From an optimization exercise on the open Yosys and OpenROAD flow, aimed at small area and a short achievable clock period; shortcuts taken in it are not production practice. RTL that was checked went through simulation tests only; none was proved equivalent to the original. Not every run is shown, and edits may drop behaviour that the tests do not exercise. Function not checked in run 16: the RTL went through the layout flow alone.

Fig. 1: run 1, routed clock nets over the placement
Scale: 4 px per um.
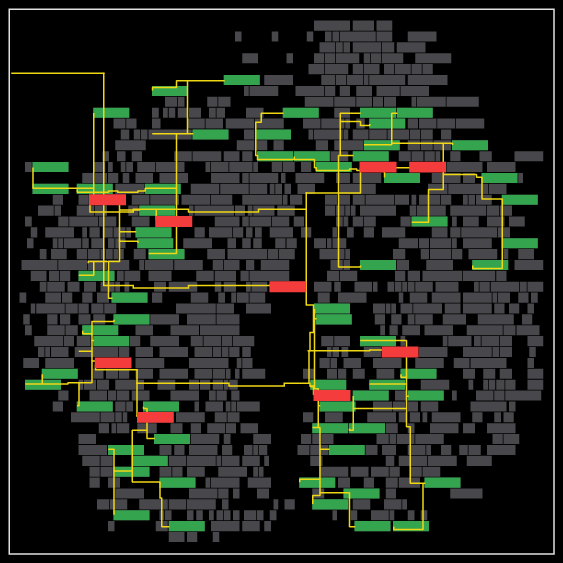
Fig. 2: run 1, cell density map
Scale: 3 px per um. The die is cut into 14 by 14 equal tiles; dark blue is low, red is high, 0 to 100% covered.
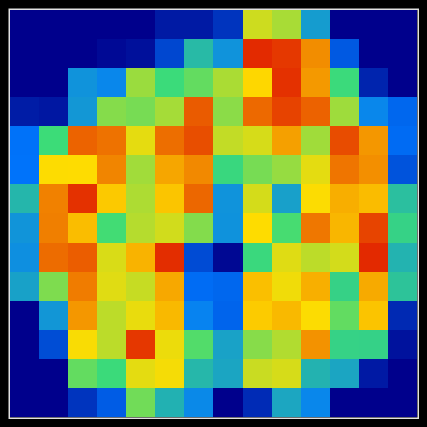
Fig. 3: run 1, wires at chosen ports, followed through buffers
Scale: 3 px per um.
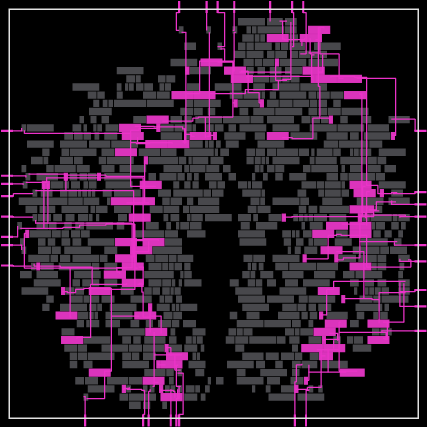
==> standard.sh <==
#!/bin/bash
# synth_recipe.tcl (not shown) runs the flow's synth.tcl, then flattens the netlist and writes it again
# the make line also repeats each setting of config.mk as NAME=value (left out here)
make -C /OpenROAD-flow-scripts/flow DESIGN_CONFIG=/design/flow/config.mk WORK_HOME=/design/flow/orfs CLKGATE_MAP_FILE= SYNTH_SCRIPT=/design/flow/synth_recipe.tcl "${@:-finish}"
==> config.mk <==
export PLATFORM = sky130hd
export DESIGN_NAME = iir
export DESIGN_NICKNAME = iir
export VERILOG_FILES = /design/flow/design.v
export SDC_FILE = /design/flow/constraint.sdc
export NUM_CORES = 4
export LEC_CHECK = 0
export CAP_MARGIN = 20
export CORE_MARGIN = 2
export CORE_UTILIZATION = 40
export SETUP_SLACK_MARGIN = 4.5
export SLEW_MARGIN = 20
export SYNTH_HIERARCHICAL = 1
==> constraint.sdc <==
create_clock -name core_clock -period 11.0 [get_ports {clk}]
set_input_delay 2.2000 -clock core_clock [delete_from_list [all_inputs] [get_ports {clk}]]
set_output_delay 2.2000 -clock core_clock [all_outputs]
set_load 0.01 [all_outputs]
==> design.v <==
module iir(
    input signed [31:0] x,
    input clk,
    input reset,
    output signed [31:0] y
    );
    reg [31:0] s1;
    reg [31:0] r2;
    wire [31:0] yv;
    wire [31:0] s1n;
    wire [31:0] r2n;
    wire ys_1;
    wire yc_2;
    wire ys_3;
    wire yc_4;
    wire ys_5;
    wire yc_6;
    wire ys_7;
    wire yc_8;
    wire ys_9;
    wire yc_10;
    wire ys_11;
    wire yc_12;
    wire ys_13;
    wire yc_14;
    wire ys_15;
    wire yc_16;
    wire ys_17;
    wire yc_18;
    wire ys_19;
    wire yc_20;
    wire ys_21;
    wire yc_22;
    wire ys_23;
    wire yc_24;
    wire ys_25;
    wire yc_26;
    wire ys_27;
    wire yc_28;
    wire ys_29;
    wire yc_30;
    wire ys_31;
    wire yc_32;
    wire ys_33;
    wire yc_34;
    wire ys_35;
    wire yc_36;
    wire ys_37;
    wire yc_38;
    wire ys_39;
    wire yc_40;
    wire ys_41;
    wire yc_42;
    wire ys_43;
    wire yc_44;
    wire ys_45;
    wire yc_46;
    wire ys_47;
    wire yc_48;
    wire ys_49;
    wire yc_50;
    wire ys_51;
    wire yc_52;
    wire ys_53;
    wire yc_54;
    wire ys_55;
    wire yc_56;
    wire ys_57;
    wire yc_58;
    wire ys_59;
    wire yc_60;
    wire yp_61;
    wire yg_62;
    wire yp_63;
    wire yg_64;
    wire yp_65;
    wire yg_66;
    wire yp_67;
    wire yg_68;
    wire yp_69;
    wire yg_70;
    wire yp_71;
    wire yg_72;
    wire yp_73;
    wire yg_74;
    wire yp_75;
    wire yg_76;
    wire yp_77;
    wire yg_78;
    wire yp_79;
    wire yg_80;
    wire yp_81;
    wire yg_82;
    wire yp_83;
    wire yg_84;
    wire yp_85;
    wire yg_86;
    wire yp_87;
    wire yg_88;
    wire yp_89;
    wire yg_90;
    wire yp_91;
    wire yg_92;
    wire yp_93;
    wire yg_94;
    wire yp_95;
    wire yg_96;
    wire yp_97;
    wire yg_98;
    wire yp_99;
    wire yg_100;
    wire yp_101;
    wire yg_102;
    wire yp_103;
    wire yg_104;
    wire yp_105;
    wire yg_106;
    wire yp_107;
    wire yg_108;
    wire yp_109;
    wire yg_110;
    wire yp_111;
    wire yg_112;
    wire yp_113;
    wire yg_114;
    wire yp_115;
    wire yg_116;
    wire yp_117;
    wire yg_118;
    wire yp_119;
    wire yg_120;
    wire ycy_121;
    wire ycy_122;
    wire ycy_123;
    wire ycy_124;
    wire ycy_125;
    wire ycy_126;
    wire ycy_127;
    wire ycy_128;
    wire ycy_129;
    wire ycy_130;
    wire ycy_131;
    wire ycy_132;
    wire ycy_133;
    wire ycy_134;
    wire ycy_135;
    wire ycy_136;
    wire ycy_137;
    wire ycy_138;
    wire ycy_139;
    wire ycy_140;
    wire ycy_141;
    wire ycy_142;
    wire ycy_143;
    wire ycy_144;
    wire ycy_145;
    wire ycy_146;
    wire ycy_147;
    wire ycy_148;
    wire ycy_149;
    wire rs_150;
    wire rc_151;
    wire rs_152;
    wire rc_153;
    wire rs_154;
    wire rc_155;
    wire rs_156;
    wire rc_157;
    wire rs_158;
    wire rc_159;
    wire rs_160;
    wire rc_161;
    wire rs_162;
    wire rc_163;
    wire rs_164;
    wire rc_165;
    wire rs_166;
    wire rc_167;
    wire rs_168;
    wire rc_169;
    wire rs_170;
    wire rc_171;
    wire rs_172;
    wire rc_173;
    wire rs_174;
    wire rc_175;
    wire rs_176;
    wire rc_177;
    wire rs_178;
    wire rc_179;
    wire rs_180;
    wire rc_181;
    wire rs_182;
    wire rc_183;
    wire rs_184;
    wire rc_185;
    wire rs_186;
    wire rc_187;
    wire rs_188;
    wire rc_189;
    wire rs_190;
    wire rc_191;
    wire rs_192;
    wire rc_193;
    wire rs_194;
    wire rc_195;
    wire rs_196;
    wire rc_197;
    wire rs_198;
    wire rc_199;
    wire rs_200;
    wire rc_201;
    wire rs_202;
    wire rc_203;
    wire rs_204;
    wire rc_205;
    wire rp_206;
    wire rg_207;
    wire rp_208;
    wire rg_209;
    wire rp_210;
    wire rg_211;
    wire rp_212;
    wire rg_213;
    wire rp_214;
    wire rg_215;
    wire rp_216;
    wire rg_217;
    wire rp_218;
    wire rg_219;
    wire rp_220;
    wire rg_221;
    wire rp_222;
    wire rg_223;
    wire rp_224;
    wire rg_225;
    wire rp_226;
    wire rg_227;
    wire rp_228;
    wire rg_229;
    wire rp_230;
    wire rg_231;
    wire rp_232;
    wire rg_233;
    wire rp_234;
    wire rg_235;
    wire rp_236;
    wire rg_237;
    wire rp_238;
    wire rg_239;
    wire rp_240;
    wire rg_241;
    wire rp_242;
    wire rg_243;
    wire rp_244;
    wire rg_245;
    wire rp_246;
    wire rg_247;
    wire rp_248;
    wire rg_249;
    wire rp_250;
    wire rg_251;
    wire rp_252;
    wire rg_253;
    wire rp_254;
    wire rg_255;
    wire rp_256;
    wire rg_257;
    wire rp_258;
    wire rg_259;
    wire rp_260;
    wire rg_261;
    wire rp_262;
    wire rg_263;
    wire rp_264;
    wire rg_265;
    wire rcy_266;
    wire rcy_267;
    wire rcy_268;
    wire rcy_269;
    wire rcy_270;
    wire rcy_271;
    wire rcy_272;
    wire rcy_273;
    wire rcy_274;
    wire rcy_275;
    wire rcy_276;
    wire rcy_277;
    wire rcy_278;
    wire rcy_279;
    wire rcy_280;
    wire rcy_281;
    wire rcy_282;
    wire rcy_283;
    wire rcy_284;
    wire rcy_285;
    wire rcy_286;
    wire rcy_287;
    wire rcy_288;
    wire rcy_289;
    wire rcy_290;
    wire rcy_291;
    wire rcy_292;
    wire rcy_293;
    wire rcy_294;
    wire inv_295;
    wire ss_296;
    wire sc_297;
    wire inv_298;
    wire ss_299;
    wire sc_300;
    wire inv_301;
    wire ss_302;
    wire sc_303;
    wire inv_304;
    wire ss_305;
    wire sc_306;
    wire inv_307;
    wire ss_308;
    wire sc_309;
    wire inv_310;
    wire ss_311;
    wire sc_312;
    wire inv_313;
    wire ss_314;
    wire sc_315;
    wire inv_316;
    wire ss_317;
    wire sc_318;
    wire inv_319;
    wire ss_320;
    wire sc_321;
    wire inv_322;
    wire ss_323;
    wire sc_324;
    wire inv_325;
    wire ss_326;
    wire sc_327;
    wire inv_328;
    wire ss_329;
    wire sc_330;
    wire inv_331;
    wire ss_332;
    wire sc_333;
    wire inv_334;
    wire ss_335;
    wire sc_336;
    wire inv_337;
    wire ss_338;
    wire sc_339;
    wire inv_340;
    wire ss_341;
    wire sc_342;
    wire inv_343;
    wire ss_344;
    wire sc_345;
    wire inv_346;
    wire ss_347;
    wire sc_348;
    wire inv_349;
    wire ss_350;
    wire sc_351;
    wire inv_352;
    wire ss_353;
    wire sc_354;
    wire inv_355;
    wire ss_356;
    wire sc_357;
    wire inv_358;
    wire ss_359;
    wire sc_360;
    wire inv_361;
    wire ss_362;
    wire sc_363;
    wire inv_364;
    wire ss_365;
    wire sc_366;
    wire inv_367;
    wire ss_368;
    wire sc_369;
    wire inv_370;
    wire ss_371;
    wire sc_372;
    wire inv_373;
    wire ss_374;
    wire sc_375;
    wire inv_376;
    wire ss_377;
    wire sc_378;
    wire inv_379;
    wire ss_380;
    wire sc_381;
    wire inv_382;
    wire ss_383;
    wire sc_384;
    wire sg_385;
    wire sp_386;
    wire sg_387;
    wire sp_388;
    wire sp_389;
    wire sg_390;
    wire sp_391;
    wire sg_392;
    wire sp_393;
    wire sg_394;
    wire sp_395;
    wire sg_396;
    wire sp_397;
    wire sg_398;
    wire sp_399;
    wire sg_400;
    wire sp_401;
    wire sg_402;
    wire sp_403;
    wire sg_404;
    wire sp_405;
    wire sg_406;
    wire sp_407;
    wire sg_408;
    wire sp_409;
    wire sg_410;
    wire sp_411;
    wire sg_412;
    wire sp_413;
    wire sg_414;
    wire sp_415;
    wire sg_416;
    wire sp_417;
    wire sg_418;
    wire sp_419;
    wire sg_420;
    wire sp_421;
    wire sg_422;
    wire sp_423;
    wire sg_424;
    wire sp_425;
    wire sg_426;
    wire sp_427;
    wire sg_428;
    wire sp_429;
    wire sg_430;
    wire sp_431;
    wire sg_432;
    wire sp_433;
    wire sg_434;
    wire sp_435;
    wire sg_436;
    wire sp_437;
    wire sg_438;
    wire sp_439;
    wire sg_440;
    wire sp_441;
    wire sg_442;
    wire sp_443;
    wire sg_444;
    wire sp_445;
    wire sg_446;
    wire scy_447;
    wire scy_448;
    wire scy_449;
    wire scy_450;
    wire scy_451;
    wire scy_452;
    wire scy_453;
    wire scy_454;
    wire scy_455;
    wire scy_456;
    wire scy_457;
    wire scy_458;
    wire scy_459;
    wire scy_460;
    wire scy_461;
    wire scy_462;
    wire scy_463;
    wire scy_464;
    wire scy_465;
    wire scy_466;
    wire scy_467;
    wire scy_468;
    wire scy_469;
    wire scy_470;
    wire scy_471;
    wire scy_472;
    wire scy_473;
    wire scy_474;
    wire scy_475;
    wire scy_476;
    iir_fa yfa_2 (.a(s1[2]), .b(x[1]), .c(x[0]), .s(ys_1), .co(yc_2));
    iir_fa yfa_4 (.a(s1[3]), .b(x[2]), .c(x[1]), .s(ys_3), .co(yc_4));
    iir_fa yfa_6 (.a(s1[4]), .b(x[3]), .c(x[2]), .s(ys_5), .co(yc_6));
    iir_fa yfa_8 (.a(s1[5]), .b(x[4]), .c(x[3]), .s(ys_7), .co(yc_8));
    iir_fa yfa_10 (.a(s1[6]), .b(x[5]), .c(x[4]), .s(ys_9), .co(yc_10));
    iir_fa yfa_12 (.a(s1[7]), .b(x[6]), .c(x[5]), .s(ys_11), .co(yc_12));
    iir_fa yfa_14 (.a(s1[8]), .b(x[7]), .c(x[6]), .s(ys_13), .co(yc_14));
    iir_fa yfa_16 (.a(s1[9]), .b(x[8]), .c(x[7]), .s(ys_15), .co(yc_16));
    iir_fa yfa_18 (.a(s1[10]), .b(x[9]), .c(x[8]), .s(ys_17), .co(yc_18));
    iir_fa yfa_20 (.a(s1[11]), .b(x[10]), .c(x[9]), .s(ys_19), .co(yc_20));
    iir_fa yfa_22 (.a(s1[12]), .b(x[11]), .c(x[10]), .s(ys_21), .co(yc_22));
    iir_fa yfa_24 (.a(s1[13]), .b(x[12]), .c(x[11]), .s(ys_23), .co(yc_24));
    iir_fa yfa_26 (.a(s1[14]), .b(x[13]), .c(x[12]), .s(ys_25), .co(yc_26));
    iir_fa yfa_28 (.a(s1[15]), .b(x[14]), .c(x[13]), .s(ys_27), .co(yc_28));
    iir_fa yfa_30 (.a(s1[16]), .b(x[15]), .c(x[14]), .s(ys_29), .co(yc_30));
    iir_fa yfa_32 (.a(s1[17]), .b(x[16]), .c(x[15]), .s(ys_31), .co(yc_32));
    iir_fa yfa_34 (.a(s1[18]), .b(x[17]), .c(x[16]), .s(ys_33), .co(yc_34));
    iir_fa yfa_36 (.a(s1[19]), .b(x[18]), .c(x[17]), .s(ys_35), .co(yc_36));
    iir_fa yfa_38 (.a(s1[20]), .b(x[19]), .c(x[18]), .s(ys_37), .co(yc_38));
    iir_fa yfa_40 (.a(s1[21]), .b(x[20]), .c(x[19]), .s(ys_39), .co(yc_40));
    iir_fa yfa_42 (.a(s1[22]), .b(x[21]), .c(x[20]), .s(ys_41), .co(yc_42));
    iir_fa yfa_44 (.a(s1[23]), .b(x[22]), .c(x[21]), .s(ys_43), .co(yc_44));
    iir_fa yfa_46 (.a(s1[24]), .b(x[23]), .c(x[22]), .s(ys_45), .co(yc_46));
    iir_fa yfa_48 (.a(s1[25]), .b(x[24]), .c(x[23]), .s(ys_47), .co(yc_48));
    iir_fa yfa_50 (.a(s1[26]), .b(x[25]), .c(x[24]), .s(ys_49), .co(yc_50));
    iir_fa yfa_52 (.a(s1[27]), .b(x[26]), .c(x[25]), .s(ys_51), .co(yc_52));
    iir_fa yfa_54 (.a(s1[28]), .b(x[27]), .c(x[26]), .s(ys_53), .co(yc_54));
    iir_fa yfa_56 (.a(s1[29]), .b(x[28]), .c(x[27]), .s(ys_55), .co(yc_56));
    iir_fa yfa_58 (.a(s1[30]), .b(x[29]), .c(x[28]), .s(ys_57), .co(yc_58));
    iir_fa yfa_60 (.a(s1[31]), .b(x[30]), .c(x[29]), .s(ys_59), .co(yc_60));
    iir_ha ypg_62 (.a(s1[1]), .b(x[0]), .s(yp_61), .co(yg_62));
    iir_ha ypg_64 (.a(yc_2), .b(ys_3), .s(yp_63), .co(yg_64));
    iir_ha ypg_66 (.a(yc_4), .b(ys_5), .s(yp_65), .co(yg_66));
    iir_ha ypg_68 (.a(yc_6), .b(ys_7), .s(yp_67), .co(yg_68));
    iir_ha ypg_70 (.a(yc_8), .b(ys_9), .s(yp_69), .co(yg_70));
    iir_ha ypg_72 (.a(yc_10), .b(ys_11), .s(yp_71), .co(yg_72));
    iir_ha ypg_74 (.a(yc_12), .b(ys_13), .s(yp_73), .co(yg_74));
    iir_ha ypg_76 (.a(yc_14), .b(ys_15), .s(yp_75), .co(yg_76));
    iir_ha ypg_78 (.a(yc_16), .b(ys_17), .s(yp_77), .co(yg_78));
    iir_ha ypg_80 (.a(yc_18), .b(ys_19), .s(yp_79), .co(yg_80));
    iir_ha ypg_82 (.a(yc_20), .b(ys_21), .s(yp_81), .co(yg_82));
    iir_ha ypg_84 (.a(yc_22), .b(ys_23), .s(yp_83), .co(yg_84));
    iir_ha ypg_86 (.a(yc_24), .b(ys_25), .s(yp_85), .co(yg_86));
    iir_ha ypg_88 (.a(yc_26), .b(ys_27), .s(yp_87), .co(yg_88));
    iir_ha ypg_90 (.a(yc_28), .b(ys_29), .s(yp_89), .co(yg_90));
    iir_ha ypg_92 (.a(yc_30), .b(ys_31), .s(yp_91), .co(yg_92));
    iir_ha ypg_94 (.a(yc_32), .b(ys_33), .s(yp_93), .co(yg_94));
    iir_ha ypg_96 (.a(yc_34), .b(ys_35), .s(yp_95), .co(yg_96));
    iir_ha ypg_98 (.a(yc_36), .b(ys_37), .s(yp_97), .co(yg_98));
    iir_ha ypg_100 (.a(yc_38), .b(ys_39), .s(yp_99), .co(yg_100));
    iir_ha ypg_102 (.a(yc_40), .b(ys_41), .s(yp_101), .co(yg_102));
    iir_ha ypg_104 (.a(yc_42), .b(ys_43), .s(yp_103), .co(yg_104));
    iir_ha ypg_106 (.a(yc_44), .b(ys_45), .s(yp_105), .co(yg_106));
    iir_ha ypg_108 (.a(yc_46), .b(ys_47), .s(yp_107), .co(yg_108));
    iir_ha ypg_110 (.a(yc_48), .b(ys_49), .s(yp_109), .co(yg_110));
    iir_ha ypg_112 (.a(yc_50), .b(ys_51), .s(yp_111), .co(yg_112));
    iir_ha ypg_114 (.a(yc_52), .b(ys_53), .s(yp_113), .co(yg_114));
    iir_ha ypg_116 (.a(yc_54), .b(ys_55), .s(yp_115), .co(yg_116));
    iir_ha ypg_118 (.a(yc_56), .b(ys_57), .s(yp_117), .co(yg_118));
    iir_ha ypg_120 (.a(yc_58), .b(ys_59), .s(yp_119), .co(yg_120));
    iir_pfx_y y_pfx (.i0(yg_62), .i1(yg_64), .i2(yg_66), .i3(yg_68), .i4(yg_70), .i5(yg_72), .i6(yg_74), .i7(yg_76), .i8(yg_78), .i9(yg_80), .i10(yg_82), .i11(yg_84), .i12(yg_86), .i13(yg_88), .i14(yg_90), .i15(yg_92), .i16(yg_94), .i17(yg_96), .i18(yg_98), .i19(yg_100), .i20(yg_102), .i21(yg_104), .i22(yg_106), .i23(yg_108), .i24(yg_110), .i25(yg_112), .i26(yg_114), .i27(yg_116), .i28(yg_118), .i29(yg_120), .i30(s1[0]), .i31(yp_61), .i32(ys_1), .i33(yp_63), .i34(yp_65), .i35(yp_67), .i36(yp_69), .i37(yp_71), .i38(yp_73), .i39(yp_75), .i40(yp_77), .i41(yp_79), .i42(yp_81), .i43(yp_83), .i44(yp_85), .i45(yp_87), .i46(yp_89), .i47(yp_91), .i48(yp_93), .i49(yp_95), .i50(yp_97), .i51(yp_99), .i52(yp_101), .i53(yp_103), .i54(yp_105), .i55(yp_107), .i56(yp_109), .i57(yp_111), .i58(yp_113), .i59(yp_115), .i60(yp_117), .i61(yp_119), .o0(ycy_121), .o1(ycy_122), .o2(ycy_123), .o3(ycy_124), .o4(ycy_125), .o5(ycy_126), .o6(ycy_127), .o7(ycy_128), .o8(ycy_129), .o9(ycy_130), .o10(ycy_131), .o11(ycy_132), .o12(ycy_133), .o13(ycy_134), .o14(ycy_135), .o15(ycy_136), .o16(ycy_137), .o17(ycy_138), .o18(ycy_139), .o19(ycy_140), .o20(ycy_141), .o21(ycy_142), .o22(ycy_143), .o23(ycy_144), .o24(ycy_145), .o25(ycy_146), .o26(ycy_147), .o27(ycy_148), .o28(ycy_149));
    assign yv[0] = s1[0];
    assign yv[1] = yp_61;
    assign yv[2] = ys_1 ^ yg_62;
    assign yv[3] = yp_63 ^ ycy_121;
    assign yv[4] = yp_65 ^ ycy_122;
    assign yv[5] = yp_67 ^ ycy_123;
    assign yv[6] = yp_69 ^ ycy_124;
    assign yv[7] = yp_71 ^ ycy_125;
    assign yv[8] = yp_73 ^ ycy_126;
    assign yv[9] = yp_75 ^ ycy_127;
    assign yv[10] = yp_77 ^ ycy_128;
    assign yv[11] = yp_79 ^ ycy_129;
    assign yv[12] = yp_81 ^ ycy_130;
    assign yv[13] = yp_83 ^ ycy_131;
    assign yv[14] = yp_85 ^ ycy_132;
    assign yv[15] = yp_87 ^ ycy_133;
    assign yv[16] = yp_89 ^ ycy_134;
    assign yv[17] = yp_91 ^ ycy_135;
    assign yv[18] = yp_93 ^ ycy_136;
    assign yv[19] = yp_95 ^ ycy_137;
    assign yv[20] = yp_97 ^ ycy_138;
    assign yv[21] = yp_99 ^ ycy_139;
    assign yv[22] = yp_101 ^ ycy_140;
    assign yv[23] = yp_103 ^ ycy_141;
    assign yv[24] = yp_105 ^ ycy_142;
    assign yv[25] = yp_107 ^ ycy_143;
    assign yv[26] = yp_109 ^ ycy_144;
    assign yv[27] = yp_111 ^ ycy_145;
    assign yv[28] = yp_113 ^ ycy_146;
    assign yv[29] = yp_115 ^ ycy_147;
    assign yv[30] = yp_117 ^ ycy_148;
    assign yv[31] = yp_119 ^ ycy_149;
    iir_fa rfa_151 (.a(s1[3]), .b(s1[4]), .c(x[0]), .s(rs_150), .co(rc_151));
    iir_fa rfa_153 (.a(s1[4]), .b(s1[5]), .c(x[1]), .s(rs_152), .co(rc_153));
    iir_fa rfa_155 (.a(s1[5]), .b(s1[6]), .c(x[2]), .s(rs_154), .co(rc_155));
    iir_fa rfa_157 (.a(s1[6]), .b(s1[7]), .c(x[3]), .s(rs_156), .co(rc_157));
    iir_fa rfa_159 (.a(s1[7]), .b(s1[8]), .c(x[4]), .s(rs_158), .co(rc_159));
    iir_fa rfa_161 (.a(s1[8]), .b(s1[9]), .c(x[5]), .s(rs_160), .co(rc_161));
    iir_fa rfa_163 (.a(s1[9]), .b(s1[10]), .c(x[6]), .s(rs_162), .co(rc_163));
    iir_fa rfa_165 (.a(s1[10]), .b(s1[11]), .c(x[7]), .s(rs_164), .co(rc_165));
    iir_fa rfa_167 (.a(s1[11]), .b(s1[12]), .c(x[8]), .s(rs_166), .co(rc_167));
    iir_fa rfa_169 (.a(s1[12]), .b(s1[13]), .c(x[9]), .s(rs_168), .co(rc_169));
    iir_fa rfa_171 (.a(s1[13]), .b(s1[14]), .c(x[10]), .s(rs_170), .co(rc_171));
    iir_fa rfa_173 (.a(s1[14]), .b(s1[15]), .c(x[11]), .s(rs_172), .co(rc_173));
    iir_fa rfa_175 (.a(s1[15]), .b(s1[16]), .c(x[12]), .s(rs_174), .co(rc_175));
    iir_fa rfa_177 (.a(s1[16]), .b(s1[17]), .c(x[13]), .s(rs_176), .co(rc_177));
    iir_fa rfa_179 (.a(s1[17]), .b(s1[18]), .c(x[14]), .s(rs_178), .co(rc_179));
    iir_fa rfa_181 (.a(s1[18]), .b(s1[19]), .c(x[15]), .s(rs_180), .co(rc_181));
    iir_fa rfa_183 (.a(s1[19]), .b(s1[20]), .c(x[16]), .s(rs_182), .co(rc_183));
    iir_fa rfa_185 (.a(s1[20]), .b(s1[21]), .c(x[17]), .s(rs_184), .co(rc_185));
    iir_fa rfa_187 (.a(s1[21]), .b(s1[22]), .c(x[18]), .s(rs_186), .co(rc_187));
    iir_fa rfa_189 (.a(s1[22]), .b(s1[23]), .c(x[19]), .s(rs_188), .co(rc_189));
    iir_fa rfa_191 (.a(s1[23]), .b(s1[24]), .c(x[20]), .s(rs_190), .co(rc_191));
    iir_fa rfa_193 (.a(s1[24]), .b(s1[25]), .c(x[21]), .s(rs_192), .co(rc_193));
    iir_fa rfa_195 (.a(s1[25]), .b(s1[26]), .c(x[22]), .s(rs_194), .co(rc_195));
    iir_fa rfa_197 (.a(s1[26]), .b(s1[27]), .c(x[23]), .s(rs_196), .co(rc_197));
    iir_fa rfa_199 (.a(s1[27]), .b(s1[28]), .c(x[24]), .s(rs_198), .co(rc_199));
    iir_fa rfa_201 (.a(s1[28]), .b(s1[29]), .c(x[25]), .s(rs_200), .co(rc_201));
    iir_fa rfa_203 (.a(s1[29]), .b(s1[30]), .c(x[26]), .s(rs_202), .co(rc_203));
    iir_fa rfa_205 (.a(s1[30]), .b(s1[31]), .c(x[27]), .s(rs_204), .co(rc_205));
    iir_ha rpg_207 (.a(s1[0]), .b(s1[1]), .s(rp_206), .co(rg_207));
    iir_ha rpg_209 (.a(s1[1]), .b(s1[2]), .s(rp_208), .co(rg_209));
    iir_ha rpg_211 (.a(s1[2]), .b(s1[3]), .s(rp_210), .co(rg_211));
    iir_ha rpg_213 (.a(rc_151), .b(rs_152), .s(rp_212), .co(rg_213));
    iir_ha rpg_215 (.a(rc_153), .b(rs_154), .s(rp_214), .co(rg_215));
    iir_ha rpg_217 (.a(rc_155), .b(rs_156), .s(rp_216), .co(rg_217));
    iir_ha rpg_219 (.a(rc_157), .b(rs_158), .s(rp_218), .co(rg_219));
    iir_ha rpg_221 (.a(rc_159), .b(rs_160), .s(rp_220), .co(rg_221));
    iir_ha rpg_223 (.a(rc_161), .b(rs_162), .s(rp_222), .co(rg_223));
    iir_ha rpg_225 (.a(rc_163), .b(rs_164), .s(rp_224), .co(rg_225));
    iir_ha rpg_227 (.a(rc_165), .b(rs_166), .s(rp_226), .co(rg_227));
    iir_ha rpg_229 (.a(rc_167), .b(rs_168), .s(rp_228), .co(rg_229));
    iir_ha rpg_231 (.a(rc_169), .b(rs_170), .s(rp_230), .co(rg_231));
    iir_ha rpg_233 (.a(rc_171), .b(rs_172), .s(rp_232), .co(rg_233));
    iir_ha rpg_235 (.a(rc_173), .b(rs_174), .s(rp_234), .co(rg_235));
    iir_ha rpg_237 (.a(rc_175), .b(rs_176), .s(rp_236), .co(rg_237));
    iir_ha rpg_239 (.a(rc_177), .b(rs_178), .s(rp_238), .co(rg_239));
    iir_ha rpg_241 (.a(rc_179), .b(rs_180), .s(rp_240), .co(rg_241));
    iir_ha rpg_243 (.a(rc_181), .b(rs_182), .s(rp_242), .co(rg_243));
    iir_ha rpg_245 (.a(rc_183), .b(rs_184), .s(rp_244), .co(rg_245));
    iir_ha rpg_247 (.a(rc_185), .b(rs_186), .s(rp_246), .co(rg_247));
    iir_ha rpg_249 (.a(rc_187), .b(rs_188), .s(rp_248), .co(rg_249));
    iir_ha rpg_251 (.a(rc_189), .b(rs_190), .s(rp_250), .co(rg_251));
    iir_ha rpg_253 (.a(rc_191), .b(rs_192), .s(rp_252), .co(rg_253));
    iir_ha rpg_255 (.a(rc_193), .b(rs_194), .s(rp_254), .co(rg_255));
    iir_ha rpg_257 (.a(rc_195), .b(rs_196), .s(rp_256), .co(rg_257));
    iir_ha rpg_259 (.a(rc_197), .b(rs_198), .s(rp_258), .co(rg_259));
    iir_ha rpg_261 (.a(rc_199), .b(rs_200), .s(rp_260), .co(rg_261));
    iir_ha rpg_263 (.a(rc_201), .b(rs_202), .s(rp_262), .co(rg_263));
    iir_ha rpg_265 (.a(rc_203), .b(rs_204), .s(rp_264), .co(rg_265));
    iir_pfx_r r_pfx (.i0(rg_207), .i1(rg_209), .i2(rg_211), .i3(rg_213), .i4(rg_215), .i5(rg_217), .i6(rg_219), .i7(rg_221), .i8(rg_223), .i9(rg_225), .i10(rg_227), .i11(rg_229), .i12(rg_231), .i13(rg_233), .i14(rg_235), .i15(rg_237), .i16(rg_239), .i17(rg_241), .i18(rg_243), .i19(rg_245), .i20(rg_247), .i21(rg_249), .i22(rg_251), .i23(rg_253), .i24(rg_255), .i25(rg_257), .i26(rg_259), .i27(rg_261), .i28(rg_263), .i29(rg_265), .i30(s1[0]), .i31(rp_206), .i32(rp_208), .i33(rp_210), .i34(rs_150), .i35(rp_212), .i36(rp_214), .i37(rp_216), .i38(rp_218), .i39(rp_220), .i40(rp_222), .i41(rp_224), .i42(rp_226), .i43(rp_228), .i44(rp_230), .i45(rp_232), .i46(rp_234), .i47(rp_236), .i48(rp_238), .i49(rp_240), .i50(rp_242), .i51(rp_244), .i52(rp_246), .i53(rp_248), .i54(rp_250), .i55(rp_252), .i56(rp_254), .i57(rp_256), .i58(rp_258), .i59(rp_260), .i60(rp_262), .i61(rp_264), .o0(rcy_266), .o1(rcy_267), .o2(rcy_268), .o3(rcy_269), .o4(rcy_270), .o5(rcy_271), .o6(rcy_272), .o7(rcy_273), .o8(rcy_274), .o9(rcy_275), .o10(rcy_276), .o11(rcy_277), .o12(rcy_278), .o13(rcy_279), .o14(rcy_280), .o15(rcy_281), .o16(rcy_282), .o17(rcy_283), .o18(rcy_284), .o19(rcy_285), .o20(rcy_286), .o21(rcy_287), .o22(rcy_288), .o23(rcy_289), .o24(rcy_290), .o25(rcy_291), .o26(rcy_292), .o27(rcy_293), .o28(rcy_294));
    assign r2n[0] = s1[0];
    assign r2n[1] = rp_206;
    assign r2n[2] = rp_208 ^ rg_207;
    assign r2n[3] = rp_210 ^ rcy_266;
    assign r2n[4] = rs_150 ^ rcy_267;
    assign r2n[5] = rp_212 ^ rcy_268;
    assign r2n[6] = rp_214 ^ rcy_269;
    assign r2n[7] = rp_216 ^ rcy_270;
    assign r2n[8] = rp_218 ^ rcy_271;
    assign r2n[9] = rp_220 ^ rcy_272;
    assign r2n[10] = rp_222 ^ rcy_273;
    assign r2n[11] = rp_224 ^ rcy_274;
    assign r2n[12] = rp_226 ^ rcy_275;
    assign r2n[13] = rp_228 ^ rcy_276;
    assign r2n[14] = rp_230 ^ rcy_277;
    assign r2n[15] = rp_232 ^ rcy_278;
    assign r2n[16] = rp_234 ^ rcy_279;
    assign r2n[17] = rp_236 ^ rcy_280;
    assign r2n[18] = rp_238 ^ rcy_281;
    assign r2n[19] = rp_240 ^ rcy_282;
    assign r2n[20] = rp_242 ^ rcy_283;
    assign r2n[21] = rp_244 ^ rcy_284;
    assign r2n[22] = rp_246 ^ rcy_285;
    assign r2n[23] = rp_248 ^ rcy_286;
    assign r2n[24] = rp_250 ^ rcy_287;
    assign r2n[25] = rp_252 ^ rcy_288;
    assign r2n[26] = rp_254 ^ rcy_289;
    assign r2n[27] = rp_256 ^ rcy_290;
    assign r2n[28] = rp_258 ^ rcy_291;
    assign r2n[29] = rp_260 ^ rcy_292;
    assign r2n[30] = rp_262 ^ rcy_293;
    assign r2n[31] = rp_264 ^ rcy_294;
    assign inv_295 = ~x[2];
    iir_fa sfa_297 (.a(inv_295), .b(r2[2]), .c(yv[0]), .s(ss_296), .co(sc_297));
    assign inv_298 = ~x[3];
    iir_fa sfa_300 (.a(inv_298), .b(r2[3]), .c(yv[1]), .s(ss_299), .co(sc_300));
    assign inv_301 = ~x[4];
    iir_fa sfa_303 (.a(inv_301), .b(r2[4]), .c(yv[2]), .s(ss_302), .co(sc_303));
    assign inv_304 = ~x[5];
    iir_fa sfa_306 (.a(inv_304), .b(r2[5]), .c(yv[3]), .s(ss_305), .co(sc_306));
    assign inv_307 = ~x[6];
    iir_fa sfa_309 (.a(inv_307), .b(r2[6]), .c(yv[4]), .s(ss_308), .co(sc_309));
    assign inv_310 = ~x[7];
    iir_fa sfa_312 (.a(inv_310), .b(r2[7]), .c(yv[5]), .s(ss_311), .co(sc_312));
    assign inv_313 = ~x[8];
    iir_fa sfa_315 (.a(inv_313), .b(r2[8]), .c(yv[6]), .s(ss_314), .co(sc_315));
    assign inv_316 = ~x[9];
    iir_fa sfa_318 (.a(inv_316), .b(r2[9]), .c(yv[7]), .s(ss_317), .co(sc_318));
    assign inv_319 = ~x[10];
    iir_fa sfa_321 (.a(inv_319), .b(r2[10]), .c(yv[8]), .s(ss_320), .co(sc_321));
    assign inv_322 = ~x[11];
    iir_fa sfa_324 (.a(inv_322), .b(r2[11]), .c(yv[9]), .s(ss_323), .co(sc_324));
    assign inv_325 = ~x[12];
    iir_fa sfa_327 (.a(inv_325), .b(r2[12]), .c(yv[10]), .s(ss_326), .co(sc_327));
    assign inv_328 = ~x[13];
    iir_fa sfa_330 (.a(inv_328), .b(r2[13]), .c(yv[11]), .s(ss_329), .co(sc_330));
    assign inv_331 = ~x[14];
    iir_fa sfa_333 (.a(inv_331), .b(r2[14]), .c(yv[12]), .s(ss_332), .co(sc_333));
    assign inv_334 = ~x[15];
    iir_fa sfa_336 (.a(inv_334), .b(r2[15]), .c(yv[13]), .s(ss_335), .co(sc_336));
    assign inv_337 = ~x[16];
    iir_fa sfa_339 (.a(inv_337), .b(r2[16]), .c(yv[14]), .s(ss_338), .co(sc_339));
    assign inv_340 = ~x[17];
    iir_fa sfa_342 (.a(inv_340), .b(r2[17]), .c(yv[15]), .s(ss_341), .co(sc_342));
    assign inv_343 = ~x[18];
    iir_fa sfa_345 (.a(inv_343), .b(r2[18]), .c(yv[16]), .s(ss_344), .co(sc_345));
    assign inv_346 = ~x[19];
    iir_fa sfa_348 (.a(inv_346), .b(r2[19]), .c(yv[17]), .s(ss_347), .co(sc_348));
    assign inv_349 = ~x[20];
    iir_fa sfa_351 (.a(inv_349), .b(r2[20]), .c(yv[18]), .s(ss_350), .co(sc_351));
    assign inv_352 = ~x[21];
    iir_fa sfa_354 (.a(inv_352), .b(r2[21]), .c(yv[19]), .s(ss_353), .co(sc_354));
    assign inv_355 = ~x[22];
    iir_fa sfa_357 (.a(inv_355), .b(r2[22]), .c(yv[20]), .s(ss_356), .co(sc_357));
    assign inv_358 = ~x[23];
    iir_fa sfa_360 (.a(inv_358), .b(r2[23]), .c(yv[21]), .s(ss_359), .co(sc_360));
    assign inv_361 = ~x[24];
    iir_fa sfa_363 (.a(inv_361), .b(r2[24]), .c(yv[22]), .s(ss_362), .co(sc_363));
    assign inv_364 = ~x[25];
    iir_fa sfa_366 (.a(inv_364), .b(r2[25]), .c(yv[23]), .s(ss_365), .co(sc_366));
    assign inv_367 = ~x[26];
    iir_fa sfa_369 (.a(inv_367), .b(r2[26]), .c(yv[24]), .s(ss_368), .co(sc_369));
    assign inv_370 = ~x[27];
    iir_fa sfa_372 (.a(inv_370), .b(r2[27]), .c(yv[25]), .s(ss_371), .co(sc_372));
    assign inv_373 = ~x[28];
    iir_fa sfa_375 (.a(inv_373), .b(r2[28]), .c(yv[26]), .s(ss_374), .co(sc_375));
    assign inv_376 = ~x[29];
    iir_fa sfa_378 (.a(inv_376), .b(r2[29]), .c(yv[27]), .s(ss_377), .co(sc_378));
    assign inv_379 = ~x[30];
    iir_fa sfa_381 (.a(inv_379), .b(r2[30]), .c(yv[28]), .s(ss_380), .co(sc_381));
    assign inv_382 = ~x[31];
    iir_fa sfa_384 (.a(inv_382), .b(r2[31]), .c(yv[29]), .s(ss_383), .co(sc_384));
    assign sg_385 = ~x[0] & r2[0];
    assign sp_386 = ~x[0] ^ r2[0];
    assign sg_387 = ~x[1] & r2[1];
    assign sp_388 = ~x[1] ^ r2[1];
    iir_ha spg_390 (.a(sc_297), .b(ss_299), .s(sp_389), .co(sg_390));
    iir_ha spg_392 (.a(sc_300), .b(ss_302), .s(sp_391), .co(sg_392));
    iir_ha spg_394 (.a(sc_303), .b(ss_305), .s(sp_393), .co(sg_394));
    iir_ha spg_396 (.a(sc_306), .b(ss_308), .s(sp_395), .co(sg_396));
    iir_ha spg_398 (.a(sc_309), .b(ss_311), .s(sp_397), .co(sg_398));
    iir_ha spg_400 (.a(sc_312), .b(ss_314), .s(sp_399), .co(sg_400));
    iir_ha spg_402 (.a(sc_315), .b(ss_317), .s(sp_401), .co(sg_402));
    iir_ha spg_404 (.a(sc_318), .b(ss_320), .s(sp_403), .co(sg_404));
    iir_ha spg_406 (.a(sc_321), .b(ss_323), .s(sp_405), .co(sg_406));
    iir_ha spg_408 (.a(sc_324), .b(ss_326), .s(sp_407), .co(sg_408));
    iir_ha spg_410 (.a(sc_327), .b(ss_329), .s(sp_409), .co(sg_410));
    iir_ha spg_412 (.a(sc_330), .b(ss_332), .s(sp_411), .co(sg_412));
    iir_ha spg_414 (.a(sc_333), .b(ss_335), .s(sp_413), .co(sg_414));
    iir_ha spg_416 (.a(sc_336), .b(ss_338), .s(sp_415), .co(sg_416));
    iir_ha spg_418 (.a(sc_339), .b(ss_341), .s(sp_417), .co(sg_418));
    iir_ha spg_420 (.a(sc_342), .b(ss_344), .s(sp_419), .co(sg_420));
    iir_ha spg_422 (.a(sc_345), .b(ss_347), .s(sp_421), .co(sg_422));
    iir_ha spg_424 (.a(sc_348), .b(ss_350), .s(sp_423), .co(sg_424));
    iir_ha spg_426 (.a(sc_351), .b(ss_353), .s(sp_425), .co(sg_426));
    iir_ha spg_428 (.a(sc_354), .b(ss_356), .s(sp_427), .co(sg_428));
    iir_ha spg_430 (.a(sc_357), .b(ss_359), .s(sp_429), .co(sg_430));
    iir_ha spg_432 (.a(sc_360), .b(ss_362), .s(sp_431), .co(sg_432));
    iir_ha spg_434 (.a(sc_363), .b(ss_365), .s(sp_433), .co(sg_434));
    iir_ha spg_436 (.a(sc_366), .b(ss_368), .s(sp_435), .co(sg_436));
    iir_ha spg_438 (.a(sc_369), .b(ss_371), .s(sp_437), .co(sg_438));
    iir_ha spg_440 (.a(sc_372), .b(ss_374), .s(sp_439), .co(sg_440));
    iir_ha spg_442 (.a(sc_375), .b(ss_377), .s(sp_441), .co(sg_442));
    iir_ha spg_444 (.a(sc_378), .b(ss_380), .s(sp_443), .co(sg_444));
    iir_ha spg_446 (.a(sc_381), .b(ss_383), .s(sp_445), .co(sg_446));
    iir_pfx_s s_pfx (.i0(sg_385), .i1(sg_387), .i2(sg_390), .i3(sg_392), .i4(sg_394), .i5(sg_396), .i6(sg_398), .i7(sg_400), .i8(sg_402), .i9(sg_404), .i10(sg_406), .i11(sg_408), .i12(sg_410), .i13(sg_412), .i14(sg_414), .i15(sg_416), .i16(sg_418), .i17(sg_420), .i18(sg_422), .i19(sg_424), .i20(sg_426), .i21(sg_428), .i22(sg_430), .i23(sg_432), .i24(sg_434), .i25(sg_436), .i26(sg_438), .i27(sg_440), .i28(sg_442), .i29(sg_444), .i30(sg_446), .i31(sp_386), .i32(sp_388), .i33(ss_296), .i34(sp_389), .i35(sp_391), .i36(sp_393), .i37(sp_395), .i38(sp_397), .i39(sp_399), .i40(sp_401), .i41(sp_403), .i42(sp_405), .i43(sp_407), .i44(sp_409), .i45(sp_411), .i46(sp_413), .i47(sp_415), .i48(sp_417), .i49(sp_419), .i50(sp_421), .i51(sp_423), .i52(sp_425), .i53(sp_427), .i54(sp_429), .i55(sp_431), .i56(sp_433), .i57(sp_435), .i58(sp_437), .i59(sp_439), .i60(sp_441), .i61(sp_443), .i62(sp_445), .o0(scy_447), .o1(scy_448), .o2(scy_449), .o3(scy_450), .o4(scy_451), .o5(scy_452), .o6(scy_453), .o7(scy_454), .o8(scy_455), .o9(scy_456), .o10(scy_457), .o11(scy_458), .o12(scy_459), .o13(scy_460), .o14(scy_461), .o15(scy_462), .o16(scy_463), .o17(scy_464), .o18(scy_465), .o19(scy_466), .o20(scy_467), .o21(scy_468), .o22(scy_469), .o23(scy_470), .o24(scy_471), .o25(scy_472), .o26(scy_473), .o27(scy_474), .o28(scy_475), .o29(scy_476));
    assign s1n[0] = ~sp_386;
    assign s1n[1] = ~(sp_388 ^ sg_385);
    assign s1n[2] = ~(ss_296 ^ scy_447);
    assign s1n[3] = ~(sp_389 ^ scy_448);
    assign s1n[4] = ~(sp_391 ^ scy_449);
    assign s1n[5] = ~(sp_393 ^ scy_450);
    assign s1n[6] = ~(sp_395 ^ scy_451);
    assign s1n[7] = ~(sp_397 ^ scy_452);
    assign s1n[8] = ~(sp_399 ^ scy_453);
    assign s1n[9] = ~(sp_401 ^ scy_454);
    assign s1n[10] = ~(sp_403 ^ scy_455);
    assign s1n[11] = ~(sp_405 ^ scy_456);
    assign s1n[12] = ~(sp_407 ^ scy_457);
    assign s1n[13] = ~(sp_409 ^ scy_458);
    assign s1n[14] = ~(sp_411 ^ scy_459);
    assign s1n[15] = ~(sp_413 ^ scy_460);
    assign s1n[16] = ~(sp_415 ^ scy_461);
    assign s1n[17] = ~(sp_417 ^ scy_462);
    assign s1n[18] = ~(sp_419 ^ scy_463);
    assign s1n[19] = ~(sp_421 ^ scy_464);
    assign s1n[20] = ~(sp_423 ^ scy_465);
    assign s1n[21] = ~(sp_425 ^ scy_466);
    assign s1n[22] = ~(sp_427 ^ scy_467);
    assign s1n[23] = ~(sp_429 ^ scy_468);
    assign s1n[24] = ~(sp_431 ^ scy_469);
    assign s1n[25] = ~(sp_433 ^ scy_470);
    assign s1n[26] = ~(sp_435 ^ scy_471);
    assign s1n[27] = ~(sp_437 ^ scy_472);
    assign s1n[28] = ~(sp_439 ^ scy_473);
    assign s1n[29] = ~(sp_441 ^ scy_474);
    assign s1n[30] = ~(sp_443 ^ scy_475);
    assign s1n[31] = ~(sp_445 ^ scy_476);
    assign y = yv;
    always @(posedge clk or posedge reset)
        if (reset) begin
            s1 <= 32'd0;
            r2 <= 32'd0;
        end else begin
            s1 <= s1n;
            r2 <= r2n;
        end
endmodule
module iir_fa(input a, input b, input c, output s, output co);
    assign s = a ^ b ^ c;
    assign co = (a & b) | (a & c) | (b & c);
endmodule
module iir_ha(input a, input b, output s, output co);
    assign s = a ^ b;
    assign co = a & b;
endmodule
module iir_pfx_y(input i0, input i1, input i2, input i3, input i4, input i5, input i6, input i7, input i8, input i9, input i10, input i11, input i12, input i13, input i14, input i15, input i16, input i17, input i18, input i19, input i20, input i21, input i22, input i23, input i24, input i25, input i26, input i27, input i28, input i29, input i30, input i31, input i32, input i33, input i34, input i35, input i36, input i37, input i38, input i39, input i40, input i41, input i42, input i43, input i44, input i45, input i46, input i47, input i48, input i49, input i50, input i51, input i52, input i53, input i54, input i55, input i56, input i57, input i58, input i59, input i60, input i61, output o0, output o1, output o2, output o3, output o4, output o5, output o6, output o7, output o8, output o9, output o10, output o11, output o12, output o13, output o14, output o15, output o16, output o17, output o18, output o19, output o20, output o21, output o22, output o23, output o24, output o25, output o26, output o27, output o28);
    wire n1 = i31 & i30;
    wire n2 = i33 & i32;
    wire n3 = i35 & i2;
    wire n4 = i3 | n3;
    wire n5 = i35 & i34;
    wire n6 = i37 & i4;
    wire n7 = i5 | n6;
    wire n8 = i37 & i36;
    wire n9 = i39 & i6;
    wire n10 = i7 | n9;
    wire n11 = i39 & i38;
    wire n12 = i41 & i8;
    wire n13 = i9 | n12;
    wire n14 = i41 & i40;
    wire n15 = i43 & i10;
    wire n16 = i11 | n15;
    wire n17 = i43 & i42;
    wire n18 = i45 & i12;
    wire n19 = i13 | n18;
    wire n20 = i45 & i44;
    wire n21 = i47 & i14;
    wire n22 = i15 | n21;
    wire n23 = i47 & i46;
    wire n24 = i49 & i16;
    wire n25 = i17 | n24;
    wire n26 = i49 & i48;
    wire n27 = i51 & i18;
    wire n28 = i19 | n27;
    wire n29 = i51 & i50;
    wire n30 = i53 & i20;
    wire n31 = i21 | n30;
    wire n32 = i53 & i52;
    wire n33 = i55 & i22;
    wire n34 = i23 | n33;
    wire n35 = i55 & i54;
    wire n36 = i57 & i24;
    wire n37 = i25 | n36;
    wire n38 = i57 & i56;
    wire n39 = i59 & i26;
    wire n40 = i27 | n39;
    wire n41 = i59 & i58;
    wire n42 = i61 & i28;
    wire n43 = i29 | n42;
    wire n44 = i61 & i60;
    wire n45 = i32 & i0;
    wire n46 = i32 & n1;
    wire n47 = n2 & i0;
    wire n48 = i1 | n47;
    wire n49 = n2 & n1;
    wire n50 = i36 & n4;
    wire n51 = i4 | n50;
    wire n52 = i36 & n5;
    wire n53 = n8 & n4;
    wire n54 = n7 | n53;
    wire n55 = n8 & n5;
    wire n56 = i40 & n10;
    wire n57 = i8 | n56;
    wire n58 = i40 & n11;
    wire n59 = n14 & n10;
    wire n60 = n13 | n59;
    wire n61 = n14 & n11;
    wire n62 = i44 & n16;
    wire n63 = i12 | n62;
    wire n64 = i44 & n17;
    wire n65 = n20 & n16;
    wire n66 = n19 | n65;
    wire n67 = n20 & n17;
    wire n68 = i48 & n22;
    wire n69 = i16 | n68;
    wire n70 = i48 & n23;
    wire n71 = n26 & n22;
    wire n72 = n25 | n71;
    wire n73 = n26 & n23;
    wire n74 = i52 & n28;
    wire n75 = i20 | n74;
    wire n76 = i52 & n29;
    wire n77 = n32 & n28;
    wire n78 = n31 | n77;
    wire n79 = n32 & n29;
    wire n80 = i56 & n34;
    wire n81 = i24 | n80;
    wire n82 = i56 & n35;
    wire n83 = n38 & n34;
    wire n84 = n37 | n83;
    wire n85 = n38 & n35;
    wire n86 = i60 & n40;
    wire n87 = i28 | n86;
    wire n88 = i60 & n41;
    wire n89 = n44 & n40;
    wire n90 = n43 | n89;
    wire n91 = n44 & n41;
    wire n92 = i34 & n48;
    wire n93 = i2 | n92;
    wire n94 = i34 & n49;
    wire n95 = n5 & n48;
    wire n96 = n4 | n95;
    wire n97 = n5 & n49;
    wire n98 = n52 & n48;
    wire n99 = n51 | n98;
    wire n100 = n52 & n49;
    wire n101 = n55 & n48;
    wire n102 = n54 | n101;
    wire n103 = n55 & n49;
    wire n104 = i42 & n60;
    wire n105 = i10 | n104;
    wire n106 = i42 & n61;
    wire n107 = n17 & n60;
    wire n108 = n16 | n107;
    wire n109 = n17 & n61;
    wire n110 = n64 & n60;
    wire n111 = n63 | n110;
    wire n112 = n64 & n61;
    wire n113 = n67 & n60;
    wire n114 = n66 | n113;
    wire n115 = n67 & n61;
    wire n116 = i50 & n72;
    wire n117 = i18 | n116;
    wire n118 = i50 & n73;
    wire n119 = n29 & n72;
    wire n120 = n28 | n119;
    wire n121 = n29 & n73;
    wire n122 = n76 & n72;
    wire n123 = n75 | n122;
    wire n124 = n76 & n73;
    wire n125 = n79 & n72;
    wire n126 = n78 | n125;
    wire n127 = n79 & n73;
    wire n128 = i58 & n84;
    wire n129 = i26 | n128;
    wire n130 = i58 & n85;
    wire n131 = n41 & n84;
    wire n132 = n40 | n131;
    wire n133 = n41 & n85;
    wire n134 = n88 & n84;
    wire n135 = n87 | n134;
    wire n136 = n88 & n85;
    wire n137 = n91 & n84;
    wire n138 = n90 | n137;
    wire n139 = n91 & n85;
    wire n140 = i38 & n102;
    wire n141 = i6 | n140;
    wire n142 = i38 & n103;
    wire n143 = n11 & n102;
    wire n144 = n10 | n143;
    wire n145 = n11 & n103;
    wire n146 = n58 & n102;
    wire n147 = n57 | n146;
    wire n148 = n58 & n103;
    wire n149 = n61 & n102;
    wire n150 = n60 | n149;
    wire n151 = n61 & n103;
    wire n152 = n106 & n102;
    wire n153 = n105 | n152;
    wire n154 = n106 & n103;
    wire n155 = n109 & n102;
    wire n156 = n108 | n155;
    wire n157 = n109 & n103;
    wire n158 = n112 & n102;
    wire n159 = n111 | n158;
    wire n160 = n112 & n103;
    wire n161 = n115 & n102;
    wire n162 = n114 | n161;
    wire n163 = n115 & n103;
    wire n164 = i54 & n126;
    wire n165 = i22 | n164;
    wire n166 = i54 & n127;
    wire n167 = n35 & n126;
    wire n168 = n34 | n167;
    wire n169 = n35 & n127;
    wire n170 = n82 & n126;
    wire n171 = n81 | n170;
    wire n172 = n82 & n127;
    wire n173 = n85 & n126;
    wire n174 = n84 | n173;
    wire n175 = n85 & n127;
    wire n176 = n130 & n126;
    wire n177 = n129 | n176;
    wire n178 = n130 & n127;
    wire n179 = n133 & n126;
    wire n180 = n132 | n179;
    wire n181 = n133 & n127;
    wire n182 = n136 & n126;
    wire n183 = n135 | n182;
    wire n184 = n136 & n127;
    wire n185 = n139 & n126;
    wire n186 = n138 | n185;
    wire n187 = n139 & n127;
    wire n188 = i46 & n162;
    wire n189 = i14 | n188;
    wire n190 = i46 & n163;
    wire n191 = n23 & n162;
    wire n192 = n22 | n191;
    wire n193 = n23 & n163;
    wire n194 = n70 & n162;
    wire n195 = n69 | n194;
    wire n196 = n70 & n163;
    wire n197 = n73 & n162;
    wire n198 = n72 | n197;
    wire n199 = n73 & n163;
    wire n200 = n118 & n162;
    wire n201 = n117 | n200;
    wire n202 = n118 & n163;
    wire n203 = n121 & n162;
    wire n204 = n120 | n203;
    wire n205 = n121 & n163;
    wire n206 = n124 & n162;
    wire n207 = n123 | n206;
    wire n208 = n124 & n163;
    wire n209 = n127 & n162;
    wire n210 = n126 | n209;
    wire n211 = n127 & n163;
    wire n212 = n166 & n162;
    wire n213 = n165 | n212;
    wire n214 = n166 & n163;
    wire n215 = n169 & n162;
    wire n216 = n168 | n215;
    wire n217 = n169 & n163;
    wire n218 = n172 & n162;
    wire n219 = n171 | n218;
    wire n220 = n172 & n163;
    wire n221 = n175 & n162;
    wire n222 = n174 | n221;
    wire n223 = n175 & n163;
    wire n224 = n178 & n162;
    wire n225 = n177 | n224;
    wire n226 = n178 & n163;
    wire n227 = n181 & n162;
    wire n228 = n180 | n227;
    wire n229 = n181 & n163;
    wire n230 = n184 & n162;
    wire n231 = n183 | n230;
    wire n232 = n184 & n163;
    wire n233 = n187 & n162;
    wire n234 = n186 | n233;
    wire n235 = n187 & n163;
    assign o0 = n45;
    assign o1 = n48;
    assign o2 = n93;
    assign o3 = n96;
    assign o4 = n99;
    assign o5 = n102;
    assign o6 = n141;
    assign o7 = n144;
    assign o8 = n147;
    assign o9 = n150;
    assign o10 = n153;
    assign o11 = n156;
    assign o12 = n159;
    assign o13 = n162;
    assign o14 = n189;
    assign o15 = n192;
    assign o16 = n195;
    assign o17 = n198;
    assign o18 = n201;
    assign o19 = n204;
    assign o20 = n207;
    assign o21 = n210;
    assign o22 = n213;
    assign o23 = n216;
    assign o24 = n219;
    assign o25 = n222;
    assign o26 = n225;
    assign o27 = n228;
    assign o28 = n231;
endmodule
module iir_pfx_r(input i0, input i1, input i2, input i3, input i4, input i5, input i6, input i7, input i8, input i9, input i10, input i11, input i12, input i13, input i14, input i15, input i16, input i17, input i18, input i19, input i20, input i21, input i22, input i23, input i24, input i25, input i26, input i27, input i28, input i29, input i30, input i31, input i32, input i33, input i34, input i35, input i36, input i37, input i38, input i39, input i40, input i41, input i42, input i43, input i44, input i45, input i46, input i47, input i48, input i49, input i50, input i51, input i52, input i53, input i54, input i55, input i56, input i57, input i58, input i59, input i60, input i61, output o0, output o1, output o2, output o3, output o4, output o5, output o6, output o7, output o8, output o9, output o10, output o11, output o12, output o13, output o14, output o15, output o16, output o17, output o18, output o19, output o20, output o21, output o22, output o23, output o24, output o25, output o26, output o27, output o28);
    wire n1 = i31 & i30;
    wire n2 = i33 & i1;
    wire n3 = i2 | n2;
    wire n4 = i33 & i32;
    wire n5 = i35 & i34;
    wire n6 = i37 & i4;
    wire n7 = i5 | n6;
    wire n8 = i37 & i36;
    wire n9 = i39 & i6;
    wire n10 = i7 | n9;
    wire n11 = i39 & i38;
    wire n12 = i41 & i8;
    wire n13 = i9 | n12;
    wire n14 = i41 & i40;
    wire n15 = i43 & i10;
    wire n16 = i11 | n15;
    wire n17 = i43 & i42;
    wire n18 = i45 & i12;
    wire n19 = i13 | n18;
    wire n20 = i45 & i44;
    wire n21 = i47 & i14;
    wire n22 = i15 | n21;
    wire n23 = i47 & i46;
    wire n24 = i49 & i16;
    wire n25 = i17 | n24;
    wire n26 = i49 & i48;
    wire n27 = i51 & i18;
    wire n28 = i19 | n27;
    wire n29 = i51 & i50;
    wire n30 = i53 & i20;
    wire n31 = i21 | n30;
    wire n32 = i53 & i52;
    wire n33 = i55 & i22;
    wire n34 = i23 | n33;
    wire n35 = i55 & i54;
    wire n36 = i57 & i24;
    wire n37 = i25 | n36;
    wire n38 = i57 & i56;
    wire n39 = i59 & i26;
    wire n40 = i27 | n39;
    wire n41 = i59 & i58;
    wire n42 = i61 & i28;
    wire n43 = i29 | n42;
    wire n44 = i61 & i60;
    wire n45 = n4 & i0;
    wire n46 = n3 | n45;
    wire n47 = n4 & n1;
    wire n48 = n8 & i3;
    wire n49 = n7 | n48;
    wire n50 = n8 & n5;
    wire n51 = n14 & n10;
    wire n52 = n13 | n51;
    wire n53 = n14 & n11;
    wire n54 = n20 & n16;
    wire n55 = n19 | n54;
    wire n56 = n20 & n17;
    wire n57 = n26 & n22;
    wire n58 = n25 | n57;
    wire n59 = n26 & n23;
    wire n60 = n32 & n28;
    wire n61 = n31 | n60;
    wire n62 = n32 & n29;
    wire n63 = n38 & n34;
    wire n64 = n37 | n63;
    wire n65 = n38 & n35;
    wire n66 = n44 & n40;
    wire n67 = n43 | n66;
    wire n68 = n44 & n41;
    wire n69 = n50 & n46;
    wire n70 = n49 | n69;
    wire n71 = n50 & n47;
    wire n72 = n56 & n52;
    wire n73 = n55 | n72;
    wire n74 = n56 & n53;
    wire n75 = n62 & n58;
    wire n76 = n61 | n75;
    wire n77 = n62 & n59;
    wire n78 = n68 & n64;
    wire n79 = n67 | n78;
    wire n80 = n68 & n65;
    wire n81 = n74 & n70;
    wire n82 = n73 | n81;
    wire n83 = n74 & n71;
    wire n84 = n80 & n76;
    wire n85 = n79 | n84;
    wire n86 = n80 & n77;
    wire n87 = n86 & n82;
    wire n88 = n85 | n87;
    wire n89 = n86 & n83;
    wire n90 = n77 & n82;
    wire n91 = n76 | n90;
    wire n92 = n77 & n83;
    wire n93 = n53 & n70;
    wire n94 = n52 | n93;
    wire n95 = n53 & n71;
    wire n96 = n59 & n82;
    wire n97 = n58 | n96;
    wire n98 = n59 & n83;
    wire n99 = n65 & n91;
    wire n100 = n64 | n99;
    wire n101 = n65 & n92;
    wire n102 = n5 & n46;
    wire n103 = i3 | n102;
    wire n104 = n5 & n47;
    wire n105 = n11 & n70;
    wire n106 = n10 | n105;
    wire n107 = n11 & n71;
    wire n108 = n17 & n94;
    wire n109 = n16 | n108;
    wire n110 = n17 & n95;
    wire n111 = n23 & n82;
    wire n112 = n22 | n111;
    wire n113 = n23 & n83;
    wire n114 = n29 & n97;
    wire n115 = n28 | n114;
    wire n116 = n29 & n98;
    wire n117 = n35 & n91;
    wire n118 = n34 | n117;
    wire n119 = n35 & n92;
    wire n120 = n41 & n100;
    wire n121 = n40 | n120;
    wire n122 = n41 & n101;
    wire n123 = i32 & i0;
    wire n124 = i1 | n123;
    wire n125 = i32 & n1;
    wire n126 = i34 & n46;
    wire n127 = i34 & n47;
    wire n128 = i36 & n103;
    wire n129 = i4 | n128;
    wire n130 = i36 & n104;
    wire n131 = i38 & n70;
    wire n132 = i6 | n131;
    wire n133 = i38 & n71;
    wire n134 = i40 & n106;
    wire n135 = i8 | n134;
    wire n136 = i40 & n107;
    wire n137 = i42 & n94;
    wire n138 = i10 | n137;
    wire n139 = i42 & n95;
    wire n140 = i44 & n109;
    wire n141 = i12 | n140;
    wire n142 = i44 & n110;
    wire n143 = i46 & n82;
    wire n144 = i14 | n143;
    wire n145 = i46 & n83;
    wire n146 = i48 & n112;
    wire n147 = i16 | n146;
    wire n148 = i48 & n113;
    wire n149 = i50 & n97;
    wire n150 = i18 | n149;
    wire n151 = i50 & n98;
    wire n152 = i52 & n115;
    wire n153 = i20 | n152;
    wire n154 = i52 & n116;
    wire n155 = i54 & n91;
    wire n156 = i22 | n155;
    wire n157 = i54 & n92;
    wire n158 = i56 & n118;
    wire n159 = i24 | n158;
    wire n160 = i56 & n119;
    wire n161 = i58 & n100;
    wire n162 = i26 | n161;
    wire n163 = i58 & n101;
    wire n164 = i60 & n121;
    wire n165 = i28 | n164;
    wire n166 = i60 & n122;
    assign o0 = n124;
    assign o1 = n46;
    assign o2 = n126;
    assign o3 = n103;
    assign o4 = n129;
    assign o5 = n70;
    assign o6 = n132;
    assign o7 = n106;
    assign o8 = n135;
    assign o9 = n94;
    assign o10 = n138;
    assign o11 = n109;
    assign o12 = n141;
    assign o13 = n82;
    assign o14 = n144;
    assign o15 = n112;
    assign o16 = n147;
    assign o17 = n97;
    assign o18 = n150;
    assign o19 = n115;
    assign o20 = n153;
    assign o21 = n91;
    assign o22 = n156;
    assign o23 = n118;
    assign o24 = n159;
    assign o25 = n100;
    assign o26 = n162;
    assign o27 = n121;
    assign o28 = n165;
endmodule
module iir_pfx_s(input i0, input i1, input i2, input i3, input i4, input i5, input i6, input i7, input i8, input i9, input i10, input i11, input i12, input i13, input i14, input i15, input i16, input i17, input i18, input i19, input i20, input i21, input i22, input i23, input i24, input i25, input i26, input i27, input i28, input i29, input i30, input i31, input i32, input i33, input i34, input i35, input i36, input i37, input i38, input i39, input i40, input i41, input i42, input i43, input i44, input i45, input i46, input i47, input i48, input i49, input i50, input i51, input i52, input i53, input i54, input i55, input i56, input i57, input i58, input i59, input i60, input i61, input i62, output o0, output o1, output o2, output o3, output o4, output o5, output o6, output o7, output o8, output o9, output o10, output o11, output o12, output o13, output o14, output o15, output o16, output o17, output o18, output o19, output o20, output o21, output o22, output o23, output o24, output o25, output o26, output o27, output o28, output o29);
    wire n1 = i32 & i0;
    wire n2 = i1 | n1;
    wire n3 = i32 & i31;
    wire n4 = i34 & i33;
    wire n5 = i36 & i3;
    wire n6 = i4 | n5;
    wire n7 = i36 & i35;
    wire n8 = i38 & i5;
    wire n9 = i6 | n8;
    wire n10 = i38 & i37;
    wire n11 = i40 & i7;
    wire n12 = i8 | n11;
    wire n13 = i40 & i39;
    wire n14 = i42 & i9;
    wire n15 = i10 | n14;
    wire n16 = i42 & i41;
    wire n17 = i44 & i11;
    wire n18 = i12 | n17;
    wire n19 = i44 & i43;
    wire n20 = i46 & i13;
    wire n21 = i14 | n20;
    wire n22 = i46 & i45;
    wire n23 = i48 & i15;
    wire n24 = i16 | n23;
    wire n25 = i48 & i47;
    wire n26 = i50 & i17;
    wire n27 = i18 | n26;
    wire n28 = i50 & i49;
    wire n29 = i52 & i19;
    wire n30 = i20 | n29;
    wire n31 = i52 & i51;
    wire n32 = i54 & i21;
    wire n33 = i22 | n32;
    wire n34 = i54 & i53;
    wire n35 = i56 & i23;
    wire n36 = i24 | n35;
    wire n37 = i56 & i55;
    wire n38 = i58 & i25;
    wire n39 = i26 | n38;
    wire n40 = i58 & i57;
    wire n41 = i60 & i27;
    wire n42 = i28 | n41;
    wire n43 = i60 & i59;
    wire n44 = i62 & i29;
    wire n45 = i30 | n44;
    wire n46 = i62 & i61;
    wire n47 = n4 & n2;
    wire n48 = i2 | n47;
    wire n49 = n4 & n3;
    wire n50 = n10 & n6;
    wire n51 = n9 | n50;
    wire n52 = n10 & n7;
    wire n53 = n16 & n12;
    wire n54 = n15 | n53;
    wire n55 = n16 & n13;
    wire n56 = n22 & n18;
    wire n57 = n21 | n56;
    wire n58 = n22 & n19;
    wire n59 = n28 & n24;
    wire n60 = n27 | n59;
    wire n61 = n28 & n25;
    wire n62 = n34 & n30;
    wire n63 = n33 | n62;
    wire n64 = n34 & n31;
    wire n65 = n40 & n36;
    wire n66 = n39 | n65;
    wire n67 = n40 & n37;
    wire n68 = n46 & n42;
    wire n69 = n45 | n68;
    wire n70 = n46 & n43;
    wire n71 = n52 & n48;
    wire n72 = n51 | n71;
    wire n73 = n52 & n49;
    wire n74 = n58 & n54;
    wire n75 = n57 | n74;
    wire n76 = n58 & n55;
    wire n77 = n64 & n60;
    wire n78 = n63 | n77;
    wire n79 = n64 & n61;
    wire n80 = n70 & n66;
    wire n81 = n69 | n80;
    wire n82 = n70 & n67;
    wire n83 = n76 & n72;
    wire n84 = n75 | n83;
    wire n85 = n76 & n73;
    wire n86 = n82 & n78;
    wire n87 = n81 | n86;
    wire n88 = n82 & n79;
    wire n89 = n88 & n84;
    wire n90 = n87 | n89;
    wire n91 = n88 & n85;
    wire n92 = n79 & n84;
    wire n93 = n78 | n92;
    wire n94 = n79 & n85;
    wire n95 = n55 & n72;
    wire n96 = n54 | n95;
    wire n97 = n55 & n73;
    wire n98 = n61 & n84;
    wire n99 = n60 | n98;
    wire n100 = n61 & n85;
    wire n101 = n67 & n93;
    wire n102 = n66 | n101;
    wire n103 = n67 & n94;
    wire n104 = n7 & n48;
    wire n105 = n6 | n104;
    wire n106 = n7 & n49;
    wire n107 = n13 & n72;
    wire n108 = n12 | n107;
    wire n109 = n13 & n73;
    wire n110 = n19 & n96;
    wire n111 = n18 | n110;
    wire n112 = n19 & n97;
    wire n113 = n25 & n84;
    wire n114 = n24 | n113;
    wire n115 = n25 & n85;
    wire n116 = n31 & n99;
    wire n117 = n30 | n116;
    wire n118 = n31 & n100;
    wire n119 = n37 & n93;
    wire n120 = n36 | n119;
    wire n121 = n37 & n94;
    wire n122 = n43 & n102;
    wire n123 = n42 | n122;
    wire n124 = n43 & n103;
    wire n125 = i33 & n2;
    wire n126 = i33 & n3;
    wire n127 = i35 & n48;
    wire n128 = i3 | n127;
    wire n129 = i35 & n49;
    wire n130 = i37 & n105;
    wire n131 = i5 | n130;
    wire n132 = i37 & n106;
    wire n133 = i39 & n72;
    wire n134 = i7 | n133;
    wire n135 = i39 & n73;
    wire n136 = i41 & n108;
    wire n137 = i9 | n136;
    wire n138 = i41 & n109;
    wire n139 = i43 & n96;
    wire n140 = i11 | n139;
    wire n141 = i43 & n97;
    wire n142 = i45 & n111;
    wire n143 = i13 | n142;
    wire n144 = i45 & n112;
    wire n145 = i47 & n84;
    wire n146 = i15 | n145;
    wire n147 = i47 & n85;
    wire n148 = i49 & n114;
    wire n149 = i17 | n148;
    wire n150 = i49 & n115;
    wire n151 = i51 & n99;
    wire n152 = i19 | n151;
    wire n153 = i51 & n100;
    wire n154 = i53 & n117;
    wire n155 = i21 | n154;
    wire n156 = i53 & n118;
    wire n157 = i55 & n93;
    wire n158 = i23 | n157;
    wire n159 = i55 & n94;
    wire n160 = i57 & n120;
    wire n161 = i25 | n160;
    wire n162 = i57 & n121;
    wire n163 = i59 & n102;
    wire n164 = i27 | n163;
    wire n165 = i59 & n103;
    wire n166 = i61 & n123;
    wire n167 = i29 | n166;
    wire n168 = i61 & n124;
    assign o0 = n2;
    assign o1 = n125;
    assign o2 = n48;
    assign o3 = n128;
    assign o4 = n105;
    assign o5 = n131;
    assign o6 = n72;
    assign o7 = n134;
    assign o8 = n108;
    assign o9 = n137;
    assign o10 = n96;
    assign o11 = n140;
    assign o12 = n111;
    assign o13 = n143;
    assign o14 = n84;
    assign o15 = n146;
    assign o16 = n114;
    assign o17 = n149;
    assign o18 = n99;
    assign o19 = n152;
    assign o20 = n117;
    assign o21 = n155;
    assign o22 = n93;
    assign o23 = n158;
    assign o24 = n120;
    assign o25 = n161;
    assign o26 = n102;
    assign o27 = n164;
    assign o28 = n123;
    assign o29 = n167;
endmodule
==> flow/run.sh <==
#!/bin/bash
# The standard ORFS layout with extra make settings:
#   BUFFER_PORTS_ARGS="-buffer_cell sky130_fd_sc_hd__buf_2"
# Each ORFS step keeps its full log under orfs/logs; make's own output goes to flow.log.
set -o pipefail
bash standard.sh BUFFER_PORTS_ARGS="-buffer_cell sky130_fd_sc_hd__buf_2" finish > flow.log 2>&1
==> metrics.yaml, run 1 <==
worst_setup_path:
  crit_path_start_kind: "primary input"
  path_class: "in2out"
  critical_path_required_ns: 8.80
  r2r_setup_slack_ns: 5.91
  reg2reg_to: "s1[27]$_DFF_PP0_"
  worstRegToRegCells: 20
  reg2reg_from: "s1[3]$_DFF_PP0_"
  crit_path_end_kind: "output pin"
  setup.worst_path.end: "y[23]"
  critPathMaxFanout: 4
  startpoint: "x[10]"
final_layout:
  fill_cells: 1443
  seq_cells: 64
  multi_input_area_share_pct: 62.8
  area_delta_synth_final_pct: 34.3
  fin_nets: 963
  inv_count: 47
  num-clock-buffers: 13
  diodes: 0
  multi_input_gates: 493
  clkCellAreaFrac_pct: 3.65
  final-nonclk-buf-share_pct: 11.5
  layout_commonest_cell: "fa_1"
  multi_input_area_mm2: 0.00586
  stdcell_area_mm2: 0.00934
  drive_gt1_share_pct: 32.9
  n_all_buffers: 135
  instances_no_fill: 979
  final_cell_mix: "fa_1 (85), ha_1 (73), dfrtp_1 (64)"
  seqAreaFraction_pct: 17.2
detailed_routing:
  drc: 0
  drt_wl_total_um: 17100
  via_per_inst: 5.12
  wl_per_cell_um: 17.5
  via_count: 5012
  detail-route-antenna-nets: 0
  drt-initial-drc-count: 188
  drtPass1Iterations: 4
yosys:
  ys_top_cells_by_count: "ha_1 (91), fa_1 (88), dfrtp_1 (64)"
  synthArstFlopShare_pct: 100
  synth_mux_area_share_pct: 0
  ys.flop_type: "dfrtp_1"
  synth_warnings: 7
  synth_top_family_by_area: "adder cells"
  yosys-top-cells-area: "fa_1 (25%), dfrtp_1 (23%), ha_1 (16%), xor2_1 (7.6%), a21o_1 (5.1%)"
  synth_compound_area_share_pct: 14.7
  yosys.area_share.adder_pct: 41.7
  yosysSeqAreaShare_pct: 23.0
  synth_simple_gate_area_share_pct: 6.28
  ys_ff_latch: 64
  synth_area_mm2: 0.00695
  synthXorXnorAreaFrac_pct: 11.5
  yosysTopAreaCell: "fa_1"
  syn_inst: 606
  synth.most_common_cell: "ha_1"
  synth_enable_flop_cells: 0
  yosysUniqueCellTypes: 50
  synth_top_cell_area_share_pct: 25.3
  syn_area_per_cell_um2: 11.5
grt:
  grt-ovfl-total: 0
  antenna_found_initial: 0
  grt_usage_pct: 19.8
  grt_pass1_vias: 5495
  grt_pass1_wl_um: 28100
cts:
  clockBufferDepth: 2
  clock-sinks: 64
  cts_buffers: 9
  cts_tree: "yes"
  cts_resized: 92
  h-tree-depth: 3
  path_clk_slew_ns: 0.05
  cts_setup_buffers: 51
  cts_hold_buf: 0
  cts_root_buf: "clkbuf_16"
floorplan:
  die_x_um: 136
  io_pins: 66
  die-area_mm2: 0.0184
  fp.dieH_um: 136
  fp-row-count: 48
  tap-cell-count: 225
sta:
  final_max_slew_viol_count: 0
  worst_hold_slack_ns: 0.453
  final-hold-violation-count: 0
  rsz0062_at_grt: "true"
  fmax_mhz: 142
  slew_headroom_pct: 42.2
  fin_tns_setup_ns: 0
  period_share_pct: 64.0
  tightest_slew_ns: 0.867
  fin_crit_ns: 7.04
  setup_slack_ns: 3.96
  setup_viol: 0
hold_path:
  whs_path_depth: 0
  hold_path_end: "r2[0]$_DFF_PP0_"
  min_path_type: "reg2reg"
  hp-start: "s1[0]$_DFF_PP0_"
run:
  maxCapViolCount: 0
place:
  gp_congestion: 0.870
  io_buffers: 65
  dpl.hpwl_um: 13100
run_status:
  status: "finished clean"
## Picture notes: Fig. 1
- yellow: clock wires (length 1120 um)
- red: clock drivers (count 9)
- green: flip-flops (count 64)
- routed clock nets: 10
Worst Clk Skew: 0.00800 ns
worst-skew pair later-pin latency: 0.34 ns

## Picture notes: Fig. 2
- emptiest ninth of the die: upper left
- fullest tile: 95%
- mean over tiles: 49%
- tiles over 75% full: 26%
- nearly empty tiles: 15%
core area: 0.0171 mm2
Initial Util: 40.6%
Layout Utilization: 54.5%

## Picture notes: Fig. 3
- magenta: `x` (bits 32; direction input; edge 9 right, 8 bottom, 8 left, 7 top; end cells 91; buffers 39; wire 2060 um)

-- run 1: flip-flops by register name, indices dropped and copies added, names as in the netlist --
| signal | cells |
|---|---|
| r2 | 32 |
| s1 | 32 |
-- run 1: layer usage --
| layer | wire length, um | global-route usage (%) |
|---|---|---|
| met2 | 8580 | 33.6 |
| met3 | 613 | 4.03 |
| met5 | 0 | 0 |
| met1 | 7630 | 26.1 |
| met4 | 301 | 5.15 |
-- run 1: cells by family after synthesis --
family                     count (synthesis)
adders and majority gates                179
AOI/OAI and AO/OA                        140
xor gates and xnor gates                  91
and+or+nand+nor                           83
DFF                                       64
buffers and inverters                     49
-- run 1: critical path, cell delays in order --
cell      delay [ns]
buf_12          0.11
fa_2            0.57
ha_4            0.22
a21oi_4         0.17
o21ai_4         0.10
a221oi_2        0.23
buf_4           0.19
nand2_4         0.06
a221o_2         0.37
a31o_1          0.24
xor2_2          0.21
buf_2           0.17
Fig. 4: run 1, placement by cell class
Scale: 4 px per um.
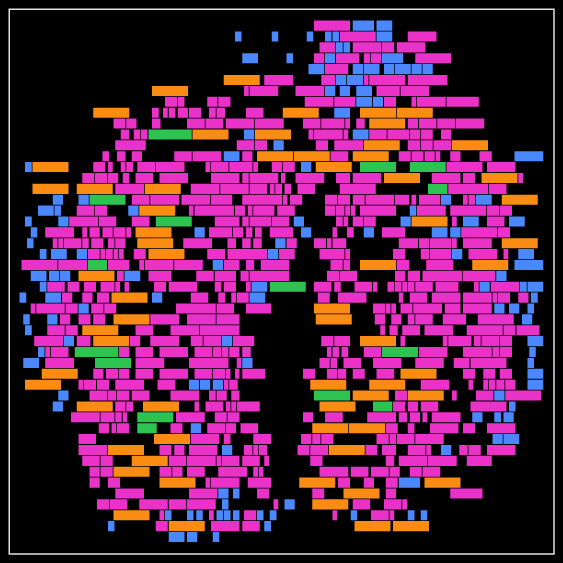

==> run 2: changes to the inputs <==
--- a/config.mk
+++ b/config.mk
@@ -7,7 +7,7 @@
 export LEC_CHECK = 0
 export CAP_MARGIN = 20
 export CORE_MARGIN = 2
-export CORE_UTILIZATION = 40
-export SETUP_SLACK_MARGIN = 4.5
+export CORE_UTILIZATION = 65
+export SETUP_SLACK_MARGIN = 3
 export SLEW_MARGIN = 20
 export SYNTH_HIERARCHICAL = 1
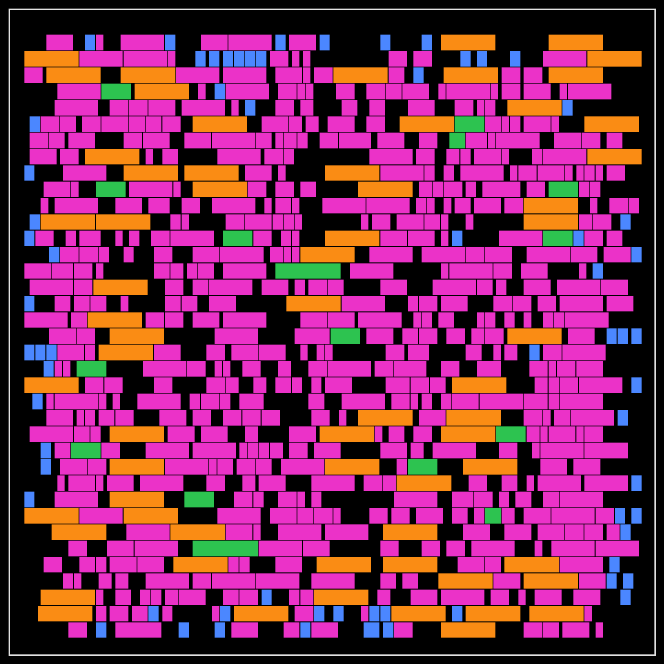
Fig. 5. Placement by cell class (run 2).
Scale: 6 px per um.
- green: clock drivers and dummy loads (cells 16)
- blue: remaining buffers and delay cells (cells 66)
- orange: sequential cells (cells 64)
- magenta: combinational and other logic (cells 540)

==> run 2 against run 1 <==
  * Non-clock buffer count down 69
  * Global-route usage up 10 points
  * Final area down 18%
  * Wire length down 9.6%
  * Die area down 37%
  * Synthesized cell count unchanged
  * Still clean on timing, DRC and antenna
  * Sequential share of layout area up 3.7 points
==> metrics.yaml, run 2 <==
worst_setup_path:
  crit_top_cell: "buf_2"
  crit_path_end_kind: "output pin"
  critPathMaxFanout: 5
  reg2reg_to: "s1[28]$_DFF_PP0_"
  critPathBufInv: 2
  r2r_setup_slack_ns: 5.68
  crit_path_start_kind: "primary input"
  worst-path-stages: 11
  cp_cell_sequence: "buf_2 -> fa_1 -> ha_1 -> and4_1 -> nand4_1 -> o21bai_2 -> a211oi_1 -> nor2_1 -> o21bai_1 -> xor2_1 -> buf_2"
  path_delay_family: "adder cells"
  path_class: "in2out"
  max_stage_delay_ns: 0.48
  startpoint: "x[12]"
  setup.worst_path.end: "y[25]"
  cp_slowest_cell: "fa_1"
  reg2reg_from: "s1[6]$_DFF_PP0_"
yosys:
  yosysTopAreaCell: "fa_1"
  synth_warnings: 7
  synth_compound_area_share_pct: 14.7
  ys_ff_latch: 64
  ys.flop_type: "dfrtp_1"
  synth_mux_area_share_pct: 0
  yosys.area_share.adder_pct: 41.7
  synthArstFlopShare_pct: 100
  synth_area_mm2: 0.00695
  synthXorXnorAreaFrac_pct: 11.5
  yosysUniqueCellTypes: 50
  ys_top_cells_by_count: "ha_1 (91), fa_1 (88), dfrtp_1 (64)"
  synth_enable_flop_cells: 0
  synth_simple_gate_area_share_pct: 6.28
  syn_area_per_cell_um2: 11.5
  syn_inst: 606
  synth_top_cell_area_share_pct: 25.3
  yosysSeqAreaShare_pct: 23.0
  yosys-top-cells-area: "fa_1 (25%), dfrtp_1 (23%), ha_1 (16%), xor2_1 (7.6%), a21o_1 (5.1%)"
sta:
  setup_slack_ns: 3.70
  fmax_mhz: 137
  fin_tns_setup_ns: 0
  rsz0062_at_grt: "false"
  tightest_slew_ns: 0.837
  slew_headroom_pct: 44.2
  finalClockSkew_ns: 0.00710
  final_max_slew_viol_count: 0
  worst_hold_slack_ns: 0.453
  final-hold-violation-count: 0
  fin_crit_ns: 7.30
  period_share_pct: 66.3
final_layout:
  fill_cells: 749
  diodes: 0
  layout_commonest_cell: "ha_1"
  stdcell_area_mm2: 0.00768
  top_regs: "r2 (32), s1 (32)"
  fin_util_pct: 74.1
  final_cell_mix: "ha_1 (91), fa_1 (88), buf_2 (65)"
  fin_nets: 894
  area_delta_synth_final_pct: 10.5
floorplan:
  die-area_mm2: 0.0115
  die_x_um: 107
  fp.dieH_um: 107
  io_pins: 66
  core_region_area_mm2: 0.0104
  initial_core_util_pct: 67.0
detailed_routing:
  wl_met3_um: 599
  dr.max_layer_used: "met4"
  drt_wl_total_um: 15500
  drt-initial-drc-count: 248
  routed-wl-met2_um: 8160
  wl_met1_um: 6340
  drtPass1Iterations: 4
  wl_per_cell_um: 18.8
  via_count: 4862
  via_per_inst: 5.91
  detail-route-antenna-nets: 0
grt:
  use_met3_pct: 5.75
  busiest_layer: "met2"
  use_met2_pct: 53.9
  grtUsageMet1_pct: 36.2
  antenna_found_initial: 0
  grt_pass1_vias: 5334
  grt_pass1_wl_um: 26100
hold_path:
  hold_path_end: "r2[0]$_DFF_PP0_"
  min_path_type: "reg2reg"
  hp-start: "s1[0]$_DFF_PP0_"
  whs_path_depth: 0
cts:
  h-tree-depth: 3
  cts_resized: 0
  clock-sinks: 64
  cts_setup_buffers: 0
  cts_root_buf: "clkbuf_8"
  cts_buffers: 9
  path_clk_slew_ns: 0.07
  clk_latency_ns: 0.37
  cts_hold_buf: 0
place:
  dpl.hpwl_um: 13000
  gp_congestion: 0.886
run:
  maxCapViolCount: 0
run_status:
  status: "finished clean"
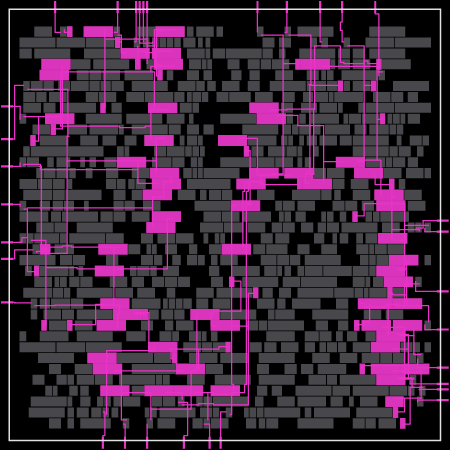
Fig. 6. Wires at chosen ports, followed through buffers (run 2).
Scale: 4 px per um.
- magenta: `x` (bits 32; direction input; edge 11 top, 8 right, 7 left, 6 bottom; end cells 91; buffers 32; wire 1780 um)

run 2: cell counts after synthesis:
No cell type changed its count.
run 2: area by class of cell:
cell class | instances | area [um2] | share of cell area [%]
clock buffer | 12 | 165 | 2.15
sequential | 64 | 1600 | 20.9
tap | 136 | 170 | 2.22
multi-input combinational | 493 | 5160 | 67.2
timing repair buffer | 66 | 333 | 4.33
inverter | 47 | 176 | 2.30
clock inverter | 4 | 75.1 | 0.978
run 2: kinds of logic (layout without fill, tap and decap cells):
family / Yosys count / count (layout)
AOI/OAI and AO/OA: 140 / 140
xor gates and xnor gates: 91 / 91
adders and majority gates: 179 / 179
buffers and inverters: 49 / 129
DFF: 64 / 64
and+or+nand+nor: 83 / 83
Fig. 7: run 2, routed clock nets over the placement
Scale: 6 px per um.
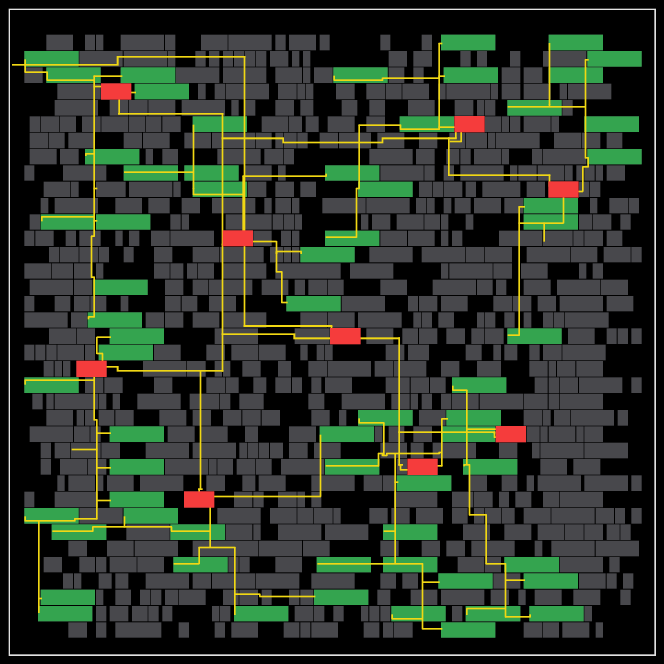

==> run 3: changes to the inputs <==
--- a/config.mk
+++ b/config.mk
@@ -7,7 +7,7 @@
 export LEC_CHECK = 0
 export CAP_MARGIN = 20
 export CORE_MARGIN = 2
-export CORE_UTILIZATION = 65
+export CORE_UTILIZATION = 80
 export SETUP_SLACK_MARGIN = 3
 export SLEW_MARGIN = 20
 export SYNTH_HIERARCHICAL = 1
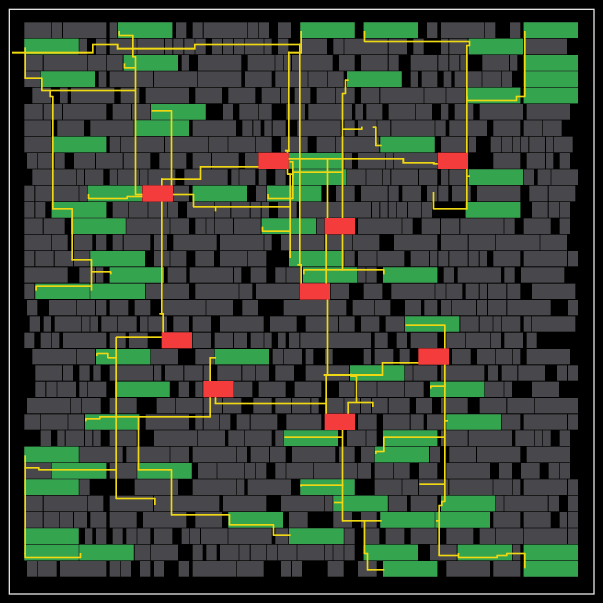
Fig. 8. Routed clock nets over the placement (run 3).
Scale: 6 px per um.
- red: clock drivers (count 9)
- yellow: clock wires (length 964 um)
- green: flip-flops (count 64)
- flops lie: widely spread
- routed clock nets: 10
Worst Clk Skew: 0.0138 ns
worst-skew pair later-pin latency: 0.36 ns

==> run 3 against run 2 <==
  * Still clean on timing, DRC and antenna
  * Maximum frequency fell by 0.28%
  * Hold slack better by 0.010 ns
  * Synthesized cell count unchanged
  * Die area is 18% lower
  * Non-clock buffer count stayed put
  * Final area down 0.91%
  * Flip-flop and latch count is the same
  * Critical endpoint is now y[23]
==> metrics.yaml, run 3 <==
floorplan:
  fp-row-count: 34
  die_x_um: 97.2
  core_region_area_mm2: 0.00855
  initial_core_util_pct: 81.3
  die-area_mm2: 0.00945
  io_pins: 66
  tap-cell-count: 108
yosys:
  synth_simple_gate_area_share_pct: 6.28
  synth_top_cell_area_share_pct: 25.3
  synth_mux_area_share_pct: 0
  synth_enable_flop_cells: 0
  yosysUniqueCellTypes: 50
  yosys-top-cells-area: "fa_1 (25%), dfrtp_1 (23%), ha_1 (16%), xor2_1 (7.6%), a21o_1 (5.1%)"
  syn_inst: 606
  synthArstFlopShare_pct: 100
  synth_compound_area_share_pct: 14.7
  synth_area_mm2: 0.00695
  ys_top_cells_by_count: "ha_1 (91), fa_1 (88), dfrtp_1 (64)"
  ys_ff_latch: 64
  ys.flop_type: "dfrtp_1"
  synth.most_common_cell: "ha_1"
  synth_top_family_by_area: "adder cells"
  yosysTopAreaCell: "fa_1"
  syn_area_per_cell_um2: 11.5
  synth_warnings: 7
  yosys.area_share.adder_pct: 41.7
  synthXorXnorAreaFrac_pct: 11.5
  yosysSeqAreaShare_pct: 23.0
final_layout:
  multi_input_area_mm2: 0.00516
  top_regs: "r2 (32), s1 (32)"
  layout_commonest_cell: "ha_1"
  seqAreaFraction_pct: 21.0
  seqCellArea_mm2: 0.00160
  final-nonclk-buf-share_pct: 4.37
  diodes: 0
  clkCellAreaFrac_pct: 2.70
  area_delta_synth_final_pct: 9.47
  n_all_buffers: 66
  multi_input_gates: 493
  drive_gt1_share_pct: 15.9
  inv_count: 47
  fin_nets: 894
  fin_util_pct: 89.0
  instances_no_fill: 794
hold_path:
  min_path_type: "reg2reg"
sta:
  worst_hold_slack_ns: 0.463
  final_max_slew_viol_count: 0
  final-hold-violation-count: 0
  slew_headroom_pct: 42.6
  fin_crit_ns: 7.32
  rsz0062_at_grt: "false"
  tightest_slew_ns: 0.862
  setup_viol: 0
grt:
  grtUsageMet1_pct: 46.5
  grt_pass1_wl_um: 28100
  use_met3_pct: 6.26
  busiest_layer: "met2"
  grt-ovfl-total: 0
  antenna_found_initial: 0
  grt_pass1_vias: 5666
  grt_usage_pct: 38.3
run:
  maxCapViolCount: 0
cts:
  path_clk_slew_ns: 0.08
  h-tree-depth: 3
  clockBufferDepth: 2
  cts_setup_buffers: 0
  cts_hold_buf: 0
  cts_tree: "yes"
  cts_root_buf: "clkbuf_8"
  cts_resized: 0
detailed_routing:
  detail-route-antenna-nets: 0
  dr.max_layer_used: "met4"
  drtPass1Iterations: 7
  drt-initial-drc-count: 257
  drt_wl_total_um: 17000
  routed-wl-met2_um: 8870
  wl_met1_um: 6530
  via_count: 5164
  drc: 0
worst_setup_path:
  critical_path_required_ns: 8.80
  path_class: "in2out"
  crit_path_start_kind: "primary input"
place:
  dpl.hpwl_um: 13200
  io_buffers: 65
  gp_congestion: 0.913
run_status:
  status: "finished clean"
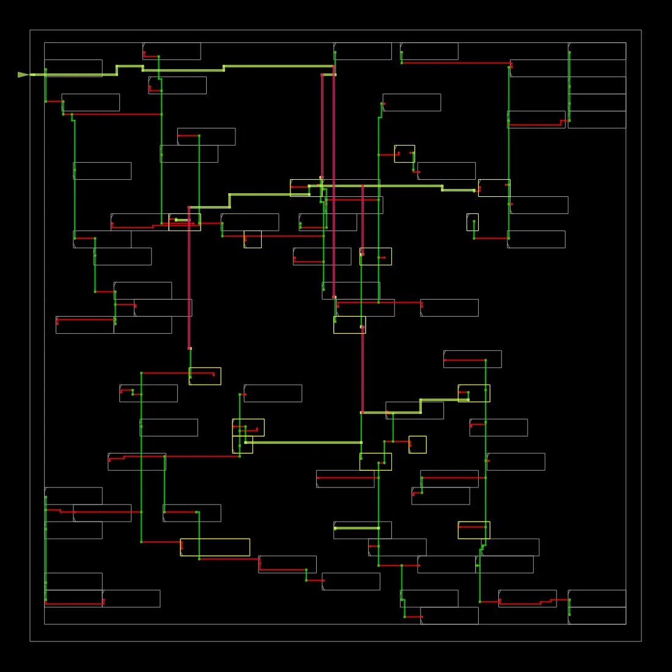
Fig. 9. Clock routing (run 3).
seq_cells: 64
CTS Sinks: 64
clock buffers: 10
CTS Buf Count: 9

## run 3: stage by stage
stage,setup slack (ns),cell area (um2)
after floorplan,4.28,6950
after global placement,3.78,7400
after detailed placement,3.76,7400
after CTS,3.72,7610
after global routing,3.49,7610
final,3.68,7610
## run 3: path summary, 6_finish.rpt
check / startpoint / to / cells after the start
max reg2reg: s1[3]$_DFF_PP0_ / s1[27]$_DFF_PP0_ / 19
min reg2reg: s1[0]$_DFF_PP0_ / r2[0]$_DFF_PP0_ / 0
min in group asynchronous: reset / r2[17]$_DFF_PP0_ / 3
max in group asynchronous: reset / r2[13]$_DFF_PP0_ / 3
min: s1[0]$_DFF_PP0_ / r2[0]$_DFF_PP0_ / 0
max: x[8] / y[23] / 11
## run 3: worst max-delay path: stages
cell and delay (ns):
buf_2 0.15, fa_1 0.47, ha_1 0.37, a21oi_1 0.18, o21ai_1 0.13, a221oi_2 0.33, nand2_2 0.14, a221o_2 0.41
a31o_1 0.25, xor2_1 0.29, buf_2 0.19
Fig. 10: run 3, wires at chosen ports, followed through buffers
Scale: 4 px per um.
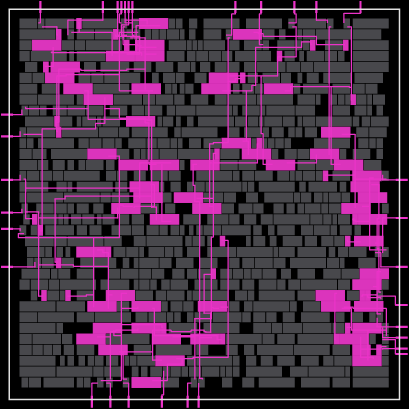

==> run 4: changes to the inputs <==
--- a/config.mk
+++ b/config.mk
@@ -7,7 +7,7 @@
 export LEC_CHECK = 0
 export CAP_MARGIN = 20
 export CORE_MARGIN = 2
-export CORE_UTILIZATION = 80
-export SETUP_SLACK_MARGIN = 3
+export CORE_UTILIZATION = 65
+export SETUP_SLACK_MARGIN = 3.8
 export SLEW_MARGIN = 20
 export SYNTH_HIERARCHICAL = 1
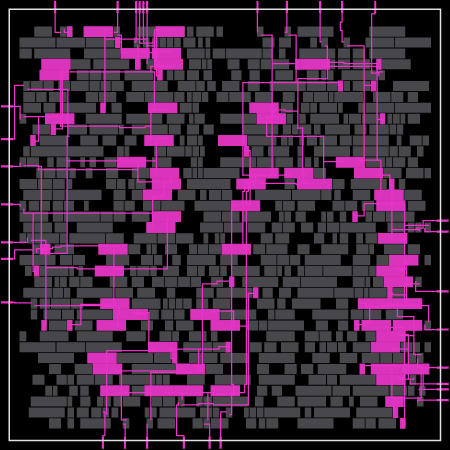
Fig. 11. Wires at chosen ports, followed through buffers (run 4).
Scale: 4 px per um.
- magenta: `x` (bits 32; direction input; edge 11 top, 8 right, 7 left, 6 bottom; end cells 91; buffers 32; wire 1780 um)

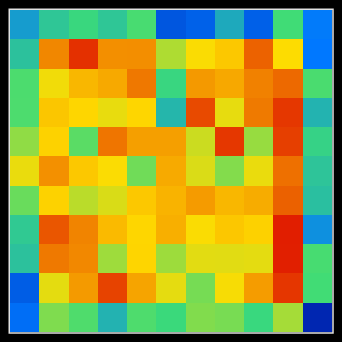
Fig. 12. Cell density map (run 4).
Scale: 3 px per um. The die is cut into 11 by 11 equal tiles; dark blue is low, red is high, 0 to 100% covered.
- tiles over 75% full: 44%
- fullest tile: 97%
- mean over tiles: 66%
core area: 0.0104 mm2
Layout Utilization: 75.5%
Initial Util: 67.0%

==> run 4 against run 3 <==
  * Still clean
  * Worst setup slack improved by 0.19 ns
  * Hold slack got worse by 0.0079 ns
  * Cell count increased by 4.4%
  * Clock-buffer cell count increased by 2
  * Sequential share of layout area decreased by 0.60 points
  * Clock skew decreased by 0.0071 ns
  * Non-clock buffer count increased by 7
  * Largest cell class unchanged
  * Highest routed layer unchanged
==> metrics.yaml, run 4 <==
sta:
  final_max_slew_viol_count: 0
  fmax_mhz: 140
  fin_tns_setup_ns: 0
  rsz0062_at_grt: "true"
  tightest_slew_ns: 0.841
  finalClockSkew_ns: 0.00676
yosys:
  yosys-top-cells-area: "fa_1 (25%), dfrtp_1 (23%), ha_1 (16%), xor2_1 (7.6%), a21o_1 (5.1%)"
  ys.flop_type: "dfrtp_1"
  synthXorXnorAreaFrac_pct: 11.5
  synth.most_common_cell: "ha_1"
  syn_inst: 606
  ys_ff_latch: 64
  yosys.area_share.adder_pct: 41.7
  synth_mux_area_share_pct: 0
final_layout:
  area_delta_synth_final_pct: 12.7
  top_regs: "r2 (32), s1 (32)"
  drive_gt1_share_pct: 18.5
  fill_cells: 727
  layout_commonest_cell: "fa_1"
detailed_routing:
  via_per_inst: 5.89
  drtPass1Iterations: 4
  drc: 0
  dr.max_layer_used: "met4"
worst_setup_path:
  path_class: "in2out"
  path_delay_family: "adder cells"
  worstRegToRegCells: 19
  reg2reg_to: "s1[23]$_DFF_PP0_"
  cp_slowest_cell: "fa_1"
  critical_path_required_ns: 8.80
  max_stage_delay_ns: 0.46
  r2r_setup_slack_ns: 5.64
  critPathBufInv: 2
grt:
  grt_usage_pct: 30.0
  grtUsageMet1_pct: 36.4
cts:
  h-tree-depth: 3
  cts_buffers: 9
  cts_root_buf: "clkbuf_8"
  cts_hold_buf: 0
  cts_tree: "yes"
hold_path:
  hp-start: "s1[0]$_DFF_PP0_"
  hold_path_end: "r2[0]$_DFF_PP0_"
  whs_path_depth: 0
place:
  io_buffers: 65
  gp_congestion: 0.886
run_status:
  status: "finished clean"
run 4: logic make-up (layout without fill, tap and decap cells):
group           after synthesis  after routing
fa+ha+maj                   179            179
compound gates              140            140
xor+xnor                     91             91
simple gates                 83             83
flops                        64             64
buf+inv                      49            136
run 4: layout make-up:
type                            instances  area, um2  area share (%)
Clock buffer                           12        165            2.11
Clock inverter                          4       75.1           0.959
Inverter                               47        176            2.25
Multi-Input combinational cell        493       5260            67.1
Sequential cell                        64       1600            20.5
Tap cell                              136        170            2.17
Timing Repair Buffer                   73        385            4.92
run 4: how the worst max path moves through the flow:
| stage | from | endpoint | slack [ns] | depth (start not counted) |
|---|---|---|---|---|
| after floorplan | x[8] | y[23] | 4.28 | 9 |
| after global placement | x[8] | y[23] | 3.75 | 11 |
| after detailed placement | x[12] | y[25] | 3.72 | 11 |
| after CTS | x[8] | y[29] | 3.80 | 12 |
| after global routing | x[12] | y[25] | 3.78 | 11 |
| final | x[4] | y[22] | 3.87 | 11 |
run 4: stage by stage:
step	cell area [um2]	setup slack [ns]	hold slack (ns)
floorplan	6950	4.28	0.418
global placement	7440	3.75	0.437
detailed placement	7440	3.72	0.435
CTS	7710	3.80	0.457
global route	7830	3.78	0.492
finish	7830	3.87	0.456
Fig. 13: run 4, clock routing
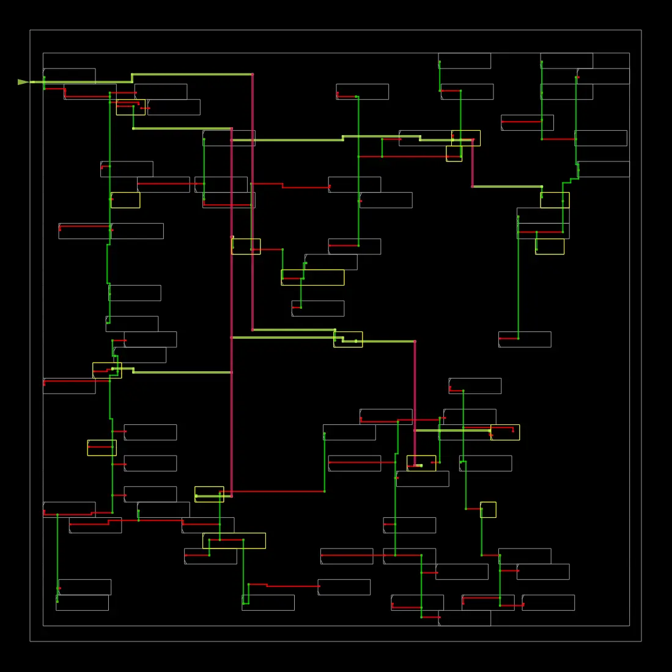

==> run 5: changes to the inputs <==
==> flow/run.sh (replaced) <==
#!/bin/bash
# The standard ORFS layout, with the port buffers made from buf_2 cells
# instead of the delay cells buffer_ports picks by default.  Each ORFS step
# keeps its full log under orfs/logs; make's own output goes to flow.log.
set -o pipefail
bash standard.sh BUFFER_PORTS_ARGS="-buffer_cell sky130_fd_sc_hd__buf_2" finish > flow.log 2>&1
--- a/config.mk
+++ b/config.mk
@@ -7,7 +7,7 @@
 export LEC_CHECK = 0
 export CAP_MARGIN = 20
 export CORE_MARGIN = 2
-export CORE_UTILIZATION = 65
-export SETUP_SLACK_MARGIN = 3.8
+export CORE_UTILIZATION = 40
+export SETUP_SLACK_MARGIN = 3
 export SLEW_MARGIN = 20
 export SYNTH_HIERARCHICAL = 1
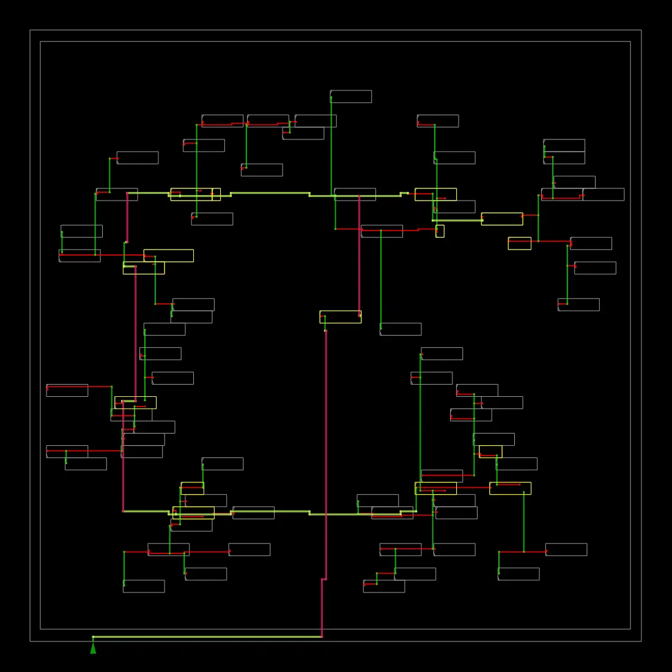
Fig. 14. Clock routing (run 5).
Worst Clk Skew: 0.00680 ns
worst-skew pair later-pin latency: 0.35 ns

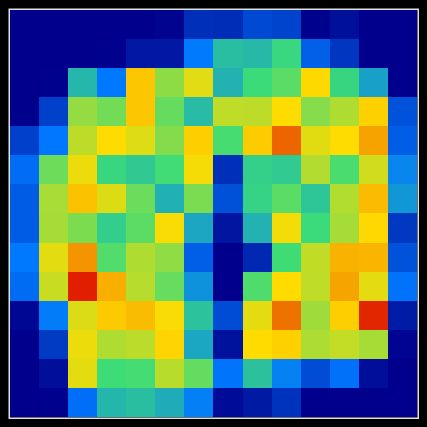
Fig. 15. Cell density map (run 5).
Scale: 3 px per um. The die is cut into 14 by 14 equal tiles; dark blue is low, red is high, 0 to 100% covered.
- mean over tiles: 41%
- fullest tile: 97%
- tiles over 75% full: 13%
- nearly empty tiles: 16%
- emptiest ninth of the die: upper left
core area: 0.0171 mm2
Layout Utilization: 45.9%
Initial Util: 40.6%

==> run 5 against run 4 <==
  * Still clean
  * Clock-buffer cell count unchanged
  * Global-route usage down 11 points
  * Non-clock buffer count decreased by 7
  * Final area increased by 0.34%
  * Wire length increased by 0.50%
  * Via count fell by 2.9%
  * Synthesized cell count is the same
  * Critical endpoint is now y[23]
==> metrics.yaml, run 5 <==
detailed_routing:
  drc: 0
  via_count: 4743
  via_per_inst: 5.21
  dr.max_layer_used: "met4"
  wl_per_cell_um: 17.4
  wl_met1_um: 7280
  drt_wl_total_um: 15800
  wl_met3_um: 478
  drt-initial-drc-count: 161
yosys:
  synth_enable_flop_cells: 0
  synthArstFlopShare_pct: 100
  ys_top_cells_by_count: "ha_1 (91), fa_1 (88), dfrtp_1 (64)"
  synth_top_cell_area_share_pct: 25.3
  ys_ff_latch: 64
  syn_area_per_cell_um2: 11.5
  yosysSeqAreaShare_pct: 23.0
  synth.most_common_cell: "ha_1"
  synth_area_mm2: 0.00695
  yosys-top-cells-area: "fa_1 (25%), dfrtp_1 (23%), ha_1 (16%), xor2_1 (7.6%), a21o_1 (5.1%)"
  syn_inst: 606
  ys.flop_type: "dfrtp_1"
cts:
  clock-sinks: 64
  h-tree-depth: 3
  cts_hold_buf: 0
  cts_resized: 0
  path_clk_slew_ns: 0.05
  clockBufferDepth: 2
  cts_buffers: 9
place:
  placed_area_mm2: 0.00755
  dp_worst_setup_slack_ns: 3.58
  io_buffers: 65
grt:
  use_met2_pct: 32.0
  grt_usage_pct: 18.9
  busiest_layer: "met2"
  grt_pass1_vias: 5236
  grtUsageMet1_pct: 24.6
  grt-ovfl-total: 0
run:
  maxCapViolCount: 0
hold_path:
  min_path_type: "reg2reg"
  hp-start: "s1[0]$_DFF_PP0_"
  hold_path_end: "r2[0]$_DFF_PP0_"
  whs_path_depth: 0
final_layout:
  fin_nets: 894
  area_delta_synth_final_pct: 13.0
  layout_commonest_cell: "ha_1"
  stdcell_area_mm2: 0.00786
  top_regs: "r2 (32), s1 (32)"
  instances_no_fill: 910
  drive_gt1_share_pct: 15.8
worst_setup_path:
  path_class: "in2out"
  r2r_setup_slack_ns: 5.46
  setup.worst_path.end: "y[23]"
  crit_top_cell: "buf_2"
  max_stage_delay_ns: 0.46
  critPathMaxFanout: 5
  crit_path_end_kind: "output pin"
  cp_slowest_cell: "fa_1"
  reg2reg_from: "s1[9]$_DFF_PP0_"
  startpoint: "x[8]"
floorplan:
  die-area_mm2: 0.0184
  die_x_um: 136
  fp.dieH_um: 136
  io_pins: 66
sta:
  fmax_mhz: 135
  period_share_pct: 67.3
  rsz0062_at_grt: "false"
  worst_hold_slack_ns: 0.457
  final-hold-violation-count: 0
  tightest_slew_ns: 0.867
  fin_tns_setup_ns: 0
  final_max_slew_viol_count: 0
  slew_headroom_pct: 42.2
run_status:
  status: "finished clean"
run 5: critical path: cells and delay by family:
| family | cells | cell delay [ns] |
|---|---|---|
| AOI/OAI and AO/OA | 5 | 1.33 |
| adders and majority gates | 2 | 0.81 |
| buffers and inverters | 2 | 0.36 |
| xor gates and xnor gates | 1 | 0.34 |
| and+or+nand+nor | 1 | 0.14 |
run 5: cell type report:
class / instances / area, um2
well taps: 225 / 282
flip-flops and latches: 64 / 1600
inverters: 47 / 176
clock buffers: 12 / 267
fillers: 1625 / 9260
clock inverters: 3 / 40.0
repair buffers: 66 / 333
multi-input cells: 493 / 5160
run 5: kinds of logic (layout without fill, tap and decap cells):
family	after synthesis	count (layout)	synth area share (%)
xor gates and xnor gates	91	91	11.5
buffers and inverters	49	128	2.75
adders and majority gates	179	179	41.7
DFF	64	64	23.0
AOI/OAI and AO/OA	140	140	14.7
and+or+nand+nor	83	83	6.28
Fig. 16: run 5, wires at chosen ports, followed through buffers
Scale: 3 px per um.
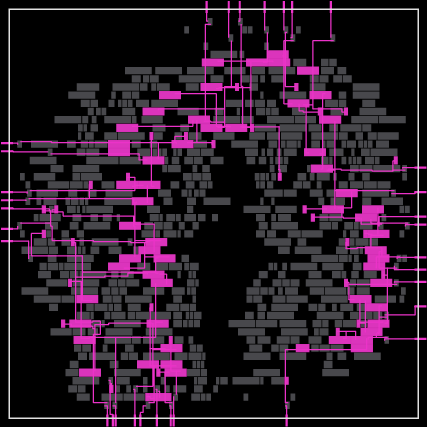

==> run 6: a larger rewrite; changed files in full <==
==> design.v <==
module iir(
    input signed [31:0] x,
    input clk,
    input reset,
    output signed [31:0] y
    );
    reg [31:0] s1;
    reg [31:0] r2;
    wire [31:0] yv;
    wire [31:0] s1n;
    wire [31:0] r2n;
    wire ys_1;
    wire yc_2;
    wire ys_3;
    wire yc_4;
    wire ys_5;
    wire yc_6;
    wire ys_7;
    wire yc_8;
    wire ys_9;
    wire yc_10;
    wire ys_11;
    wire yc_12;
    wire ys_13;
    wire yc_14;
    wire ys_15;
    wire yc_16;
    wire ys_17;
    wire yc_18;
    wire ys_19;
    wire yc_20;
    wire ys_21;
    wire yc_22;
    wire ys_23;
    wire yc_24;
    wire ys_25;
    wire yc_26;
    wire ys_27;
    wire yc_28;
    wire ys_29;
    wire yc_30;
    wire ys_31;
    wire yc_32;
    wire ys_33;
    wire yc_34;
    wire ys_35;
    wire yc_36;
    wire ys_37;
    wire yc_38;
    wire ys_39;
    wire yc_40;
    wire ys_41;
    wire yc_42;
    wire ys_43;
    wire yc_44;
    wire ys_45;
    wire yc_46;
    wire ys_47;
    wire yc_48;
    wire ys_49;
    wire yc_50;
    wire ys_51;
    wire yc_52;
    wire ys_53;
    wire yc_54;
    wire ys_55;
    wire yc_56;
    wire ys_57;
    wire yc_58;
    wire ys_59;
    wire yc_60;
    wire yp_61;
    wire yg_62;
    wire yp_63;
    wire yg_64;
    wire yp_65;
    wire yg_66;
    wire yp_67;
    wire yg_68;
    wire yp_69;
    wire yg_70;
    wire yp_71;
    wire yg_72;
    wire yp_73;
    wire yg_74;
    wire yp_75;
    wire yg_76;
    wire yp_77;
    wire yg_78;
    wire yp_79;
    wire yg_80;
    wire yp_81;
    wire yg_82;
    wire yp_83;
    wire yg_84;
    wire yp_85;
    wire yg_86;
    wire yp_87;
    wire yg_88;
    wire yp_89;
    wire yg_90;
    wire yp_91;
    wire yg_92;
    wire yp_93;
    wire yg_94;
    wire yp_95;
    wire yg_96;
    wire yp_97;
    wire yg_98;
    wire yp_99;
    wire yg_100;
    wire yp_101;
    wire yg_102;
    wire yp_103;
    wire yg_104;
    wire yp_105;
    wire yg_106;
    wire yp_107;
    wire yg_108;
    wire yp_109;
    wire yg_110;
    wire yp_111;
    wire yg_112;
    wire yp_113;
    wire yg_114;
    wire yp_115;
    wire yg_116;
    wire yp_117;
    wire yg_118;
    wire yp_119;
    wire yg_120;
    wire ynand2_121;
    wire ynand2_122;
    wire yaoi21_123;
    wire ynand2_124;
    wire yaoi21_125;
    wire ynand2_126;
    wire yaoi21_127;
    wire ynand2_128;
    wire yaoi21_129;
    wire ynand2_130;
    wire yaoi21_131;
    wire ynand2_132;
    wire yaoi21_133;
    wire ynand2_134;
    wire yaoi21_135;
    wire ynand2_136;
    wire yaoi21_137;
    wire ynand2_138;
    wire yaoi21_139;
    wire ynand2_140;
    wire yaoi21_141;
    wire ynand2_142;
    wire yaoi21_143;
    wire ynand2_144;
    wire yaoi21_145;
    wire ynand2_146;
    wire yaoi21_147;
    wire ynand2_148;
    wire yaoi21_149;
    wire ynand2_150;
    wire yinv_151;
    wire yinv_152;
    wire yaoi21_153;
    wire ynand2_154;
    wire yinv_155;
    wire yoai21_156;
    wire ynor2_157;
    wire yoai21_158;
    wire ynor2_159;
    wire yoai21_160;
    wire ynor2_161;
    wire yoai21_162;
    wire ynor2_163;
    wire yoai21_164;
    wire ynor2_165;
    wire yoai21_166;
    wire ynor2_167;
    wire yoai21_168;
    wire ynor2_169;
    wire yoai21_170;
    wire ynor2_171;
    wire yoai21_172;
    wire ynor2_173;
    wire yoai21_174;
    wire ynor2_175;
    wire yoai21_176;
    wire ynor2_177;
    wire yoai21_178;
    wire ynor2_179;
    wire yoai21_180;
    wire ynor2_181;
    wire yoai21_182;
    wire ynor2_183;
    wire yaoi21_184;
    wire ynand2_185;
    wire yinv_186;
    wire yinv_187;
    wire yaoi21_188;
    wire ynand2_189;
    wire yaoi21_190;
    wire ynand2_191;
    wire yaoi21_192;
    wire ynand2_193;
    wire yaoi21_194;
    wire ynand2_195;
    wire yaoi21_196;
    wire ynand2_197;
    wire yaoi21_198;
    wire ynand2_199;
    wire yaoi21_200;
    wire ynand2_201;
    wire yaoi21_202;
    wire ynand2_203;
    wire yaoi21_204;
    wire ynand2_205;
    wire yaoi21_206;
    wire ynand2_207;
    wire yaoi21_208;
    wire ynand2_209;
    wire yaoi21_210;
    wire ynand2_211;
    wire yaoi21_212;
    wire ynand2_213;
    wire yinv_214;
    wire yoai21_215;
    wire ynor2_216;
    wire yoai21_217;
    wire ynor2_218;
    wire yoai21_219;
    wire ynor2_220;
    wire yoai21_221;
    wire ynor2_222;
    wire yoai21_223;
    wire ynor2_224;
    wire yoai21_225;
    wire ynor2_226;
    wire yoai21_227;
    wire ynor2_228;
    wire yoai21_229;
    wire ynor2_230;
    wire yoai21_231;
    wire ynor2_232;
    wire yoai21_233;
    wire ynor2_234;
    wire yoai21_235;
    wire ynor2_236;
    wire yoai21_237;
    wire ynor2_238;
    wire yaoi21_239;
    wire ynand2_240;
    wire yaoi21_241;
    wire ynand2_242;
    wire yinv_243;
    wire yinv_244;
    wire yaoi21_245;
    wire ynand2_246;
    wire yinv_247;
    wire yinv_248;
    wire yaoi21_249;
    wire ynand2_250;
    wire yaoi21_251;
    wire ynand2_252;
    wire yaoi21_253;
    wire ynand2_254;
    wire yaoi21_255;
    wire ynand2_256;
    wire yaoi21_257;
    wire ynand2_258;
    wire yaoi21_259;
    wire yaoi21_260;
    wire yaoi21_261;
    wire yaoi21_262;
    wire yaoi21_263;
    wire yaoi21_264;
    wire yaoi21_265;
    wire yinv_266;
    wire yaoi21_267;
    wire yinv_268;
    wire yaoi21_269;
    wire yinv_270;
    wire yaoi21_271;
    wire yinv_272;
    wire yaoi21_273;
    wire yinv_274;
    wire yaoi21_275;
    wire yinv_276;
    wire yaoi21_277;
    wire yinv_278;
    wire yaoi21_279;
    wire rs_280;
    wire rc_281;
    wire rs_282;
    wire rc_283;
    wire rs_284;
    wire rc_285;
    wire rs_286;
    wire rc_287;
    wire rs_288;
    wire rc_289;
    wire rs_290;
    wire rc_291;
    wire rs_292;
    wire rc_293;
    wire rs_294;
    wire rc_295;
    wire rs_296;
    wire rc_297;
    wire rs_298;
    wire rc_299;
    wire rs_300;
    wire rc_301;
    wire rs_302;
    wire rc_303;
    wire rs_304;
    wire rc_305;
    wire rs_306;
    wire rc_307;
    wire rs_308;
    wire rc_309;
    wire rs_310;
    wire rc_311;
    wire rs_312;
    wire rc_313;
    wire rs_314;
    wire rc_315;
    wire rs_316;
    wire rc_317;
    wire rs_318;
    wire rc_319;
    wire rs_320;
    wire rc_321;
    wire rs_322;
    wire rc_323;
    wire rs_324;
    wire rc_325;
    wire rs_326;
    wire rc_327;
    wire rs_328;
    wire rc_329;
    wire rs_330;
    wire rc_331;
    wire rs_332;
    wire rc_333;
    wire rs_334;
    wire rc_335;
    wire rp_336;
    wire rg_337;
    wire rp_338;
    wire rg_339;
    wire rp_340;
    wire rg_341;
    wire rp_342;
    wire rg_343;
    wire rp_344;
    wire rg_345;
    wire rp_346;
    wire rg_347;
    wire rp_348;
    wire rg_349;
    wire rp_350;
    wire rg_351;
    wire rp_352;
    wire rg_353;
    wire rp_354;
    wire rg_355;
    wire rp_356;
    wire rg_357;
    wire rp_358;
    wire rg_359;
    wire rp_360;
    wire rg_361;
    wire rp_362;
    wire rg_363;
    wire rp_364;
    wire rg_365;
    wire rp_366;
    wire rg_367;
    wire rp_368;
    wire rg_369;
    wire rp_370;
    wire rg_371;
    wire rp_372;
    wire rg_373;
    wire rp_374;
    wire rg_375;
    wire rp_376;
    wire rg_377;
    wire rp_378;
    wire rg_379;
    wire rp_380;
    wire rg_381;
    wire rp_382;
    wire rg_383;
    wire rp_384;
    wire rg_385;
    wire rp_386;
    wire rg_387;
    wire rp_388;
    wire rg_389;
    wire rp_390;
    wire rg_391;
    wire rp_392;
    wire rg_393;
    wire rp_394;
    wire rg_395;
    wire rcy_396;
    wire rcy_397;
    wire rcy_398;
    wire rcy_399;
    wire rcy_400;
    wire rcy_401;
    wire rcy_402;
    wire rcy_403;
    wire rcy_404;
    wire rcy_405;
    wire rcy_406;
    wire rcy_407;
    wire rcy_408;
    wire rcy_409;
    wire rcy_410;
    wire rcy_411;
    wire rcy_412;
    wire rcy_413;
    wire rcy_414;
    wire rcy_415;
    wire rcy_416;
    wire rcy_417;
    wire rcy_418;
    wire rcy_419;
    wire rcy_420;
    wire rcy_421;
    wire rcy_422;
    wire rcy_423;
    wire rcy_424;
    wire inv_425;
    wire ss_426;
    wire sc_427;
    wire inv_428;
    wire ss_429;
    wire sc_430;
    wire inv_431;
    wire ss_432;
    wire sc_433;
    wire inv_434;
    wire ss_435;
    wire sc_436;
    wire inv_437;
    wire ss_438;
    wire sc_439;
    wire inv_440;
    wire ss_441;
    wire sc_442;
    wire inv_443;
    wire ss_444;
    wire sc_445;
    wire inv_446;
    wire ss_447;
    wire sc_448;
    wire inv_449;
    wire ss_450;
    wire sc_451;
    wire inv_452;
    wire ss_453;
    wire sc_454;
    wire inv_455;
    wire ss_456;
    wire sc_457;
    wire inv_458;
    wire ss_459;
    wire sc_460;
    wire inv_461;
    wire ss_462;
    wire sc_463;
    wire inv_464;
    wire ss_465;
    wire sc_466;
    wire inv_467;
    wire ss_468;
    wire sc_469;
    wire inv_470;
    wire ss_471;
    wire sc_472;
    wire inv_473;
    wire ss_474;
    wire sc_475;
    wire inv_476;
    wire ss_477;
    wire sc_478;
    wire inv_479;
    wire ss_480;
    wire sc_481;
    wire inv_482;
    wire ss_483;
    wire sc_484;
    wire inv_485;
    wire ss_486;
    wire sc_487;
    wire inv_488;
    wire ss_489;
    wire sc_490;
    wire inv_491;
    wire ss_492;
    wire sc_493;
    wire inv_494;
    wire ss_495;
    wire sc_496;
    wire inv_497;
    wire ss_498;
    wire sc_499;
    wire inv_500;
    wire ss_501;
    wire sc_502;
    wire inv_503;
    wire ss_504;
    wire sc_505;
    wire inv_506;
    wire ss_507;
    wire sc_508;
    wire inv_509;
    wire ss_510;
    wire sc_511;
    wire inv_512;
    wire ss_513;
    wire sc_514;
    wire sg_515;
    wire sp_516;
    wire sg_517;
    wire sp_518;
    wire sp_519;
    wire sg_520;
    wire sp_521;
    wire sg_522;
    wire sp_523;
    wire sg_524;
    wire sp_525;
    wire sg_526;
    wire sp_527;
    wire sg_528;
    wire sp_529;
    wire sg_530;
    wire sp_531;
    wire sg_532;
    wire sp_533;
    wire sg_534;
    wire sp_535;
    wire sg_536;
    wire sp_537;
    wire sg_538;
    wire sp_539;
    wire sg_540;
    wire sp_541;
    wire sg_542;
    wire sp_543;
    wire sg_544;
    wire sp_545;
    wire sg_546;
    wire sp_547;
    wire sg_548;
    wire sp_549;
    wire sg_550;
    wire sp_551;
    wire sg_552;
    wire sp_553;
    wire sg_554;
    wire sp_555;
    wire sg_556;
    wire sp_557;
    wire sg_558;
    wire sp_559;
    wire sg_560;
    wire sp_561;
    wire sg_562;
    wire sp_563;
    wire sg_564;
    wire sp_565;
    wire sg_566;
    wire sp_567;
    wire sg_568;
    wire sp_569;
    wire sg_570;
    wire sp_571;
    wire sg_572;
    wire sp_573;
    wire sg_574;
    wire sp_575;
    wire sg_576;
    wire scy_577;
    wire scy_578;
    wire scy_579;
    wire scy_580;
    wire scy_581;
    wire scy_582;
    wire scy_583;
    wire scy_584;
    wire scy_585;
    wire scy_586;
    wire scy_587;
    wire scy_588;
    wire scy_589;
    wire scy_590;
    wire scy_591;
    wire scy_592;
    wire scy_593;
    wire scy_594;
    wire scy_595;
    wire scy_596;
    wire scy_597;
    wire scy_598;
    wire scy_599;
    wire scy_600;
    wire scy_601;
    wire scy_602;
    wire scy_603;
    wire scy_604;
    wire scy_605;
    wire scy_606;
    iir_fa yfa_2 (.a(s1[2]), .b(x[1]), .c(x[0]), .s(ys_1), .co(yc_2));
    iir_fa yfa_4 (.a(s1[3]), .b(x[2]), .c(x[1]), .s(ys_3), .co(yc_4));
    iir_fa yfa_6 (.a(s1[4]), .b(x[3]), .c(x[2]), .s(ys_5), .co(yc_6));
    iir_fa yfa_8 (.a(s1[5]), .b(x[4]), .c(x[3]), .s(ys_7), .co(yc_8));
    iir_fa yfa_10 (.a(s1[6]), .b(x[5]), .c(x[4]), .s(ys_9), .co(yc_10));
    iir_fa yfa_12 (.a(s1[7]), .b(x[6]), .c(x[5]), .s(ys_11), .co(yc_12));
    iir_fa yfa_14 (.a(s1[8]), .b(x[7]), .c(x[6]), .s(ys_13), .co(yc_14));
    iir_fa yfa_16 (.a(s1[9]), .b(x[8]), .c(x[7]), .s(ys_15), .co(yc_16));
    iir_fa yfa_18 (.a(s1[10]), .b(x[9]), .c(x[8]), .s(ys_17), .co(yc_18));
    iir_fa yfa_20 (.a(s1[11]), .b(x[10]), .c(x[9]), .s(ys_19), .co(yc_20));
    iir_fa yfa_22 (.a(s1[12]), .b(x[11]), .c(x[10]), .s(ys_21), .co(yc_22));
    iir_fa yfa_24 (.a(s1[13]), .b(x[12]), .c(x[11]), .s(ys_23), .co(yc_24));
    iir_fa yfa_26 (.a(s1[14]), .b(x[13]), .c(x[12]), .s(ys_25), .co(yc_26));
    iir_fa yfa_28 (.a(s1[15]), .b(x[14]), .c(x[13]), .s(ys_27), .co(yc_28));
    iir_fa yfa_30 (.a(s1[16]), .b(x[15]), .c(x[14]), .s(ys_29), .co(yc_30));
    iir_fa yfa_32 (.a(s1[17]), .b(x[16]), .c(x[15]), .s(ys_31), .co(yc_32));
    iir_fa yfa_34 (.a(s1[18]), .b(x[17]), .c(x[16]), .s(ys_33), .co(yc_34));
    iir_fa yfa_36 (.a(s1[19]), .b(x[18]), .c(x[17]), .s(ys_35), .co(yc_36));
    iir_fa yfa_38 (.a(s1[20]), .b(x[19]), .c(x[18]), .s(ys_37), .co(yc_38));
    iir_fa yfa_40 (.a(s1[21]), .b(x[20]), .c(x[19]), .s(ys_39), .co(yc_40));
    iir_fa yfa_42 (.a(s1[22]), .b(x[21]), .c(x[20]), .s(ys_41), .co(yc_42));
    iir_fa yfa_44 (.a(s1[23]), .b(x[22]), .c(x[21]), .s(ys_43), .co(yc_44));
    iir_fa yfa_46 (.a(s1[24]), .b(x[23]), .c(x[22]), .s(ys_45), .co(yc_46));
    iir_fa yfa_48 (.a(s1[25]), .b(x[24]), .c(x[23]), .s(ys_47), .co(yc_48));
    iir_fa yfa_50 (.a(s1[26]), .b(x[25]), .c(x[24]), .s(ys_49), .co(yc_50));
    iir_fa yfa_52 (.a(s1[27]), .b(x[26]), .c(x[25]), .s(ys_51), .co(yc_52));
    iir_fa yfa_54 (.a(s1[28]), .b(x[27]), .c(x[26]), .s(ys_53), .co(yc_54));
    iir_fa yfa_56 (.a(s1[29]), .b(x[28]), .c(x[27]), .s(ys_55), .co(yc_56));
    iir_fa yfa_58 (.a(s1[30]), .b(x[29]), .c(x[28]), .s(ys_57), .co(yc_58));
    iir_fa yfa_60 (.a(s1[31]), .b(x[30]), .c(x[29]), .s(ys_59), .co(yc_60));
    iir_ha ypg_62 (.a(s1[1]), .b(x[0]), .s(yp_61), .co(yg_62));
    iir_ha ypg_64 (.a(yc_2), .b(ys_3), .s(yp_63), .co(yg_64));
    iir_ha ypg_66 (.a(yc_4), .b(ys_5), .s(yp_65), .co(yg_66));
    iir_ha ypg_68 (.a(yc_6), .b(ys_7), .s(yp_67), .co(yg_68));
    iir_ha ypg_70 (.a(yc_8), .b(ys_9), .s(yp_69), .co(yg_70));
    iir_ha ypg_72 (.a(yc_10), .b(ys_11), .s(yp_71), .co(yg_72));
    iir_ha ypg_74 (.a(yc_12), .b(ys_13), .s(yp_73), .co(yg_74));
    iir_ha ypg_76 (.a(yc_14), .b(ys_15), .s(yp_75), .co(yg_76));
    iir_ha ypg_78 (.a(yc_16), .b(ys_17), .s(yp_77), .co(yg_78));
    iir_ha ypg_80 (.a(yc_18), .b(ys_19), .s(yp_79), .co(yg_80));
    iir_ha ypg_82 (.a(yc_20), .b(ys_21), .s(yp_81), .co(yg_82));
    iir_ha ypg_84 (.a(yc_22), .b(ys_23), .s(yp_83), .co(yg_84));
    iir_ha ypg_86 (.a(yc_24), .b(ys_25), .s(yp_85), .co(yg_86));
    iir_ha ypg_88 (.a(yc_26), .b(ys_27), .s(yp_87), .co(yg_88));
    iir_ha ypg_90 (.a(yc_28), .b(ys_29), .s(yp_89), .co(yg_90));
    iir_ha ypg_92 (.a(yc_30), .b(ys_31), .s(yp_91), .co(yg_92));
    iir_ha ypg_94 (.a(yc_32), .b(ys_33), .s(yp_93), .co(yg_94));
    iir_ha ypg_96 (.a(yc_34), .b(ys_35), .s(yp_95), .co(yg_96));
    iir_ha ypg_98 (.a(yc_36), .b(ys_37), .s(yp_97), .co(yg_98));
    iir_ha ypg_100 (.a(yc_38), .b(ys_39), .s(yp_99), .co(yg_100));
    iir_ha ypg_102 (.a(yc_40), .b(ys_41), .s(yp_101), .co(yg_102));
    iir_ha ypg_104 (.a(yc_42), .b(ys_43), .s(yp_103), .co(yg_104));
    iir_ha ypg_106 (.a(yc_44), .b(ys_45), .s(yp_105), .co(yg_106));
    iir_ha ypg_108 (.a(yc_46), .b(ys_47), .s(yp_107), .co(yg_108));
    iir_ha ypg_110 (.a(yc_48), .b(ys_49), .s(yp_109), .co(yg_110));
    iir_ha ypg_112 (.a(yc_50), .b(ys_51), .s(yp_111), .co(yg_112));
    iir_ha ypg_114 (.a(yc_52), .b(ys_53), .s(yp_113), .co(yg_114));
    iir_ha ypg_116 (.a(yc_54), .b(ys_55), .s(yp_115), .co(yg_116));
    iir_ha ypg_118 (.a(yc_56), .b(ys_57), .s(yp_117), .co(yg_118));
    iir_ha ypg_120 (.a(yc_58), .b(ys_59), .s(yp_119), .co(yg_120));
    iir_nand2 ynand2_121_i (.a(yp_61), .b(s1[0]), .y(ynand2_121));
    iir_nand2 ynand2_122_i (.a(yp_63), .b(ys_1), .y(ynand2_122));
    iir_aoi21 yaoi21_123_i (.a(yp_67), .b(yg_66), .c(yg_68), .y(yaoi21_123));
    iir_nand2 ynand2_124_i (.a(yp_67), .b(yp_65), .y(ynand2_124));
    iir_aoi21 yaoi21_125_i (.a(yp_71), .b(yg_70), .c(yg_72), .y(yaoi21_125));
    iir_nand2 ynand2_126_i (.a(yp_71), .b(yp_69), .y(ynand2_126));
    iir_aoi21 yaoi21_127_i (.a(yp_75), .b(yg_74), .c(yg_76), .y(yaoi21_127));
    iir_nand2 ynand2_128_i (.a(yp_75), .b(yp_73), .y(ynand2_128));
    iir_aoi21 yaoi21_129_i (.a(yp_79), .b(yg_78), .c(yg_80), .y(yaoi21_129));
    iir_nand2 ynand2_130_i (.a(yp_79), .b(yp_77), .y(ynand2_130));
    iir_aoi21 yaoi21_131_i (.a(yp_83), .b(yg_82), .c(yg_84), .y(yaoi21_131));
    iir_nand2 ynand2_132_i (.a(yp_83), .b(yp_81), .y(ynand2_132));
    iir_aoi21 yaoi21_133_i (.a(yp_87), .b(yg_86), .c(yg_88), .y(yaoi21_133));
    iir_nand2 ynand2_134_i (.a(yp_87), .b(yp_85), .y(ynand2_134));
    iir_aoi21 yaoi21_135_i (.a(yp_91), .b(yg_90), .c(yg_92), .y(yaoi21_135));
    iir_nand2 ynand2_136_i (.a(yp_91), .b(yp_89), .y(ynand2_136));
    iir_aoi21 yaoi21_137_i (.a(yp_95), .b(yg_94), .c(yg_96), .y(yaoi21_137));
    iir_nand2 ynand2_138_i (.a(yp_95), .b(yp_93), .y(ynand2_138));
    iir_aoi21 yaoi21_139_i (.a(yp_99), .b(yg_98), .c(yg_100), .y(yaoi21_139));
    iir_nand2 ynand2_140_i (.a(yp_99), .b(yp_97), .y(ynand2_140));
    iir_aoi21 yaoi21_141_i (.a(yp_103), .b(yg_102), .c(yg_104), .y(yaoi21_141));
    iir_nand2 ynand2_142_i (.a(yp_103), .b(yp_101), .y(ynand2_142));
    iir_aoi21 yaoi21_143_i (.a(yp_107), .b(yg_106), .c(yg_108), .y(yaoi21_143));
    iir_nand2 ynand2_144_i (.a(yp_107), .b(yp_105), .y(ynand2_144));
    iir_aoi21 yaoi21_145_i (.a(yp_111), .b(yg_110), .c(yg_112), .y(yaoi21_145));
    iir_nand2 ynand2_146_i (.a(yp_111), .b(yp_109), .y(ynand2_146));
    iir_aoi21 yaoi21_147_i (.a(yp_115), .b(yg_114), .c(yg_116), .y(yaoi21_147));
    iir_nand2 ynand2_148_i (.a(yp_115), .b(yp_113), .y(ynand2_148));
    iir_aoi21 yaoi21_149_i (.a(yp_119), .b(yg_118), .c(yg_120), .y(yaoi21_149));
    iir_nand2 ynand2_150_i (.a(yp_119), .b(yp_117), .y(ynand2_150));
    iir_inv yinv_151_i (.a(ynand2_122), .y(yinv_151));
    iir_inv yinv_152_i (.a(ynand2_121), .y(yinv_152));
    iir_aoi21 yaoi21_153_i (.a(yinv_151), .b(yg_62), .c(yg_64), .y(yaoi21_153));
    iir_nand2 ynand2_154_i (.a(yinv_151), .b(yinv_152), .y(ynand2_154));
    iir_inv yinv_155_i (.a(yg_64), .y(yinv_155));
    iir_oai21 yoai21_156_i (.a(ynand2_124), .b(yinv_155), .c(yaoi21_123), .y(yoai21_156));
    iir_nor2 ynor2_157_i (.a(ynand2_124), .b(ynand2_122), .y(ynor2_157));
    iir_oai21 yoai21_158_i (.a(ynand2_126), .b(yaoi21_123), .c(yaoi21_125), .y(yoai21_158));
    iir_nor2 ynor2_159_i (.a(ynand2_126), .b(ynand2_124), .y(ynor2_159));
    iir_oai21 yoai21_160_i (.a(ynand2_128), .b(yaoi21_125), .c(yaoi21_127), .y(yoai21_160));
    iir_nor2 ynor2_161_i (.a(ynand2_128), .b(ynand2_126), .y(ynor2_161));
    iir_oai21 yoai21_162_i (.a(ynand2_130), .b(yaoi21_127), .c(yaoi21_129), .y(yoai21_162));
    iir_nor2 ynor2_163_i (.a(ynand2_130), .b(ynand2_128), .y(ynor2_163));
    iir_oai21 yoai21_164_i (.a(ynand2_132), .b(yaoi21_129), .c(yaoi21_131), .y(yoai21_164));
    iir_nor2 ynor2_165_i (.a(ynand2_132), .b(ynand2_130), .y(ynor2_165));
    iir_oai21 yoai21_166_i (.a(ynand2_134), .b(yaoi21_131), .c(yaoi21_133), .y(yoai21_166));
    iir_nor2 ynor2_167_i (.a(ynand2_134), .b(ynand2_132), .y(ynor2_167));
    iir_oai21 yoai21_168_i (.a(ynand2_136), .b(yaoi21_133), .c(yaoi21_135), .y(yoai21_168));
    iir_nor2 ynor2_169_i (.a(ynand2_136), .b(ynand2_134), .y(ynor2_169));
    iir_oai21 yoai21_170_i (.a(ynand2_138), .b(yaoi21_135), .c(yaoi21_137), .y(yoai21_170));
    iir_nor2 ynor2_171_i (.a(ynand2_138), .b(ynand2_136), .y(ynor2_171));
    iir_oai21 yoai21_172_i (.a(ynand2_140), .b(yaoi21_137), .c(yaoi21_139), .y(yoai21_172));
    iir_nor2 ynor2_173_i (.a(ynand2_140), .b(ynand2_138), .y(ynor2_173));
    iir_oai21 yoai21_174_i (.a(ynand2_142), .b(yaoi21_139), .c(yaoi21_141), .y(yoai21_174));
    iir_nor2 ynor2_175_i (.a(ynand2_142), .b(ynand2_140), .y(ynor2_175));
    iir_oai21 yoai21_176_i (.a(ynand2_144), .b(yaoi21_141), .c(yaoi21_143), .y(yoai21_176));
    iir_nor2 ynor2_177_i (.a(ynand2_144), .b(ynand2_142), .y(ynor2_177));
    iir_oai21 yoai21_178_i (.a(ynand2_146), .b(yaoi21_143), .c(yaoi21_145), .y(yoai21_178));
    iir_nor2 ynor2_179_i (.a(ynand2_146), .b(ynand2_144), .y(ynor2_179));
    iir_oai21 yoai21_180_i (.a(ynand2_148), .b(yaoi21_145), .c(yaoi21_147), .y(yoai21_180));
    iir_nor2 ynor2_181_i (.a(ynand2_148), .b(ynand2_146), .y(ynor2_181));
    iir_oai21 yoai21_182_i (.a(ynand2_150), .b(yaoi21_147), .c(yaoi21_149), .y(yoai21_182));
    iir_nor2 ynor2_183_i (.a(ynand2_150), .b(ynand2_148), .y(ynor2_183));
    iir_aoi21 yaoi21_184_i (.a(ynor2_157), .b(yg_62), .c(yoai21_156), .y(yaoi21_184));
    iir_nand2 ynand2_185_i (.a(ynor2_157), .b(yinv_152), .y(ynand2_185));
    iir_inv yinv_186_i (.a(yaoi21_153), .y(yinv_186));
    iir_inv yinv_187_i (.a(ynand2_154), .y(yinv_187));
    iir_aoi21 yaoi21_188_i (.a(ynor2_159), .b(yinv_186), .c(yoai21_158), .y(yaoi21_188));
    iir_nand2 ynand2_189_i (.a(ynor2_159), .b(yinv_187), .y(ynand2_189));
    iir_aoi21 yaoi21_190_i (.a(ynor2_161), .b(yoai21_156), .c(yoai21_160), .y(yaoi21_190));
    iir_nand2 ynand2_191_i (.a(ynor2_161), .b(ynor2_157), .y(ynand2_191));
    iir_aoi21 yaoi21_192_i (.a(ynor2_163), .b(yoai21_158), .c(yoai21_162), .y(yaoi21_192));
    iir_nand2 ynand2_193_i (.a(ynor2_163), .b(ynor2_159), .y(ynand2_193));
    iir_aoi21 yaoi21_194_i (.a(ynor2_165), .b(yoai21_160), .c(yoai21_164), .y(yaoi21_194));
    iir_nand2 ynand2_195_i (.a(ynor2_165), .b(ynor2_161), .y(ynand2_195));
    iir_aoi21 yaoi21_196_i (.a(ynor2_167), .b(yoai21_162), .c(yoai21_166), .y(yaoi21_196));
    iir_nand2 ynand2_197_i (.a(ynor2_167), .b(ynor2_163), .y(ynand2_197));
    iir_aoi21 yaoi21_198_i (.a(ynor2_169), .b(yoai21_164), .c(yoai21_168), .y(yaoi21_198));
    iir_nand2 ynand2_199_i (.a(ynor2_169), .b(ynor2_165), .y(ynand2_199));
    iir_aoi21 yaoi21_200_i (.a(ynor2_171), .b(yoai21_166), .c(yoai21_170), .y(yaoi21_200));
    iir_nand2 ynand2_201_i (.a(ynor2_171), .b(ynor2_167), .y(ynand2_201));
    iir_aoi21 yaoi21_202_i (.a(ynor2_173), .b(yoai21_168), .c(yoai21_172), .y(yaoi21_202));
    iir_nand2 ynand2_203_i (.a(ynor2_173), .b(ynor2_169), .y(ynand2_203));
    iir_aoi21 yaoi21_204_i (.a(ynor2_175), .b(yoai21_170), .c(yoai21_174), .y(yaoi21_204));
    iir_nand2 ynand2_205_i (.a(ynor2_175), .b(ynor2_171), .y(ynand2_205));
    iir_aoi21 yaoi21_206_i (.a(ynor2_177), .b(yoai21_172), .c(yoai21_176), .y(yaoi21_206));
    iir_nand2 ynand2_207_i (.a(ynor2_177), .b(ynor2_173), .y(ynand2_207));
    iir_aoi21 yaoi21_208_i (.a(ynor2_179), .b(yoai21_174), .c(yoai21_178), .y(yaoi21_208));
    iir_nand2 ynand2_209_i (.a(ynor2_179), .b(ynor2_175), .y(ynand2_209));
    iir_aoi21 yaoi21_210_i (.a(ynor2_181), .b(yoai21_176), .c(yoai21_180), .y(yaoi21_210));
    iir_nand2 ynand2_211_i (.a(ynor2_181), .b(ynor2_177), .y(ynand2_211));
    iir_aoi21 yaoi21_212_i (.a(ynor2_183), .b(yoai21_178), .c(yoai21_182), .y(yaoi21_212));
    iir_nand2 ynand2_213_i (.a(ynor2_183), .b(ynor2_179), .y(ynand2_213));
    iir_inv yinv_214_i (.a(yg_62), .y(yinv_214));
    iir_oai21 yoai21_215_i (.a(ynand2_191), .b(yinv_214), .c(yaoi21_190), .y(yoai21_215));
    iir_nor2 ynor2_216_i (.a(ynand2_191), .b(ynand2_121), .y(ynor2_216));
    iir_oai21 yoai21_217_i (.a(ynand2_193), .b(yaoi21_153), .c(yaoi21_192), .y(yoai21_217));
    iir_nor2 ynor2_218_i (.a(ynand2_193), .b(ynand2_154), .y(ynor2_218));
    iir_oai21 yoai21_219_i (.a(ynand2_195), .b(yaoi21_184), .c(yaoi21_194), .y(yoai21_219));
    iir_nor2 ynor2_220_i (.a(ynand2_195), .b(ynand2_185), .y(ynor2_220));
    iir_oai21 yoai21_221_i (.a(ynand2_197), .b(yaoi21_188), .c(yaoi21_196), .y(yoai21_221));
    iir_nor2 ynor2_222_i (.a(ynand2_197), .b(ynand2_189), .y(ynor2_222));
    iir_oai21 yoai21_223_i (.a(ynand2_199), .b(yaoi21_190), .c(yaoi21_198), .y(yoai21_223));
    iir_nor2 ynor2_224_i (.a(ynand2_199), .b(ynand2_191), .y(ynor2_224));
    iir_oai21 yoai21_225_i (.a(ynand2_201), .b(yaoi21_192), .c(yaoi21_200), .y(yoai21_225));
    iir_nor2 ynor2_226_i (.a(ynand2_201), .b(ynand2_193), .y(ynor2_226));
    iir_oai21 yoai21_227_i (.a(ynand2_203), .b(yaoi21_194), .c(yaoi21_202), .y(yoai21_227));
    iir_nor2 ynor2_228_i (.a(ynand2_203), .b(ynand2_195), .y(ynor2_228));
    iir_oai21 yoai21_229_i (.a(ynand2_205), .b(yaoi21_196), .c(yaoi21_204), .y(yoai21_229));
    iir_nor2 ynor2_230_i (.a(ynand2_205), .b(ynand2_197), .y(ynor2_230));
    iir_oai21 yoai21_231_i (.a(ynand2_207), .b(yaoi21_198), .c(yaoi21_206), .y(yoai21_231));
    iir_nor2 ynor2_232_i (.a(ynand2_207), .b(ynand2_199), .y(ynor2_232));
    iir_oai21 yoai21_233_i (.a(ynand2_209), .b(yaoi21_200), .c(yaoi21_208), .y(yoai21_233));
    iir_nor2 ynor2_234_i (.a(ynand2_209), .b(ynand2_201), .y(ynor2_234));
    iir_oai21 yoai21_235_i (.a(ynand2_211), .b(yaoi21_202), .c(yaoi21_210), .y(yoai21_235));
    iir_nor2 ynor2_236_i (.a(ynand2_211), .b(ynand2_203), .y(ynor2_236));
    iir_oai21 yoai21_237_i (.a(ynand2_213), .b(yaoi21_204), .c(yaoi21_212), .y(yoai21_237));
    iir_nor2 ynor2_238_i (.a(ynand2_213), .b(ynand2_205), .y(ynor2_238));
    iir_aoi21 yaoi21_239_i (.a(ynor2_224), .b(yg_62), .c(yoai21_223), .y(yaoi21_239));
    iir_nand2 ynand2_240_i (.a(ynor2_224), .b(yinv_152), .y(ynand2_240));
    iir_aoi21 yaoi21_241_i (.a(ynor2_226), .b(yinv_186), .c(yoai21_225), .y(yaoi21_241));
    iir_nand2 ynand2_242_i (.a(ynor2_226), .b(yinv_187), .y(ynand2_242));
    iir_inv yinv_243_i (.a(yaoi21_184), .y(yinv_243));
    iir_inv yinv_244_i (.a(ynand2_185), .y(yinv_244));
    iir_aoi21 yaoi21_245_i (.a(ynor2_228), .b(yinv_243), .c(yoai21_227), .y(yaoi21_245));
    iir_nand2 ynand2_246_i (.a(ynor2_228), .b(yinv_244), .y(ynand2_246));
    iir_inv yinv_247_i (.a(yaoi21_188), .y(yinv_247));
    iir_inv yinv_248_i (.a(ynand2_189), .y(yinv_248));
    iir_aoi21 yaoi21_249_i (.a(ynor2_230), .b(yinv_247), .c(yoai21_229), .y(yaoi21_249));
    iir_nand2 ynand2_250_i (.a(ynor2_230), .b(yinv_248), .y(ynand2_250));
    iir_aoi21 yaoi21_251_i (.a(ynor2_232), .b(yoai21_215), .c(yoai21_231), .y(yaoi21_251));
    iir_nand2 ynand2_252_i (.a(ynor2_232), .b(ynor2_216), .y(ynand2_252));
    iir_aoi21 yaoi21_253_i (.a(ynor2_234), .b(yoai21_217), .c(yoai21_233), .y(yaoi21_253));
    iir_nand2 ynand2_254_i (.a(ynor2_234), .b(ynor2_218), .y(ynand2_254));
    iir_aoi21 yaoi21_255_i (.a(ynor2_236), .b(yoai21_219), .c(yoai21_235), .y(yaoi21_255));
    iir_nand2 ynand2_256_i (.a(ynor2_236), .b(ynor2_220), .y(ynand2_256));
    iir_aoi21 yaoi21_257_i (.a(ynor2_238), .b(yoai21_221), .c(yoai21_237), .y(yaoi21_257));
    iir_nand2 ynand2_258_i (.a(ys_1), .b(yg_62), .y(ynand2_258));
    iir_aoi21 yaoi21_259_i (.a(yp_65), .b(yinv_186), .c(yg_66), .y(yaoi21_259));
    iir_aoi21 yaoi21_260_i (.a(yp_69), .b(yinv_243), .c(yg_70), .y(yaoi21_260));
    iir_aoi21 yaoi21_261_i (.a(yp_73), .b(yinv_247), .c(yg_74), .y(yaoi21_261));
    iir_aoi21 yaoi21_262_i (.a(yp_77), .b(yoai21_215), .c(yg_78), .y(yaoi21_262));
    iir_aoi21 yaoi21_263_i (.a(yp_81), .b(yoai21_217), .c(yg_82), .y(yaoi21_263));
    iir_aoi21 yaoi21_264_i (.a(yp_85), .b(yoai21_219), .c(yg_86), .y(yaoi21_264));
    iir_aoi21 yaoi21_265_i (.a(yp_89), .b(yoai21_221), .c(yg_90), .y(yaoi21_265));
    iir_inv yinv_266_i (.a(yaoi21_239), .y(yinv_266));
    iir_aoi21 yaoi21_267_i (.a(yp_93), .b(yinv_266), .c(yg_94), .y(yaoi21_267));
    iir_inv yinv_268_i (.a(yaoi21_241), .y(yinv_268));
    iir_aoi21 yaoi21_269_i (.a(yp_97), .b(yinv_268), .c(yg_98), .y(yaoi21_269));
    iir_inv yinv_270_i (.a(yaoi21_245), .y(yinv_270));
    iir_aoi21 yaoi21_271_i (.a(yp_101), .b(yinv_270), .c(yg_102), .y(yaoi21_271));
    iir_inv yinv_272_i (.a(yaoi21_249), .y(yinv_272));
    iir_aoi21 yaoi21_273_i (.a(yp_105), .b(yinv_272), .c(yg_106), .y(yaoi21_273));
    iir_inv yinv_274_i (.a(yaoi21_251), .y(yinv_274));
    iir_aoi21 yaoi21_275_i (.a(yp_109), .b(yinv_274), .c(yg_110), .y(yaoi21_275));
    iir_inv yinv_276_i (.a(yaoi21_253), .y(yinv_276));
    iir_aoi21 yaoi21_277_i (.a(yp_113), .b(yinv_276), .c(yg_114), .y(yaoi21_277));
    iir_inv yinv_278_i (.a(yaoi21_255), .y(yinv_278));
    iir_aoi21 yaoi21_279_i (.a(yp_117), .b(yinv_278), .c(yg_118), .y(yaoi21_279));
    assign yv[0] = s1[0];
    assign yv[1] = yp_61;
    assign yv[2] = ys_1 ^ yg_62;
    assign yv[3] = ~(yp_63 ^ ynand2_258);
    assign yv[4] = ~(yp_65 ^ yaoi21_153);
    assign yv[5] = ~(yp_67 ^ yaoi21_259);
    assign yv[6] = ~(yp_69 ^ yaoi21_184);
    assign yv[7] = ~(yp_71 ^ yaoi21_260);
    assign yv[8] = ~(yp_73 ^ yaoi21_188);
    assign yv[9] = ~(yp_75 ^ yaoi21_261);
    assign yv[10] = yp_77 ^ yoai21_215;
    assign yv[11] = ~(yp_79 ^ yaoi21_262);
    assign yv[12] = yp_81 ^ yoai21_217;
    assign yv[13] = ~(yp_83 ^ yaoi21_263);
    assign yv[14] = yp_85 ^ yoai21_219;
    assign yv[15] = ~(yp_87 ^ yaoi21_264);
    assign yv[16] = yp_89 ^ yoai21_221;
    assign yv[17] = ~(yp_91 ^ yaoi21_265);
    assign yv[18] = ~(yp_93 ^ yaoi21_239);
    assign yv[19] = ~(yp_95 ^ yaoi21_267);
    assign yv[20] = ~(yp_97 ^ yaoi21_241);
    assign yv[21] = ~(yp_99 ^ yaoi21_269);
    assign yv[22] = ~(yp_101 ^ yaoi21_245);
    assign yv[23] = ~(yp_103 ^ yaoi21_271);
    assign yv[24] = ~(yp_105 ^ yaoi21_249);
    assign yv[25] = ~(yp_107 ^ yaoi21_273);
    assign yv[26] = ~(yp_109 ^ yaoi21_251);
    assign yv[27] = ~(yp_111 ^ yaoi21_275);
    assign yv[28] = ~(yp_113 ^ yaoi21_253);
    assign yv[29] = ~(yp_115 ^ yaoi21_277);
    assign yv[30] = ~(yp_117 ^ yaoi21_255);
    assign yv[31] = ~(yp_119 ^ yaoi21_279);
    iir_fa rfa_281 (.a(s1[3]), .b(s1[4]), .c(x[0]), .s(rs_280), .co(rc_281));
    iir_fa rfa_283 (.a(s1[4]), .b(s1[5]), .c(x[1]), .s(rs_282), .co(rc_283));
    iir_fa rfa_285 (.a(s1[5]), .b(s1[6]), .c(x[2]), .s(rs_284), .co(rc_285));
    iir_fa rfa_287 (.a(s1[6]), .b(s1[7]), .c(x[3]), .s(rs_286), .co(rc_287));
    iir_fa rfa_289 (.a(s1[7]), .b(s1[8]), .c(x[4]), .s(rs_288), .co(rc_289));
    iir_fa rfa_291 (.a(s1[8]), .b(s1[9]), .c(x[5]), .s(rs_290), .co(rc_291));
    iir_fa rfa_293 (.a(s1[9]), .b(s1[10]), .c(x[6]), .s(rs_292), .co(rc_293));
    iir_fa rfa_295 (.a(s1[10]), .b(s1[11]), .c(x[7]), .s(rs_294), .co(rc_295));
    iir_fa rfa_297 (.a(s1[11]), .b(s1[12]), .c(x[8]), .s(rs_296), .co(rc_297));
    iir_fa rfa_299 (.a(s1[12]), .b(s1[13]), .c(x[9]), .s(rs_298), .co(rc_299));
    iir_fa rfa_301 (.a(s1[13]), .b(s1[14]), .c(x[10]), .s(rs_300), .co(rc_301));
    iir_fa rfa_303 (.a(s1[14]), .b(s1[15]), .c(x[11]), .s(rs_302), .co(rc_303));
    iir_fa rfa_305 (.a(s1[15]), .b(s1[16]), .c(x[12]), .s(rs_304), .co(rc_305));
    iir_fa rfa_307 (.a(s1[16]), .b(s1[17]), .c(x[13]), .s(rs_306), .co(rc_307));
    iir_fa rfa_309 (.a(s1[17]), .b(s1[18]), .c(x[14]), .s(rs_308), .co(rc_309));
    iir_fa rfa_311 (.a(s1[18]), .b(s1[19]), .c(x[15]), .s(rs_310), .co(rc_311));
    iir_fa rfa_313 (.a(s1[19]), .b(s1[20]), .c(x[16]), .s(rs_312), .co(rc_313));
    iir_fa rfa_315 (.a(s1[20]), .b(s1[21]), .c(x[17]), .s(rs_314), .co(rc_315));
    iir_fa rfa_317 (.a(s1[21]), .b(s1[22]), .c(x[18]), .s(rs_316), .co(rc_317));
    iir_fa rfa_319 (.a(s1[22]), .b(s1[23]), .c(x[19]), .s(rs_318), .co(rc_319));
    iir_fa rfa_321 (.a(s1[23]), .b(s1[24]), .c(x[20]), .s(rs_320), .co(rc_321));
    iir_fa rfa_323 (.a(s1[24]), .b(s1[25]), .c(x[21]), .s(rs_322), .co(rc_323));
    iir_fa rfa_325 (.a(s1[25]), .b(s1[26]), .c(x[22]), .s(rs_324), .co(rc_325));
    iir_fa rfa_327 (.a(s1[26]), .b(s1[27]), .c(x[23]), .s(rs_326), .co(rc_327));
    iir_fa rfa_329 (.a(s1[27]), .b(s1[28]), .c(x[24]), .s(rs_328), .co(rc_329));
    iir_fa rfa_331 (.a(s1[28]), .b(s1[29]), .c(x[25]), .s(rs_330), .co(rc_331));
    iir_fa rfa_333 (.a(s1[29]), .b(s1[30]), .c(x[26]), .s(rs_332), .co(rc_333));
    iir_fa rfa_335 (.a(s1[30]), .b(s1[31]), .c(x[27]), .s(rs_334), .co(rc_335));
    iir_ha rpg_337 (.a(s1[0]), .b(s1[1]), .s(rp_336), .co(rg_337));
    iir_ha rpg_339 (.a(s1[1]), .b(s1[2]), .s(rp_338), .co(rg_339));
    iir_ha rpg_341 (.a(s1[2]), .b(s1[3]), .s(rp_340), .co(rg_341));
    iir_ha rpg_343 (.a(rc_281), .b(rs_282), .s(rp_342), .co(rg_343));
    iir_ha rpg_345 (.a(rc_283), .b(rs_284), .s(rp_344), .co(rg_345));
    iir_ha rpg_347 (.a(rc_285), .b(rs_286), .s(rp_346), .co(rg_347));
    iir_ha rpg_349 (.a(rc_287), .b(rs_288), .s(rp_348), .co(rg_349));
    iir_ha rpg_351 (.a(rc_289), .b(rs_290), .s(rp_350), .co(rg_351));
    iir_ha rpg_353 (.a(rc_291), .b(rs_292), .s(rp_352), .co(rg_353));
    iir_ha rpg_355 (.a(rc_293), .b(rs_294), .s(rp_354), .co(rg_355));
    iir_ha rpg_357 (.a(rc_295), .b(rs_296), .s(rp_356), .co(rg_357));
    iir_ha rpg_359 (.a(rc_297), .b(rs_298), .s(rp_358), .co(rg_359));
    iir_ha rpg_361 (.a(rc_299), .b(rs_300), .s(rp_360), .co(rg_361));
    iir_ha rpg_363 (.a(rc_301), .b(rs_302), .s(rp_362), .co(rg_363));
    iir_ha rpg_365 (.a(rc_303), .b(rs_304), .s(rp_364), .co(rg_365));
    iir_ha rpg_367 (.a(rc_305), .b(rs_306), .s(rp_366), .co(rg_367));
    iir_ha rpg_369 (.a(rc_307), .b(rs_308), .s(rp_368), .co(rg_369));
    iir_ha rpg_371 (.a(rc_309), .b(rs_310), .s(rp_370), .co(rg_371));
    iir_ha rpg_373 (.a(rc_311), .b(rs_312), .s(rp_372), .co(rg_373));
    iir_ha rpg_375 (.a(rc_313), .b(rs_314), .s(rp_374), .co(rg_375));
    iir_ha rpg_377 (.a(rc_315), .b(rs_316), .s(rp_376), .co(rg_377));
    iir_ha rpg_379 (.a(rc_317), .b(rs_318), .s(rp_378), .co(rg_379));
    iir_ha rpg_381 (.a(rc_319), .b(rs_320), .s(rp_380), .co(rg_381));
    iir_ha rpg_383 (.a(rc_321), .b(rs_322), .s(rp_382), .co(rg_383));
    iir_ha rpg_385 (.a(rc_323), .b(rs_324), .s(rp_384), .co(rg_385));
    iir_ha rpg_387 (.a(rc_325), .b(rs_326), .s(rp_386), .co(rg_387));
    iir_ha rpg_389 (.a(rc_327), .b(rs_328), .s(rp_388), .co(rg_389));
    iir_ha rpg_391 (.a(rc_329), .b(rs_330), .s(rp_390), .co(rg_391));
    iir_ha rpg_393 (.a(rc_331), .b(rs_332), .s(rp_392), .co(rg_393));
    iir_ha rpg_395 (.a(rc_333), .b(rs_334), .s(rp_394), .co(rg_395));
    iir_pfx_r r_pfx (.i0(rg_337), .i1(rg_339), .i2(rg_341), .i3(rg_343), .i4(rg_345), .i5(rg_347), .i6(rg_349), .i7(rg_351), .i8(rg_353), .i9(rg_355), .i10(rg_357), .i11(rg_359), .i12(rg_361), .i13(rg_363), .i14(rg_365), .i15(rg_367), .i16(rg_369), .i17(rg_371), .i18(rg_373), .i19(rg_375), .i20(rg_377), .i21(rg_379), .i22(rg_381), .i23(rg_383), .i24(rg_385), .i25(rg_387), .i26(rg_389), .i27(rg_391), .i28(rg_393), .i29(rg_395), .i30(s1[0]), .i31(rp_336), .i32(rp_338), .i33(rp_340), .i34(rs_280), .i35(rp_342), .i36(rp_344), .i37(rp_346), .i38(rp_348), .i39(rp_350), .i40(rp_352), .i41(rp_354), .i42(rp_356), .i43(rp_358), .i44(rp_360), .i45(rp_362), .i46(rp_364), .i47(rp_366), .i48(rp_368), .i49(rp_370), .i50(rp_372), .i51(rp_374), .i52(rp_376), .i53(rp_378), .i54(rp_380), .i55(rp_382), .i56(rp_384), .i57(rp_386), .i58(rp_388), .i59(rp_390), .i60(rp_392), .i61(rp_394), .o0(rcy_396), .o1(rcy_397), .o2(rcy_398), .o3(rcy_399), .o4(rcy_400), .o5(rcy_401), .o6(rcy_402), .o7(rcy_403), .o8(rcy_404), .o9(rcy_405), .o10(rcy_406), .o11(rcy_407), .o12(rcy_408), .o13(rcy_409), .o14(rcy_410), .o15(rcy_411), .o16(rcy_412), .o17(rcy_413), .o18(rcy_414), .o19(rcy_415), .o20(rcy_416), .o21(rcy_417), .o22(rcy_418), .o23(rcy_419), .o24(rcy_420), .o25(rcy_421), .o26(rcy_422), .o27(rcy_423), .o28(rcy_424));
    assign r2n[0] = s1[0];
    assign r2n[1] = rp_336;
    assign r2n[2] = rp_338 ^ rg_337;
    assign r2n[3] = rp_340 ^ rcy_396;
    assign r2n[4] = rs_280 ^ rcy_397;
    assign r2n[5] = rp_342 ^ rcy_398;
    assign r2n[6] = rp_344 ^ rcy_399;
    assign r2n[7] = rp_346 ^ rcy_400;
    assign r2n[8] = rp_348 ^ rcy_401;
    assign r2n[9] = rp_350 ^ rcy_402;
    assign r2n[10] = rp_352 ^ rcy_403;
    assign r2n[11] = rp_354 ^ rcy_404;
    assign r2n[12] = rp_356 ^ rcy_405;
    assign r2n[13] = rp_358 ^ rcy_406;
    assign r2n[14] = rp_360 ^ rcy_407;
    assign r2n[15] = rp_362 ^ rcy_408;
    assign r2n[16] = rp_364 ^ rcy_409;
    assign r2n[17] = rp_366 ^ rcy_410;
    assign r2n[18] = rp_368 ^ rcy_411;
    assign r2n[19] = rp_370 ^ rcy_412;
    assign r2n[20] = rp_372 ^ rcy_413;
    assign r2n[21] = rp_374 ^ rcy_414;
    assign r2n[22] = rp_376 ^ rcy_415;
    assign r2n[23] = rp_378 ^ rcy_416;
    assign r2n[24] = rp_380 ^ rcy_417;
    assign r2n[25] = rp_382 ^ rcy_418;
    assign r2n[26] = rp_384 ^ rcy_419;
    assign r2n[27] = rp_386 ^ rcy_420;
    assign r2n[28] = rp_388 ^ rcy_421;
    assign r2n[29] = rp_390 ^ rcy_422;
    assign r2n[30] = rp_392 ^ rcy_423;
    assign r2n[31] = rp_394 ^ rcy_424;
    assign inv_425 = ~x[2];
    iir_fa sfa_427 (.a(inv_425), .b(r2[2]), .c(yv[0]), .s(ss_426), .co(sc_427));
    assign inv_428 = ~x[3];
    iir_fa sfa_430 (.a(inv_428), .b(r2[3]), .c(yv[1]), .s(ss_429), .co(sc_430));
    assign inv_431 = ~x[4];
    iir_fa sfa_433 (.a(inv_431), .b(r2[4]), .c(yv[2]), .s(ss_432), .co(sc_433));
    assign inv_434 = ~x[5];
    iir_fa sfa_436 (.a(inv_434), .b(r2[5]), .c(yv[3]), .s(ss_435), .co(sc_436));
    assign inv_437 = ~x[6];
    iir_fa sfa_439 (.a(inv_437), .b(r2[6]), .c(yv[4]), .s(ss_438), .co(sc_439));
    assign inv_440 = ~x[7];
    iir_fa sfa_442 (.a(inv_440), .b(r2[7]), .c(yv[5]), .s(ss_441), .co(sc_442));
    assign inv_443 = ~x[8];
    iir_fa sfa_445 (.a(inv_443), .b(r2[8]), .c(yv[6]), .s(ss_444), .co(sc_445));
    assign inv_446 = ~x[9];
    iir_fa sfa_448 (.a(inv_446), .b(r2[9]), .c(yv[7]), .s(ss_447), .co(sc_448));
    assign inv_449 = ~x[10];
    iir_fa sfa_451 (.a(inv_449), .b(r2[10]), .c(yv[8]), .s(ss_450), .co(sc_451));
    assign inv_452 = ~x[11];
    iir_fa sfa_454 (.a(inv_452), .b(r2[11]), .c(yv[9]), .s(ss_453), .co(sc_454));
    assign inv_455 = ~x[12];
    iir_fa sfa_457 (.a(inv_455), .b(r2[12]), .c(yv[10]), .s(ss_456), .co(sc_457));
    assign inv_458 = ~x[13];
    iir_fa sfa_460 (.a(inv_458), .b(r2[13]), .c(yv[11]), .s(ss_459), .co(sc_460));
    assign inv_461 = ~x[14];
    iir_fa sfa_463 (.a(inv_461), .b(r2[14]), .c(yv[12]), .s(ss_462), .co(sc_463));
    assign inv_464 = ~x[15];
    iir_fa sfa_466 (.a(inv_464), .b(r2[15]), .c(yv[13]), .s(ss_465), .co(sc_466));
    assign inv_467 = ~x[16];
    iir_fa sfa_469 (.a(inv_467), .b(r2[16]), .c(yv[14]), .s(ss_468), .co(sc_469));
    assign inv_470 = ~x[17];
    iir_fa sfa_472 (.a(inv_470), .b(r2[17]), .c(yv[15]), .s(ss_471), .co(sc_472));
    assign inv_473 = ~x[18];
    iir_fa sfa_475 (.a(inv_473), .b(r2[18]), .c(yv[16]), .s(ss_474), .co(sc_475));
    assign inv_476 = ~x[19];
    iir_fa sfa_478 (.a(inv_476), .b(r2[19]), .c(yv[17]), .s(ss_477), .co(sc_478));
    assign inv_479 = ~x[20];
    iir_fa sfa_481 (.a(inv_479), .b(r2[20]), .c(yv[18]), .s(ss_480), .co(sc_481));
    assign inv_482 = ~x[21];
    iir_fa sfa_484 (.a(inv_482), .b(r2[21]), .c(yv[19]), .s(ss_483), .co(sc_484));
    assign inv_485 = ~x[22];
    iir_fa sfa_487 (.a(inv_485), .b(r2[22]), .c(yv[20]), .s(ss_486), .co(sc_487));
    assign inv_488 = ~x[23];
    iir_fa sfa_490 (.a(inv_488), .b(r2[23]), .c(yv[21]), .s(ss_489), .co(sc_490));
    assign inv_491 = ~x[24];
    iir_fa sfa_493 (.a(inv_491), .b(r2[24]), .c(yv[22]), .s(ss_492), .co(sc_493));
    assign inv_494 = ~x[25];
    iir_fa sfa_496 (.a(inv_494), .b(r2[25]), .c(yv[23]), .s(ss_495), .co(sc_496));
    assign inv_497 = ~x[26];
    iir_fa sfa_499 (.a(inv_497), .b(r2[26]), .c(yv[24]), .s(ss_498), .co(sc_499));
    assign inv_500 = ~x[27];
    iir_fa sfa_502 (.a(inv_500), .b(r2[27]), .c(yv[25]), .s(ss_501), .co(sc_502));
    assign inv_503 = ~x[28];
    iir_fa sfa_505 (.a(inv_503), .b(r2[28]), .c(yv[26]), .s(ss_504), .co(sc_505));
    assign inv_506 = ~x[29];
    iir_fa sfa_508 (.a(inv_506), .b(r2[29]), .c(yv[27]), .s(ss_507), .co(sc_508));
    assign inv_509 = ~x[30];
    iir_fa sfa_511 (.a(inv_509), .b(r2[30]), .c(yv[28]), .s(ss_510), .co(sc_511));
    assign inv_512 = ~x[31];
    iir_fa sfa_514 (.a(inv_512), .b(r2[31]), .c(yv[29]), .s(ss_513), .co(sc_514));
    assign sg_515 = ~x[0] & r2[0];
    assign sp_516 = ~x[0] ^ r2[0];
    assign sg_517 = ~x[1] & r2[1];
    assign sp_518 = ~x[1] ^ r2[1];
    iir_ha spg_520 (.a(sc_427), .b(ss_429), .s(sp_519), .co(sg_520));
    iir_ha spg_522 (.a(sc_430), .b(ss_432), .s(sp_521), .co(sg_522));
    iir_ha spg_524 (.a(sc_433), .b(ss_435), .s(sp_523), .co(sg_524));
    iir_ha spg_526 (.a(sc_436), .b(ss_438), .s(sp_525), .co(sg_526));
    iir_ha spg_528 (.a(sc_439), .b(ss_441), .s(sp_527), .co(sg_528));
    iir_ha spg_530 (.a(sc_442), .b(ss_444), .s(sp_529), .co(sg_530));
    iir_ha spg_532 (.a(sc_445), .b(ss_447), .s(sp_531), .co(sg_532));
    iir_ha spg_534 (.a(sc_448), .b(ss_450), .s(sp_533), .co(sg_534));
    iir_ha spg_536 (.a(sc_451), .b(ss_453), .s(sp_535), .co(sg_536));
    iir_ha spg_538 (.a(sc_454), .b(ss_456), .s(sp_537), .co(sg_538));
    iir_ha spg_540 (.a(sc_457), .b(ss_459), .s(sp_539), .co(sg_540));
    iir_ha spg_542 (.a(sc_460), .b(ss_462), .s(sp_541), .co(sg_542));
    iir_ha spg_544 (.a(sc_463), .b(ss_465), .s(sp_543), .co(sg_544));
    iir_ha spg_546 (.a(sc_466), .b(ss_468), .s(sp_545), .co(sg_546));
    iir_ha spg_548 (.a(sc_469), .b(ss_471), .s(sp_547), .co(sg_548));
    iir_ha spg_550 (.a(sc_472), .b(ss_474), .s(sp_549), .co(sg_550));
    iir_ha spg_552 (.a(sc_475), .b(ss_477), .s(sp_551), .co(sg_552));
    iir_ha spg_554 (.a(sc_478), .b(ss_480), .s(sp_553), .co(sg_554));
    iir_ha spg_556 (.a(sc_481), .b(ss_483), .s(sp_555), .co(sg_556));
    iir_ha spg_558 (.a(sc_484), .b(ss_486), .s(sp_557), .co(sg_558));
    iir_ha spg_560 (.a(sc_487), .b(ss_489), .s(sp_559), .co(sg_560));
    iir_ha spg_562 (.a(sc_490), .b(ss_492), .s(sp_561), .co(sg_562));
    iir_ha spg_564 (.a(sc_493), .b(ss_495), .s(sp_563), .co(sg_564));
    iir_ha spg_566 (.a(sc_496), .b(ss_498), .s(sp_565), .co(sg_566));
    iir_ha spg_568 (.a(sc_499), .b(ss_501), .s(sp_567), .co(sg_568));
    iir_ha spg_570 (.a(sc_502), .b(ss_504), .s(sp_569), .co(sg_570));
    iir_ha spg_572 (.a(sc_505), .b(ss_507), .s(sp_571), .co(sg_572));
    iir_ha spg_574 (.a(sc_508), .b(ss_510), .s(sp_573), .co(sg_574));
    iir_ha spg_576 (.a(sc_511), .b(ss_513), .s(sp_575), .co(sg_576));
    iir_pfx_s s_pfx (.i0(sg_515), .i1(sg_517), .i2(sg_520), .i3(sg_522), .i4(sg_524), .i5(sg_526), .i6(sg_528), .i7(sg_530), .i8(sg_532), .i9(sg_534), .i10(sg_536), .i11(sg_538), .i12(sg_540), .i13(sg_542), .i14(sg_544), .i15(sg_546), .i16(sg_548), .i17(sg_550), .i18(sg_552), .i19(sg_554), .i20(sg_556), .i21(sg_558), .i22(sg_560), .i23(sg_562), .i24(sg_564), .i25(sg_566), .i26(sg_568), .i27(sg_570), .i28(sg_572), .i29(sg_574), .i30(sg_576), .i31(sp_516), .i32(sp_518), .i33(ss_426), .i34(sp_519), .i35(sp_521), .i36(sp_523), .i37(sp_525), .i38(sp_527), .i39(sp_529), .i40(sp_531), .i41(sp_533), .i42(sp_535), .i43(sp_537), .i44(sp_539), .i45(sp_541), .i46(sp_543), .i47(sp_545), .i48(sp_547), .i49(sp_549), .i50(sp_551), .i51(sp_553), .i52(sp_555), .i53(sp_557), .i54(sp_559), .i55(sp_561), .i56(sp_563), .i57(sp_565), .i58(sp_567), .i59(sp_569), .i60(sp_571), .i61(sp_573), .i62(sp_575), .o0(scy_577), .o1(scy_578), .o2(scy_579), .o3(scy_580), .o4(scy_581), .o5(scy_582), .o6(scy_583), .o7(scy_584), .o8(scy_585), .o9(scy_586), .o10(scy_587), .o11(scy_588), .o12(scy_589), .o13(scy_590), .o14(scy_591), .o15(scy_592), .o16(scy_593), .o17(scy_594), .o18(scy_595), .o19(scy_596), .o20(scy_597), .o21(scy_598), .o22(scy_599), .o23(scy_600), .o24(scy_601), .o25(scy_602), .o26(scy_603), .o27(scy_604), .o28(scy_605), .o29(scy_606));
    assign s1n[0] = ~sp_516;
    assign s1n[1] = ~(sp_518 ^ sg_515);
    assign s1n[2] = ~(ss_426 ^ scy_577);
    assign s1n[3] = ~(sp_519 ^ scy_578);
    assign s1n[4] = ~(sp_521 ^ scy_579);
    assign s1n[5] = ~(sp_523 ^ scy_580);
    assign s1n[6] = ~(sp_525 ^ scy_581);
    assign s1n[7] = ~(sp_527 ^ scy_582);
    assign s1n[8] = ~(sp_529 ^ scy_583);
    assign s1n[9] = ~(sp_531 ^ scy_584);
    assign s1n[10] = ~(sp_533 ^ scy_585);
    assign s1n[11] = ~(sp_535 ^ scy_586);
    assign s1n[12] = ~(sp_537 ^ scy_587);
    assign s1n[13] = ~(sp_539 ^ scy_588);
    assign s1n[14] = ~(sp_541 ^ scy_589);
    assign s1n[15] = ~(sp_543 ^ scy_590);
    assign s1n[16] = ~(sp_545 ^ scy_591);
    assign s1n[17] = ~(sp_547 ^ scy_592);
    assign s1n[18] = ~(sp_549 ^ scy_593);
    assign s1n[19] = ~(sp_551 ^ scy_594);
    assign s1n[20] = ~(sp_553 ^ scy_595);
    assign s1n[21] = ~(sp_555 ^ scy_596);
    assign s1n[22] = ~(sp_557 ^ scy_597);
    assign s1n[23] = ~(sp_559 ^ scy_598);
    assign s1n[24] = ~(sp_561 ^ scy_599);
    assign s1n[25] = ~(sp_563 ^ scy_600);
    assign s1n[26] = ~(sp_565 ^ scy_601);
    assign s1n[27] = ~(sp_567 ^ scy_602);
    assign s1n[28] = ~(sp_569 ^ scy_603);
    assign s1n[29] = ~(sp_571 ^ scy_604);
    assign s1n[30] = ~(sp_573 ^ scy_605);
    assign s1n[31] = ~(sp_575 ^ scy_606);
    assign y = yv;
    always @(posedge clk or posedge reset)
        if (reset) begin
            s1 <= 32'd0;
            r2 <= 32'd0;
        end else begin
            s1 <= s1n;
            r2 <= r2n;
        end
endmodule
module iir_fa(input a, input b, input c, output s, output co);
    assign s = a ^ b ^ c;
    assign co = (a & b) | (a & c) | (b & c);
endmodule
module iir_ha(input a, input b, output s, output co);
    assign s = a ^ b;
    assign co = a & b;
endmodule
module iir_aoi21(input a, input b, input c, output y);
    assign y = ~((a & b) | c);
endmodule
module iir_oai21(input a, input b, input c, output y);
    assign y = ~((a | b) & c);
endmodule
module iir_nand2(input a, input b, output y);
    assign y = ~(a & b);
endmodule
module iir_nor2(input a, input b, output y);
    assign y = ~(a | b);
endmodule
module iir_inv(input a, output y);
    assign y = ~a;
endmodule
module iir_pfx_r(input i0, input i1, input i2, input i3, input i4, input i5, input i6, input i7, input i8, input i9, input i10, input i11, input i12, input i13, input i14, input i15, input i16, input i17, input i18, input i19, input i20, input i21, input i22, input i23, input i24, input i25, input i26, input i27, input i28, input i29, input i30, input i31, input i32, input i33, input i34, input i35, input i36, input i37, input i38, input i39, input i40, input i41, input i42, input i43, input i44, input i45, input i46, input i47, input i48, input i49, input i50, input i51, input i52, input i53, input i54, input i55, input i56, input i57, input i58, input i59, input i60, input i61, output o0, output o1, output o2, output o3, output o4, output o5, output o6, output o7, output o8, output o9, output o10, output o11, output o12, output o13, output o14, output o15, output o16, output o17, output o18, output o19, output o20, output o21, output o22, output o23, output o24, output o25, output o26, output o27, output o28);
    wire n1 = i31 & i30;
    wire n2 = i33 & i1;
    wire n3 = i2 | n2;
    wire n4 = i33 & i32;
    wire n5 = i35 & i34;
    wire n6 = i37 & i4;
    wire n7 = i5 | n6;
    wire n8 = i37 & i36;
    wire n9 = i39 & i6;
    wire n10 = i7 | n9;
    wire n11 = i39 & i38;
    wire n12 = i41 & i8;
    wire n13 = i9 | n12;
    wire n14 = i41 & i40;
    wire n15 = i43 & i10;
    wire n16 = i11 | n15;
    wire n17 = i43 & i42;
    wire n18 = i45 & i12;
    wire n19 = i13 | n18;
    wire n20 = i45 & i44;
    wire n21 = i47 & i14;
    wire n22 = i15 | n21;
    wire n23 = i47 & i46;
    wire n24 = i49 & i16;
    wire n25 = i17 | n24;
    wire n26 = i49 & i48;
    wire n27 = i51 & i18;
    wire n28 = i19 | n27;
    wire n29 = i51 & i50;
    wire n30 = i53 & i20;
    wire n31 = i21 | n30;
    wire n32 = i53 & i52;
    wire n33 = i55 & i22;
    wire n34 = i23 | n33;
    wire n35 = i55 & i54;
    wire n36 = i57 & i24;
    wire n37 = i25 | n36;
    wire n38 = i57 & i56;
    wire n39 = i59 & i26;
    wire n40 = i27 | n39;
    wire n41 = i59 & i58;
    wire n42 = i61 & i28;
    wire n43 = i29 | n42;
    wire n44 = i61 & i60;
    wire n45 = n4 & i0;
    wire n46 = n3 | n45;
    wire n47 = n4 & n1;
    wire n48 = n8 & i3;
    wire n49 = n7 | n48;
    wire n50 = n8 & n5;
    wire n51 = n14 & n10;
    wire n52 = n13 | n51;
    wire n53 = n14 & n11;
    wire n54 = n20 & n16;
    wire n55 = n19 | n54;
    wire n56 = n20 & n17;
    wire n57 = n26 & n22;
    wire n58 = n25 | n57;
    wire n59 = n26 & n23;
    wire n60 = n32 & n28;
    wire n61 = n31 | n60;
    wire n62 = n32 & n29;
    wire n63 = n38 & n34;
    wire n64 = n37 | n63;
    wire n65 = n38 & n35;
    wire n66 = n44 & n40;
    wire n67 = n43 | n66;
    wire n68 = n44 & n41;
    wire n69 = n50 & n46;
    wire n70 = n49 | n69;
    wire n71 = n50 & n47;
    wire n72 = n56 & n52;
    wire n73 = n55 | n72;
    wire n74 = n56 & n53;
    wire n75 = n62 & n58;
    wire n76 = n61 | n75;
    wire n77 = n62 & n59;
    wire n78 = n68 & n64;
    wire n79 = n67 | n78;
    wire n80 = n68 & n65;
    wire n81 = n74 & n70;
    wire n82 = n73 | n81;
    wire n83 = n74 & n71;
    wire n84 = n80 & n76;
    wire n85 = n79 | n84;
    wire n86 = n80 & n77;
    wire n87 = n86 & n82;
    wire n88 = n85 | n87;
    wire n89 = n86 & n83;
    wire n90 = n77 & n82;
    wire n91 = n76 | n90;
    wire n92 = n77 & n83;
    wire n93 = n53 & n70;
    wire n94 = n52 | n93;
    wire n95 = n53 & n71;
    wire n96 = n59 & n82;
    wire n97 = n58 | n96;
    wire n98 = n59 & n83;
    wire n99 = n65 & n91;
    wire n100 = n64 | n99;
    wire n101 = n65 & n92;
    wire n102 = n5 & n46;
    wire n103 = i3 | n102;
    wire n104 = n5 & n47;
    wire n105 = n11 & n70;
    wire n106 = n10 | n105;
    wire n107 = n11 & n71;
    wire n108 = n17 & n94;
    wire n109 = n16 | n108;
    wire n110 = n17 & n95;
    wire n111 = n23 & n82;
    wire n112 = n22 | n111;
    wire n113 = n23 & n83;
    wire n114 = n29 & n97;
    wire n115 = n28 | n114;
    wire n116 = n29 & n98;
    wire n117 = n35 & n91;
    wire n118 = n34 | n117;
    wire n119 = n35 & n92;
    wire n120 = n41 & n100;
    wire n121 = n40 | n120;
    wire n122 = n41 & n101;
    wire n123 = i32 & i0;
    wire n124 = i1 | n123;
    wire n125 = i32 & n1;
    wire n126 = i34 & n46;
    wire n127 = i34 & n47;
    wire n128 = i36 & n103;
    wire n129 = i4 | n128;
    wire n130 = i36 & n104;
    wire n131 = i38 & n70;
    wire n132 = i6 | n131;
    wire n133 = i38 & n71;
    wire n134 = i40 & n106;
    wire n135 = i8 | n134;
    wire n136 = i40 & n107;
    wire n137 = i42 & n94;
    wire n138 = i10 | n137;
    wire n139 = i42 & n95;
    wire n140 = i44 & n109;
    wire n141 = i12 | n140;
    wire n142 = i44 & n110;
    wire n143 = i46 & n82;
    wire n144 = i14 | n143;
    wire n145 = i46 & n83;
    wire n146 = i48 & n112;
    wire n147 = i16 | n146;
    wire n148 = i48 & n113;
    wire n149 = i50 & n97;
    wire n150 = i18 | n149;
    wire n151 = i50 & n98;
    wire n152 = i52 & n115;
    wire n153 = i20 | n152;
    wire n154 = i52 & n116;
    wire n155 = i54 & n91;
    wire n156 = i22 | n155;
    wire n157 = i54 & n92;
    wire n158 = i56 & n118;
    wire n159 = i24 | n158;
    wire n160 = i56 & n119;
    wire n161 = i58 & n100;
    wire n162 = i26 | n161;
    wire n163 = i58 & n101;
    wire n164 = i60 & n121;
    wire n165 = i28 | n164;
    wire n166 = i60 & n122;
    assign o0 = n124;
    assign o1 = n46;
    assign o2 = n126;
    assign o3 = n103;
    assign o4 = n129;
    assign o5 = n70;
    assign o6 = n132;
    assign o7 = n106;
    assign o8 = n135;
    assign o9 = n94;
    assign o10 = n138;
    assign o11 = n109;
    assign o12 = n141;
    assign o13 = n82;
    assign o14 = n144;
    assign o15 = n112;
    assign o16 = n147;
    assign o17 = n97;
    assign o18 = n150;
    assign o19 = n115;
    assign o20 = n153;
    assign o21 = n91;
    assign o22 = n156;
    assign o23 = n118;
    assign o24 = n159;
    assign o25 = n100;
    assign o26 = n162;
    assign o27 = n121;
    assign o28 = n165;
endmodule
module iir_pfx_s(input i0, input i1, input i2, input i3, input i4, input i5, input i6, input i7, input i8, input i9, input i10, input i11, input i12, input i13, input i14, input i15, input i16, input i17, input i18, input i19, input i20, input i21, input i22, input i23, input i24, input i25, input i26, input i27, input i28, input i29, input i30, input i31, input i32, input i33, input i34, input i35, input i36, input i37, input i38, input i39, input i40, input i41, input i42, input i43, input i44, input i45, input i46, input i47, input i48, input i49, input i50, input i51, input i52, input i53, input i54, input i55, input i56, input i57, input i58, input i59, input i60, input i61, input i62, output o0, output o1, output o2, output o3, output o4, output o5, output o6, output o7, output o8, output o9, output o10, output o11, output o12, output o13, output o14, output o15, output o16, output o17, output o18, output o19, output o20, output o21, output o22, output o23, output o24, output o25, output o26, output o27, output o28, output o29);
    wire n1 = i32 & i0;
    wire n2 = i1 | n1;
    wire n3 = i32 & i31;
    wire n4 = i34 & i33;
    wire n5 = i36 & i3;
    wire n6 = i4 | n5;
    wire n7 = i36 & i35;
    wire n8 = i38 & i5;
    wire n9 = i6 | n8;
    wire n10 = i38 & i37;
    wire n11 = i40 & i7;
    wire n12 = i8 | n11;
    wire n13 = i40 & i39;
    wire n14 = i42 & i9;
    wire n15 = i10 | n14;
    wire n16 = i42 & i41;
    wire n17 = i44 & i11;
    wire n18 = i12 | n17;
    wire n19 = i44 & i43;
    wire n20 = i46 & i13;
    wire n21 = i14 | n20;
    wire n22 = i46 & i45;
    wire n23 = i48 & i15;
    wire n24 = i16 | n23;
    wire n25 = i48 & i47;
    wire n26 = i50 & i17;
    wire n27 = i18 | n26;
    wire n28 = i50 & i49;
    wire n29 = i52 & i19;
    wire n30 = i20 | n29;
    wire n31 = i52 & i51;
    wire n32 = i54 & i21;
    wire n33 = i22 | n32;
    wire n34 = i54 & i53;
    wire n35 = i56 & i23;
    wire n36 = i24 | n35;
    wire n37 = i56 & i55;
    wire n38 = i58 & i25;
    wire n39 = i26 | n38;
    wire n40 = i58 & i57;
    wire n41 = i60 & i27;
    wire n42 = i28 | n41;
    wire n43 = i60 & i59;
    wire n44 = i62 & i29;
    wire n45 = i30 | n44;
    wire n46 = i62 & i61;
    wire n47 = n4 & n2;
    wire n48 = i2 | n47;
    wire n49 = n4 & n3;
    wire n50 = n10 & n6;
    wire n51 = n9 | n50;
    wire n52 = n10 & n7;
    wire n53 = n16 & n12;
    wire n54 = n15 | n53;
    wire n55 = n16 & n13;
    wire n56 = n22 & n18;
    wire n57 = n21 | n56;
    wire n58 = n22 & n19;
    wire n59 = n28 & n24;
    wire n60 = n27 | n59;
    wire n61 = n28 & n25;
    wire n62 = n34 & n30;
    wire n63 = n33 | n62;
    wire n64 = n34 & n31;
    wire n65 = n40 & n36;
    wire n66 = n39 | n65;
    wire n67 = n40 & n37;
    wire n68 = n46 & n42;
    wire n69 = n45 | n68;
    wire n70 = n46 & n43;
    wire n71 = n52 & n48;
    wire n72 = n51 | n71;
    wire n73 = n52 & n49;
    wire n74 = n58 & n54;
    wire n75 = n57 | n74;
    wire n76 = n58 & n55;
    wire n77 = n64 & n60;
    wire n78 = n63 | n77;
    wire n79 = n64 & n61;
    wire n80 = n70 & n66;
    wire n81 = n69 | n80;
    wire n82 = n70 & n67;
    wire n83 = n76 & n72;
    wire n84 = n75 | n83;
    wire n85 = n76 & n73;
    wire n86 = n82 & n78;
    wire n87 = n81 | n86;
    wire n88 = n82 & n79;
    wire n89 = n88 & n84;
    wire n90 = n87 | n89;
    wire n91 = n88 & n85;
    wire n92 = n79 & n84;
    wire n93 = n78 | n92;
    wire n94 = n79 & n85;
    wire n95 = n55 & n72;
    wire n96 = n54 | n95;
    wire n97 = n55 & n73;
    wire n98 = n61 & n84;
    wire n99 = n60 | n98;
    wire n100 = n61 & n85;
    wire n101 = n67 & n93;
    wire n102 = n66 | n101;
    wire n103 = n67 & n94;
    wire n104 = n7 & n48;
    wire n105 = n6 | n104;
    wire n106 = n7 & n49;
    wire n107 = n13 & n72;
    wire n108 = n12 | n107;
    wire n109 = n13 & n73;
    wire n110 = n19 & n96;
    wire n111 = n18 | n110;
    wire n112 = n19 & n97;
    wire n113 = n25 & n84;
    wire n114 = n24 | n113;
    wire n115 = n25 & n85;
    wire n116 = n31 & n99;
    wire n117 = n30 | n116;
    wire n118 = n31 & n100;
    wire n119 = n37 & n93;
    wire n120 = n36 | n119;
    wire n121 = n37 & n94;
    wire n122 = n43 & n102;
    wire n123 = n42 | n122;
    wire n124 = n43 & n103;
    wire n125 = i33 & n2;
    wire n126 = i33 & n3;
    wire n127 = i35 & n48;
    wire n128 = i3 | n127;
    wire n129 = i35 & n49;
    wire n130 = i37 & n105;
    wire n131 = i5 | n130;
    wire n132 = i37 & n106;
    wire n133 = i39 & n72;
    wire n134 = i7 | n133;
    wire n135 = i39 & n73;
    wire n136 = i41 & n108;
    wire n137 = i9 | n136;
    wire n138 = i41 & n109;
    wire n139 = i43 & n96;
    wire n140 = i11 | n139;
    wire n141 = i43 & n97;
    wire n142 = i45 & n111;
    wire n143 = i13 | n142;
    wire n144 = i45 & n112;
    wire n145 = i47 & n84;
    wire n146 = i15 | n145;
    wire n147 = i47 & n85;
    wire n148 = i49 & n114;
    wire n149 = i17 | n148;
    wire n150 = i49 & n115;
    wire n151 = i51 & n99;
    wire n152 = i19 | n151;
    wire n153 = i51 & n100;
    wire n154 = i53 & n117;
    wire n155 = i21 | n154;
    wire n156 = i53 & n118;
    wire n157 = i55 & n93;
    wire n158 = i23 | n157;
    wire n159 = i55 & n94;
    wire n160 = i57 & n120;
    wire n161 = i25 | n160;
    wire n162 = i57 & n121;
    wire n163 = i59 & n102;
    wire n164 = i27 | n163;
    wire n165 = i59 & n103;
    wire n166 = i61 & n123;
    wire n167 = i29 | n166;
    wire n168 = i61 & n124;
    assign o0 = n2;
    assign o1 = n125;
    assign o2 = n48;
    assign o3 = n128;
    assign o4 = n105;
    assign o5 = n131;
    assign o6 = n72;
    assign o7 = n134;
    assign o8 = n108;
    assign o9 = n137;
    assign o10 = n96;
    assign o11 = n140;
    assign o12 = n111;
    assign o13 = n143;
    assign o14 = n84;
    assign o15 = n146;
    assign o16 = n114;
    assign o17 = n149;
    assign o18 = n99;
    assign o19 = n152;
    assign o20 = n117;
    assign o21 = n155;
    assign o22 = n93;
    assign o23 = n158;
    assign o24 = n120;
    assign o25 = n161;
    assign o26 = n102;
    assign o27 = n164;
    assign o28 = n123;
    assign o29 = n167;
endmodule
==> flow/run.sh <==
#!/bin/bash
# The standard ORFS layout with extra make settings:
#   BUFFER_PORTS_ARGS="-buffer_cell sky130_fd_sc_hd__buf_2"
# Each ORFS step keeps its full log under orfs/logs; make's own output goes to flow.log.
set -o pipefail
bash standard.sh BUFFER_PORTS_ARGS="-buffer_cell sky130_fd_sc_hd__buf_2" finish > flow.log 2>&1
==> config.mk <==
export PLATFORM = sky130hd
export DESIGN_NAME = iir
export DESIGN_NICKNAME = iir
export VERILOG_FILES = /design/flow/design.v
export SDC_FILE = /design/flow/constraint.sdc
export NUM_CORES = 4
export LEC_CHECK = 0
export CAP_MARGIN = 20
export CORE_MARGIN = 2
export CORE_UTILIZATION = 80
export SETUP_SLACK_MARGIN = 3
export SLEW_MARGIN = 20
export SYNTH_HIERARCHICAL = 1
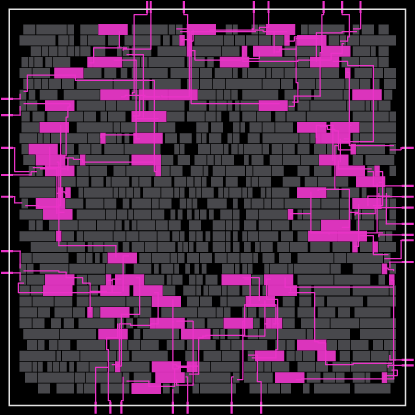
Fig. 17. Wires at chosen ports, followed through buffers (run 6).
Scale: 4 px per um.
- magenta: `x` (bits 32; direction input; edge 10 right, 8 top, 7 left, 7 bottom; end cells 91; buffers 32; wire 1540 um)
IO Pins: 66
port bufs: 65

==> run 6 against run 5 <==
  * Final area is essentially flat
  * Flip-flop and latch count is the same
  * First-iteration DRC count grew 24%
  * Worst setup slack gained 0.41 ns
  * Non-clock buffer count is the same
  * Critical path type unchanged
  * Critical endpoint is now y[27]
==> metrics.yaml, run 6 <==
run_status:
  status: "finished clean"
yosys:
  synthXorXnorAreaFrac_pct: 11.1
  synth_top_family_by_area: "adder cells"
  yosys-top-cells-area: "fa_1 (25%), dfrtp_1 (22%), ha_1 (16%), xnor2_1 (6.8%), a21oi_2 (5.9%)"
  synth_warnings: 7
  ys_ff_latch: 64
  synth.most_common_cell: "ha_1"
  synth_enable_flop_cells: 0
  yosysUniqueCellTypes: 43
  synth_mux_area_share_pct: 0
  yosys.area_share.adder_pct: 40.4
  yosysSeqAreaShare_pct: 22.3
  yosysTopAreaCell: "fa_1"
  synth_simple_gate_area_share_pct: 5.77
cts:
  clk_latency_ns: 0.35
  path_clk_slew_ns: 0.08
  h-tree-depth: 3
  cts_setup_buffers: 0
  cts_tree: "yes"
  clockBufferDepth: 2
  cts_buffers: 9
  cts_root_buf: "clkbuf_8"
detailed_routing:
  drc: 0
  wl_per_cell_um: 20.5
  via_per_inst: 6.36
worst_setup_path:
  cp_cell_sequence: "buf_2 -> fa_1 -> ha_1 -> nand2_1 -> nor2_1 -> nand2_1 -> o21ai_1 -> a21oi_2 -> inv_1 -> a21oi_2 -> xnor2_1 -> buf_2"
  crit_path_end_kind: "output pin"
  cp_slowest_cell: "fa_1"
  startpoint: "x[7]"
  setup.worst_path.end: "y[27]"
  r2r_setup_slack_ns: 5.74
  worstRegToRegCells: 21
final_layout:
  top_regs: "r2 (32), s1 (32)"
  layout_commonest_cell: "ha_1"
  drive_gt1_share_pct: 19.8
  fin_nets: 939
  multi_input_area_mm2: 0.00536
  area_delta_synth_final_pct: 9.40
grt:
  grt_usage_pct: 37.9
  grt_pass1_vias: 5888
sta:
  tightest_slew_ns: 0.844
  setup_slack_ns: 4.01
  final_max_slew_viol_count: 0
  final-hold-violation-count: 0
  fin_tns_setup_ns: 0
  fin_crit_ns: 6.99
  rsz0062_at_grt: "false"
  setup_viol: 0
  slew_headroom_pct: 43.7
hold_path:
  hp-start: "s1[0]$_DFF_PP0_"
  min_path_type: "reg2reg"
run:
  maxCapViolCount: 0
floorplan:
  core_region_area_mm2: 0.00872
  die_x_um: 98.7
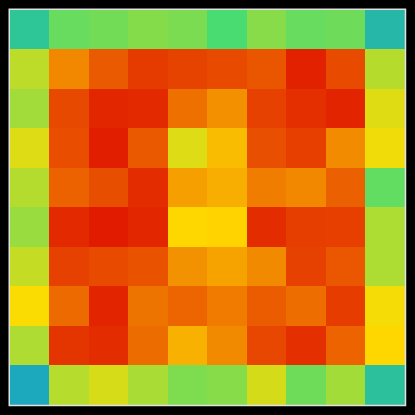
Fig. 18. Cell density map (run 6).
Scale: 4 px per um. The die is cut into 10 by 10 equal tiles; dark blue is low, red is high, 0 to 100% covered.
- fullest tile: 97%
- mean over tiles: 79%
- tiles over 75% full: 64%

[run 6: final cells by class]
type	instances	area share, %
multi-input cells	531	68.2
clock buffers	11	1.80
well taps	108	1.72
flip-flops and latches	64	20.4
clock inverters	5	1.02
repair buffers	66	4.24
inverters	54	2.58
[run 6: critical path, delay by kind of cell]
family | cells | cell delay (ns)
fa+ha+maj | 2 | 0.85
compound gates | 3 | 0.55
simple gates | 3 | 0.46
buf+inv | 3 | 0.44
xor+xnor | 1 | 0.28
[run 6: metal layers]
layer / GRT usage [%] / part of all wire (%) / wire length [um]
met4: 12.3 / 2.5 / 427
met2: 65.4 / 51 / 8750
met5: 0 / 0 / 0
met1: 48.8 / 41 / 7010
met3: 7.30 / 5.9 / 1010
[run 6: through the flow]
| stage | std cells | cell area (um2) | hold WS [ns] | util, % |
|---|---|---|---|---|
| floorplan | 651 | 7180 | 0.418 | - |
| global placement | 823 | 7630 | 0.451 | 87.5 |
| detailed placement | 823 | 7630 | 0.457 | 87.5 |
| CTS | 839 | 7850 | 0.480 | 90.0 |
| global route | 839 | 7850 | 0.492 | 90.0 |
| finish | 839 | 7850 | 0.476 | 90.0 |
==> run 7: changes to the inputs <==
--- a/config.mk
+++ b/config.mk
@@ -8,6 +8,6 @@
 export CAP_MARGIN = 20
 export CORE_MARGIN = 2
 export CORE_UTILIZATION = 80
-export SETUP_SLACK_MARGIN = 3
+export SETUP_SLACK_MARGIN = 4.3
 export SLEW_MARGIN = 20
 export SYNTH_HIERARCHICAL = 1
==> run 7 against run 6 <==
  * Synthesized area did not move
  * The run now fails in global routing
  * Synthesized cell count did not move
==> metrics.yaml, run 7 <==
cts:
  clockBufferDepth: 2
  clock-sinks: 64
  cts_buffers: 9
  cts_hold_buf: 0
  h-tree-depth: 3
  cts_root_buf: "clkbuf_8"
grt:
  grt_max_degree: 65
yosys:
  synth_warnings: 7
  syn_nets: 864
  synth.most_common_cell: "ha_1"
  synth_enable_flop_cells: 0
  ys.flop_type: "dfrtp_1"
  syn_inst: 651
  yosysUniqueCellTypes: 43
  syn_area_per_cell_um2: 11.0
  synth_area_mm2: 0.00718
  ys_top_cells_by_count: "ha_1 (91), fa_1 (88), dfrtp_1 (64)"
  synth_top_cell_area_share_pct: 24.6
  yosysTopAreaCell: "fa_1"
  synthArstFlopShare_pct: 100
  ys_ff_latch: 64
  yosys-top-cells-area: "fa_1 (25%), dfrtp_1 (22%), ha_1 (16%), xnor2_1 (6.8%), a21oi_2 (5.9%)"
  yosysSeqAreaShare_pct: 22.3
sta:
  crit_endpoint: "y[23]"
  worstEpCategory: "top-level output"
floorplan:
  io_pins: 66
  fp-row-count: 34
  initial_core_util_pct: 82.3
  fp.dieH_um: 98.7
  die_x_um: 98.7
place:
  gp_congestion: 0.989
  dpl.hpwl_um: 13900
  placed_area_mm2: 0.00763
  dp_cells: 823
  dp_worst_setup_slack_ns: 4.06
  io_buffers: 65
run_status:
  error_line: "[ERROR DPL-0038] Utilization greater than 100%, impossible to legalize"
  lastStage: "global routing"
  status: "aborted with a tool error"
[run 7: cell counts after synthesis]
Identical to the previous run, type by type.
[run 7: per-module statistics from Yosys, one instance, submodules excluded, excerpt]
module     area [um2]  flip-flops and latches  cells inside
iir_nor2         3.75                       0             1
iir_pfx_r         482                       0            71
iir_aoi21        8.76                       0             1
iir              2570                      64           193
iir_ha           12.5                       0             1
iir_pfx_s         490                       0            79
iir_fa           20.0                       0             1
iir_nand2        3.75                       0             1
[run 7: logic make-up after synthesis]
group	share of synthesized area [%]
AOI/OAI and AO/OA	17.3
buffers and inverters	3.03
and+or+nand+nor	5.77
adders and majority gates	40.4
DFF	22.3
xor gates and xnor gates	11.1
[run 7: how the worst max path moves through the flow]
stage / startpoint / end / slack [ns]
2_1_floorplan: x[6] / y[27] / 4.65
3_3_place_gp: x[2] / y[25] / 4.16
3_5_place_dp: x[7] / y[27] / 4.06
4_1_cts: x[2] / y[25] / 4.24
[run 7: repair_timing]
action,in CTS
pin swaps,7
resized for setup,23
buffers inserted,4
setup endpoints to repair,16
hold endpoints to repair,0
==> run 8: changes to the inputs <==
--- a/config.mk
+++ b/config.mk
@@ -8,6 +8,6 @@
 export CAP_MARGIN = 20
 export CORE_MARGIN = 2
 export CORE_UTILIZATION = 80
-export SETUP_SLACK_MARGIN = 4.3
+export SETUP_SLACK_MARGIN = 4
 export SLEW_MARGIN = 20
 export SYNTH_HIERARCHICAL = 1
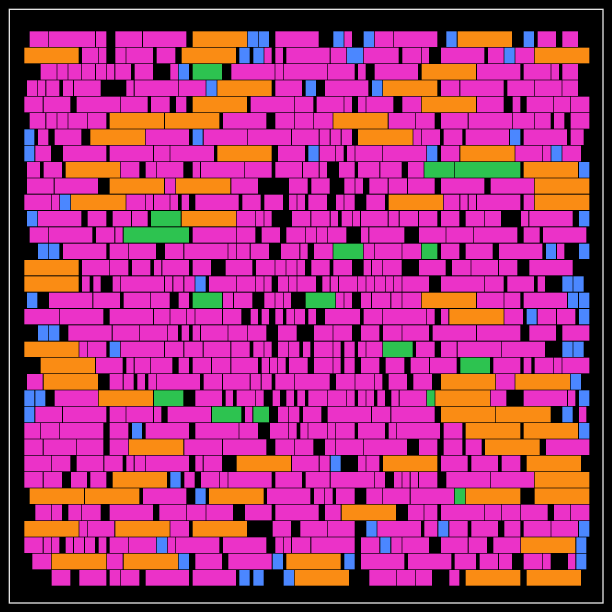
Fig. 19. Placement by cell class (run 8).
Scale: 6 px per um.
- blue: remaining buffers and delay cells (cells 66)
- orange: sequential cells (cells 64)
- magenta: combinational and other logic (cells 585)
- green: clock drivers and dummy loads (cells 16)
Layout Utilization: 90.5%
core area: 0.00872 mm2

==> run 8 against run 7 <==
  * The run now finishes clean
  * Synthesized area unchanged
  * Synthesized cell count unchanged
==> metrics.yaml, run 8 <==
yosys:
  syn_area_per_cell_um2: 11.0
  yosysSeqAreaShare_pct: 22.3
  synth_simple_gate_area_share_pct: 5.77
  synth.most_common_cell: "ha_1"
  ys_top_cells_by_count: "ha_1 (91), fa_1 (88), dfrtp_1 (64)"
  yosys.area_share.adder_pct: 40.4
  synth_top_cell_area_share_pct: 24.6
  synth_top_family_by_area: "adder cells"
grt:
  use_met3_pct: 7.30
  grt_usage_pct: 37.9
  antenna_found_initial: 0
  busiest_layer: "met2"
  use_met2_pct: 65.4
place:
  placed_area_mm2: 0.00763
  dpl.hpwl_um: 13900
  dp_worst_setup_slack_ns: 4.06
  io_buffers: 65
worst_setup_path:
  critical_path_required_ns: 8.80
  r2r_setup_slack_ns: 5.89
  path_class: "in2out"
  crit_path_end_kind: "output pin"
  crit_path_start_kind: "primary input"
sta:
  slew_headroom_pct: 43.3
  setup_viol: 0
  final-hold-violation-count: 0
  worst_hold_slack_ns: 0.475
final_layout:
  fill_cells: 396
  final_cell_mix: "ha_1 (91), fa_1 (88), buf_2 (65)"
  drive_gt1_share_pct: 20.7
  top_regs: "r2 (32), s1 (32)"
  layout_commonest_cell: "ha_1"
  stdcell_area_mm2: 0.00789
  multi_input_area_mm2: 0.00540
  fin_nets: 939
cts:
  cts_hold_buf: 0
  h-tree-depth: 3
  cts_setup_buffers: 0
  cts_tree: "yes"
  clk_latency_ns: 0.35
  cts_resized: 0
  cts_root_buf: "clkbuf_8"
detailed_routing:
  drtPass1Iterations: 6
  drc: 0
  dr.max_layer_used: "met4"
  drt_wl_total_um: 17300
  drt-initial-drc-count: 231
  wl_met3_um: 1090
  via_count: 5346
hold_path:
  min_path_type: "reg2reg"
floorplan:
  die-area_mm2: 0.00974
  fp.dieH_um: 98.7
  fp-row-count: 34
  initial_core_util_pct: 82.3
run_status:
  status: "finished clean"
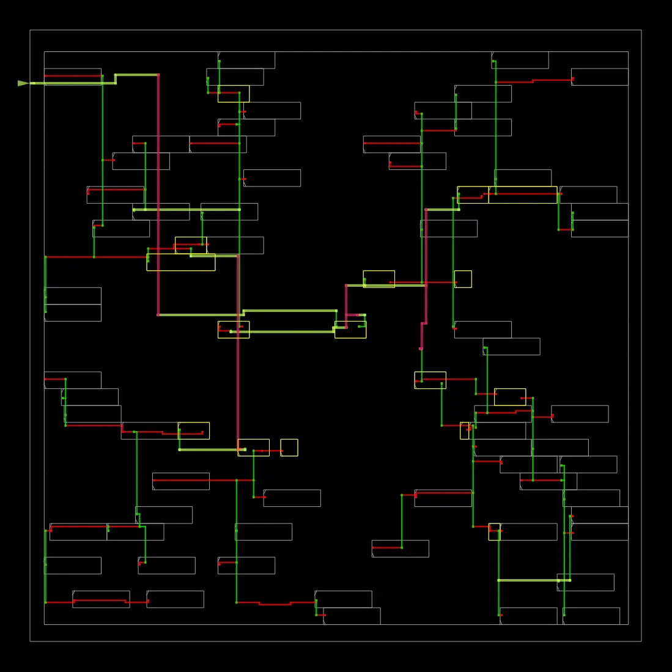
Fig. 20. Clock routing (run 8).
Worst Clk Skew: 0.00823 ns
clock buffers: 11

[run 8: worst paths after layout]
kind,cells after the start,endpoint,start
worst max-delay path,12,y[29],x[3]
worst min-delay path,0,r2[0]$_DFF_PP0_,s1[0]$_DFF_PP0_
worst max register to register,21,s1[22]$_DFF_PP0_,s1[3]$_DFF_PP0_
min in group asynchronous,3,s1[21]$_DFF_PP0_,reset
max in group asynchronous,3,s1[11]$_DFF_PP0_,reset
worst min register to register,0,r2[0]$_DFF_PP0_,s1[0]$_DFF_PP0_
[run 8: layout make-up]
class                   instances  area share, %
well taps                     108           1.71
inverters                      54           2.57
flip-flops and latches         64           20.3
repair buffers                 66           4.22
clock inverters                 5           1.01
multi-input cells             531           68.4
clock buffers                  11           1.79
[run 8: worst max-delay path, stage by stage]
cell     delay, ns
buf_2         0.14
fa_1          0.46
ha_1          0.36
nand2_1       0.12
nor2_1        0.26
nand2_1       0.11
o21ai_1       0.31
a21oi_2       0.13
inv_1         0.09
a21oi_2       0.05
xnor2_1       0.27
buf_2         0.19
Fig. 21: run 8, wires at chosen ports, followed through buffers
Scale: 4 px per um.
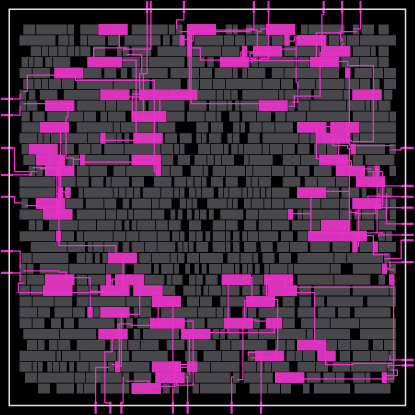

==> run 9: changes to the inputs <==
==> flow/run.sh (replaced) <==
#!/bin/bash
# The standard ORFS layout with extra make settings:
#   BUFFER_PORTS_ARGS="-buffer_cell sky130_fd_sc_hd__buf_2" ABC_LOAD_IN_FF=1
# Each ORFS step keeps its full log under orfs/logs; make's own output goes to flow.log.
set -o pipefail
bash standard.sh BUFFER_PORTS_ARGS="-buffer_cell sky130_fd_sc_hd__buf_2" ABC_LOAD_IN_FF=1 finish > flow.log 2>&1
--- a/config.mk
+++ b/config.mk
@@ -7,7 +7,7 @@
 export LEC_CHECK = 0
 export CAP_MARGIN = 20
 export CORE_MARGIN = 2
-export CORE_UTILIZATION = 80
-export SETUP_SLACK_MARGIN = 4
+export CORE_UTILIZATION = 70
+export SETUP_SLACK_MARGIN = 3.5
 export SLEW_MARGIN = 20
 export SYNTH_HIERARCHICAL = 1
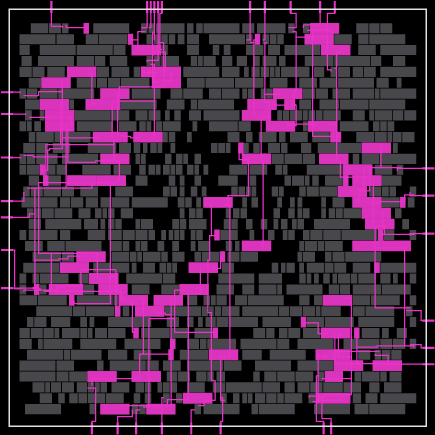
Fig. 22. Wires at chosen ports, followed through buffers (run 9).
Scale: 4 px per um.
- magenta: `x` (bits 32; direction input; edge 11 top, 8 bottom, 7 left, 6 right; end cells 91; buffers 32; wire 1590 um)

==> run 9 against run 8 <==
  * Still clean on timing, DRC and antenna
  * Synthesized cell count did not move
  * Register-to-register slack got worse by 0.54 ns
  * First-iteration DRC count rose by 1.3%
  * Critical path depth rose by 2
  * Highest routed layer unchanged
==> metrics.yaml, run 9 <==
place:
  io_buffers: 65
  dpl.hpwl_um: 13600
  gp_congestion: 0.948
worst_setup_path:
  cp_slowest_cell: "fa_1"
  worstRegToRegCells: 21
  max_stage_delay_ns: 0.47
  setup.worst_path.end: "y[25]"
  reg2reg_to: "s1[27]$_DFF_PP0_"
  critPathMaxFanout: 4
  r2r_setup_slack_ns: 5.35
  path_delay_family: "compound AO/OA/AOI/OAI gates"
  critical_path_required_ns: 8.80
  crit_path_start_kind: "primary input"
  cp_cell_sequence: "buf_2 -> fa_1 -> ha_1 -> nand2_1 -> inv_1 -> a21oi_1 -> inv_1 -> a21oi_1 -> inv_1 -> a21oi_1 -> inv_1 -> a21oi_1 -> xnor2_1 -> buf_2"
  path_class: "in2out"
  startpoint: "x[2]"
final_layout:
  fin_util_pct: 78.9
  fill_cells: 668
  inv_count: 54
  layout_commonest_cell: "ha_1"
  seq_cells: 64
  final-nonclk-buf-share_pct: 4.33
  drive_gt1_share_pct: 12.3
  fin_nets: 939
  top_area_cell_class: "multi-input combinational cells"
  area_delta_synth_final_pct: 10.0
  multi_input_area_share_pct: 67.2
  top_regs: "r2 (32), s1 (32)"
  diodes: 0
  seqCellArea_mm2: 0.00160
  seqAreaFraction_pct: 20.9
cts:
  h-tree-depth: 3
  cts_tree: "yes"
  cts_resized: 0
  path_clk_slew_ns: 0.07
  cts_buffers: 9
  cts_setup_buffers: 0
  clock-sinks: 64
  clockBufferDepth: 2
  cts_root_buf: "clkbuf_8"
  cts_hold_buf: 0
yosys:
  yosys-top-cells-area: "fa_1 (25%), dfrtp_1 (23%), ha_1 (16%), xnor2_1 (7.0%), a21oi_1 (4.9%)"
  synthXorXnorAreaFrac_pct: 11.4
  syn_nets: 864
  yosysUniqueCellTypes: 37
  synth.most_common_cell: "ha_1"
  syn_inst: 651
  synth_area_mm2: 0.00698
  ys.flop_type: "dfrtp_1"
  synthArstFlopShare_pct: 100
  synth_top_family_by_area: "adder cells"
  synth_compound_area_share_pct: 15.1
  synth_mux_area_share_pct: 0
  yosysTopAreaCell: "fa_1"
  ys_top_cells_by_count: "ha_1 (91), fa_1 (88), a21oi_1 (69)"
  ys_ff_latch: 64
  synth_warnings: 7
sta:
  fin_tns_setup_ns: 0
  period_share_pct: 65.4
  finalClockSkew_ns: 0.00779
  fin_crit_ns: 7.20
  setup_slack_ns: 3.80
  final_max_slew_viol_count: 0
  setup_viol: 0
  rsz0062_at_grt: "false"
  fmax_mhz: 139
hold_path:
  hp-start: "s1[0]$_DFF_PP0_"
  hold_path_end: "r2[0]$_DFF_PP0_"
  whs_path_depth: 0
grt:
  busiest_layer: "met2"
  use_met3_pct: 6.58
  grtUsageMet1_pct: 41.3
  grt_pass1_wl_um: 27500
  use_met2_pct: 58.5
  grt-ovfl-total: 0
  antenna_found_initial: 0
  grt_usage_pct: 33.0
floorplan:
  die-area_mm2: 0.0108
  tap-cell-count: 133
  initial_core_util_pct: 71.7
  io_pins: 66
  fp-row-count: 36
detailed_routing:
  drt-initial-drc-count: 234
  drt_wl_total_um: 16500
  detail-route-antenna-nets: 0
  wl_per_cell_um: 19.1
  via_per_inst: 5.90
  drtPass1Iterations: 4
  drc: 0
run_status:
  status: "finished clean"
run:
  maxCapViolCount: 0
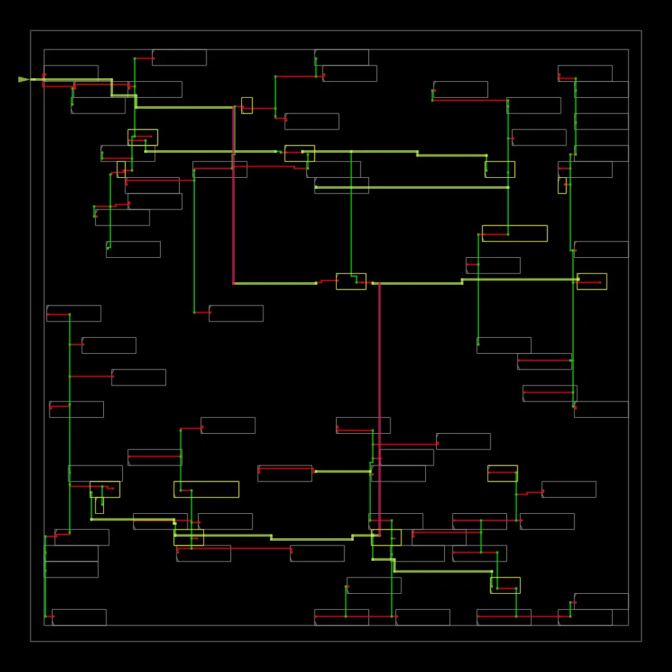
Fig. 23. Clock routing (run 9).
worst-skew pair later-pin latency: 0.37 ns
clock buffers: 13

==> run 9: through the flow <==
stage          std cells  hold WS (ns)  instance area, um2
3_5_place_dp         848         0.447                7460
6_report             864         0.462                7680
5_1_grt              864         0.474                7680
3_3_place_gp         848         0.436                7460
4_1_cts              864         0.464                7680
2_1_floorplan        651         0.418                6980
==> run 9: modules after synthesis, one instance, submodules excluded <==
module / copies in the design / flops+latches / cells inside / area, um2
iir_nor2: 20 / 0 / 1 / 3.75
iir_fa: 88 / 0 / 1 / 20.0
iir_nand2: 26 / 0 / 1 / 3.75
iir_ha: 89 / 0 / 1 / 12.5
iir_aoi21: 48 / 0 / 1 / 5.00
iir_inv: 13 / 0 / 1 / 3.75
iir_oai21: 24 / 0 / 1 / 5.00
iir: 1 / 64 / 193 / 2570
iir_pfx_s: 1 / 0 / 79 / 470
iir_pfx_r: 1 / 0 / 71 / 487
==> run 9: layer usage <==
metal,vias to the layer above,wire length [um]
met5,-,0
met4,0,302
met3,23,644
met2,143,8620
met1,2559,6950
li1,2375,-
Fig. 24: run 9, routed clock nets over the placement
Scale: 6 px per um.
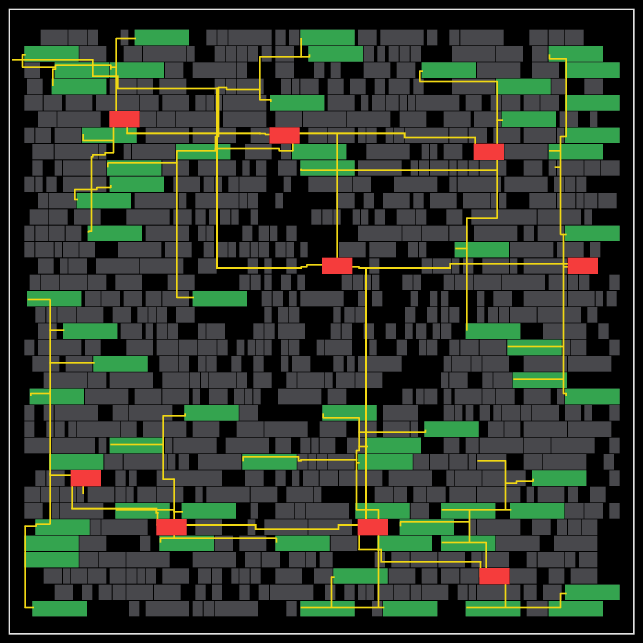

==> run 10: changes to the inputs <==
--- a/config.mk
+++ b/config.mk
@@ -8,6 +8,6 @@
 export CAP_MARGIN = 20
 export CORE_MARGIN = 2
 export CORE_UTILIZATION = 70
-export SETUP_SLACK_MARGIN = 3.5
+export SETUP_SLACK_MARGIN = 4
 export SLEW_MARGIN = 20
 export SYNTH_HIERARCHICAL = 1
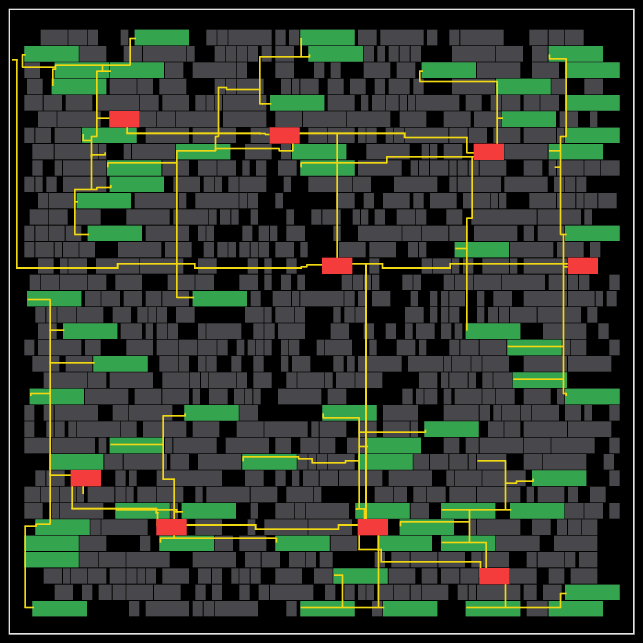
Fig. 25. Routed clock nets over the placement (run 10).
Scale: 6 px per um.
- red: clock drivers (count 9)
- green: flip-flops (count 64)
- yellow: clock wires (length 1050 um)
- routed clock nets: 10
Worst Clk Skew: 0.00693 ns

==> run 10 against run 9 <==
  * Still clean
  * Register-to-register slack improved by 0.31 ns
  * Maximum frequency grew 4.0%
  * Critical path depth decreased by 4
  * Wire length is 1.0% higher
  * Global-route usage unchanged
  * Cell count rose by 0.12%
  * Utilization is 1.1 points higher
  * Hold slack about the same
  * Via count decreased by 0.24%
  * Largest cell class unchanged
==> metrics.yaml, run 10 <==
sta:
  final_max_slew_viol_count: 0
  setup_viol: 0
  period_share_pct: 62.9
  worst_hold_slack_ns: 0.462
  fmax_mhz: 144
  tightest_slew_ns: 0.874
  final-hold-violation-count: 0
  rsz0062_at_grt: "true"
  fin_tns_setup_ns: 0
yosys:
  synth_top_cell_area_share_pct: 25.2
  yosys-top-cells-area: "fa_1 (25%), dfrtp_1 (23%), ha_1 (16%), xnor2_1 (7.0%), a21oi_1 (4.9%)"
  synth_area_mm2: 0.00698
  synthArstFlopShare_pct: 100
  ys_ff_latch: 64
  ys.flop_type: "dfrtp_1"
  yosysTopAreaCell: "fa_1"
  syn_inst: 651
  yosysSeqAreaShare_pct: 22.9
  synth_warnings: 7
  syn_area_per_cell_um2: 10.7
  ys_top_cells_by_count: "ha_1 (91), fa_1 (88), a21oi_1 (69)"
  synth_enable_flop_cells: 0
  yosysUniqueCellTypes: 37
floorplan:
  die_x_um: 104
  io_pins: 66
  fp.dieH_um: 104
worst_setup_path:
  crit_path_start_kind: "primary input"
  worstRegToRegCells: 21
  critPathMaxFanout: 4
  r2r_setup_slack_ns: 5.66
  path_class: "in2out"
  critPathBufInv: 2
  cp_cell_sequence: "buf_2 -> fa_1 -> ha_1 -> nand2_1 -> o21ai_1 -> a21oi_2 -> o21ai_1 -> a21oi_1 -> xnor2_1 -> buf_2"
  worst-path-stages: 10
  cp_slowest_cell: "fa_1"
  crit_path_end_kind: "output pin"
  reg2reg_from: "s1[3]$_DFF_PP0_"
final_layout:
  area_delta_synth_final_pct: 11.5
  layout_commonest_cell: "ha_1"
  fill_cells: 655
  final_cell_mix: "ha_1 (91), fa_1 (88), buf_2 (65)"
  stdcell_area_mm2: 0.00778
  fin_nets: 940
grt:
  grt-ovfl-total: 0
  grtUsageMet1_pct: 41.3
  grt_pass1_vias: 5561
  grt_usage_pct: 33.0
  grt_max_degree: 65
  antenna_found_initial: 0
cts:
  h-tree-depth: 3
  cts_hold_buf: 0
  cts_buffers: 9
  cts_root_buf: "clkbuf_8"
  clk_latency_ns: 0.37
  path_clk_slew_ns: 0.07
  clock-sinks: 64
  cts_tree: "yes"
run:
  maxCapViolCount: 0
detailed_routing:
  wl_per_cell_um: 19.3
  via_per_inst: 5.88
  drt-initial-drc-count: 245
  detail-route-antenna-nets: 0
  via_count: 5088
  drtPass1Iterations: 4
  dr.max_layer_used: "met4"
  drt_wl_total_um: 16700
  wl_met3_um: 612
  wl_met1_um: 7040
place:
  dp_worst_setup_slack_ns: 3.60
  gp_congestion: 0.948
hold_path:
  whs_path_depth: 0
  min_path_type: "reg2reg"
  hold_path_end: "r2[0]$_DFF_PP0_"
run_status:
  status: "finished clean"
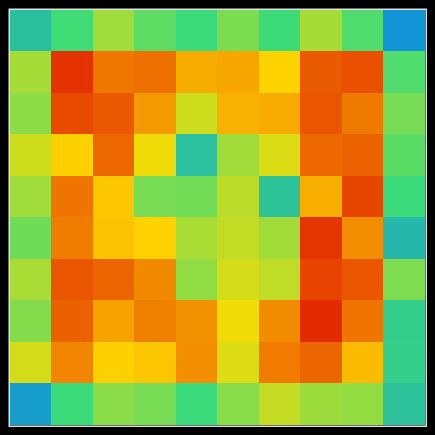
Fig. 26. Cell density map (run 10).
Scale: 4 px per um. The die is cut into 10 by 10 equal tiles; dark blue is low, red is high, 0 to 100% covered.
- fullest tile: 95%
- tiles over 75% full: 47%
- mean over tiles: 71%
Layout Utilization: 80.0%
Initial Util: 71.7%
core area: 0.00973 mm2

run 10: cell count changes in the layout (fill, tap and decap cells not counted), sizes merged:
cell,delta
buf,+1
run 10: kinds of logic after synthesis:
kind of cell / count (synthesis) / synth area share (%)
fa+ha+maj: 179 / 41.5
simple gates: 93 / 5.83
xor+xnor: 91 / 11.4
buf+inv: 56 / 3.12
compound gates: 168 / 15.1
flops: 64 / 22.9
run 10: cell type report:
class	instances	area, um2	share of cell area [%]
clock inverter	3	65.1	0.836
sequential	64	1600	20.6
multi-input combinational	531	5260	67.6
timing repair buffer	67	340	4.37
tap	133	166	2.14
inverter	54	203	2.60
clock buffer	13	149	1.91
run 10: timing repair:
item | in CTS | in global routing
pin swaps | 0 | 1
setup endpoints to repair | 5 | 18
buffers inserted | 0 | 1
gates resized for setup | 3 | 19
cloned | 0 | 0
run 10: metrics by stage:
stage	cells
2_1_floorplan	651
3_3_place_gp	848
3_5_place_dp	848
4_1_cts	864
5_1_grt	865
6_report	865
Fig. 27: run 10, placement by cell class
Scale: 6 px per um.
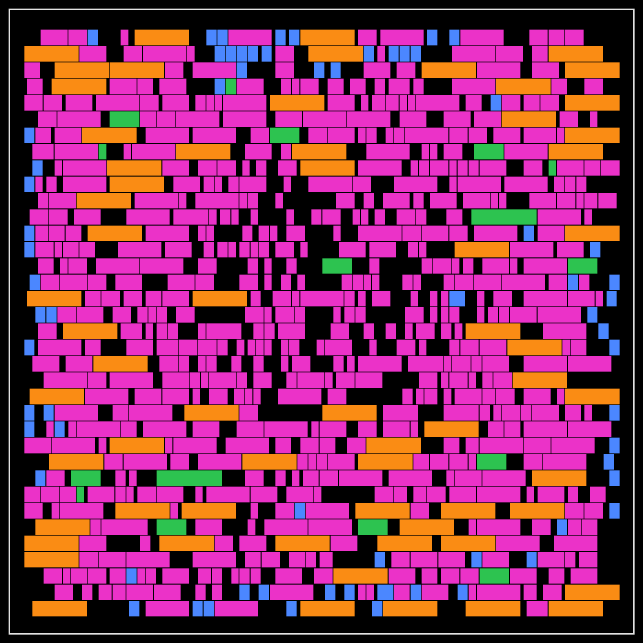

==> run 11: changes to the inputs <==
==> flow/run.sh (replaced) <==
#!/bin/bash
# The standard ORFS layout with extra make settings:
#   BUFFER_PORTS_ARGS="-buffer_cell sky130_fd_sc_hd__buf_2" CTS_ARGS="-sink_clustering_enable -repair_clock_nets -dont_use_dummy_load"
# Each ORFS step keeps its full log under orfs/logs; make's own output goes to flow.log.
set -o pipefail
bash standard.sh BUFFER_PORTS_ARGS="-buffer_cell sky130_fd_sc_hd__buf_2" CTS_ARGS="-sink_clustering_enable -repair_clock_nets -dont_use_dummy_load" finish > flow.log 2>&1
--- a/config.mk
+++ b/config.mk
@@ -7,7 +7,7 @@
 export LEC_CHECK = 0
 export CAP_MARGIN = 20
 export CORE_MARGIN = 2
-export CORE_UTILIZATION = 70
+export CORE_UTILIZATION = 75
 export SETUP_SLACK_MARGIN = 4
 export SLEW_MARGIN = 20
 export SYNTH_HIERARCHICAL = 1
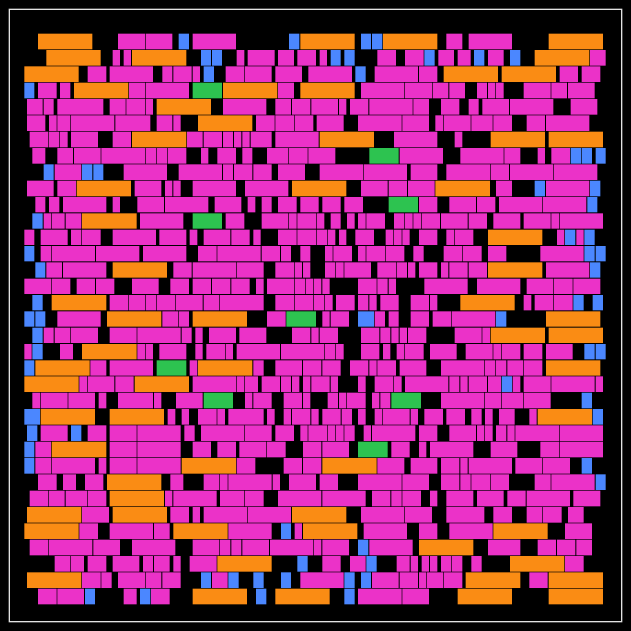
Fig. 28. Placement by cell class (run 11).
Scale: 6 px per um.
- blue: remaining buffers and delay cells (cells 67)
- magenta: combinational and other logic (cells 585)
- orange: sequential cells (cells 64)
- green: clock drivers (cells 9)
post-layout instance area: 0.00782 mm2
Layout Utilization: 84.7%
Site Rows: 35
sequential cell area share: 20.5%
core area: 0.00924 mm2

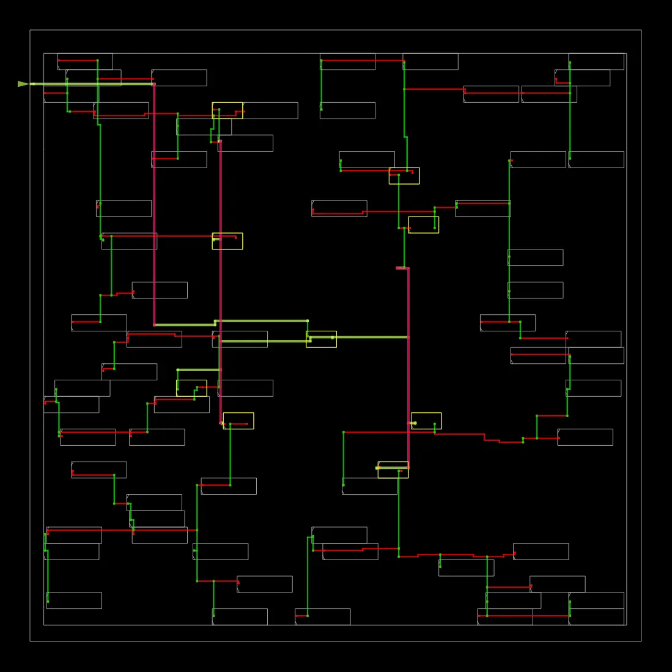
Fig. 29. Clock routing (run 11).
Worst Clk Skew: 0.0194 ns
clock buffers: 9

==> run 11 against run 10 <==
  * Sequential share of layout area fell by 0.11 points
  * Maximum frequency increased by 0.23%
  * Synthesized cell count is the same
  * Wire length increased by 1.4%
  * Via count increased by 3.8%
  * Final area rose by 0.51%
  * First-iteration DRC count grew 31%
==> metrics.yaml, run 11 <==
yosys:
  syn_inst: 651
  synth_enable_flop_cells: 0
  ys_top_cells_by_count: "ha_1 (91), fa_1 (88), dfrtp_1 (64)"
  ys_ff_latch: 64
  synthArstFlopShare_pct: 100
  syn_nets: 864
  yosysTopAreaCell: "fa_1"
  synth_top_cell_area_share_pct: 24.6
  synth_area_mm2: 0.00718
  synth_warnings: 7
  syn_area_per_cell_um2: 11.0
  yosysUniqueCellTypes: 43
  ys.flop_type: "dfrtp_1"
  yosysSeqAreaShare_pct: 22.3
  synth.most_common_cell: "ha_1"
  yosys-top-cells-area: "fa_1 (25%), dfrtp_1 (22%), ha_1 (16%), xnor2_1 (6.8%), a21oi_2 (5.9%)"
detailed_routing:
  wl_per_cell_um: 19.8
  drt_wl_total_um: 16900
  drt-initial-drc-count: 320
  routed-wl-met2_um: 8100
  dr.max_layer_used: "met4"
  wl_met1_um: 7360
  drtPass1Iterations: 5
  via_count: 5281
  wl_met3_um: 1110
  detail-route-antenna-nets: 0
  drc: 0
place:
  placed_area_mm2: 0.00765
  gp_congestion: 0.921
  dpl.hpwl_um: 13900
  dp_cells: 844
  io_buffers: 65
sta:
  fin_crit_ns: 6.91
  rsz0062_at_grt: "false"
  slew_headroom_pct: 42.7
  period_share_pct: 62.8
  tightest_slew_ns: 0.859
  setup_slack_ns: 4.09
  final-hold-violation-count: 0
  setup_viol: 0
grt:
  grt_pass1_wl_um: 27500
  use_met2_pct: 56.4
  grt_max_degree: 65
  use_met3_pct: 6.36
  antenna_found_initial: 0
  grt_usage_pct: 35.2
  busiest_layer: "met2"
  grtUsageMet1_pct: 50.0
cts:
  cts_tree: "yes"
  cts_hold_buf: 0
  cts_root_buf: "clkbuf_8"
  clk_latency_ns: 0.35
  clockBufferDepth: 2
  clock-sinks: 64
  path_clk_slew_ns: 0.07
  h-tree-depth: 3
  cts_buffers: 9
floorplan:
  die_x_um: 102
  io_pins: 66
  fp.dieH_um: 102
hold_path:
  min_path_type: "reg2reg"
final_layout:
  layout_commonest_cell: "ha_1"
  final_cell_mix: "ha_1 (91), fa_1 (88), buf_2 (65)"
  diodes: 0
  area_delta_synth_final_pct: 9.03
  fin_nets: 940
  top_regs: "r2 (32), s1 (32)"
  instances_no_fill: 854
  drive_gt1_share_pct: 20.4
worst_setup_path:
  max_stage_delay_ns: 0.52
  crit_path_start_kind: "primary input"
  critPathMaxFanout: 4
  crit_path_end_kind: "output pin"
  critical_path_required_ns: 8.80
  cp_slowest_cell: "fa_1"
  path_class: "in2out"
  cp_cell_sequence: "buf_2 -> fa_1 -> ha_1 -> nand2_1 -> nor2_1 -> nand2_1 -> o21ai_1 -> a21oi_2 -> xnor2_1 -> buf_2"
  critPathBufInv: 2
  path_delay_family: "adder cells"
  r2r_setup_slack_ns: 5.79
run:
  maxCapViolCount: 0
run_status:
  status: "finished clean"
## run 11: final cells by class
type,count,area (um2)
Clock buffer,9,124
Fill cell,558,1420
Inverter,54,203
Multi-Input combinational cell,531,5390
Sequential cell,64,1600
Tap cell,129,161
Timing Repair Buffer,67,340
## run 11: timing repair
| action | in CTS | in global routing |
|---|---|---|
| hold endpoints to repair | 0 | 0 |
| setup endpoints to repair | 0 | 16 |
| buffers inserted | 0 | 1 |
| gates resized for setup | 0 | 9 |
## run 11: final timing paths
path | start | end | cells after the start
min in group asynchronous | reset | r2[2]$_DFF_PP0_ | 3
max in group asynchronous | reset | s1[12]$_DFF_PP0_ | 3
worst max register to register | s1[3]$_DFF_PP0_ | s1[28]$_DFF_PP0_ | 21
worst min-delay path | s1[0]$_DFF_PP0_ | r2[0]$_DFF_PP0_ | 0
worst min register to register | s1[0]$_DFF_PP0_ | r2[0]$_DFF_PP0_ | 0
worst max-delay path | x[11] | y[17] | 10
## run 11: logic make-up after synthesis
family	share of synthesized area (%)
and+or+nand+nor	5.77
DFF	22.3
adders and majority gates	40.4
xor gates and xnor gates	11.1
buffers and inverters	3.03
AOI/OAI and AO/OA	17.3
Fig. 30: run 11, wires at chosen ports, followed through buffers
Scale: 4 px per um.
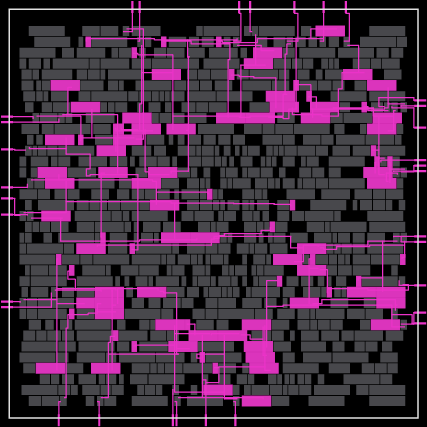

==> run 12: changes to the inputs <==
==> flow/run.sh (replaced) <==
#!/bin/bash
# The standard ORFS layout with extra make settings:
#   BUFFER_PORTS_ARGS="-buffer_cell sky130_fd_sc_hd__buf_2" ABC_LOAD_IN_FF=1 CTS_ARGS="-sink_clustering_enable -repair_clock_nets -dont_use_dummy_load"
# Each ORFS step keeps its full log under orfs/logs; make's own output goes to flow.log.
set -o pipefail
bash standard.sh BUFFER_PORTS_ARGS="-buffer_cell sky130_fd_sc_hd__buf_2" ABC_LOAD_IN_FF=1 CTS_ARGS="-sink_clustering_enable -repair_clock_nets -dont_use_dummy_load" finish > flow.log 2>&1
--- a/config.mk
+++ b/config.mk
@@ -7,7 +7,7 @@
 export LEC_CHECK = 0
 export CAP_MARGIN = 20
 export CORE_MARGIN = 2
-export CORE_UTILIZATION = 75
+export CORE_UTILIZATION = 70
 export SETUP_SLACK_MARGIN = 4
 export SLEW_MARGIN = 20
 export SYNTH_HIERARCHICAL = 1
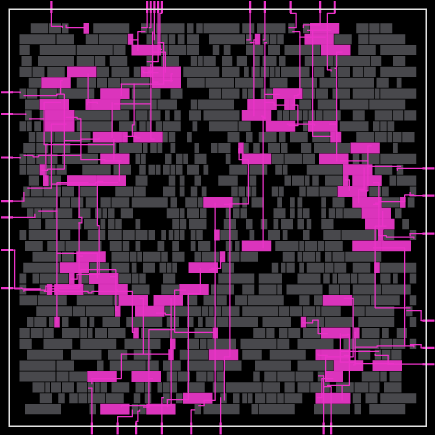
Fig. 31. Wires at chosen ports, followed through buffers (run 12).
Scale: 4 px per um.
- magenta: `x` (bits 32; direction input; edge 11 top, 8 bottom, 7 left, 6 right; end cells 91; buffers 32; wire 1570 um)

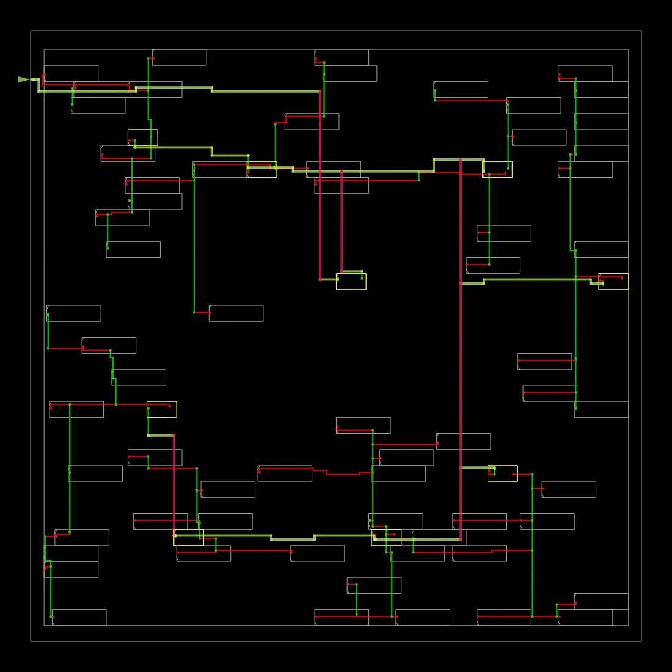
Fig. 32. Clock routing (run 12).
Worst Clk Skew: 0.0176 ns

==> run 12 against run 11 <==
  * Still clean on timing, DRC and antenna
  * Flip-flop and latch count unchanged
  * Wire length is 2.7% lower
  * Largest cell class unchanged
  * Highest routed layer unchanged
==> metrics.yaml, run 12 <==
worst_setup_path:
  critPathBufInv: 4
  path_delay_family: "compound AO/OA/AOI/OAI gates"
  critPathMaxFanout: 4
  cp_slowest_cell: "fa_1"
  crit_path_end_kind: "output pin"
  path_class: "in2out"
  cp_cell_sequence: "buf_2 -> fa_1 -> ha_1 -> a21oi_1 -> o21ai_1 -> a21oi_2 -> inv_1 -> a21oi_2 -> inv_1 -> a21oi_1 -> xnor2_1 -> buf_2"
  r2r_setup_slack_ns: 5.71
  reg2reg_from: "s1[3]$_DFF_PP0_"
  max_stage_delay_ns: 0.48
  worstRegToRegCells: 21
  setup.worst_path.end: "y[23]"
  critical_path_required_ns: 8.80
  crit_path_start_kind: "primary input"
yosys:
  ys_top_cells_by_count: "ha_1 (91), fa_1 (88), a21oi_1 (69)"
  synth_warnings: 7
  synth_top_family_by_area: "adder cells"
  yosysTopAreaCell: "fa_1"
  yosysSeqAreaShare_pct: 22.9
  ys_ff_latch: 64
  ys.flop_type: "dfrtp_1"
  synth_compound_area_share_pct: 15.1
  synth.most_common_cell: "ha_1"
  synth_mux_area_share_pct: 0
  synth_enable_flop_cells: 0
  synthXorXnorAreaFrac_pct: 11.4
  yosys-top-cells-area: "fa_1 (25%), dfrtp_1 (23%), ha_1 (16%), xnor2_1 (7.0%), a21oi_1 (4.9%)"
  syn_area_per_cell_um2: 10.7
  syn_inst: 651
  synthArstFlopShare_pct: 100
  synth_top_cell_area_share_pct: 25.2
final_layout:
  stdcell_area_mm2: 0.00767
  top_regs: "r2 (32), s1 (32)"
  fin_util_pct: 78.9
  diodes: 0
  fin_nets: 939
  area_delta_synth_final_pct: 9.95
  layout_commonest_cell: "ha_1"
  final_cell_mix: "ha_1 (91), fa_1 (88), buf_2 (65)"
  instances_no_fill: 857
detailed_routing:
  drc: 0
  drtPass1Iterations: 4
  via_per_inst: 5.87
  drt_wl_total_um: 16500
  routed-wl-met2_um: 8520
  via_count: 5034
  detail-route-antenna-nets: 0
  wl_met1_um: 6930
  dr.max_layer_used: "met4"
  wl_per_cell_um: 19.2
  wl_met3_um: 645
cts:
  cts_root_buf: "clkbuf_8"
  clock-sinks: 64
  clockBufferDepth: 2
  path_clk_slew_ns: 0.07
  clk_latency_ns: 0.37
  cts_tree: "yes"
  h-tree-depth: 3
  cts_setup_buffers: 0
  cts_buffers: 9
run:
  maxCapViolCount: 0
sta:
  slew_headroom_pct: 40.1
  period_share_pct: 63.0
  final-hold-violation-count: 0
  rsz0062_at_grt: "true"
  final_max_slew_viol_count: 0
  fin_crit_ns: 6.93
  setup_slack_ns: 4.07
  fmax_mhz: 144
  worst_hold_slack_ns: 0.462
  tightest_slew_ns: 0.898
  fin_tns_setup_ns: 0
  setup_viol: 0
grt:
  grt_pass1_wl_um: 27300
  use_met2_pct: 57.2
  use_met3_pct: 6.33
  grtUsageMet1_pct: 41.7
  antenna_found_initial: 0
  grt_usage_pct: 32.9
  grt_max_degree: 65
  grt_pass1_vias: 5551
  grt-ovfl-total: 0
  busiest_layer: "met2"
hold_path:
  hold_path_end: "r2[0]$_DFF_PP0_"
  hp-start: "s1[0]$_DFF_PP0_"
  whs_path_depth: 0
  min_path_type: "reg2reg"
floorplan:
  die-area_mm2: 0.0108
  core_region_area_mm2: 0.00973
  fp-row-count: 36
  fp.dieH_um: 104
  initial_core_util_pct: 71.7
place:
  gp_congestion: 0.948
  dpl.hpwl_um: 13600
  io_buffers: 65
  dp_worst_setup_slack_ns: 3.60
run_status:
  status: "finished clean"
==> run 12: changes by cell type after synthesis, moves of 2 or more <==
cell     previous run  this run
a21oi_2            48         0
a21oi_1            21        69
a21o_2              3         0
a21o_1             39        42
and3_1              2         4
==> run 12: Yosys stat by module, one instance, submodules excluded <==
| module | cells inside | flip-flops and latches | cell area, um2 |
|---|---|---|---|
| iir_fa | 1 | 0 | 20.0 |
| iir_nand2 | 1 | 0 | 3.75 |
| iir_nor2 | 1 | 0 | 3.75 |
| iir_aoi21 | 1 | 0 | 5.00 |
| iir | 193 | 64 | 2570 |
| iir_inv | 1 | 0 | 3.75 |
| iir_pfx_s | 79 | 0 | 470 |
| iir_oai21 | 1 | 0 | 5.00 |
| iir_pfx_r | 71 | 0 | 487 |
| iir_ha | 1 | 0 | 12.5 |
==> run 12: layout make-up <==
class | count | area [um2]
Fill cell | 678 | 2050
Inverter | 54 | 203
Tap cell | 133 | 166
Clock buffer | 9 | 124
Sequential cell | 64 | 1600
Multi-Input combinational cell | 531 | 5250
Timing Repair Buffer | 66 | 333
==> run 12: what timing repair did <==
item                                    in CTS  in global routing
endpoints found under the setup margin       3                 15
resized for setup                            2                 19
hold buffers                                 0                  0
pin swaps                                    0                  2
Fig. 33: run 12, routed clock nets over the placement
Scale: 6 px per um.
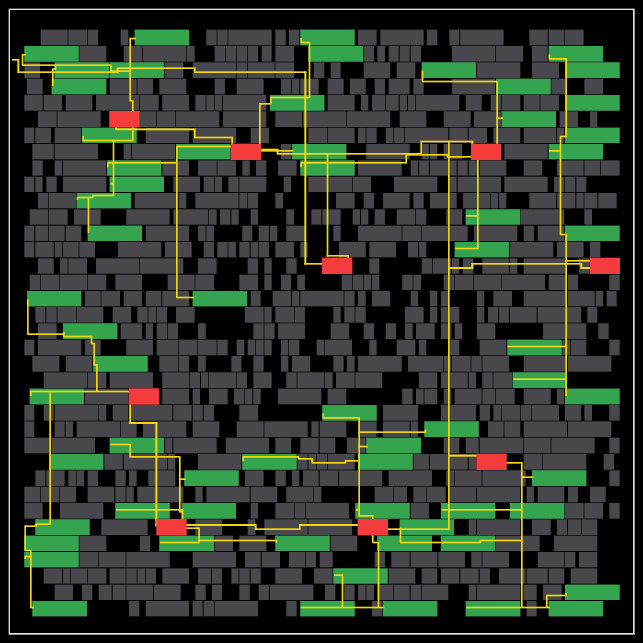

==> run 13: changes to the inputs <==
--- a/config.mk
+++ b/config.mk
@@ -5,6 +5,7 @@
 export SDC_FILE = /design/flow/constraint.sdc
 export NUM_CORES = 4
 export LEC_CHECK = 0
+export ABC_AREA = 1
 export CAP_MARGIN = 20
 export CORE_MARGIN = 2
 export CORE_UTILIZATION = 70
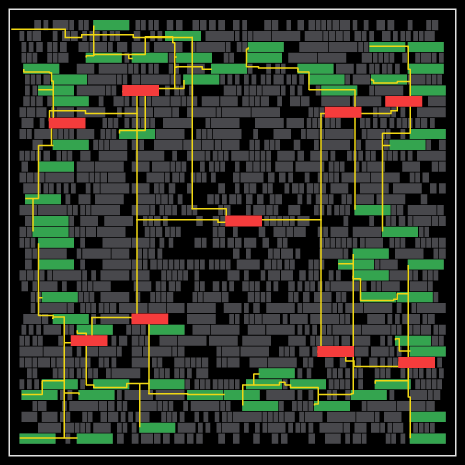
Fig. 34. Routed clock nets over the placement (run 13).
Scale: 4 px per um.
- red: clock drivers (count 9)
- green: flip-flops (count 64)
- yellow: clock wires (length 1020 um)
- routed clock nets: 10

==> run 13 against run 12 <==
  * Wire length up 4.3%
  * Utilization down 0.71 points
  * Final area increased by 15%
  * Non-clock buffer count is the same
  * Flip-flop and latch count is the same
  * Clock skew fell by 0.0084 ns
  * Critical path type unchanged
==> metrics.yaml, run 13 <==
run_status:
  status: "finished clean"
final_layout:
  top_regs: "r2 (32), s1 (32)"
  n_all_buffers: 66
  num-clock-buffers: 9
  fill_cells: 858
  layout_commonest_cell: "nand2_1"
  stdcell_area_mm2: 0.00885
  diodes: 0
  inv_count: 263
  multi_input_gates: 748
  multi_input_area_mm2: 0.00552
  final_cell_mix: "nand2_1 (368), inv_1 (258), ha_1 (91)"
  instances_no_fill: 1293
  clkCellAreaFrac_pct: 2.54
  seqCellArea_mm2: 0.00160
  multi_input_area_share_pct: 62.4
yosys:
  synth.most_common_cell: "nand2_1"
  yosys-top-cells-area: "fa_1 (22%), dfrtp_1 (20%), nand2_1 (17%), ha_1 (14%), inv_1 (12%)"
  synth_top_cell_area_share_pct: 21.9
  synth_area_mm2: 0.00805
  yosysSeqAreaShare_pct: 19.9
  ys_ff_latch: 64
  yosysUniqueCellTypes: 26
  syn_nets: 1290
  synthArstFlopShare_pct: 100
  syn_area_per_cell_um2: 7.47
  ys.flop_type: "dfrtp_1"
  yosysTopAreaCell: "fa_1"
  synth_enable_flop_cells: 0
worst_setup_path:
  reg2reg_from: "s1[5]$_DFF_PP0_"
  critPathMaxFanout: 4
  max_stage_delay_ns: 0.46
  cp_cell_sequence: "buf_2 -> fa_1 -> ha_1 -> a21oi_1 -> o21ai_1 -> a21oi_2 -> o21ai_1 -> a21oi_1 -> inv_1 -> a21oi_1 -> inv_1 -> nand2_1 -> nand2_1 -> buf_2"
  cp_slowest_cell: "fa_1"
  crit_top_cell: "a21oi_1"
  crit_path_start_kind: "primary input"
  worstRegToRegCells: 26
  startpoint: "x[4]"
place:
  io_buffers: 65
  placed_area_mm2: 0.00855
  dp_worst_setup_slack_ns: 3.86
  dp_cells: 1284
  gp_congestion: 0.875
  dpl.hpwl_um: 14100
grt:
  grt_pass1_vias: 6739
  grt-ovfl-total: 0
  use_met3_pct: 5.19
  antenna_found_initial: 0
  grtUsageMet1_pct: 40.0
  grt_max_degree: 65
  busiest_layer: "met2"
  use_met2_pct: 51.9
cts:
  cts_root_buf: "clkbuf_16"
  cts_hold_buf: 0
  clock-sinks: 64
  clk_latency_ns: 0.34
  h-tree-depth: 3
  cts_tree: "yes"
  clockBufferDepth: 2
  cts_resized: 2
  cts_setup_buffers: 0
  path_clk_slew_ns: 0.05
  cts_buffers: 9
detailed_routing:
  drc: 0
  drt_wl_total_um: 17200
  wl_per_cell_um: 13.3
  via_per_inst: 5.07
  drt-initial-drc-count: 373
floorplan:
  tap-cell-count: 143
  fp.dieH_um: 111
  initial_core_util_pct: 71.1
  fp-row-count: 39
  die-area_mm2: 0.0124
  io_pins: 66
  core_region_area_mm2: 0.0113
  die_x_um: 111
sta:
  setup_viol: 0
  setup_slack_ns: 4.12
  slew_headroom_pct: 44.8
  fin_crit_ns: 6.88
  fmax_mhz: 145
  final_max_slew_viol_count: 0
  final-hold-violation-count: 0
  finalClockSkew_ns: 0.00923
  worst_hold_slack_ns: 0.465
hold_path:
  hp-start: "s1[0]$_DFF_PP0_"
  min_path_type: "reg2reg"
run:
  maxCapViolCount: 0
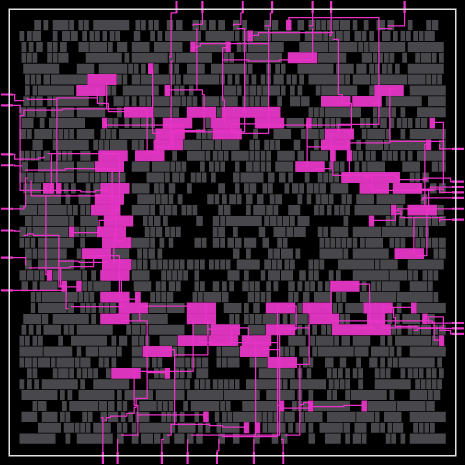
Fig. 35. Wires at chosen ports, followed through buffers (run 13).
Scale: 4 px per um.
- magenta: `x` (bits 32; direction input; edge 10 right, 8 left, 7 top, 7 bottom; end cells 91; buffers 32; wire 1830 um)

run 13: cell families (layout without fill, tap and decap cells):
| kind of cell | count (synthesis) | count (layout) | share of synthesized area (%) |
|---|---|---|---|
| compound gates | 127 | 127 | 9.53 |
| fa+ha+maj | 179 | 179 | 36.0 |
| buf+inv | 265 | 338 | 12.5 |
| flops | 64 | 64 | 19.9 |
| simple gates | 442 | 442 | 22.1 |
run 13: metal layers:
| metal | wire, um | share of wire [%] |
|---|---|---|
| met5 | 0 | 0 |
| met4 | 359 | 2.1 |
| met3 | 660 | 3.8 |
| met2 | 8270 | 48 |
| met1 | 7890 | 46 |
run 13: worst paths after layout:
path | end | slack [ns]
hold / removal | r2[0]$_DFF_PP0_ | 0.47
setup / recovery | y[21] | 4.12
max in group asynchronous | s1[9]$_DFF_PP0_ | 8.36
hold reg to reg | r2[0]$_DFF_PP0_ | 0.47
setup reg to reg | s1[31]$_DFF_PP0_ | 6.22
min in group asynchronous | s1[27]$_DFF_PP0_ | 2.10
run 13: critical path, delay by kind of cell:
family	cells	cell delay, ns
buffers and inverters	4	0.44
AOI/OAI and AO/OA	6	1.11
and+or+nand+nor	2	0.15
adders and majority gates	2	0.79
Fig. 36: run 13, cell density map
Scale: 3 px per um. The die is cut into 11 by 11 equal tiles; dark blue is low, red is high, 0 to 100% covered.
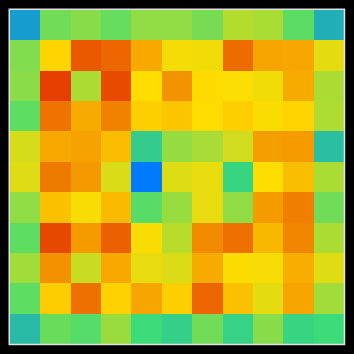

==> run 14: changes to the inputs <==
--- a/config.mk
+++ b/config.mk
@@ -5,10 +5,9 @@
 export SDC_FILE = /design/flow/constraint.sdc
 export NUM_CORES = 4
 export LEC_CHECK = 0
-export ABC_AREA = 1
 export CAP_MARGIN = 20
 export CORE_MARGIN = 2
 export CORE_UTILIZATION = 70
-export SETUP_SLACK_MARGIN = 4
+export SETUP_SLACK_MARGIN = 4.2
 export SLEW_MARGIN = 20
 export SYNTH_HIERARCHICAL = 1
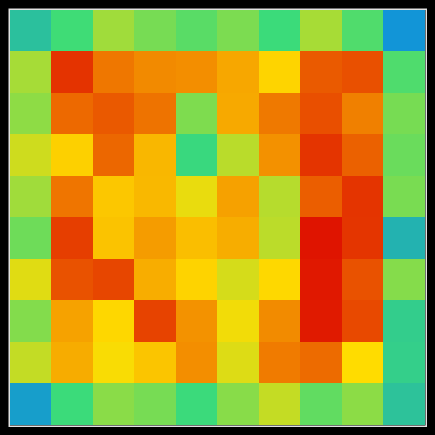
Fig. 37. Cell density map (run 14).
Scale: 4 px per um. The die is cut into 10 by 10 equal tiles; dark blue is low, red is high, 0 to 100% covered.
- mean over tiles: 73%
- fullest tile: 98%
- tiles over 75% full: 53%

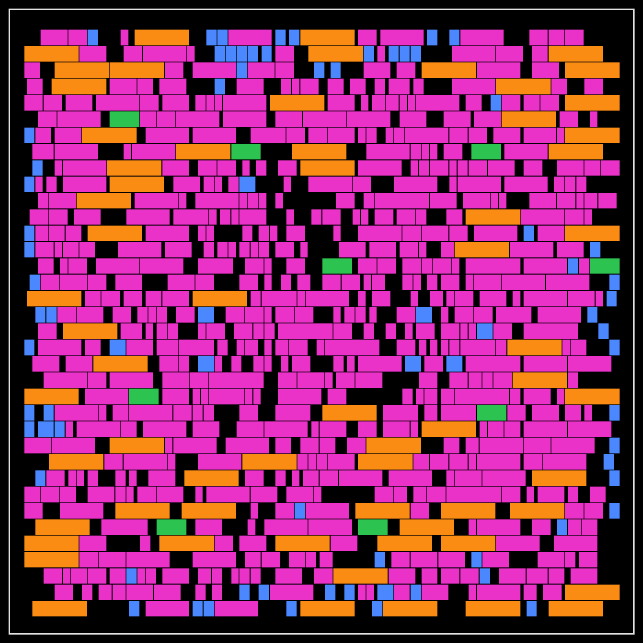
Fig. 38. Placement by cell class (run 14).
Scale: 6 px per um.
- blue: remaining buffers and delay cells (cells 75)
- magenta: combinational and other logic (cells 585)
- orange: sequential cells (cells 64)
- green: clock drivers (cells 9)

==> run 14 against run 13 <==
  * Synthesized cell count is 40% lower
  * Die area down 13%
  * Cell count shrank 33%
  * Critical endpoint is now y[17]
  * Flip-flop and latch count unchanged
  * First-iteration DRC count fell by 38%
  * Sequential share of layout area grew 1.9 points
==> metrics.yaml, run 14 <==
yosys:
  synth_top_cell_area_share_pct: 25.2
  synthXorXnorAreaFrac_pct: 11.4
  synth_warnings: 7
  yosys.area_share.adder_pct: 41.5
  synthArstFlopShare_pct: 100
  synth.most_common_cell: "ha_1"
  yosys-top-cells-area: "fa_1 (25%), dfrtp_1 (23%), ha_1 (16%), xnor2_1 (7.0%), a21oi_1 (4.9%)"
  syn_nets: 864
  ys_top_cells_by_count: "ha_1 (91), fa_1 (88), a21oi_1 (69)"
  syn_area_per_cell_um2: 10.7
  yosysSeqAreaShare_pct: 22.9
  synth_compound_area_share_pct: 15.1
  synth_simple_gate_area_share_pct: 5.83
  yosysUniqueCellTypes: 37
  synth_enable_flop_cells: 0
  synth_area_mm2: 0.00698
place:
  dpl.hpwl_um: 13600
  io_buffers: 65
  dp_cells: 848
  placed_area_mm2: 0.00746
final_layout:
  final_cell_mix: "fa_1 (88), ha_1 (82), buf_2 (65)"
  area_delta_synth_final_pct: 14.7
  top_regs: "r2 (32), s1 (32)"
  drive_gt1_share_pct: 21.7
  layout_commonest_cell: "fa_1"
  fin_nets: 948
  instances_no_fill: 866
grt:
  grt_pass1_wl_um: 27500
  use_met3_pct: 7.08
  grt_pass1_vias: 5605
  grt_usage_pct: 33.0
  busiest_layer: "met2"
  antenna_found_initial: 1
  grt_max_degree: 65
  grtUsageMet1_pct: 40.7
  use_met2_pct: 57.9
detailed_routing:
  drt_wl_total_um: 16900
  wl_met3_um: 781
  via_count: 5147
  drtPass1Iterations: 5
  routed-wl-met2_um: 8710
  dr.max_layer_used: "met5"
  drt-initial-drc-count: 230
  drc: 0
worst_setup_path:
  path_class: "in2out"
  crit_path_end_kind: "output pin"
  critPathMaxFanout: 4
  critPathBufInv: 3
  cp_slowest_cell: "fa_1"
  critical_path_required_ns: 8.80
  max_stage_delay_ns: 0.48
  path_delay_family: "adder cells"
  crit_path_start_kind: "primary input"
sta:
  final_max_slew_viol_count: 0
  final-hold-violation-count: 0
  tightest_slew_ns: 0.907
  slew_headroom_pct: 39.6
  fin_crit_ns: 6.77
  worst_hold_slack_ns: 0.461
  finalClockSkew_ns: 0.0179
  fin_tns_setup_ns: 0
  setup_viol: 0
cts:
  cts_root_buf: "clkbuf_8"
  clk_latency_ns: 0.38
  cts_resized: 18
  clockBufferDepth: 2
  path_clk_slew_ns: 0.07
  cts_buffers: 9
  cts_tree: "yes"
run_status:
  status: "finished clean"
hold_path:
  min_path_type: "reg2reg"
run:
  maxCapViolCount: 0
floorplan:
  fp-row-count: 36
  core_region_area_mm2: 0.00973
  fp.dieH_um: 104
  io_pins: 66
  die-area_mm2: 0.0108
  initial_core_util_pct: 71.7
run 14: changes by cell type in the layout (fill, tap and decap cells not counted), sizes merged, moves of 3 or more:
cell,before,now
inv,263,54
nor2,38,22
and4,0,3
buf,66,75
nand2,386,47
nand3,13,7
o21ai,25,35
and3,0,4
xnor2,0,56
a21oi,64,69
a21o,26,42
xor2,0,35
run 14: path summary, 6_finish.rpt:
kind | to | slack, ns | cells past startpoint | from
hold / removal | r2[0]$_DFF_PP0_ | 0.46 | 0 | s1[0]$_DFF_PP0_
min in group asynchronous | r2[17]$_DFF_PP0_ | 2.04 | 3 | reset
max in group asynchronous | s1[10]$_DFF_PP0_ | 8.30 | 3 | reset
setup reg to reg | s1[27]$_DFF_PP0_ | 5.84 | 21 | s1[3]$_DFF_PP0_
setup / recovery | y[17] | 4.23 | 11 | x[5]
hold reg to reg | r2[0]$_DFF_PP0_ | 0.46 | 0 | s1[0]$_DFF_PP0_
run 14: layout make-up:
class                   instances  area (um2)
inverters                      54         203
fillers                       619        1720
repair buffers                 75         400
clock buffers                   9         124
flip-flops and latches         64        1600
well taps                     133         166
multi-input cells             531        5510
Fig. 39: run 14, wires at chosen ports, followed through buffers
Scale: 4 px per um.
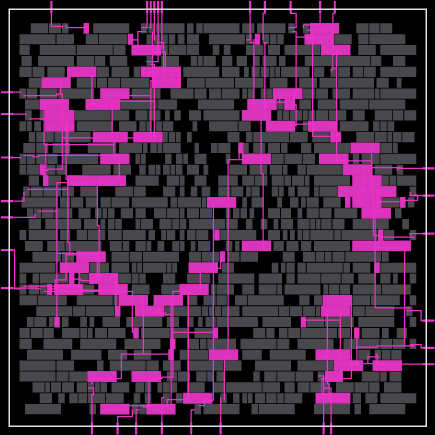

==> run 15: changes to the inputs <==
==> flow/run.sh (replaced) <==
#!/bin/bash
# The standard ORFS layout with two extra make settings:
#  - the port buffers are buf_2 cells instead of the delay cells that
#    buffer_ports picks by default;
#  - ABC maps the small leaf modules for a 1 fF load, so they start at the
#    smallest drive strength and the resizer upsizes only what timing needs.
# Each ORFS step keeps its full log under orfs/logs; make's own output goes
# to flow.log.
set -o pipefail
bash standard.sh BUFFER_PORTS_ARGS="-buffer_cell sky130_fd_sc_hd__buf_2" ABC_LOAD_IN_FF=1 finish > flow.log 2>&1
--- a/config.mk
+++ b/config.mk
@@ -8,6 +8,6 @@
 export CAP_MARGIN = 20
 export CORE_MARGIN = 2
 export CORE_UTILIZATION = 70
-export SETUP_SLACK_MARGIN = 4.2
+export SETUP_SLACK_MARGIN = 4
 export SLEW_MARGIN = 20
 export SYNTH_HIERARCHICAL = 1
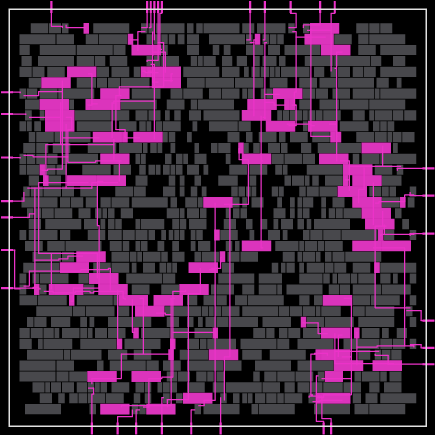
Fig. 40. Wires at chosen ports, followed through buffers (run 15).
Scale: 4 px per um.
- magenta: `x` (bits 32; direction input; edge 11 top, 8 bottom, 7 left, 6 right; end cells 91; buffers 32; wire 1580 um)

==> run 15 against run 14 <==
  * Critical path type unchanged
  * Worst setup slack got worse by 0.15 ns
  * Still clean
  * Via count down 1.1%
  * Clock skew fell by 0.011 ns
  * Synthesized area stayed put
  * Die area unchanged
==> metrics.yaml, run 15 <==
worst_setup_path:
  crit_path_end_kind: "output pin"
  reg2reg_to: "s1[26]$_DFF_PP0_"
  reg2reg_from: "s1[3]$_DFF_PP0_"
  startpoint: "x[3]"
  critPathMaxFanout: 4
  worstRegToRegCells: 21
yosys:
  syn_inst: 651
  yosysSeqAreaShare_pct: 22.9
  syn_nets: 864
  ys_ff_latch: 64
  yosysUniqueCellTypes: 37
  synth_top_cell_area_share_pct: 25.2
  synth.most_common_cell: "ha_1"
  synth_area_mm2: 0.00698
  ys_top_cells_by_count: "ha_1 (91), fa_1 (88), a21oi_1 (69)"
  syn_area_per_cell_um2: 10.7
detailed_routing:
  via_per_inst: 5.88
  routed-wl-met2_um: 8760
  detail-route-antenna-nets: 0
  wl_met1_um: 7040
  drtPass1Iterations: 4
  drc: 0
  drt-initial-drc-count: 245
cts:
  cts_root_buf: "clkbuf_8"
  cts_buffers: 9
  cts_hold_buf: 0
  clk_latency_ns: 0.37
  path_clk_slew_ns: 0.07
  h-tree-depth: 3
  clockBufferDepth: 2
final_layout:
  multi_input_area_share_pct: 67.6
  final-nonclk-buf-share_pct: 4.37
  seqAreaFraction_pct: 20.6
  final_cell_mix: "ha_1 (91), fa_1 (88), buf_2 (65)"
  layout_commonest_cell: "ha_1"
  top_regs: "r2 (32), s1 (32)"
  drive_gt1_share_pct: 15.2
  fin_util_pct: 80.0
  inv_count: 54
  area_delta_synth_final_pct: 11.5
  fin_nets: 940
  n_all_buffers: 67
  seqCellArea_mm2: 0.00160
  diodes: 0
  multi_input_area_mm2: 0.00526
  multi_input_gates: 531
  clkCellAreaFrac_pct: 2.75
  top_area_cell_class: "multi-input combinational cells"
  fill_cells: 655
  seq_cells: 64
floorplan:
  io_pins: 66
  tap-cell-count: 133
  fp-row-count: 36
  initial_core_util_pct: 71.7
  die_x_um: 104
  die-area_mm2: 0.0108
  core_region_area_mm2: 0.00973
hold_path:
  min_path_type: "reg2reg"
  hold_path_end: "r2[0]$_DFF_PP0_"
grt:
  antenna_found_initial: 0
  use_met3_pct: 6.58
  grt_usage_pct: 33.0
  grt_pass1_wl_um: 27500
  use_met2_pct: 58.5
  grt_pass1_vias: 5561
  grtUsageMet1_pct: 41.3
  grt_max_degree: 65
  grt-ovfl-total: 0
run:
  maxCapViolCount: 0
sta:
  final-hold-violation-count: 0
  period_share_pct: 62.9
  fin_tns_setup_ns: 0
  setup_viol: 0
  tightest_slew_ns: 0.874
place:
  dpl.hpwl_um: 13600
  dp_worst_setup_slack_ns: 3.60
  io_buffers: 65
run_status:
  status: "finished clean"
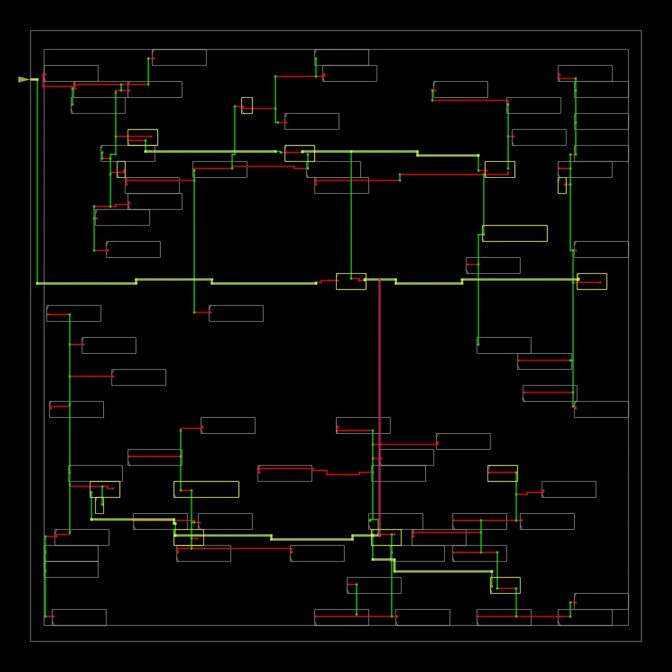
Fig. 41. Clock routing (run 15).
clock buffers: 13
Worst Clk Skew: 0.00693 ns

==> run 15: cell counts after synthesis <==
No cell type changed its count.
==> run 15: worst max-delay path, stage by stage <==
cell and delay (ns):
buf_2 0.15, fa_1 0.51, ha_1 0.35, nand2_1 0.11, o21ai_1 0.28, a21oi_2 0.10, o21ai_1 0.36, a21oi_1 0.14
xnor2_1 0.33, buf_2 0.20
==> run 15: cells by family (layout without fill, tap and decap cells) <==
family / after synthesis / count (layout) / synth area share, %
adders and majority gates: 179 / 179 / 41.5
AOI/OAI and AO/OA: 168 / 168 / 15.1
and+or+nand+nor: 93 / 93 / 5.83
xor gates and xnor gates: 91 / 91 / 11.4
DFF: 64 / 64 / 22.9
buffers and inverters: 56 / 137 / 3.12
==> run 15: timing repair <==
item,in CTS,in global routing
pin swaps,0,1
setup buffers,0,1
setup endpoints to repair,5,18
resized for setup,3,19
==> run 15: through the flow <==
step	std cells	cell area, um2
6_report	865	7780
2_1_floorplan	651	6980
5_1_grt	865	7780
3_3_place_gp	848	7460
4_1_cts	864	7690
3_5_place_dp	848	7460
--- run 16: outline of the changes from run 15 ---
design.v: 1515 -> 1604 lines; modules unchanged: 8
  iir: edited, 1095 -> 1384 lines
  removed: iir_pfx_s
==> flow/run.sh (replaced) <==
#!/bin/bash
# The standard ORFS layout with extra make settings:
#   BUFFER_PORTS_ARGS="-buffer_cell sky130_fd_sc_hd__buf_2" ABC_LOAD_IN_FF=1
# Each ORFS step keeps its full log under orfs/logs; make's own output goes to flow.log.
set -o pipefail
bash standard.sh BUFFER_PORTS_ARGS="-buffer_cell sky130_fd_sc_hd__buf_2" ABC_LOAD_IN_FF=1 finish > flow.log 2>&1
--- a/config.mk
+++ b/config.mk
@@ -9,5 +9,5 @@
 export CORE_MARGIN = 2
 export CORE_UTILIZATION = 70
-export SETUP_SLACK_MARGIN = 4
+export SETUP_SLACK_MARGIN = 4.3
 export SLEW_MARGIN = 20
 export SYNTH_HIERARCHICAL = 1
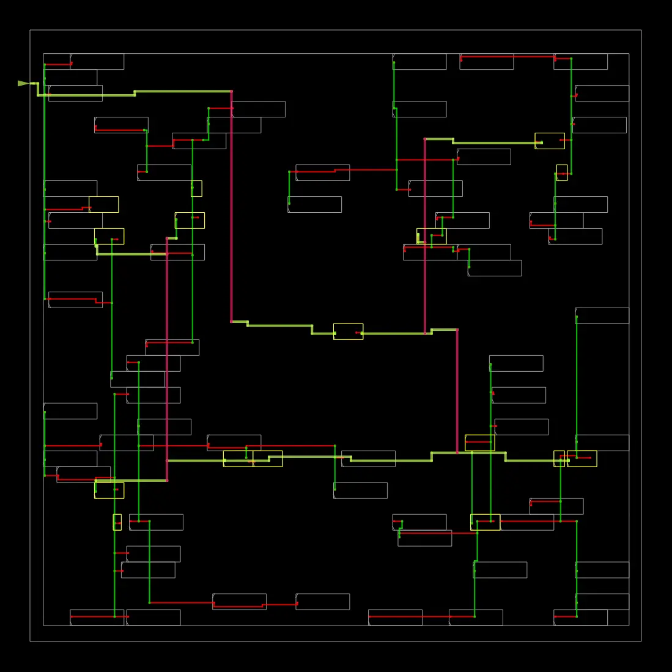
Fig. 42. Clock routing (run 16).
Worst Clk Skew: 0.0140 ns
worst-skew pair later-pin latency: 0.38 ns

==> run 16 against run 15 <==
  * Worst setup slack improved by 0.14 ns
  * First-iteration DRC count is 150% higher
  * Non-clock buffer count is 22 higher
  * Via count up 18%
  * Wire length grew 29%
  * Hold slack gained 0.018 ns
  * Critical endpoint is now y[20]
==> metrics.yaml, run 16 <==
yosys:
  ys.flop_type: "dfrtp_1"
  yosysTopAreaCell: "fa_1"
  synth_warnings: 7
  syn_nets: 917
  synth_area_mm2: 0.00710
  ys_ff_latch: 64
  yosysUniqueCellTypes: 31
  syn_area_per_cell_um2: 10.1
  synth_top_cell_area_share_pct: 24.8
  synth_enable_flop_cells: 0
  syn_inst: 704
  yosys-top-cells-area: "fa_1 (25%), dfrtp_1 (23%), ha_1 (16%), xor2_1 (7.5%), a21oi_1 (7.4%)"
  ys_top_cells_by_count: "a21oi_1 (105), ha_1 (91), fa_1 (88)"
  yosysSeqAreaShare_pct: 22.6
cts:
  clock-sinks: 64
  cts_tree: "yes"
  cts_setup_buffers: 11
  h-tree-depth: 3
  cts_hold_buf: 0
  cts_resized: 48
  cts_root_buf: "clkbuf_8"
sta:
  rsz0062_at_grt: "true"
  period_share_pct: 61.7
  worst_hold_slack_ns: 0.480
  slew_headroom_pct: 41.3
  setup_slack_ns: 4.21
  final_max_slew_viol_count: 0
  fmax_mhz: 147
  fin_tns_setup_ns: 0
  final-hold-violation-count: 0
  tightest_slew_ns: 0.881
  fin_crit_ns: 6.79
final_layout:
  drive_gt1_share_pct: 27.8
  diodes: 0
  fin_nets: 1015
  stdcell_area_mm2: 0.00882
  layout_commonest_cell: "fa_1"
  area_delta_synth_final_pct: 24.3
  final_cell_mix: "fa_1 (85), ha_1 (75), a21oi_1 (68)"
  top_regs: "r2 (32), s1 (32)"
worst_setup_path:
  reg2reg_from: "s1[7]$_DFF_PP0_"
  startpoint: "x[15]"
  worstRegToRegCells: 23
  crit_path_end_kind: "output pin"
  r2r_setup_slack_ns: 5.82
  crit_path_start_kind: "primary input"
  cp_cell_sequence: "buf_2 -> fa_1 -> ha_1 -> nand2_2 -> nor2_4 -> nand2_1 -> nor2_1 -> a21oi_2 -> buf_4 -> xnor2_1 -> buf_2"
  reg2reg_to: "s1[25]$_DFF_PP0_"
  cp_slowest_cell: "fa_1"
  crit_top_cell: "buf_2"
  max_stage_delay_ns: 0.52
  critPathMaxFanout: 4
  path_delay_family: "adder cells"
  path_class: "in2out"
hold_path:
  hp-start: "s1[0]$_DFF_PP0_"
  whs_path_depth: 0
  hold_path_end: "r2[0]$_DFF_PP0_"
grt:
  grt_pass1_vias: 6040
  grt_max_degree: 65
  grt_pass1_wl_um: 31200
  grt_usage_pct: 37.2
  grt-ovfl-total: 0
  antenna_found_initial: 0
place:
  gp_congestion: 0.978
  dp_worst_setup_slack_ns: 3.89
  placed_area_mm2: 0.00758
  dpl.hpwl_um: 15100
  dp_cells: 901
floorplan:
  fp.dieH_um: 105
  io_pins: 66
  core_region_area_mm2: 0.00982
  fp-row-count: 36
  die_x_um: 105
  die-area_mm2: 0.0110
run_status:
  status: "finished clean"
detailed_routing:
  via_per_inst: 6.41
  drt-initial-drc-count: 607
  via_count: 6027
  drt_wl_total_um: 21500
  drtPass1Iterations: 6
  drc: 0
run:
  maxCapViolCount: 0
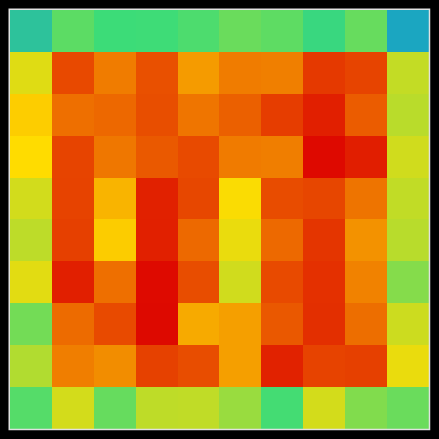
Fig. 43. Cell density map (run 16).
Scale: 4 px per um. The die is cut into 10 by 10 equal tiles; dark blue is low, red is high, 0 to 100% covered.
- fullest tile: 99%
- mean over tiles: 79%
- tiles over 75% full: 63%
Initial Util: 72.3%
Layout Utilization: 89.8%

[run 16: area by class of cell]
type	count	area (um2)	share of cell area [%]
Tap cell	133	166	1.89
Clock inverter	3	15.0	0.170
Sequential cell	64	1600	18.2
Timing Repair Buffer	89	577	6.54
Multi-Input combinational cell	575	6050	68.6
Inverter	63	236	2.68
Clock buffer	13	169	1.92
[run 16: metal layers]
layer / track usage, % / routed length, um
met1: 48.6 / 8180
met2: 63.5 / 10800
met3: 7.99 / 1520
met4: 9.90 / 1020
met5: 0 / 0
[run 16: worst reg2reg max path, delay by kind of cell, from the launching register on]
kind | cells | cell delay (ns)
AOI/OAI and AO/OA | 11 | 1.90
adders and majority gates | 4 | 1.65
buffers and inverters | 5 | 0.58
DFF | 1 | 0.47
xor gates and xnor gates | 2 | 0.36
and+or+nand+nor | 1 | 0.11
[run 16: logic make-up after synthesis]
kind of cell	after synthesis	share of synthesized area (%)
adder cells (fa/ha/maj)	179	40.9
AO/OA/AOI/OAI	192	15.4
AND/OR/NAND/NOR	113	6.44
flip-flops	64	22.6
buffers and inverters	65	3.54
XOR/XNOR	91	11.2
Fig. 44: run 16, routed clock nets over the placement
Scale: 6 px per um.
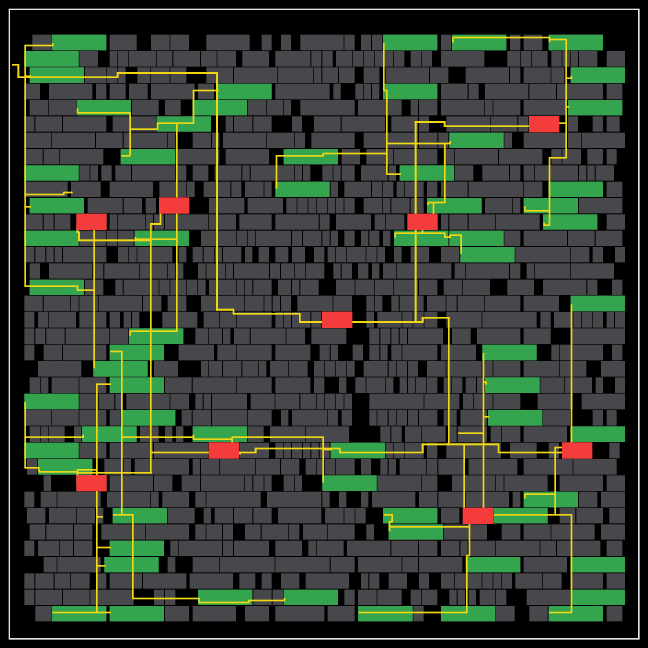

==> run 17: too many edits to list; what changed since run 16 <==
design.v: 1604 -> 1497 lines; modules unchanged: 7
  iir: edited, 1384 -> 1474 lines
  removed: iir_pfx_r
==> flow/run.sh (replaced) <==
#!/bin/bash
# The standard ORFS layout with extra make settings:
#   BUFFER_PORTS_ARGS="-buffer_cell sky130_fd_sc_hd__buf_2" ABC_LOAD_IN_FF=1 CTS_ARGS="-sink_clustering_enable -repair_clock_nets -dont_use_dummy_load"
# Each ORFS step keeps its full log under orfs/logs; make's own output goes to flow.log.
set -o pipefail
bash standard.sh BUFFER_PORTS_ARGS="-buffer_cell sky130_fd_sc_hd__buf_2" ABC_LOAD_IN_FF=1 CTS_ARGS="-sink_clustering_enable -repair_clock_nets -dont_use_dummy_load" finish > flow.log 2>&1
--- a/config.mk
+++ b/config.mk
@@ -9,5 +9,5 @@
 export CORE_MARGIN = 2
 export CORE_UTILIZATION = 70
-export SETUP_SLACK_MARGIN = 4.3
+export SETUP_SLACK_MARGIN = 4
 export SLEW_MARGIN = 20
 export SYNTH_HIERARCHICAL = 1
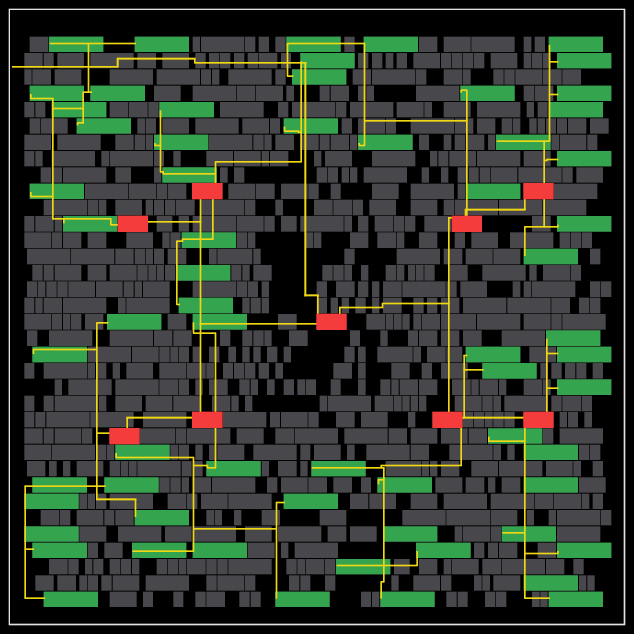
Fig. 45. Routed clock nets over the placement (run 17).
Scale: 6 px per um.
- yellow: clock wires (length 937 um)
- green: flip-flops (count 64)
- red: clock drivers (count 9)
- flops lie: widely spread
- routed clock nets: 10
worst-skew pair later-pin latency: 0.35 ns

==> run 17 against run 16 <==
  * Hold slack worse by 0.0092 ns
  * Non-clock buffer count is 19 lower
  * Global-route usage is 4.3 points lower
  * Flip-flop and latch count unchanged
  * First-iteration DRC count decreased by 71%
  * Critical endpoint is now y[25]
==> metrics.yaml, run 17 <==
worst_setup_path:
  startpoint: "x[2]"
  max_stage_delay_ns: 0.46
  critPathBufInv: 6
  cp_cell_sequence: "buf_2 -> fa_1 -> ha_1 -> nand2_1 -> inv_1 -> a21oi_4 -> inv_1 -> a21oi_4 -> inv_1 -> a21oi_2 -> inv_1 -> a21oi_1 -> xnor2_1 -> buf_2"
  reg2reg_to: "s1[31]$_DFF_PP0_"
  cp_slowest_cell: "fa_1"
  setup.worst_path.end: "y[25]"
  crit_path_end_kind: "output pin"
  r2r_setup_slack_ns: 5.82
  crit_path_start_kind: "primary input"
  worstRegToRegCells: 20
  critPathMaxFanout: 4
  crit_top_cell: "inv_1"
  worst-path-stages: 14
  path_class: "in2out"
  path_delay_family: "adder cells"
yosys:
  synthArstFlopShare_pct: 100
  ys_ff_latch: 64
  syn_nets: 878
  syn_inst: 665
  synthXorXnorAreaFrac_pct: 11.8
  yosysSeqAreaShare_pct: 23.7
  yosysTopAreaCell: "fa_1"
  synth_enable_flop_cells: 0
  syn_area_per_cell_um2: 10.2
  synth_area_mm2: 0.00676
  yosysUniqueCellTypes: 11
  yosys-top-cells-area: "fa_1 (26%), dfrtp_1 (24%), ha_1 (17%), a21oi_1 (8.7%), xnor2_1 (7.1%)"
  ys_top_cells_by_count: "a21oi_1 (117), ha_1 (91), fa_1 (88)"
  synth_compound_area_share_pct: 12.7
  synth_mux_area_share_pct: 0
place:
  gp_congestion: 0.948
  dpl.hpwl_um: 13100
  io_buffers: 65
  dp_worst_setup_slack_ns: 3.71
  dp_cells: 858
  placed_area_mm2: 0.00724
floorplan:
  fp.dieH_um: 102
  die-area_mm2: 0.0105
  die_x_um: 102
  io_pins: 66
  initial_core_util_pct: 72.5
  fp-row-count: 35
  core_region_area_mm2: 0.00933
final_layout:
  fin_util_pct: 80.5
  instances_no_fill: 871
  layout_commonest_cell: "a21oi_1"
  diodes: 0
  area_delta_synth_final_pct: 11.0
  seqCellArea_mm2: 0.00160
  top_regs: "r2 (32), s1 (32)"
  drive_gt1_share_pct: 13.9
  stdcell_area_mm2: 0.00750
  final_cell_mix: "a21oi_1 (100), ha_1 (91), fa_1 (88)"
cts:
  clockBufferDepth: 2
  cts_buffers: 9
  h-tree-depth: 3
  cts_resized: 5
  clock-sinks: 64
sta:
  period_share_pct: 62.8
  fin_crit_ns: 6.91
  setup_viol: 0
  rsz0062_at_grt: "true"
  final_max_slew_viol_count: 0
  final-hold-violation-count: 0
  setup_slack_ns: 4.09
  slew_headroom_pct: 43.0
  fin_tns_setup_ns: 0
  worst_hold_slack_ns: 0.471
  tightest_slew_ns: 0.855
  finalClockSkew_ns: 0.00907
detailed_routing:
  drt_wl_total_um: 16000
  drt-initial-drc-count: 176
  drc: 0
  drtPass1Iterations: 5
  detail-route-antenna-nets: 0
  via_per_inst: 5.83
  wl_per_cell_um: 18.4
run_status:
  status: "finished clean"
grt:
  grt-ovfl-total: 0
  grt_usage_pct: 32.9
  grt_pass1_vias: 5339
  grt_pass1_wl_um: 25800
  grt_max_degree: 65
hold_path:
  whs_path_depth: 0
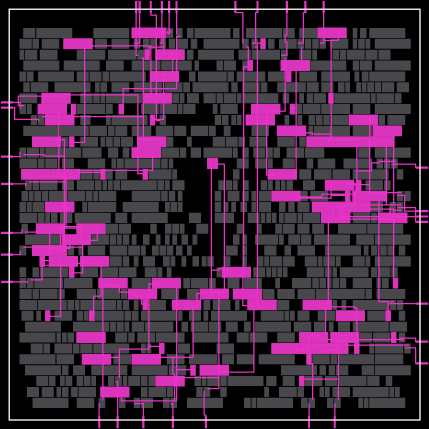
Fig. 46. Wires at chosen ports, followed through buffers (run 17).
Scale: 4 px per um.
- magenta: `x` (bits 32; direction input; edge 11 top, 7 bottom, 7 left, 7 right; end cells 91; buffers 32; wire 1730 um)

## run 17: routing by layer
metal | up-vias | routed length, um | GRT usage (%)
li1 | 2364 | - | -
met2 | 169 | 8290 | 57.7
met3 | 31 | 693 | 5.61
met1 | 2511 | 6570 | 41.1
met5 | - | 0 | 0
met4 | 0 | 434 | 12.2
## run 17: final cells by class
| type | count | area share, % |
|---|---|---|
| Multi-Input combinational cell | 533 | 66.7 |
| Sequential cell | 64 | 21.3 |
| Timing Repair Buffer | 70 | 4.83 |
| Inverter | 66 | 3.30 |
| Tap cell | 129 | 2.15 |
| Clock buffer | 9 | 1.65 |
## run 17: worst register-to-register path: stages (launching register included)
cell and delay [ns]:
dfrtp_1 0.47, fa_1 0.53, ha_1 0.36, nand2_1 0.11, o21ai_1 0.26, a21oi_2 0.09, inv_1 0.14, a21oi_1 0.09
xnor2_1 0.35, fa_1 0.49, ha_1 0.34, nand2_1 0.08, nor2_1 0.18, nand2_1 0.10, o21ai_2 0.28, inv_1 0.13
o21ai_1 0.34, a21oi_1 0.21, o21ai_1 0.24, a21oi_1 0.11, xor2_1 0.16

## what the ideal ports hide
In the flow no input, the clock included, has a driving cell. The finished layouts below were timed again as built, in two steps. Step 1 assumes that a clkbuf_16 drives the clock port and a buf_2 every other input. Step 2 moves the port delays by t, midway between the first and last clock arrival at a register: inputs arrive t later, outputs are due t later. That takes back most of the time a late clock gives input paths. a / b / c = ideal / step 1 / step 2; a / b = the first two.
| run | t, ns | setup slack, ns | hold WS [ns] | worst setup path at the end |
|---|---|---|---|---|
| run 1 | 0.377 | 3.956 / 3.907 / 3.907 | 0.453 / 0.453 / 0.453 | input to output |
| run 2 | 0.403 | 3.702 / 3.683 / 3.683 | 0.453 / 0.453 / 0.453 | input to output |
| run 3 | 0.385 | 3.681 / 3.662 / 3.658 | 0.463 / 0.463 / 0.463 | input to register |
| run 4 | 0.405 | 3.870 / 3.852 / 3.780 | 0.456 / 0.456 / 0.456 | input to register |
| run 5 | 0.382 | 3.598 / 3.577 / 3.577 | 0.457 / 0.457 / 0.457 | input to output |
| run 6 | 0.379 | 4.006 / 3.980 / 3.876 | 0.476 / 0.476 / 0.476 | input to register |
| run 8 | 0.380 | 4.097 / 4.077 / 4.021 | 0.475 / 0.475 / 0.475 | input to register |
| run 9 | 0.399 | 3.802 / 3.775 / 3.463 | 0.462 / 0.462 / 0.462 | input to register |
| run 10 | 0.396 | 4.078 / 4.058 / 3.774 | 0.462 / 0.462 / 0.462 | input to register |
| run 11 | 0.375 | 4.094 / 4.073 / 3.929 | 0.465 / 0.465 / 0.465 | input to register |
| run 12 | 0.398 | 4.065 / 4.045 / 3.813 | 0.462 / 0.462 / 0.462 | input to register |
| run 13 | 0.379 | 4.117 / 4.100 / 4.100 | 0.465 / 0.465 / 0.465 | input to output |
| run 14 | 0.403 | 4.227 / 4.208 / 3.967 | 0.461 / 0.461 / 0.461 | input to register |
| run 15 | 0.396 | 4.078 / 4.058 / 3.774 | 0.462 / 0.462 / 0.462 | input to register |
| run 16 | 0.412 | 4.214 / 4.188 / 4.003 | 0.480 / 0.480 / 0.480 | input to register |
| run 17 | 0.377 | 4.094 / 4.075 / 3.965 | 0.471 / 0.471 / 0.471 | input to register |
After both steps setup and hold are still met in every run listed. The setup slack of run 9, which loses most, moves by -0.027 ns with the drivers and by -0.339 ns with both steps.
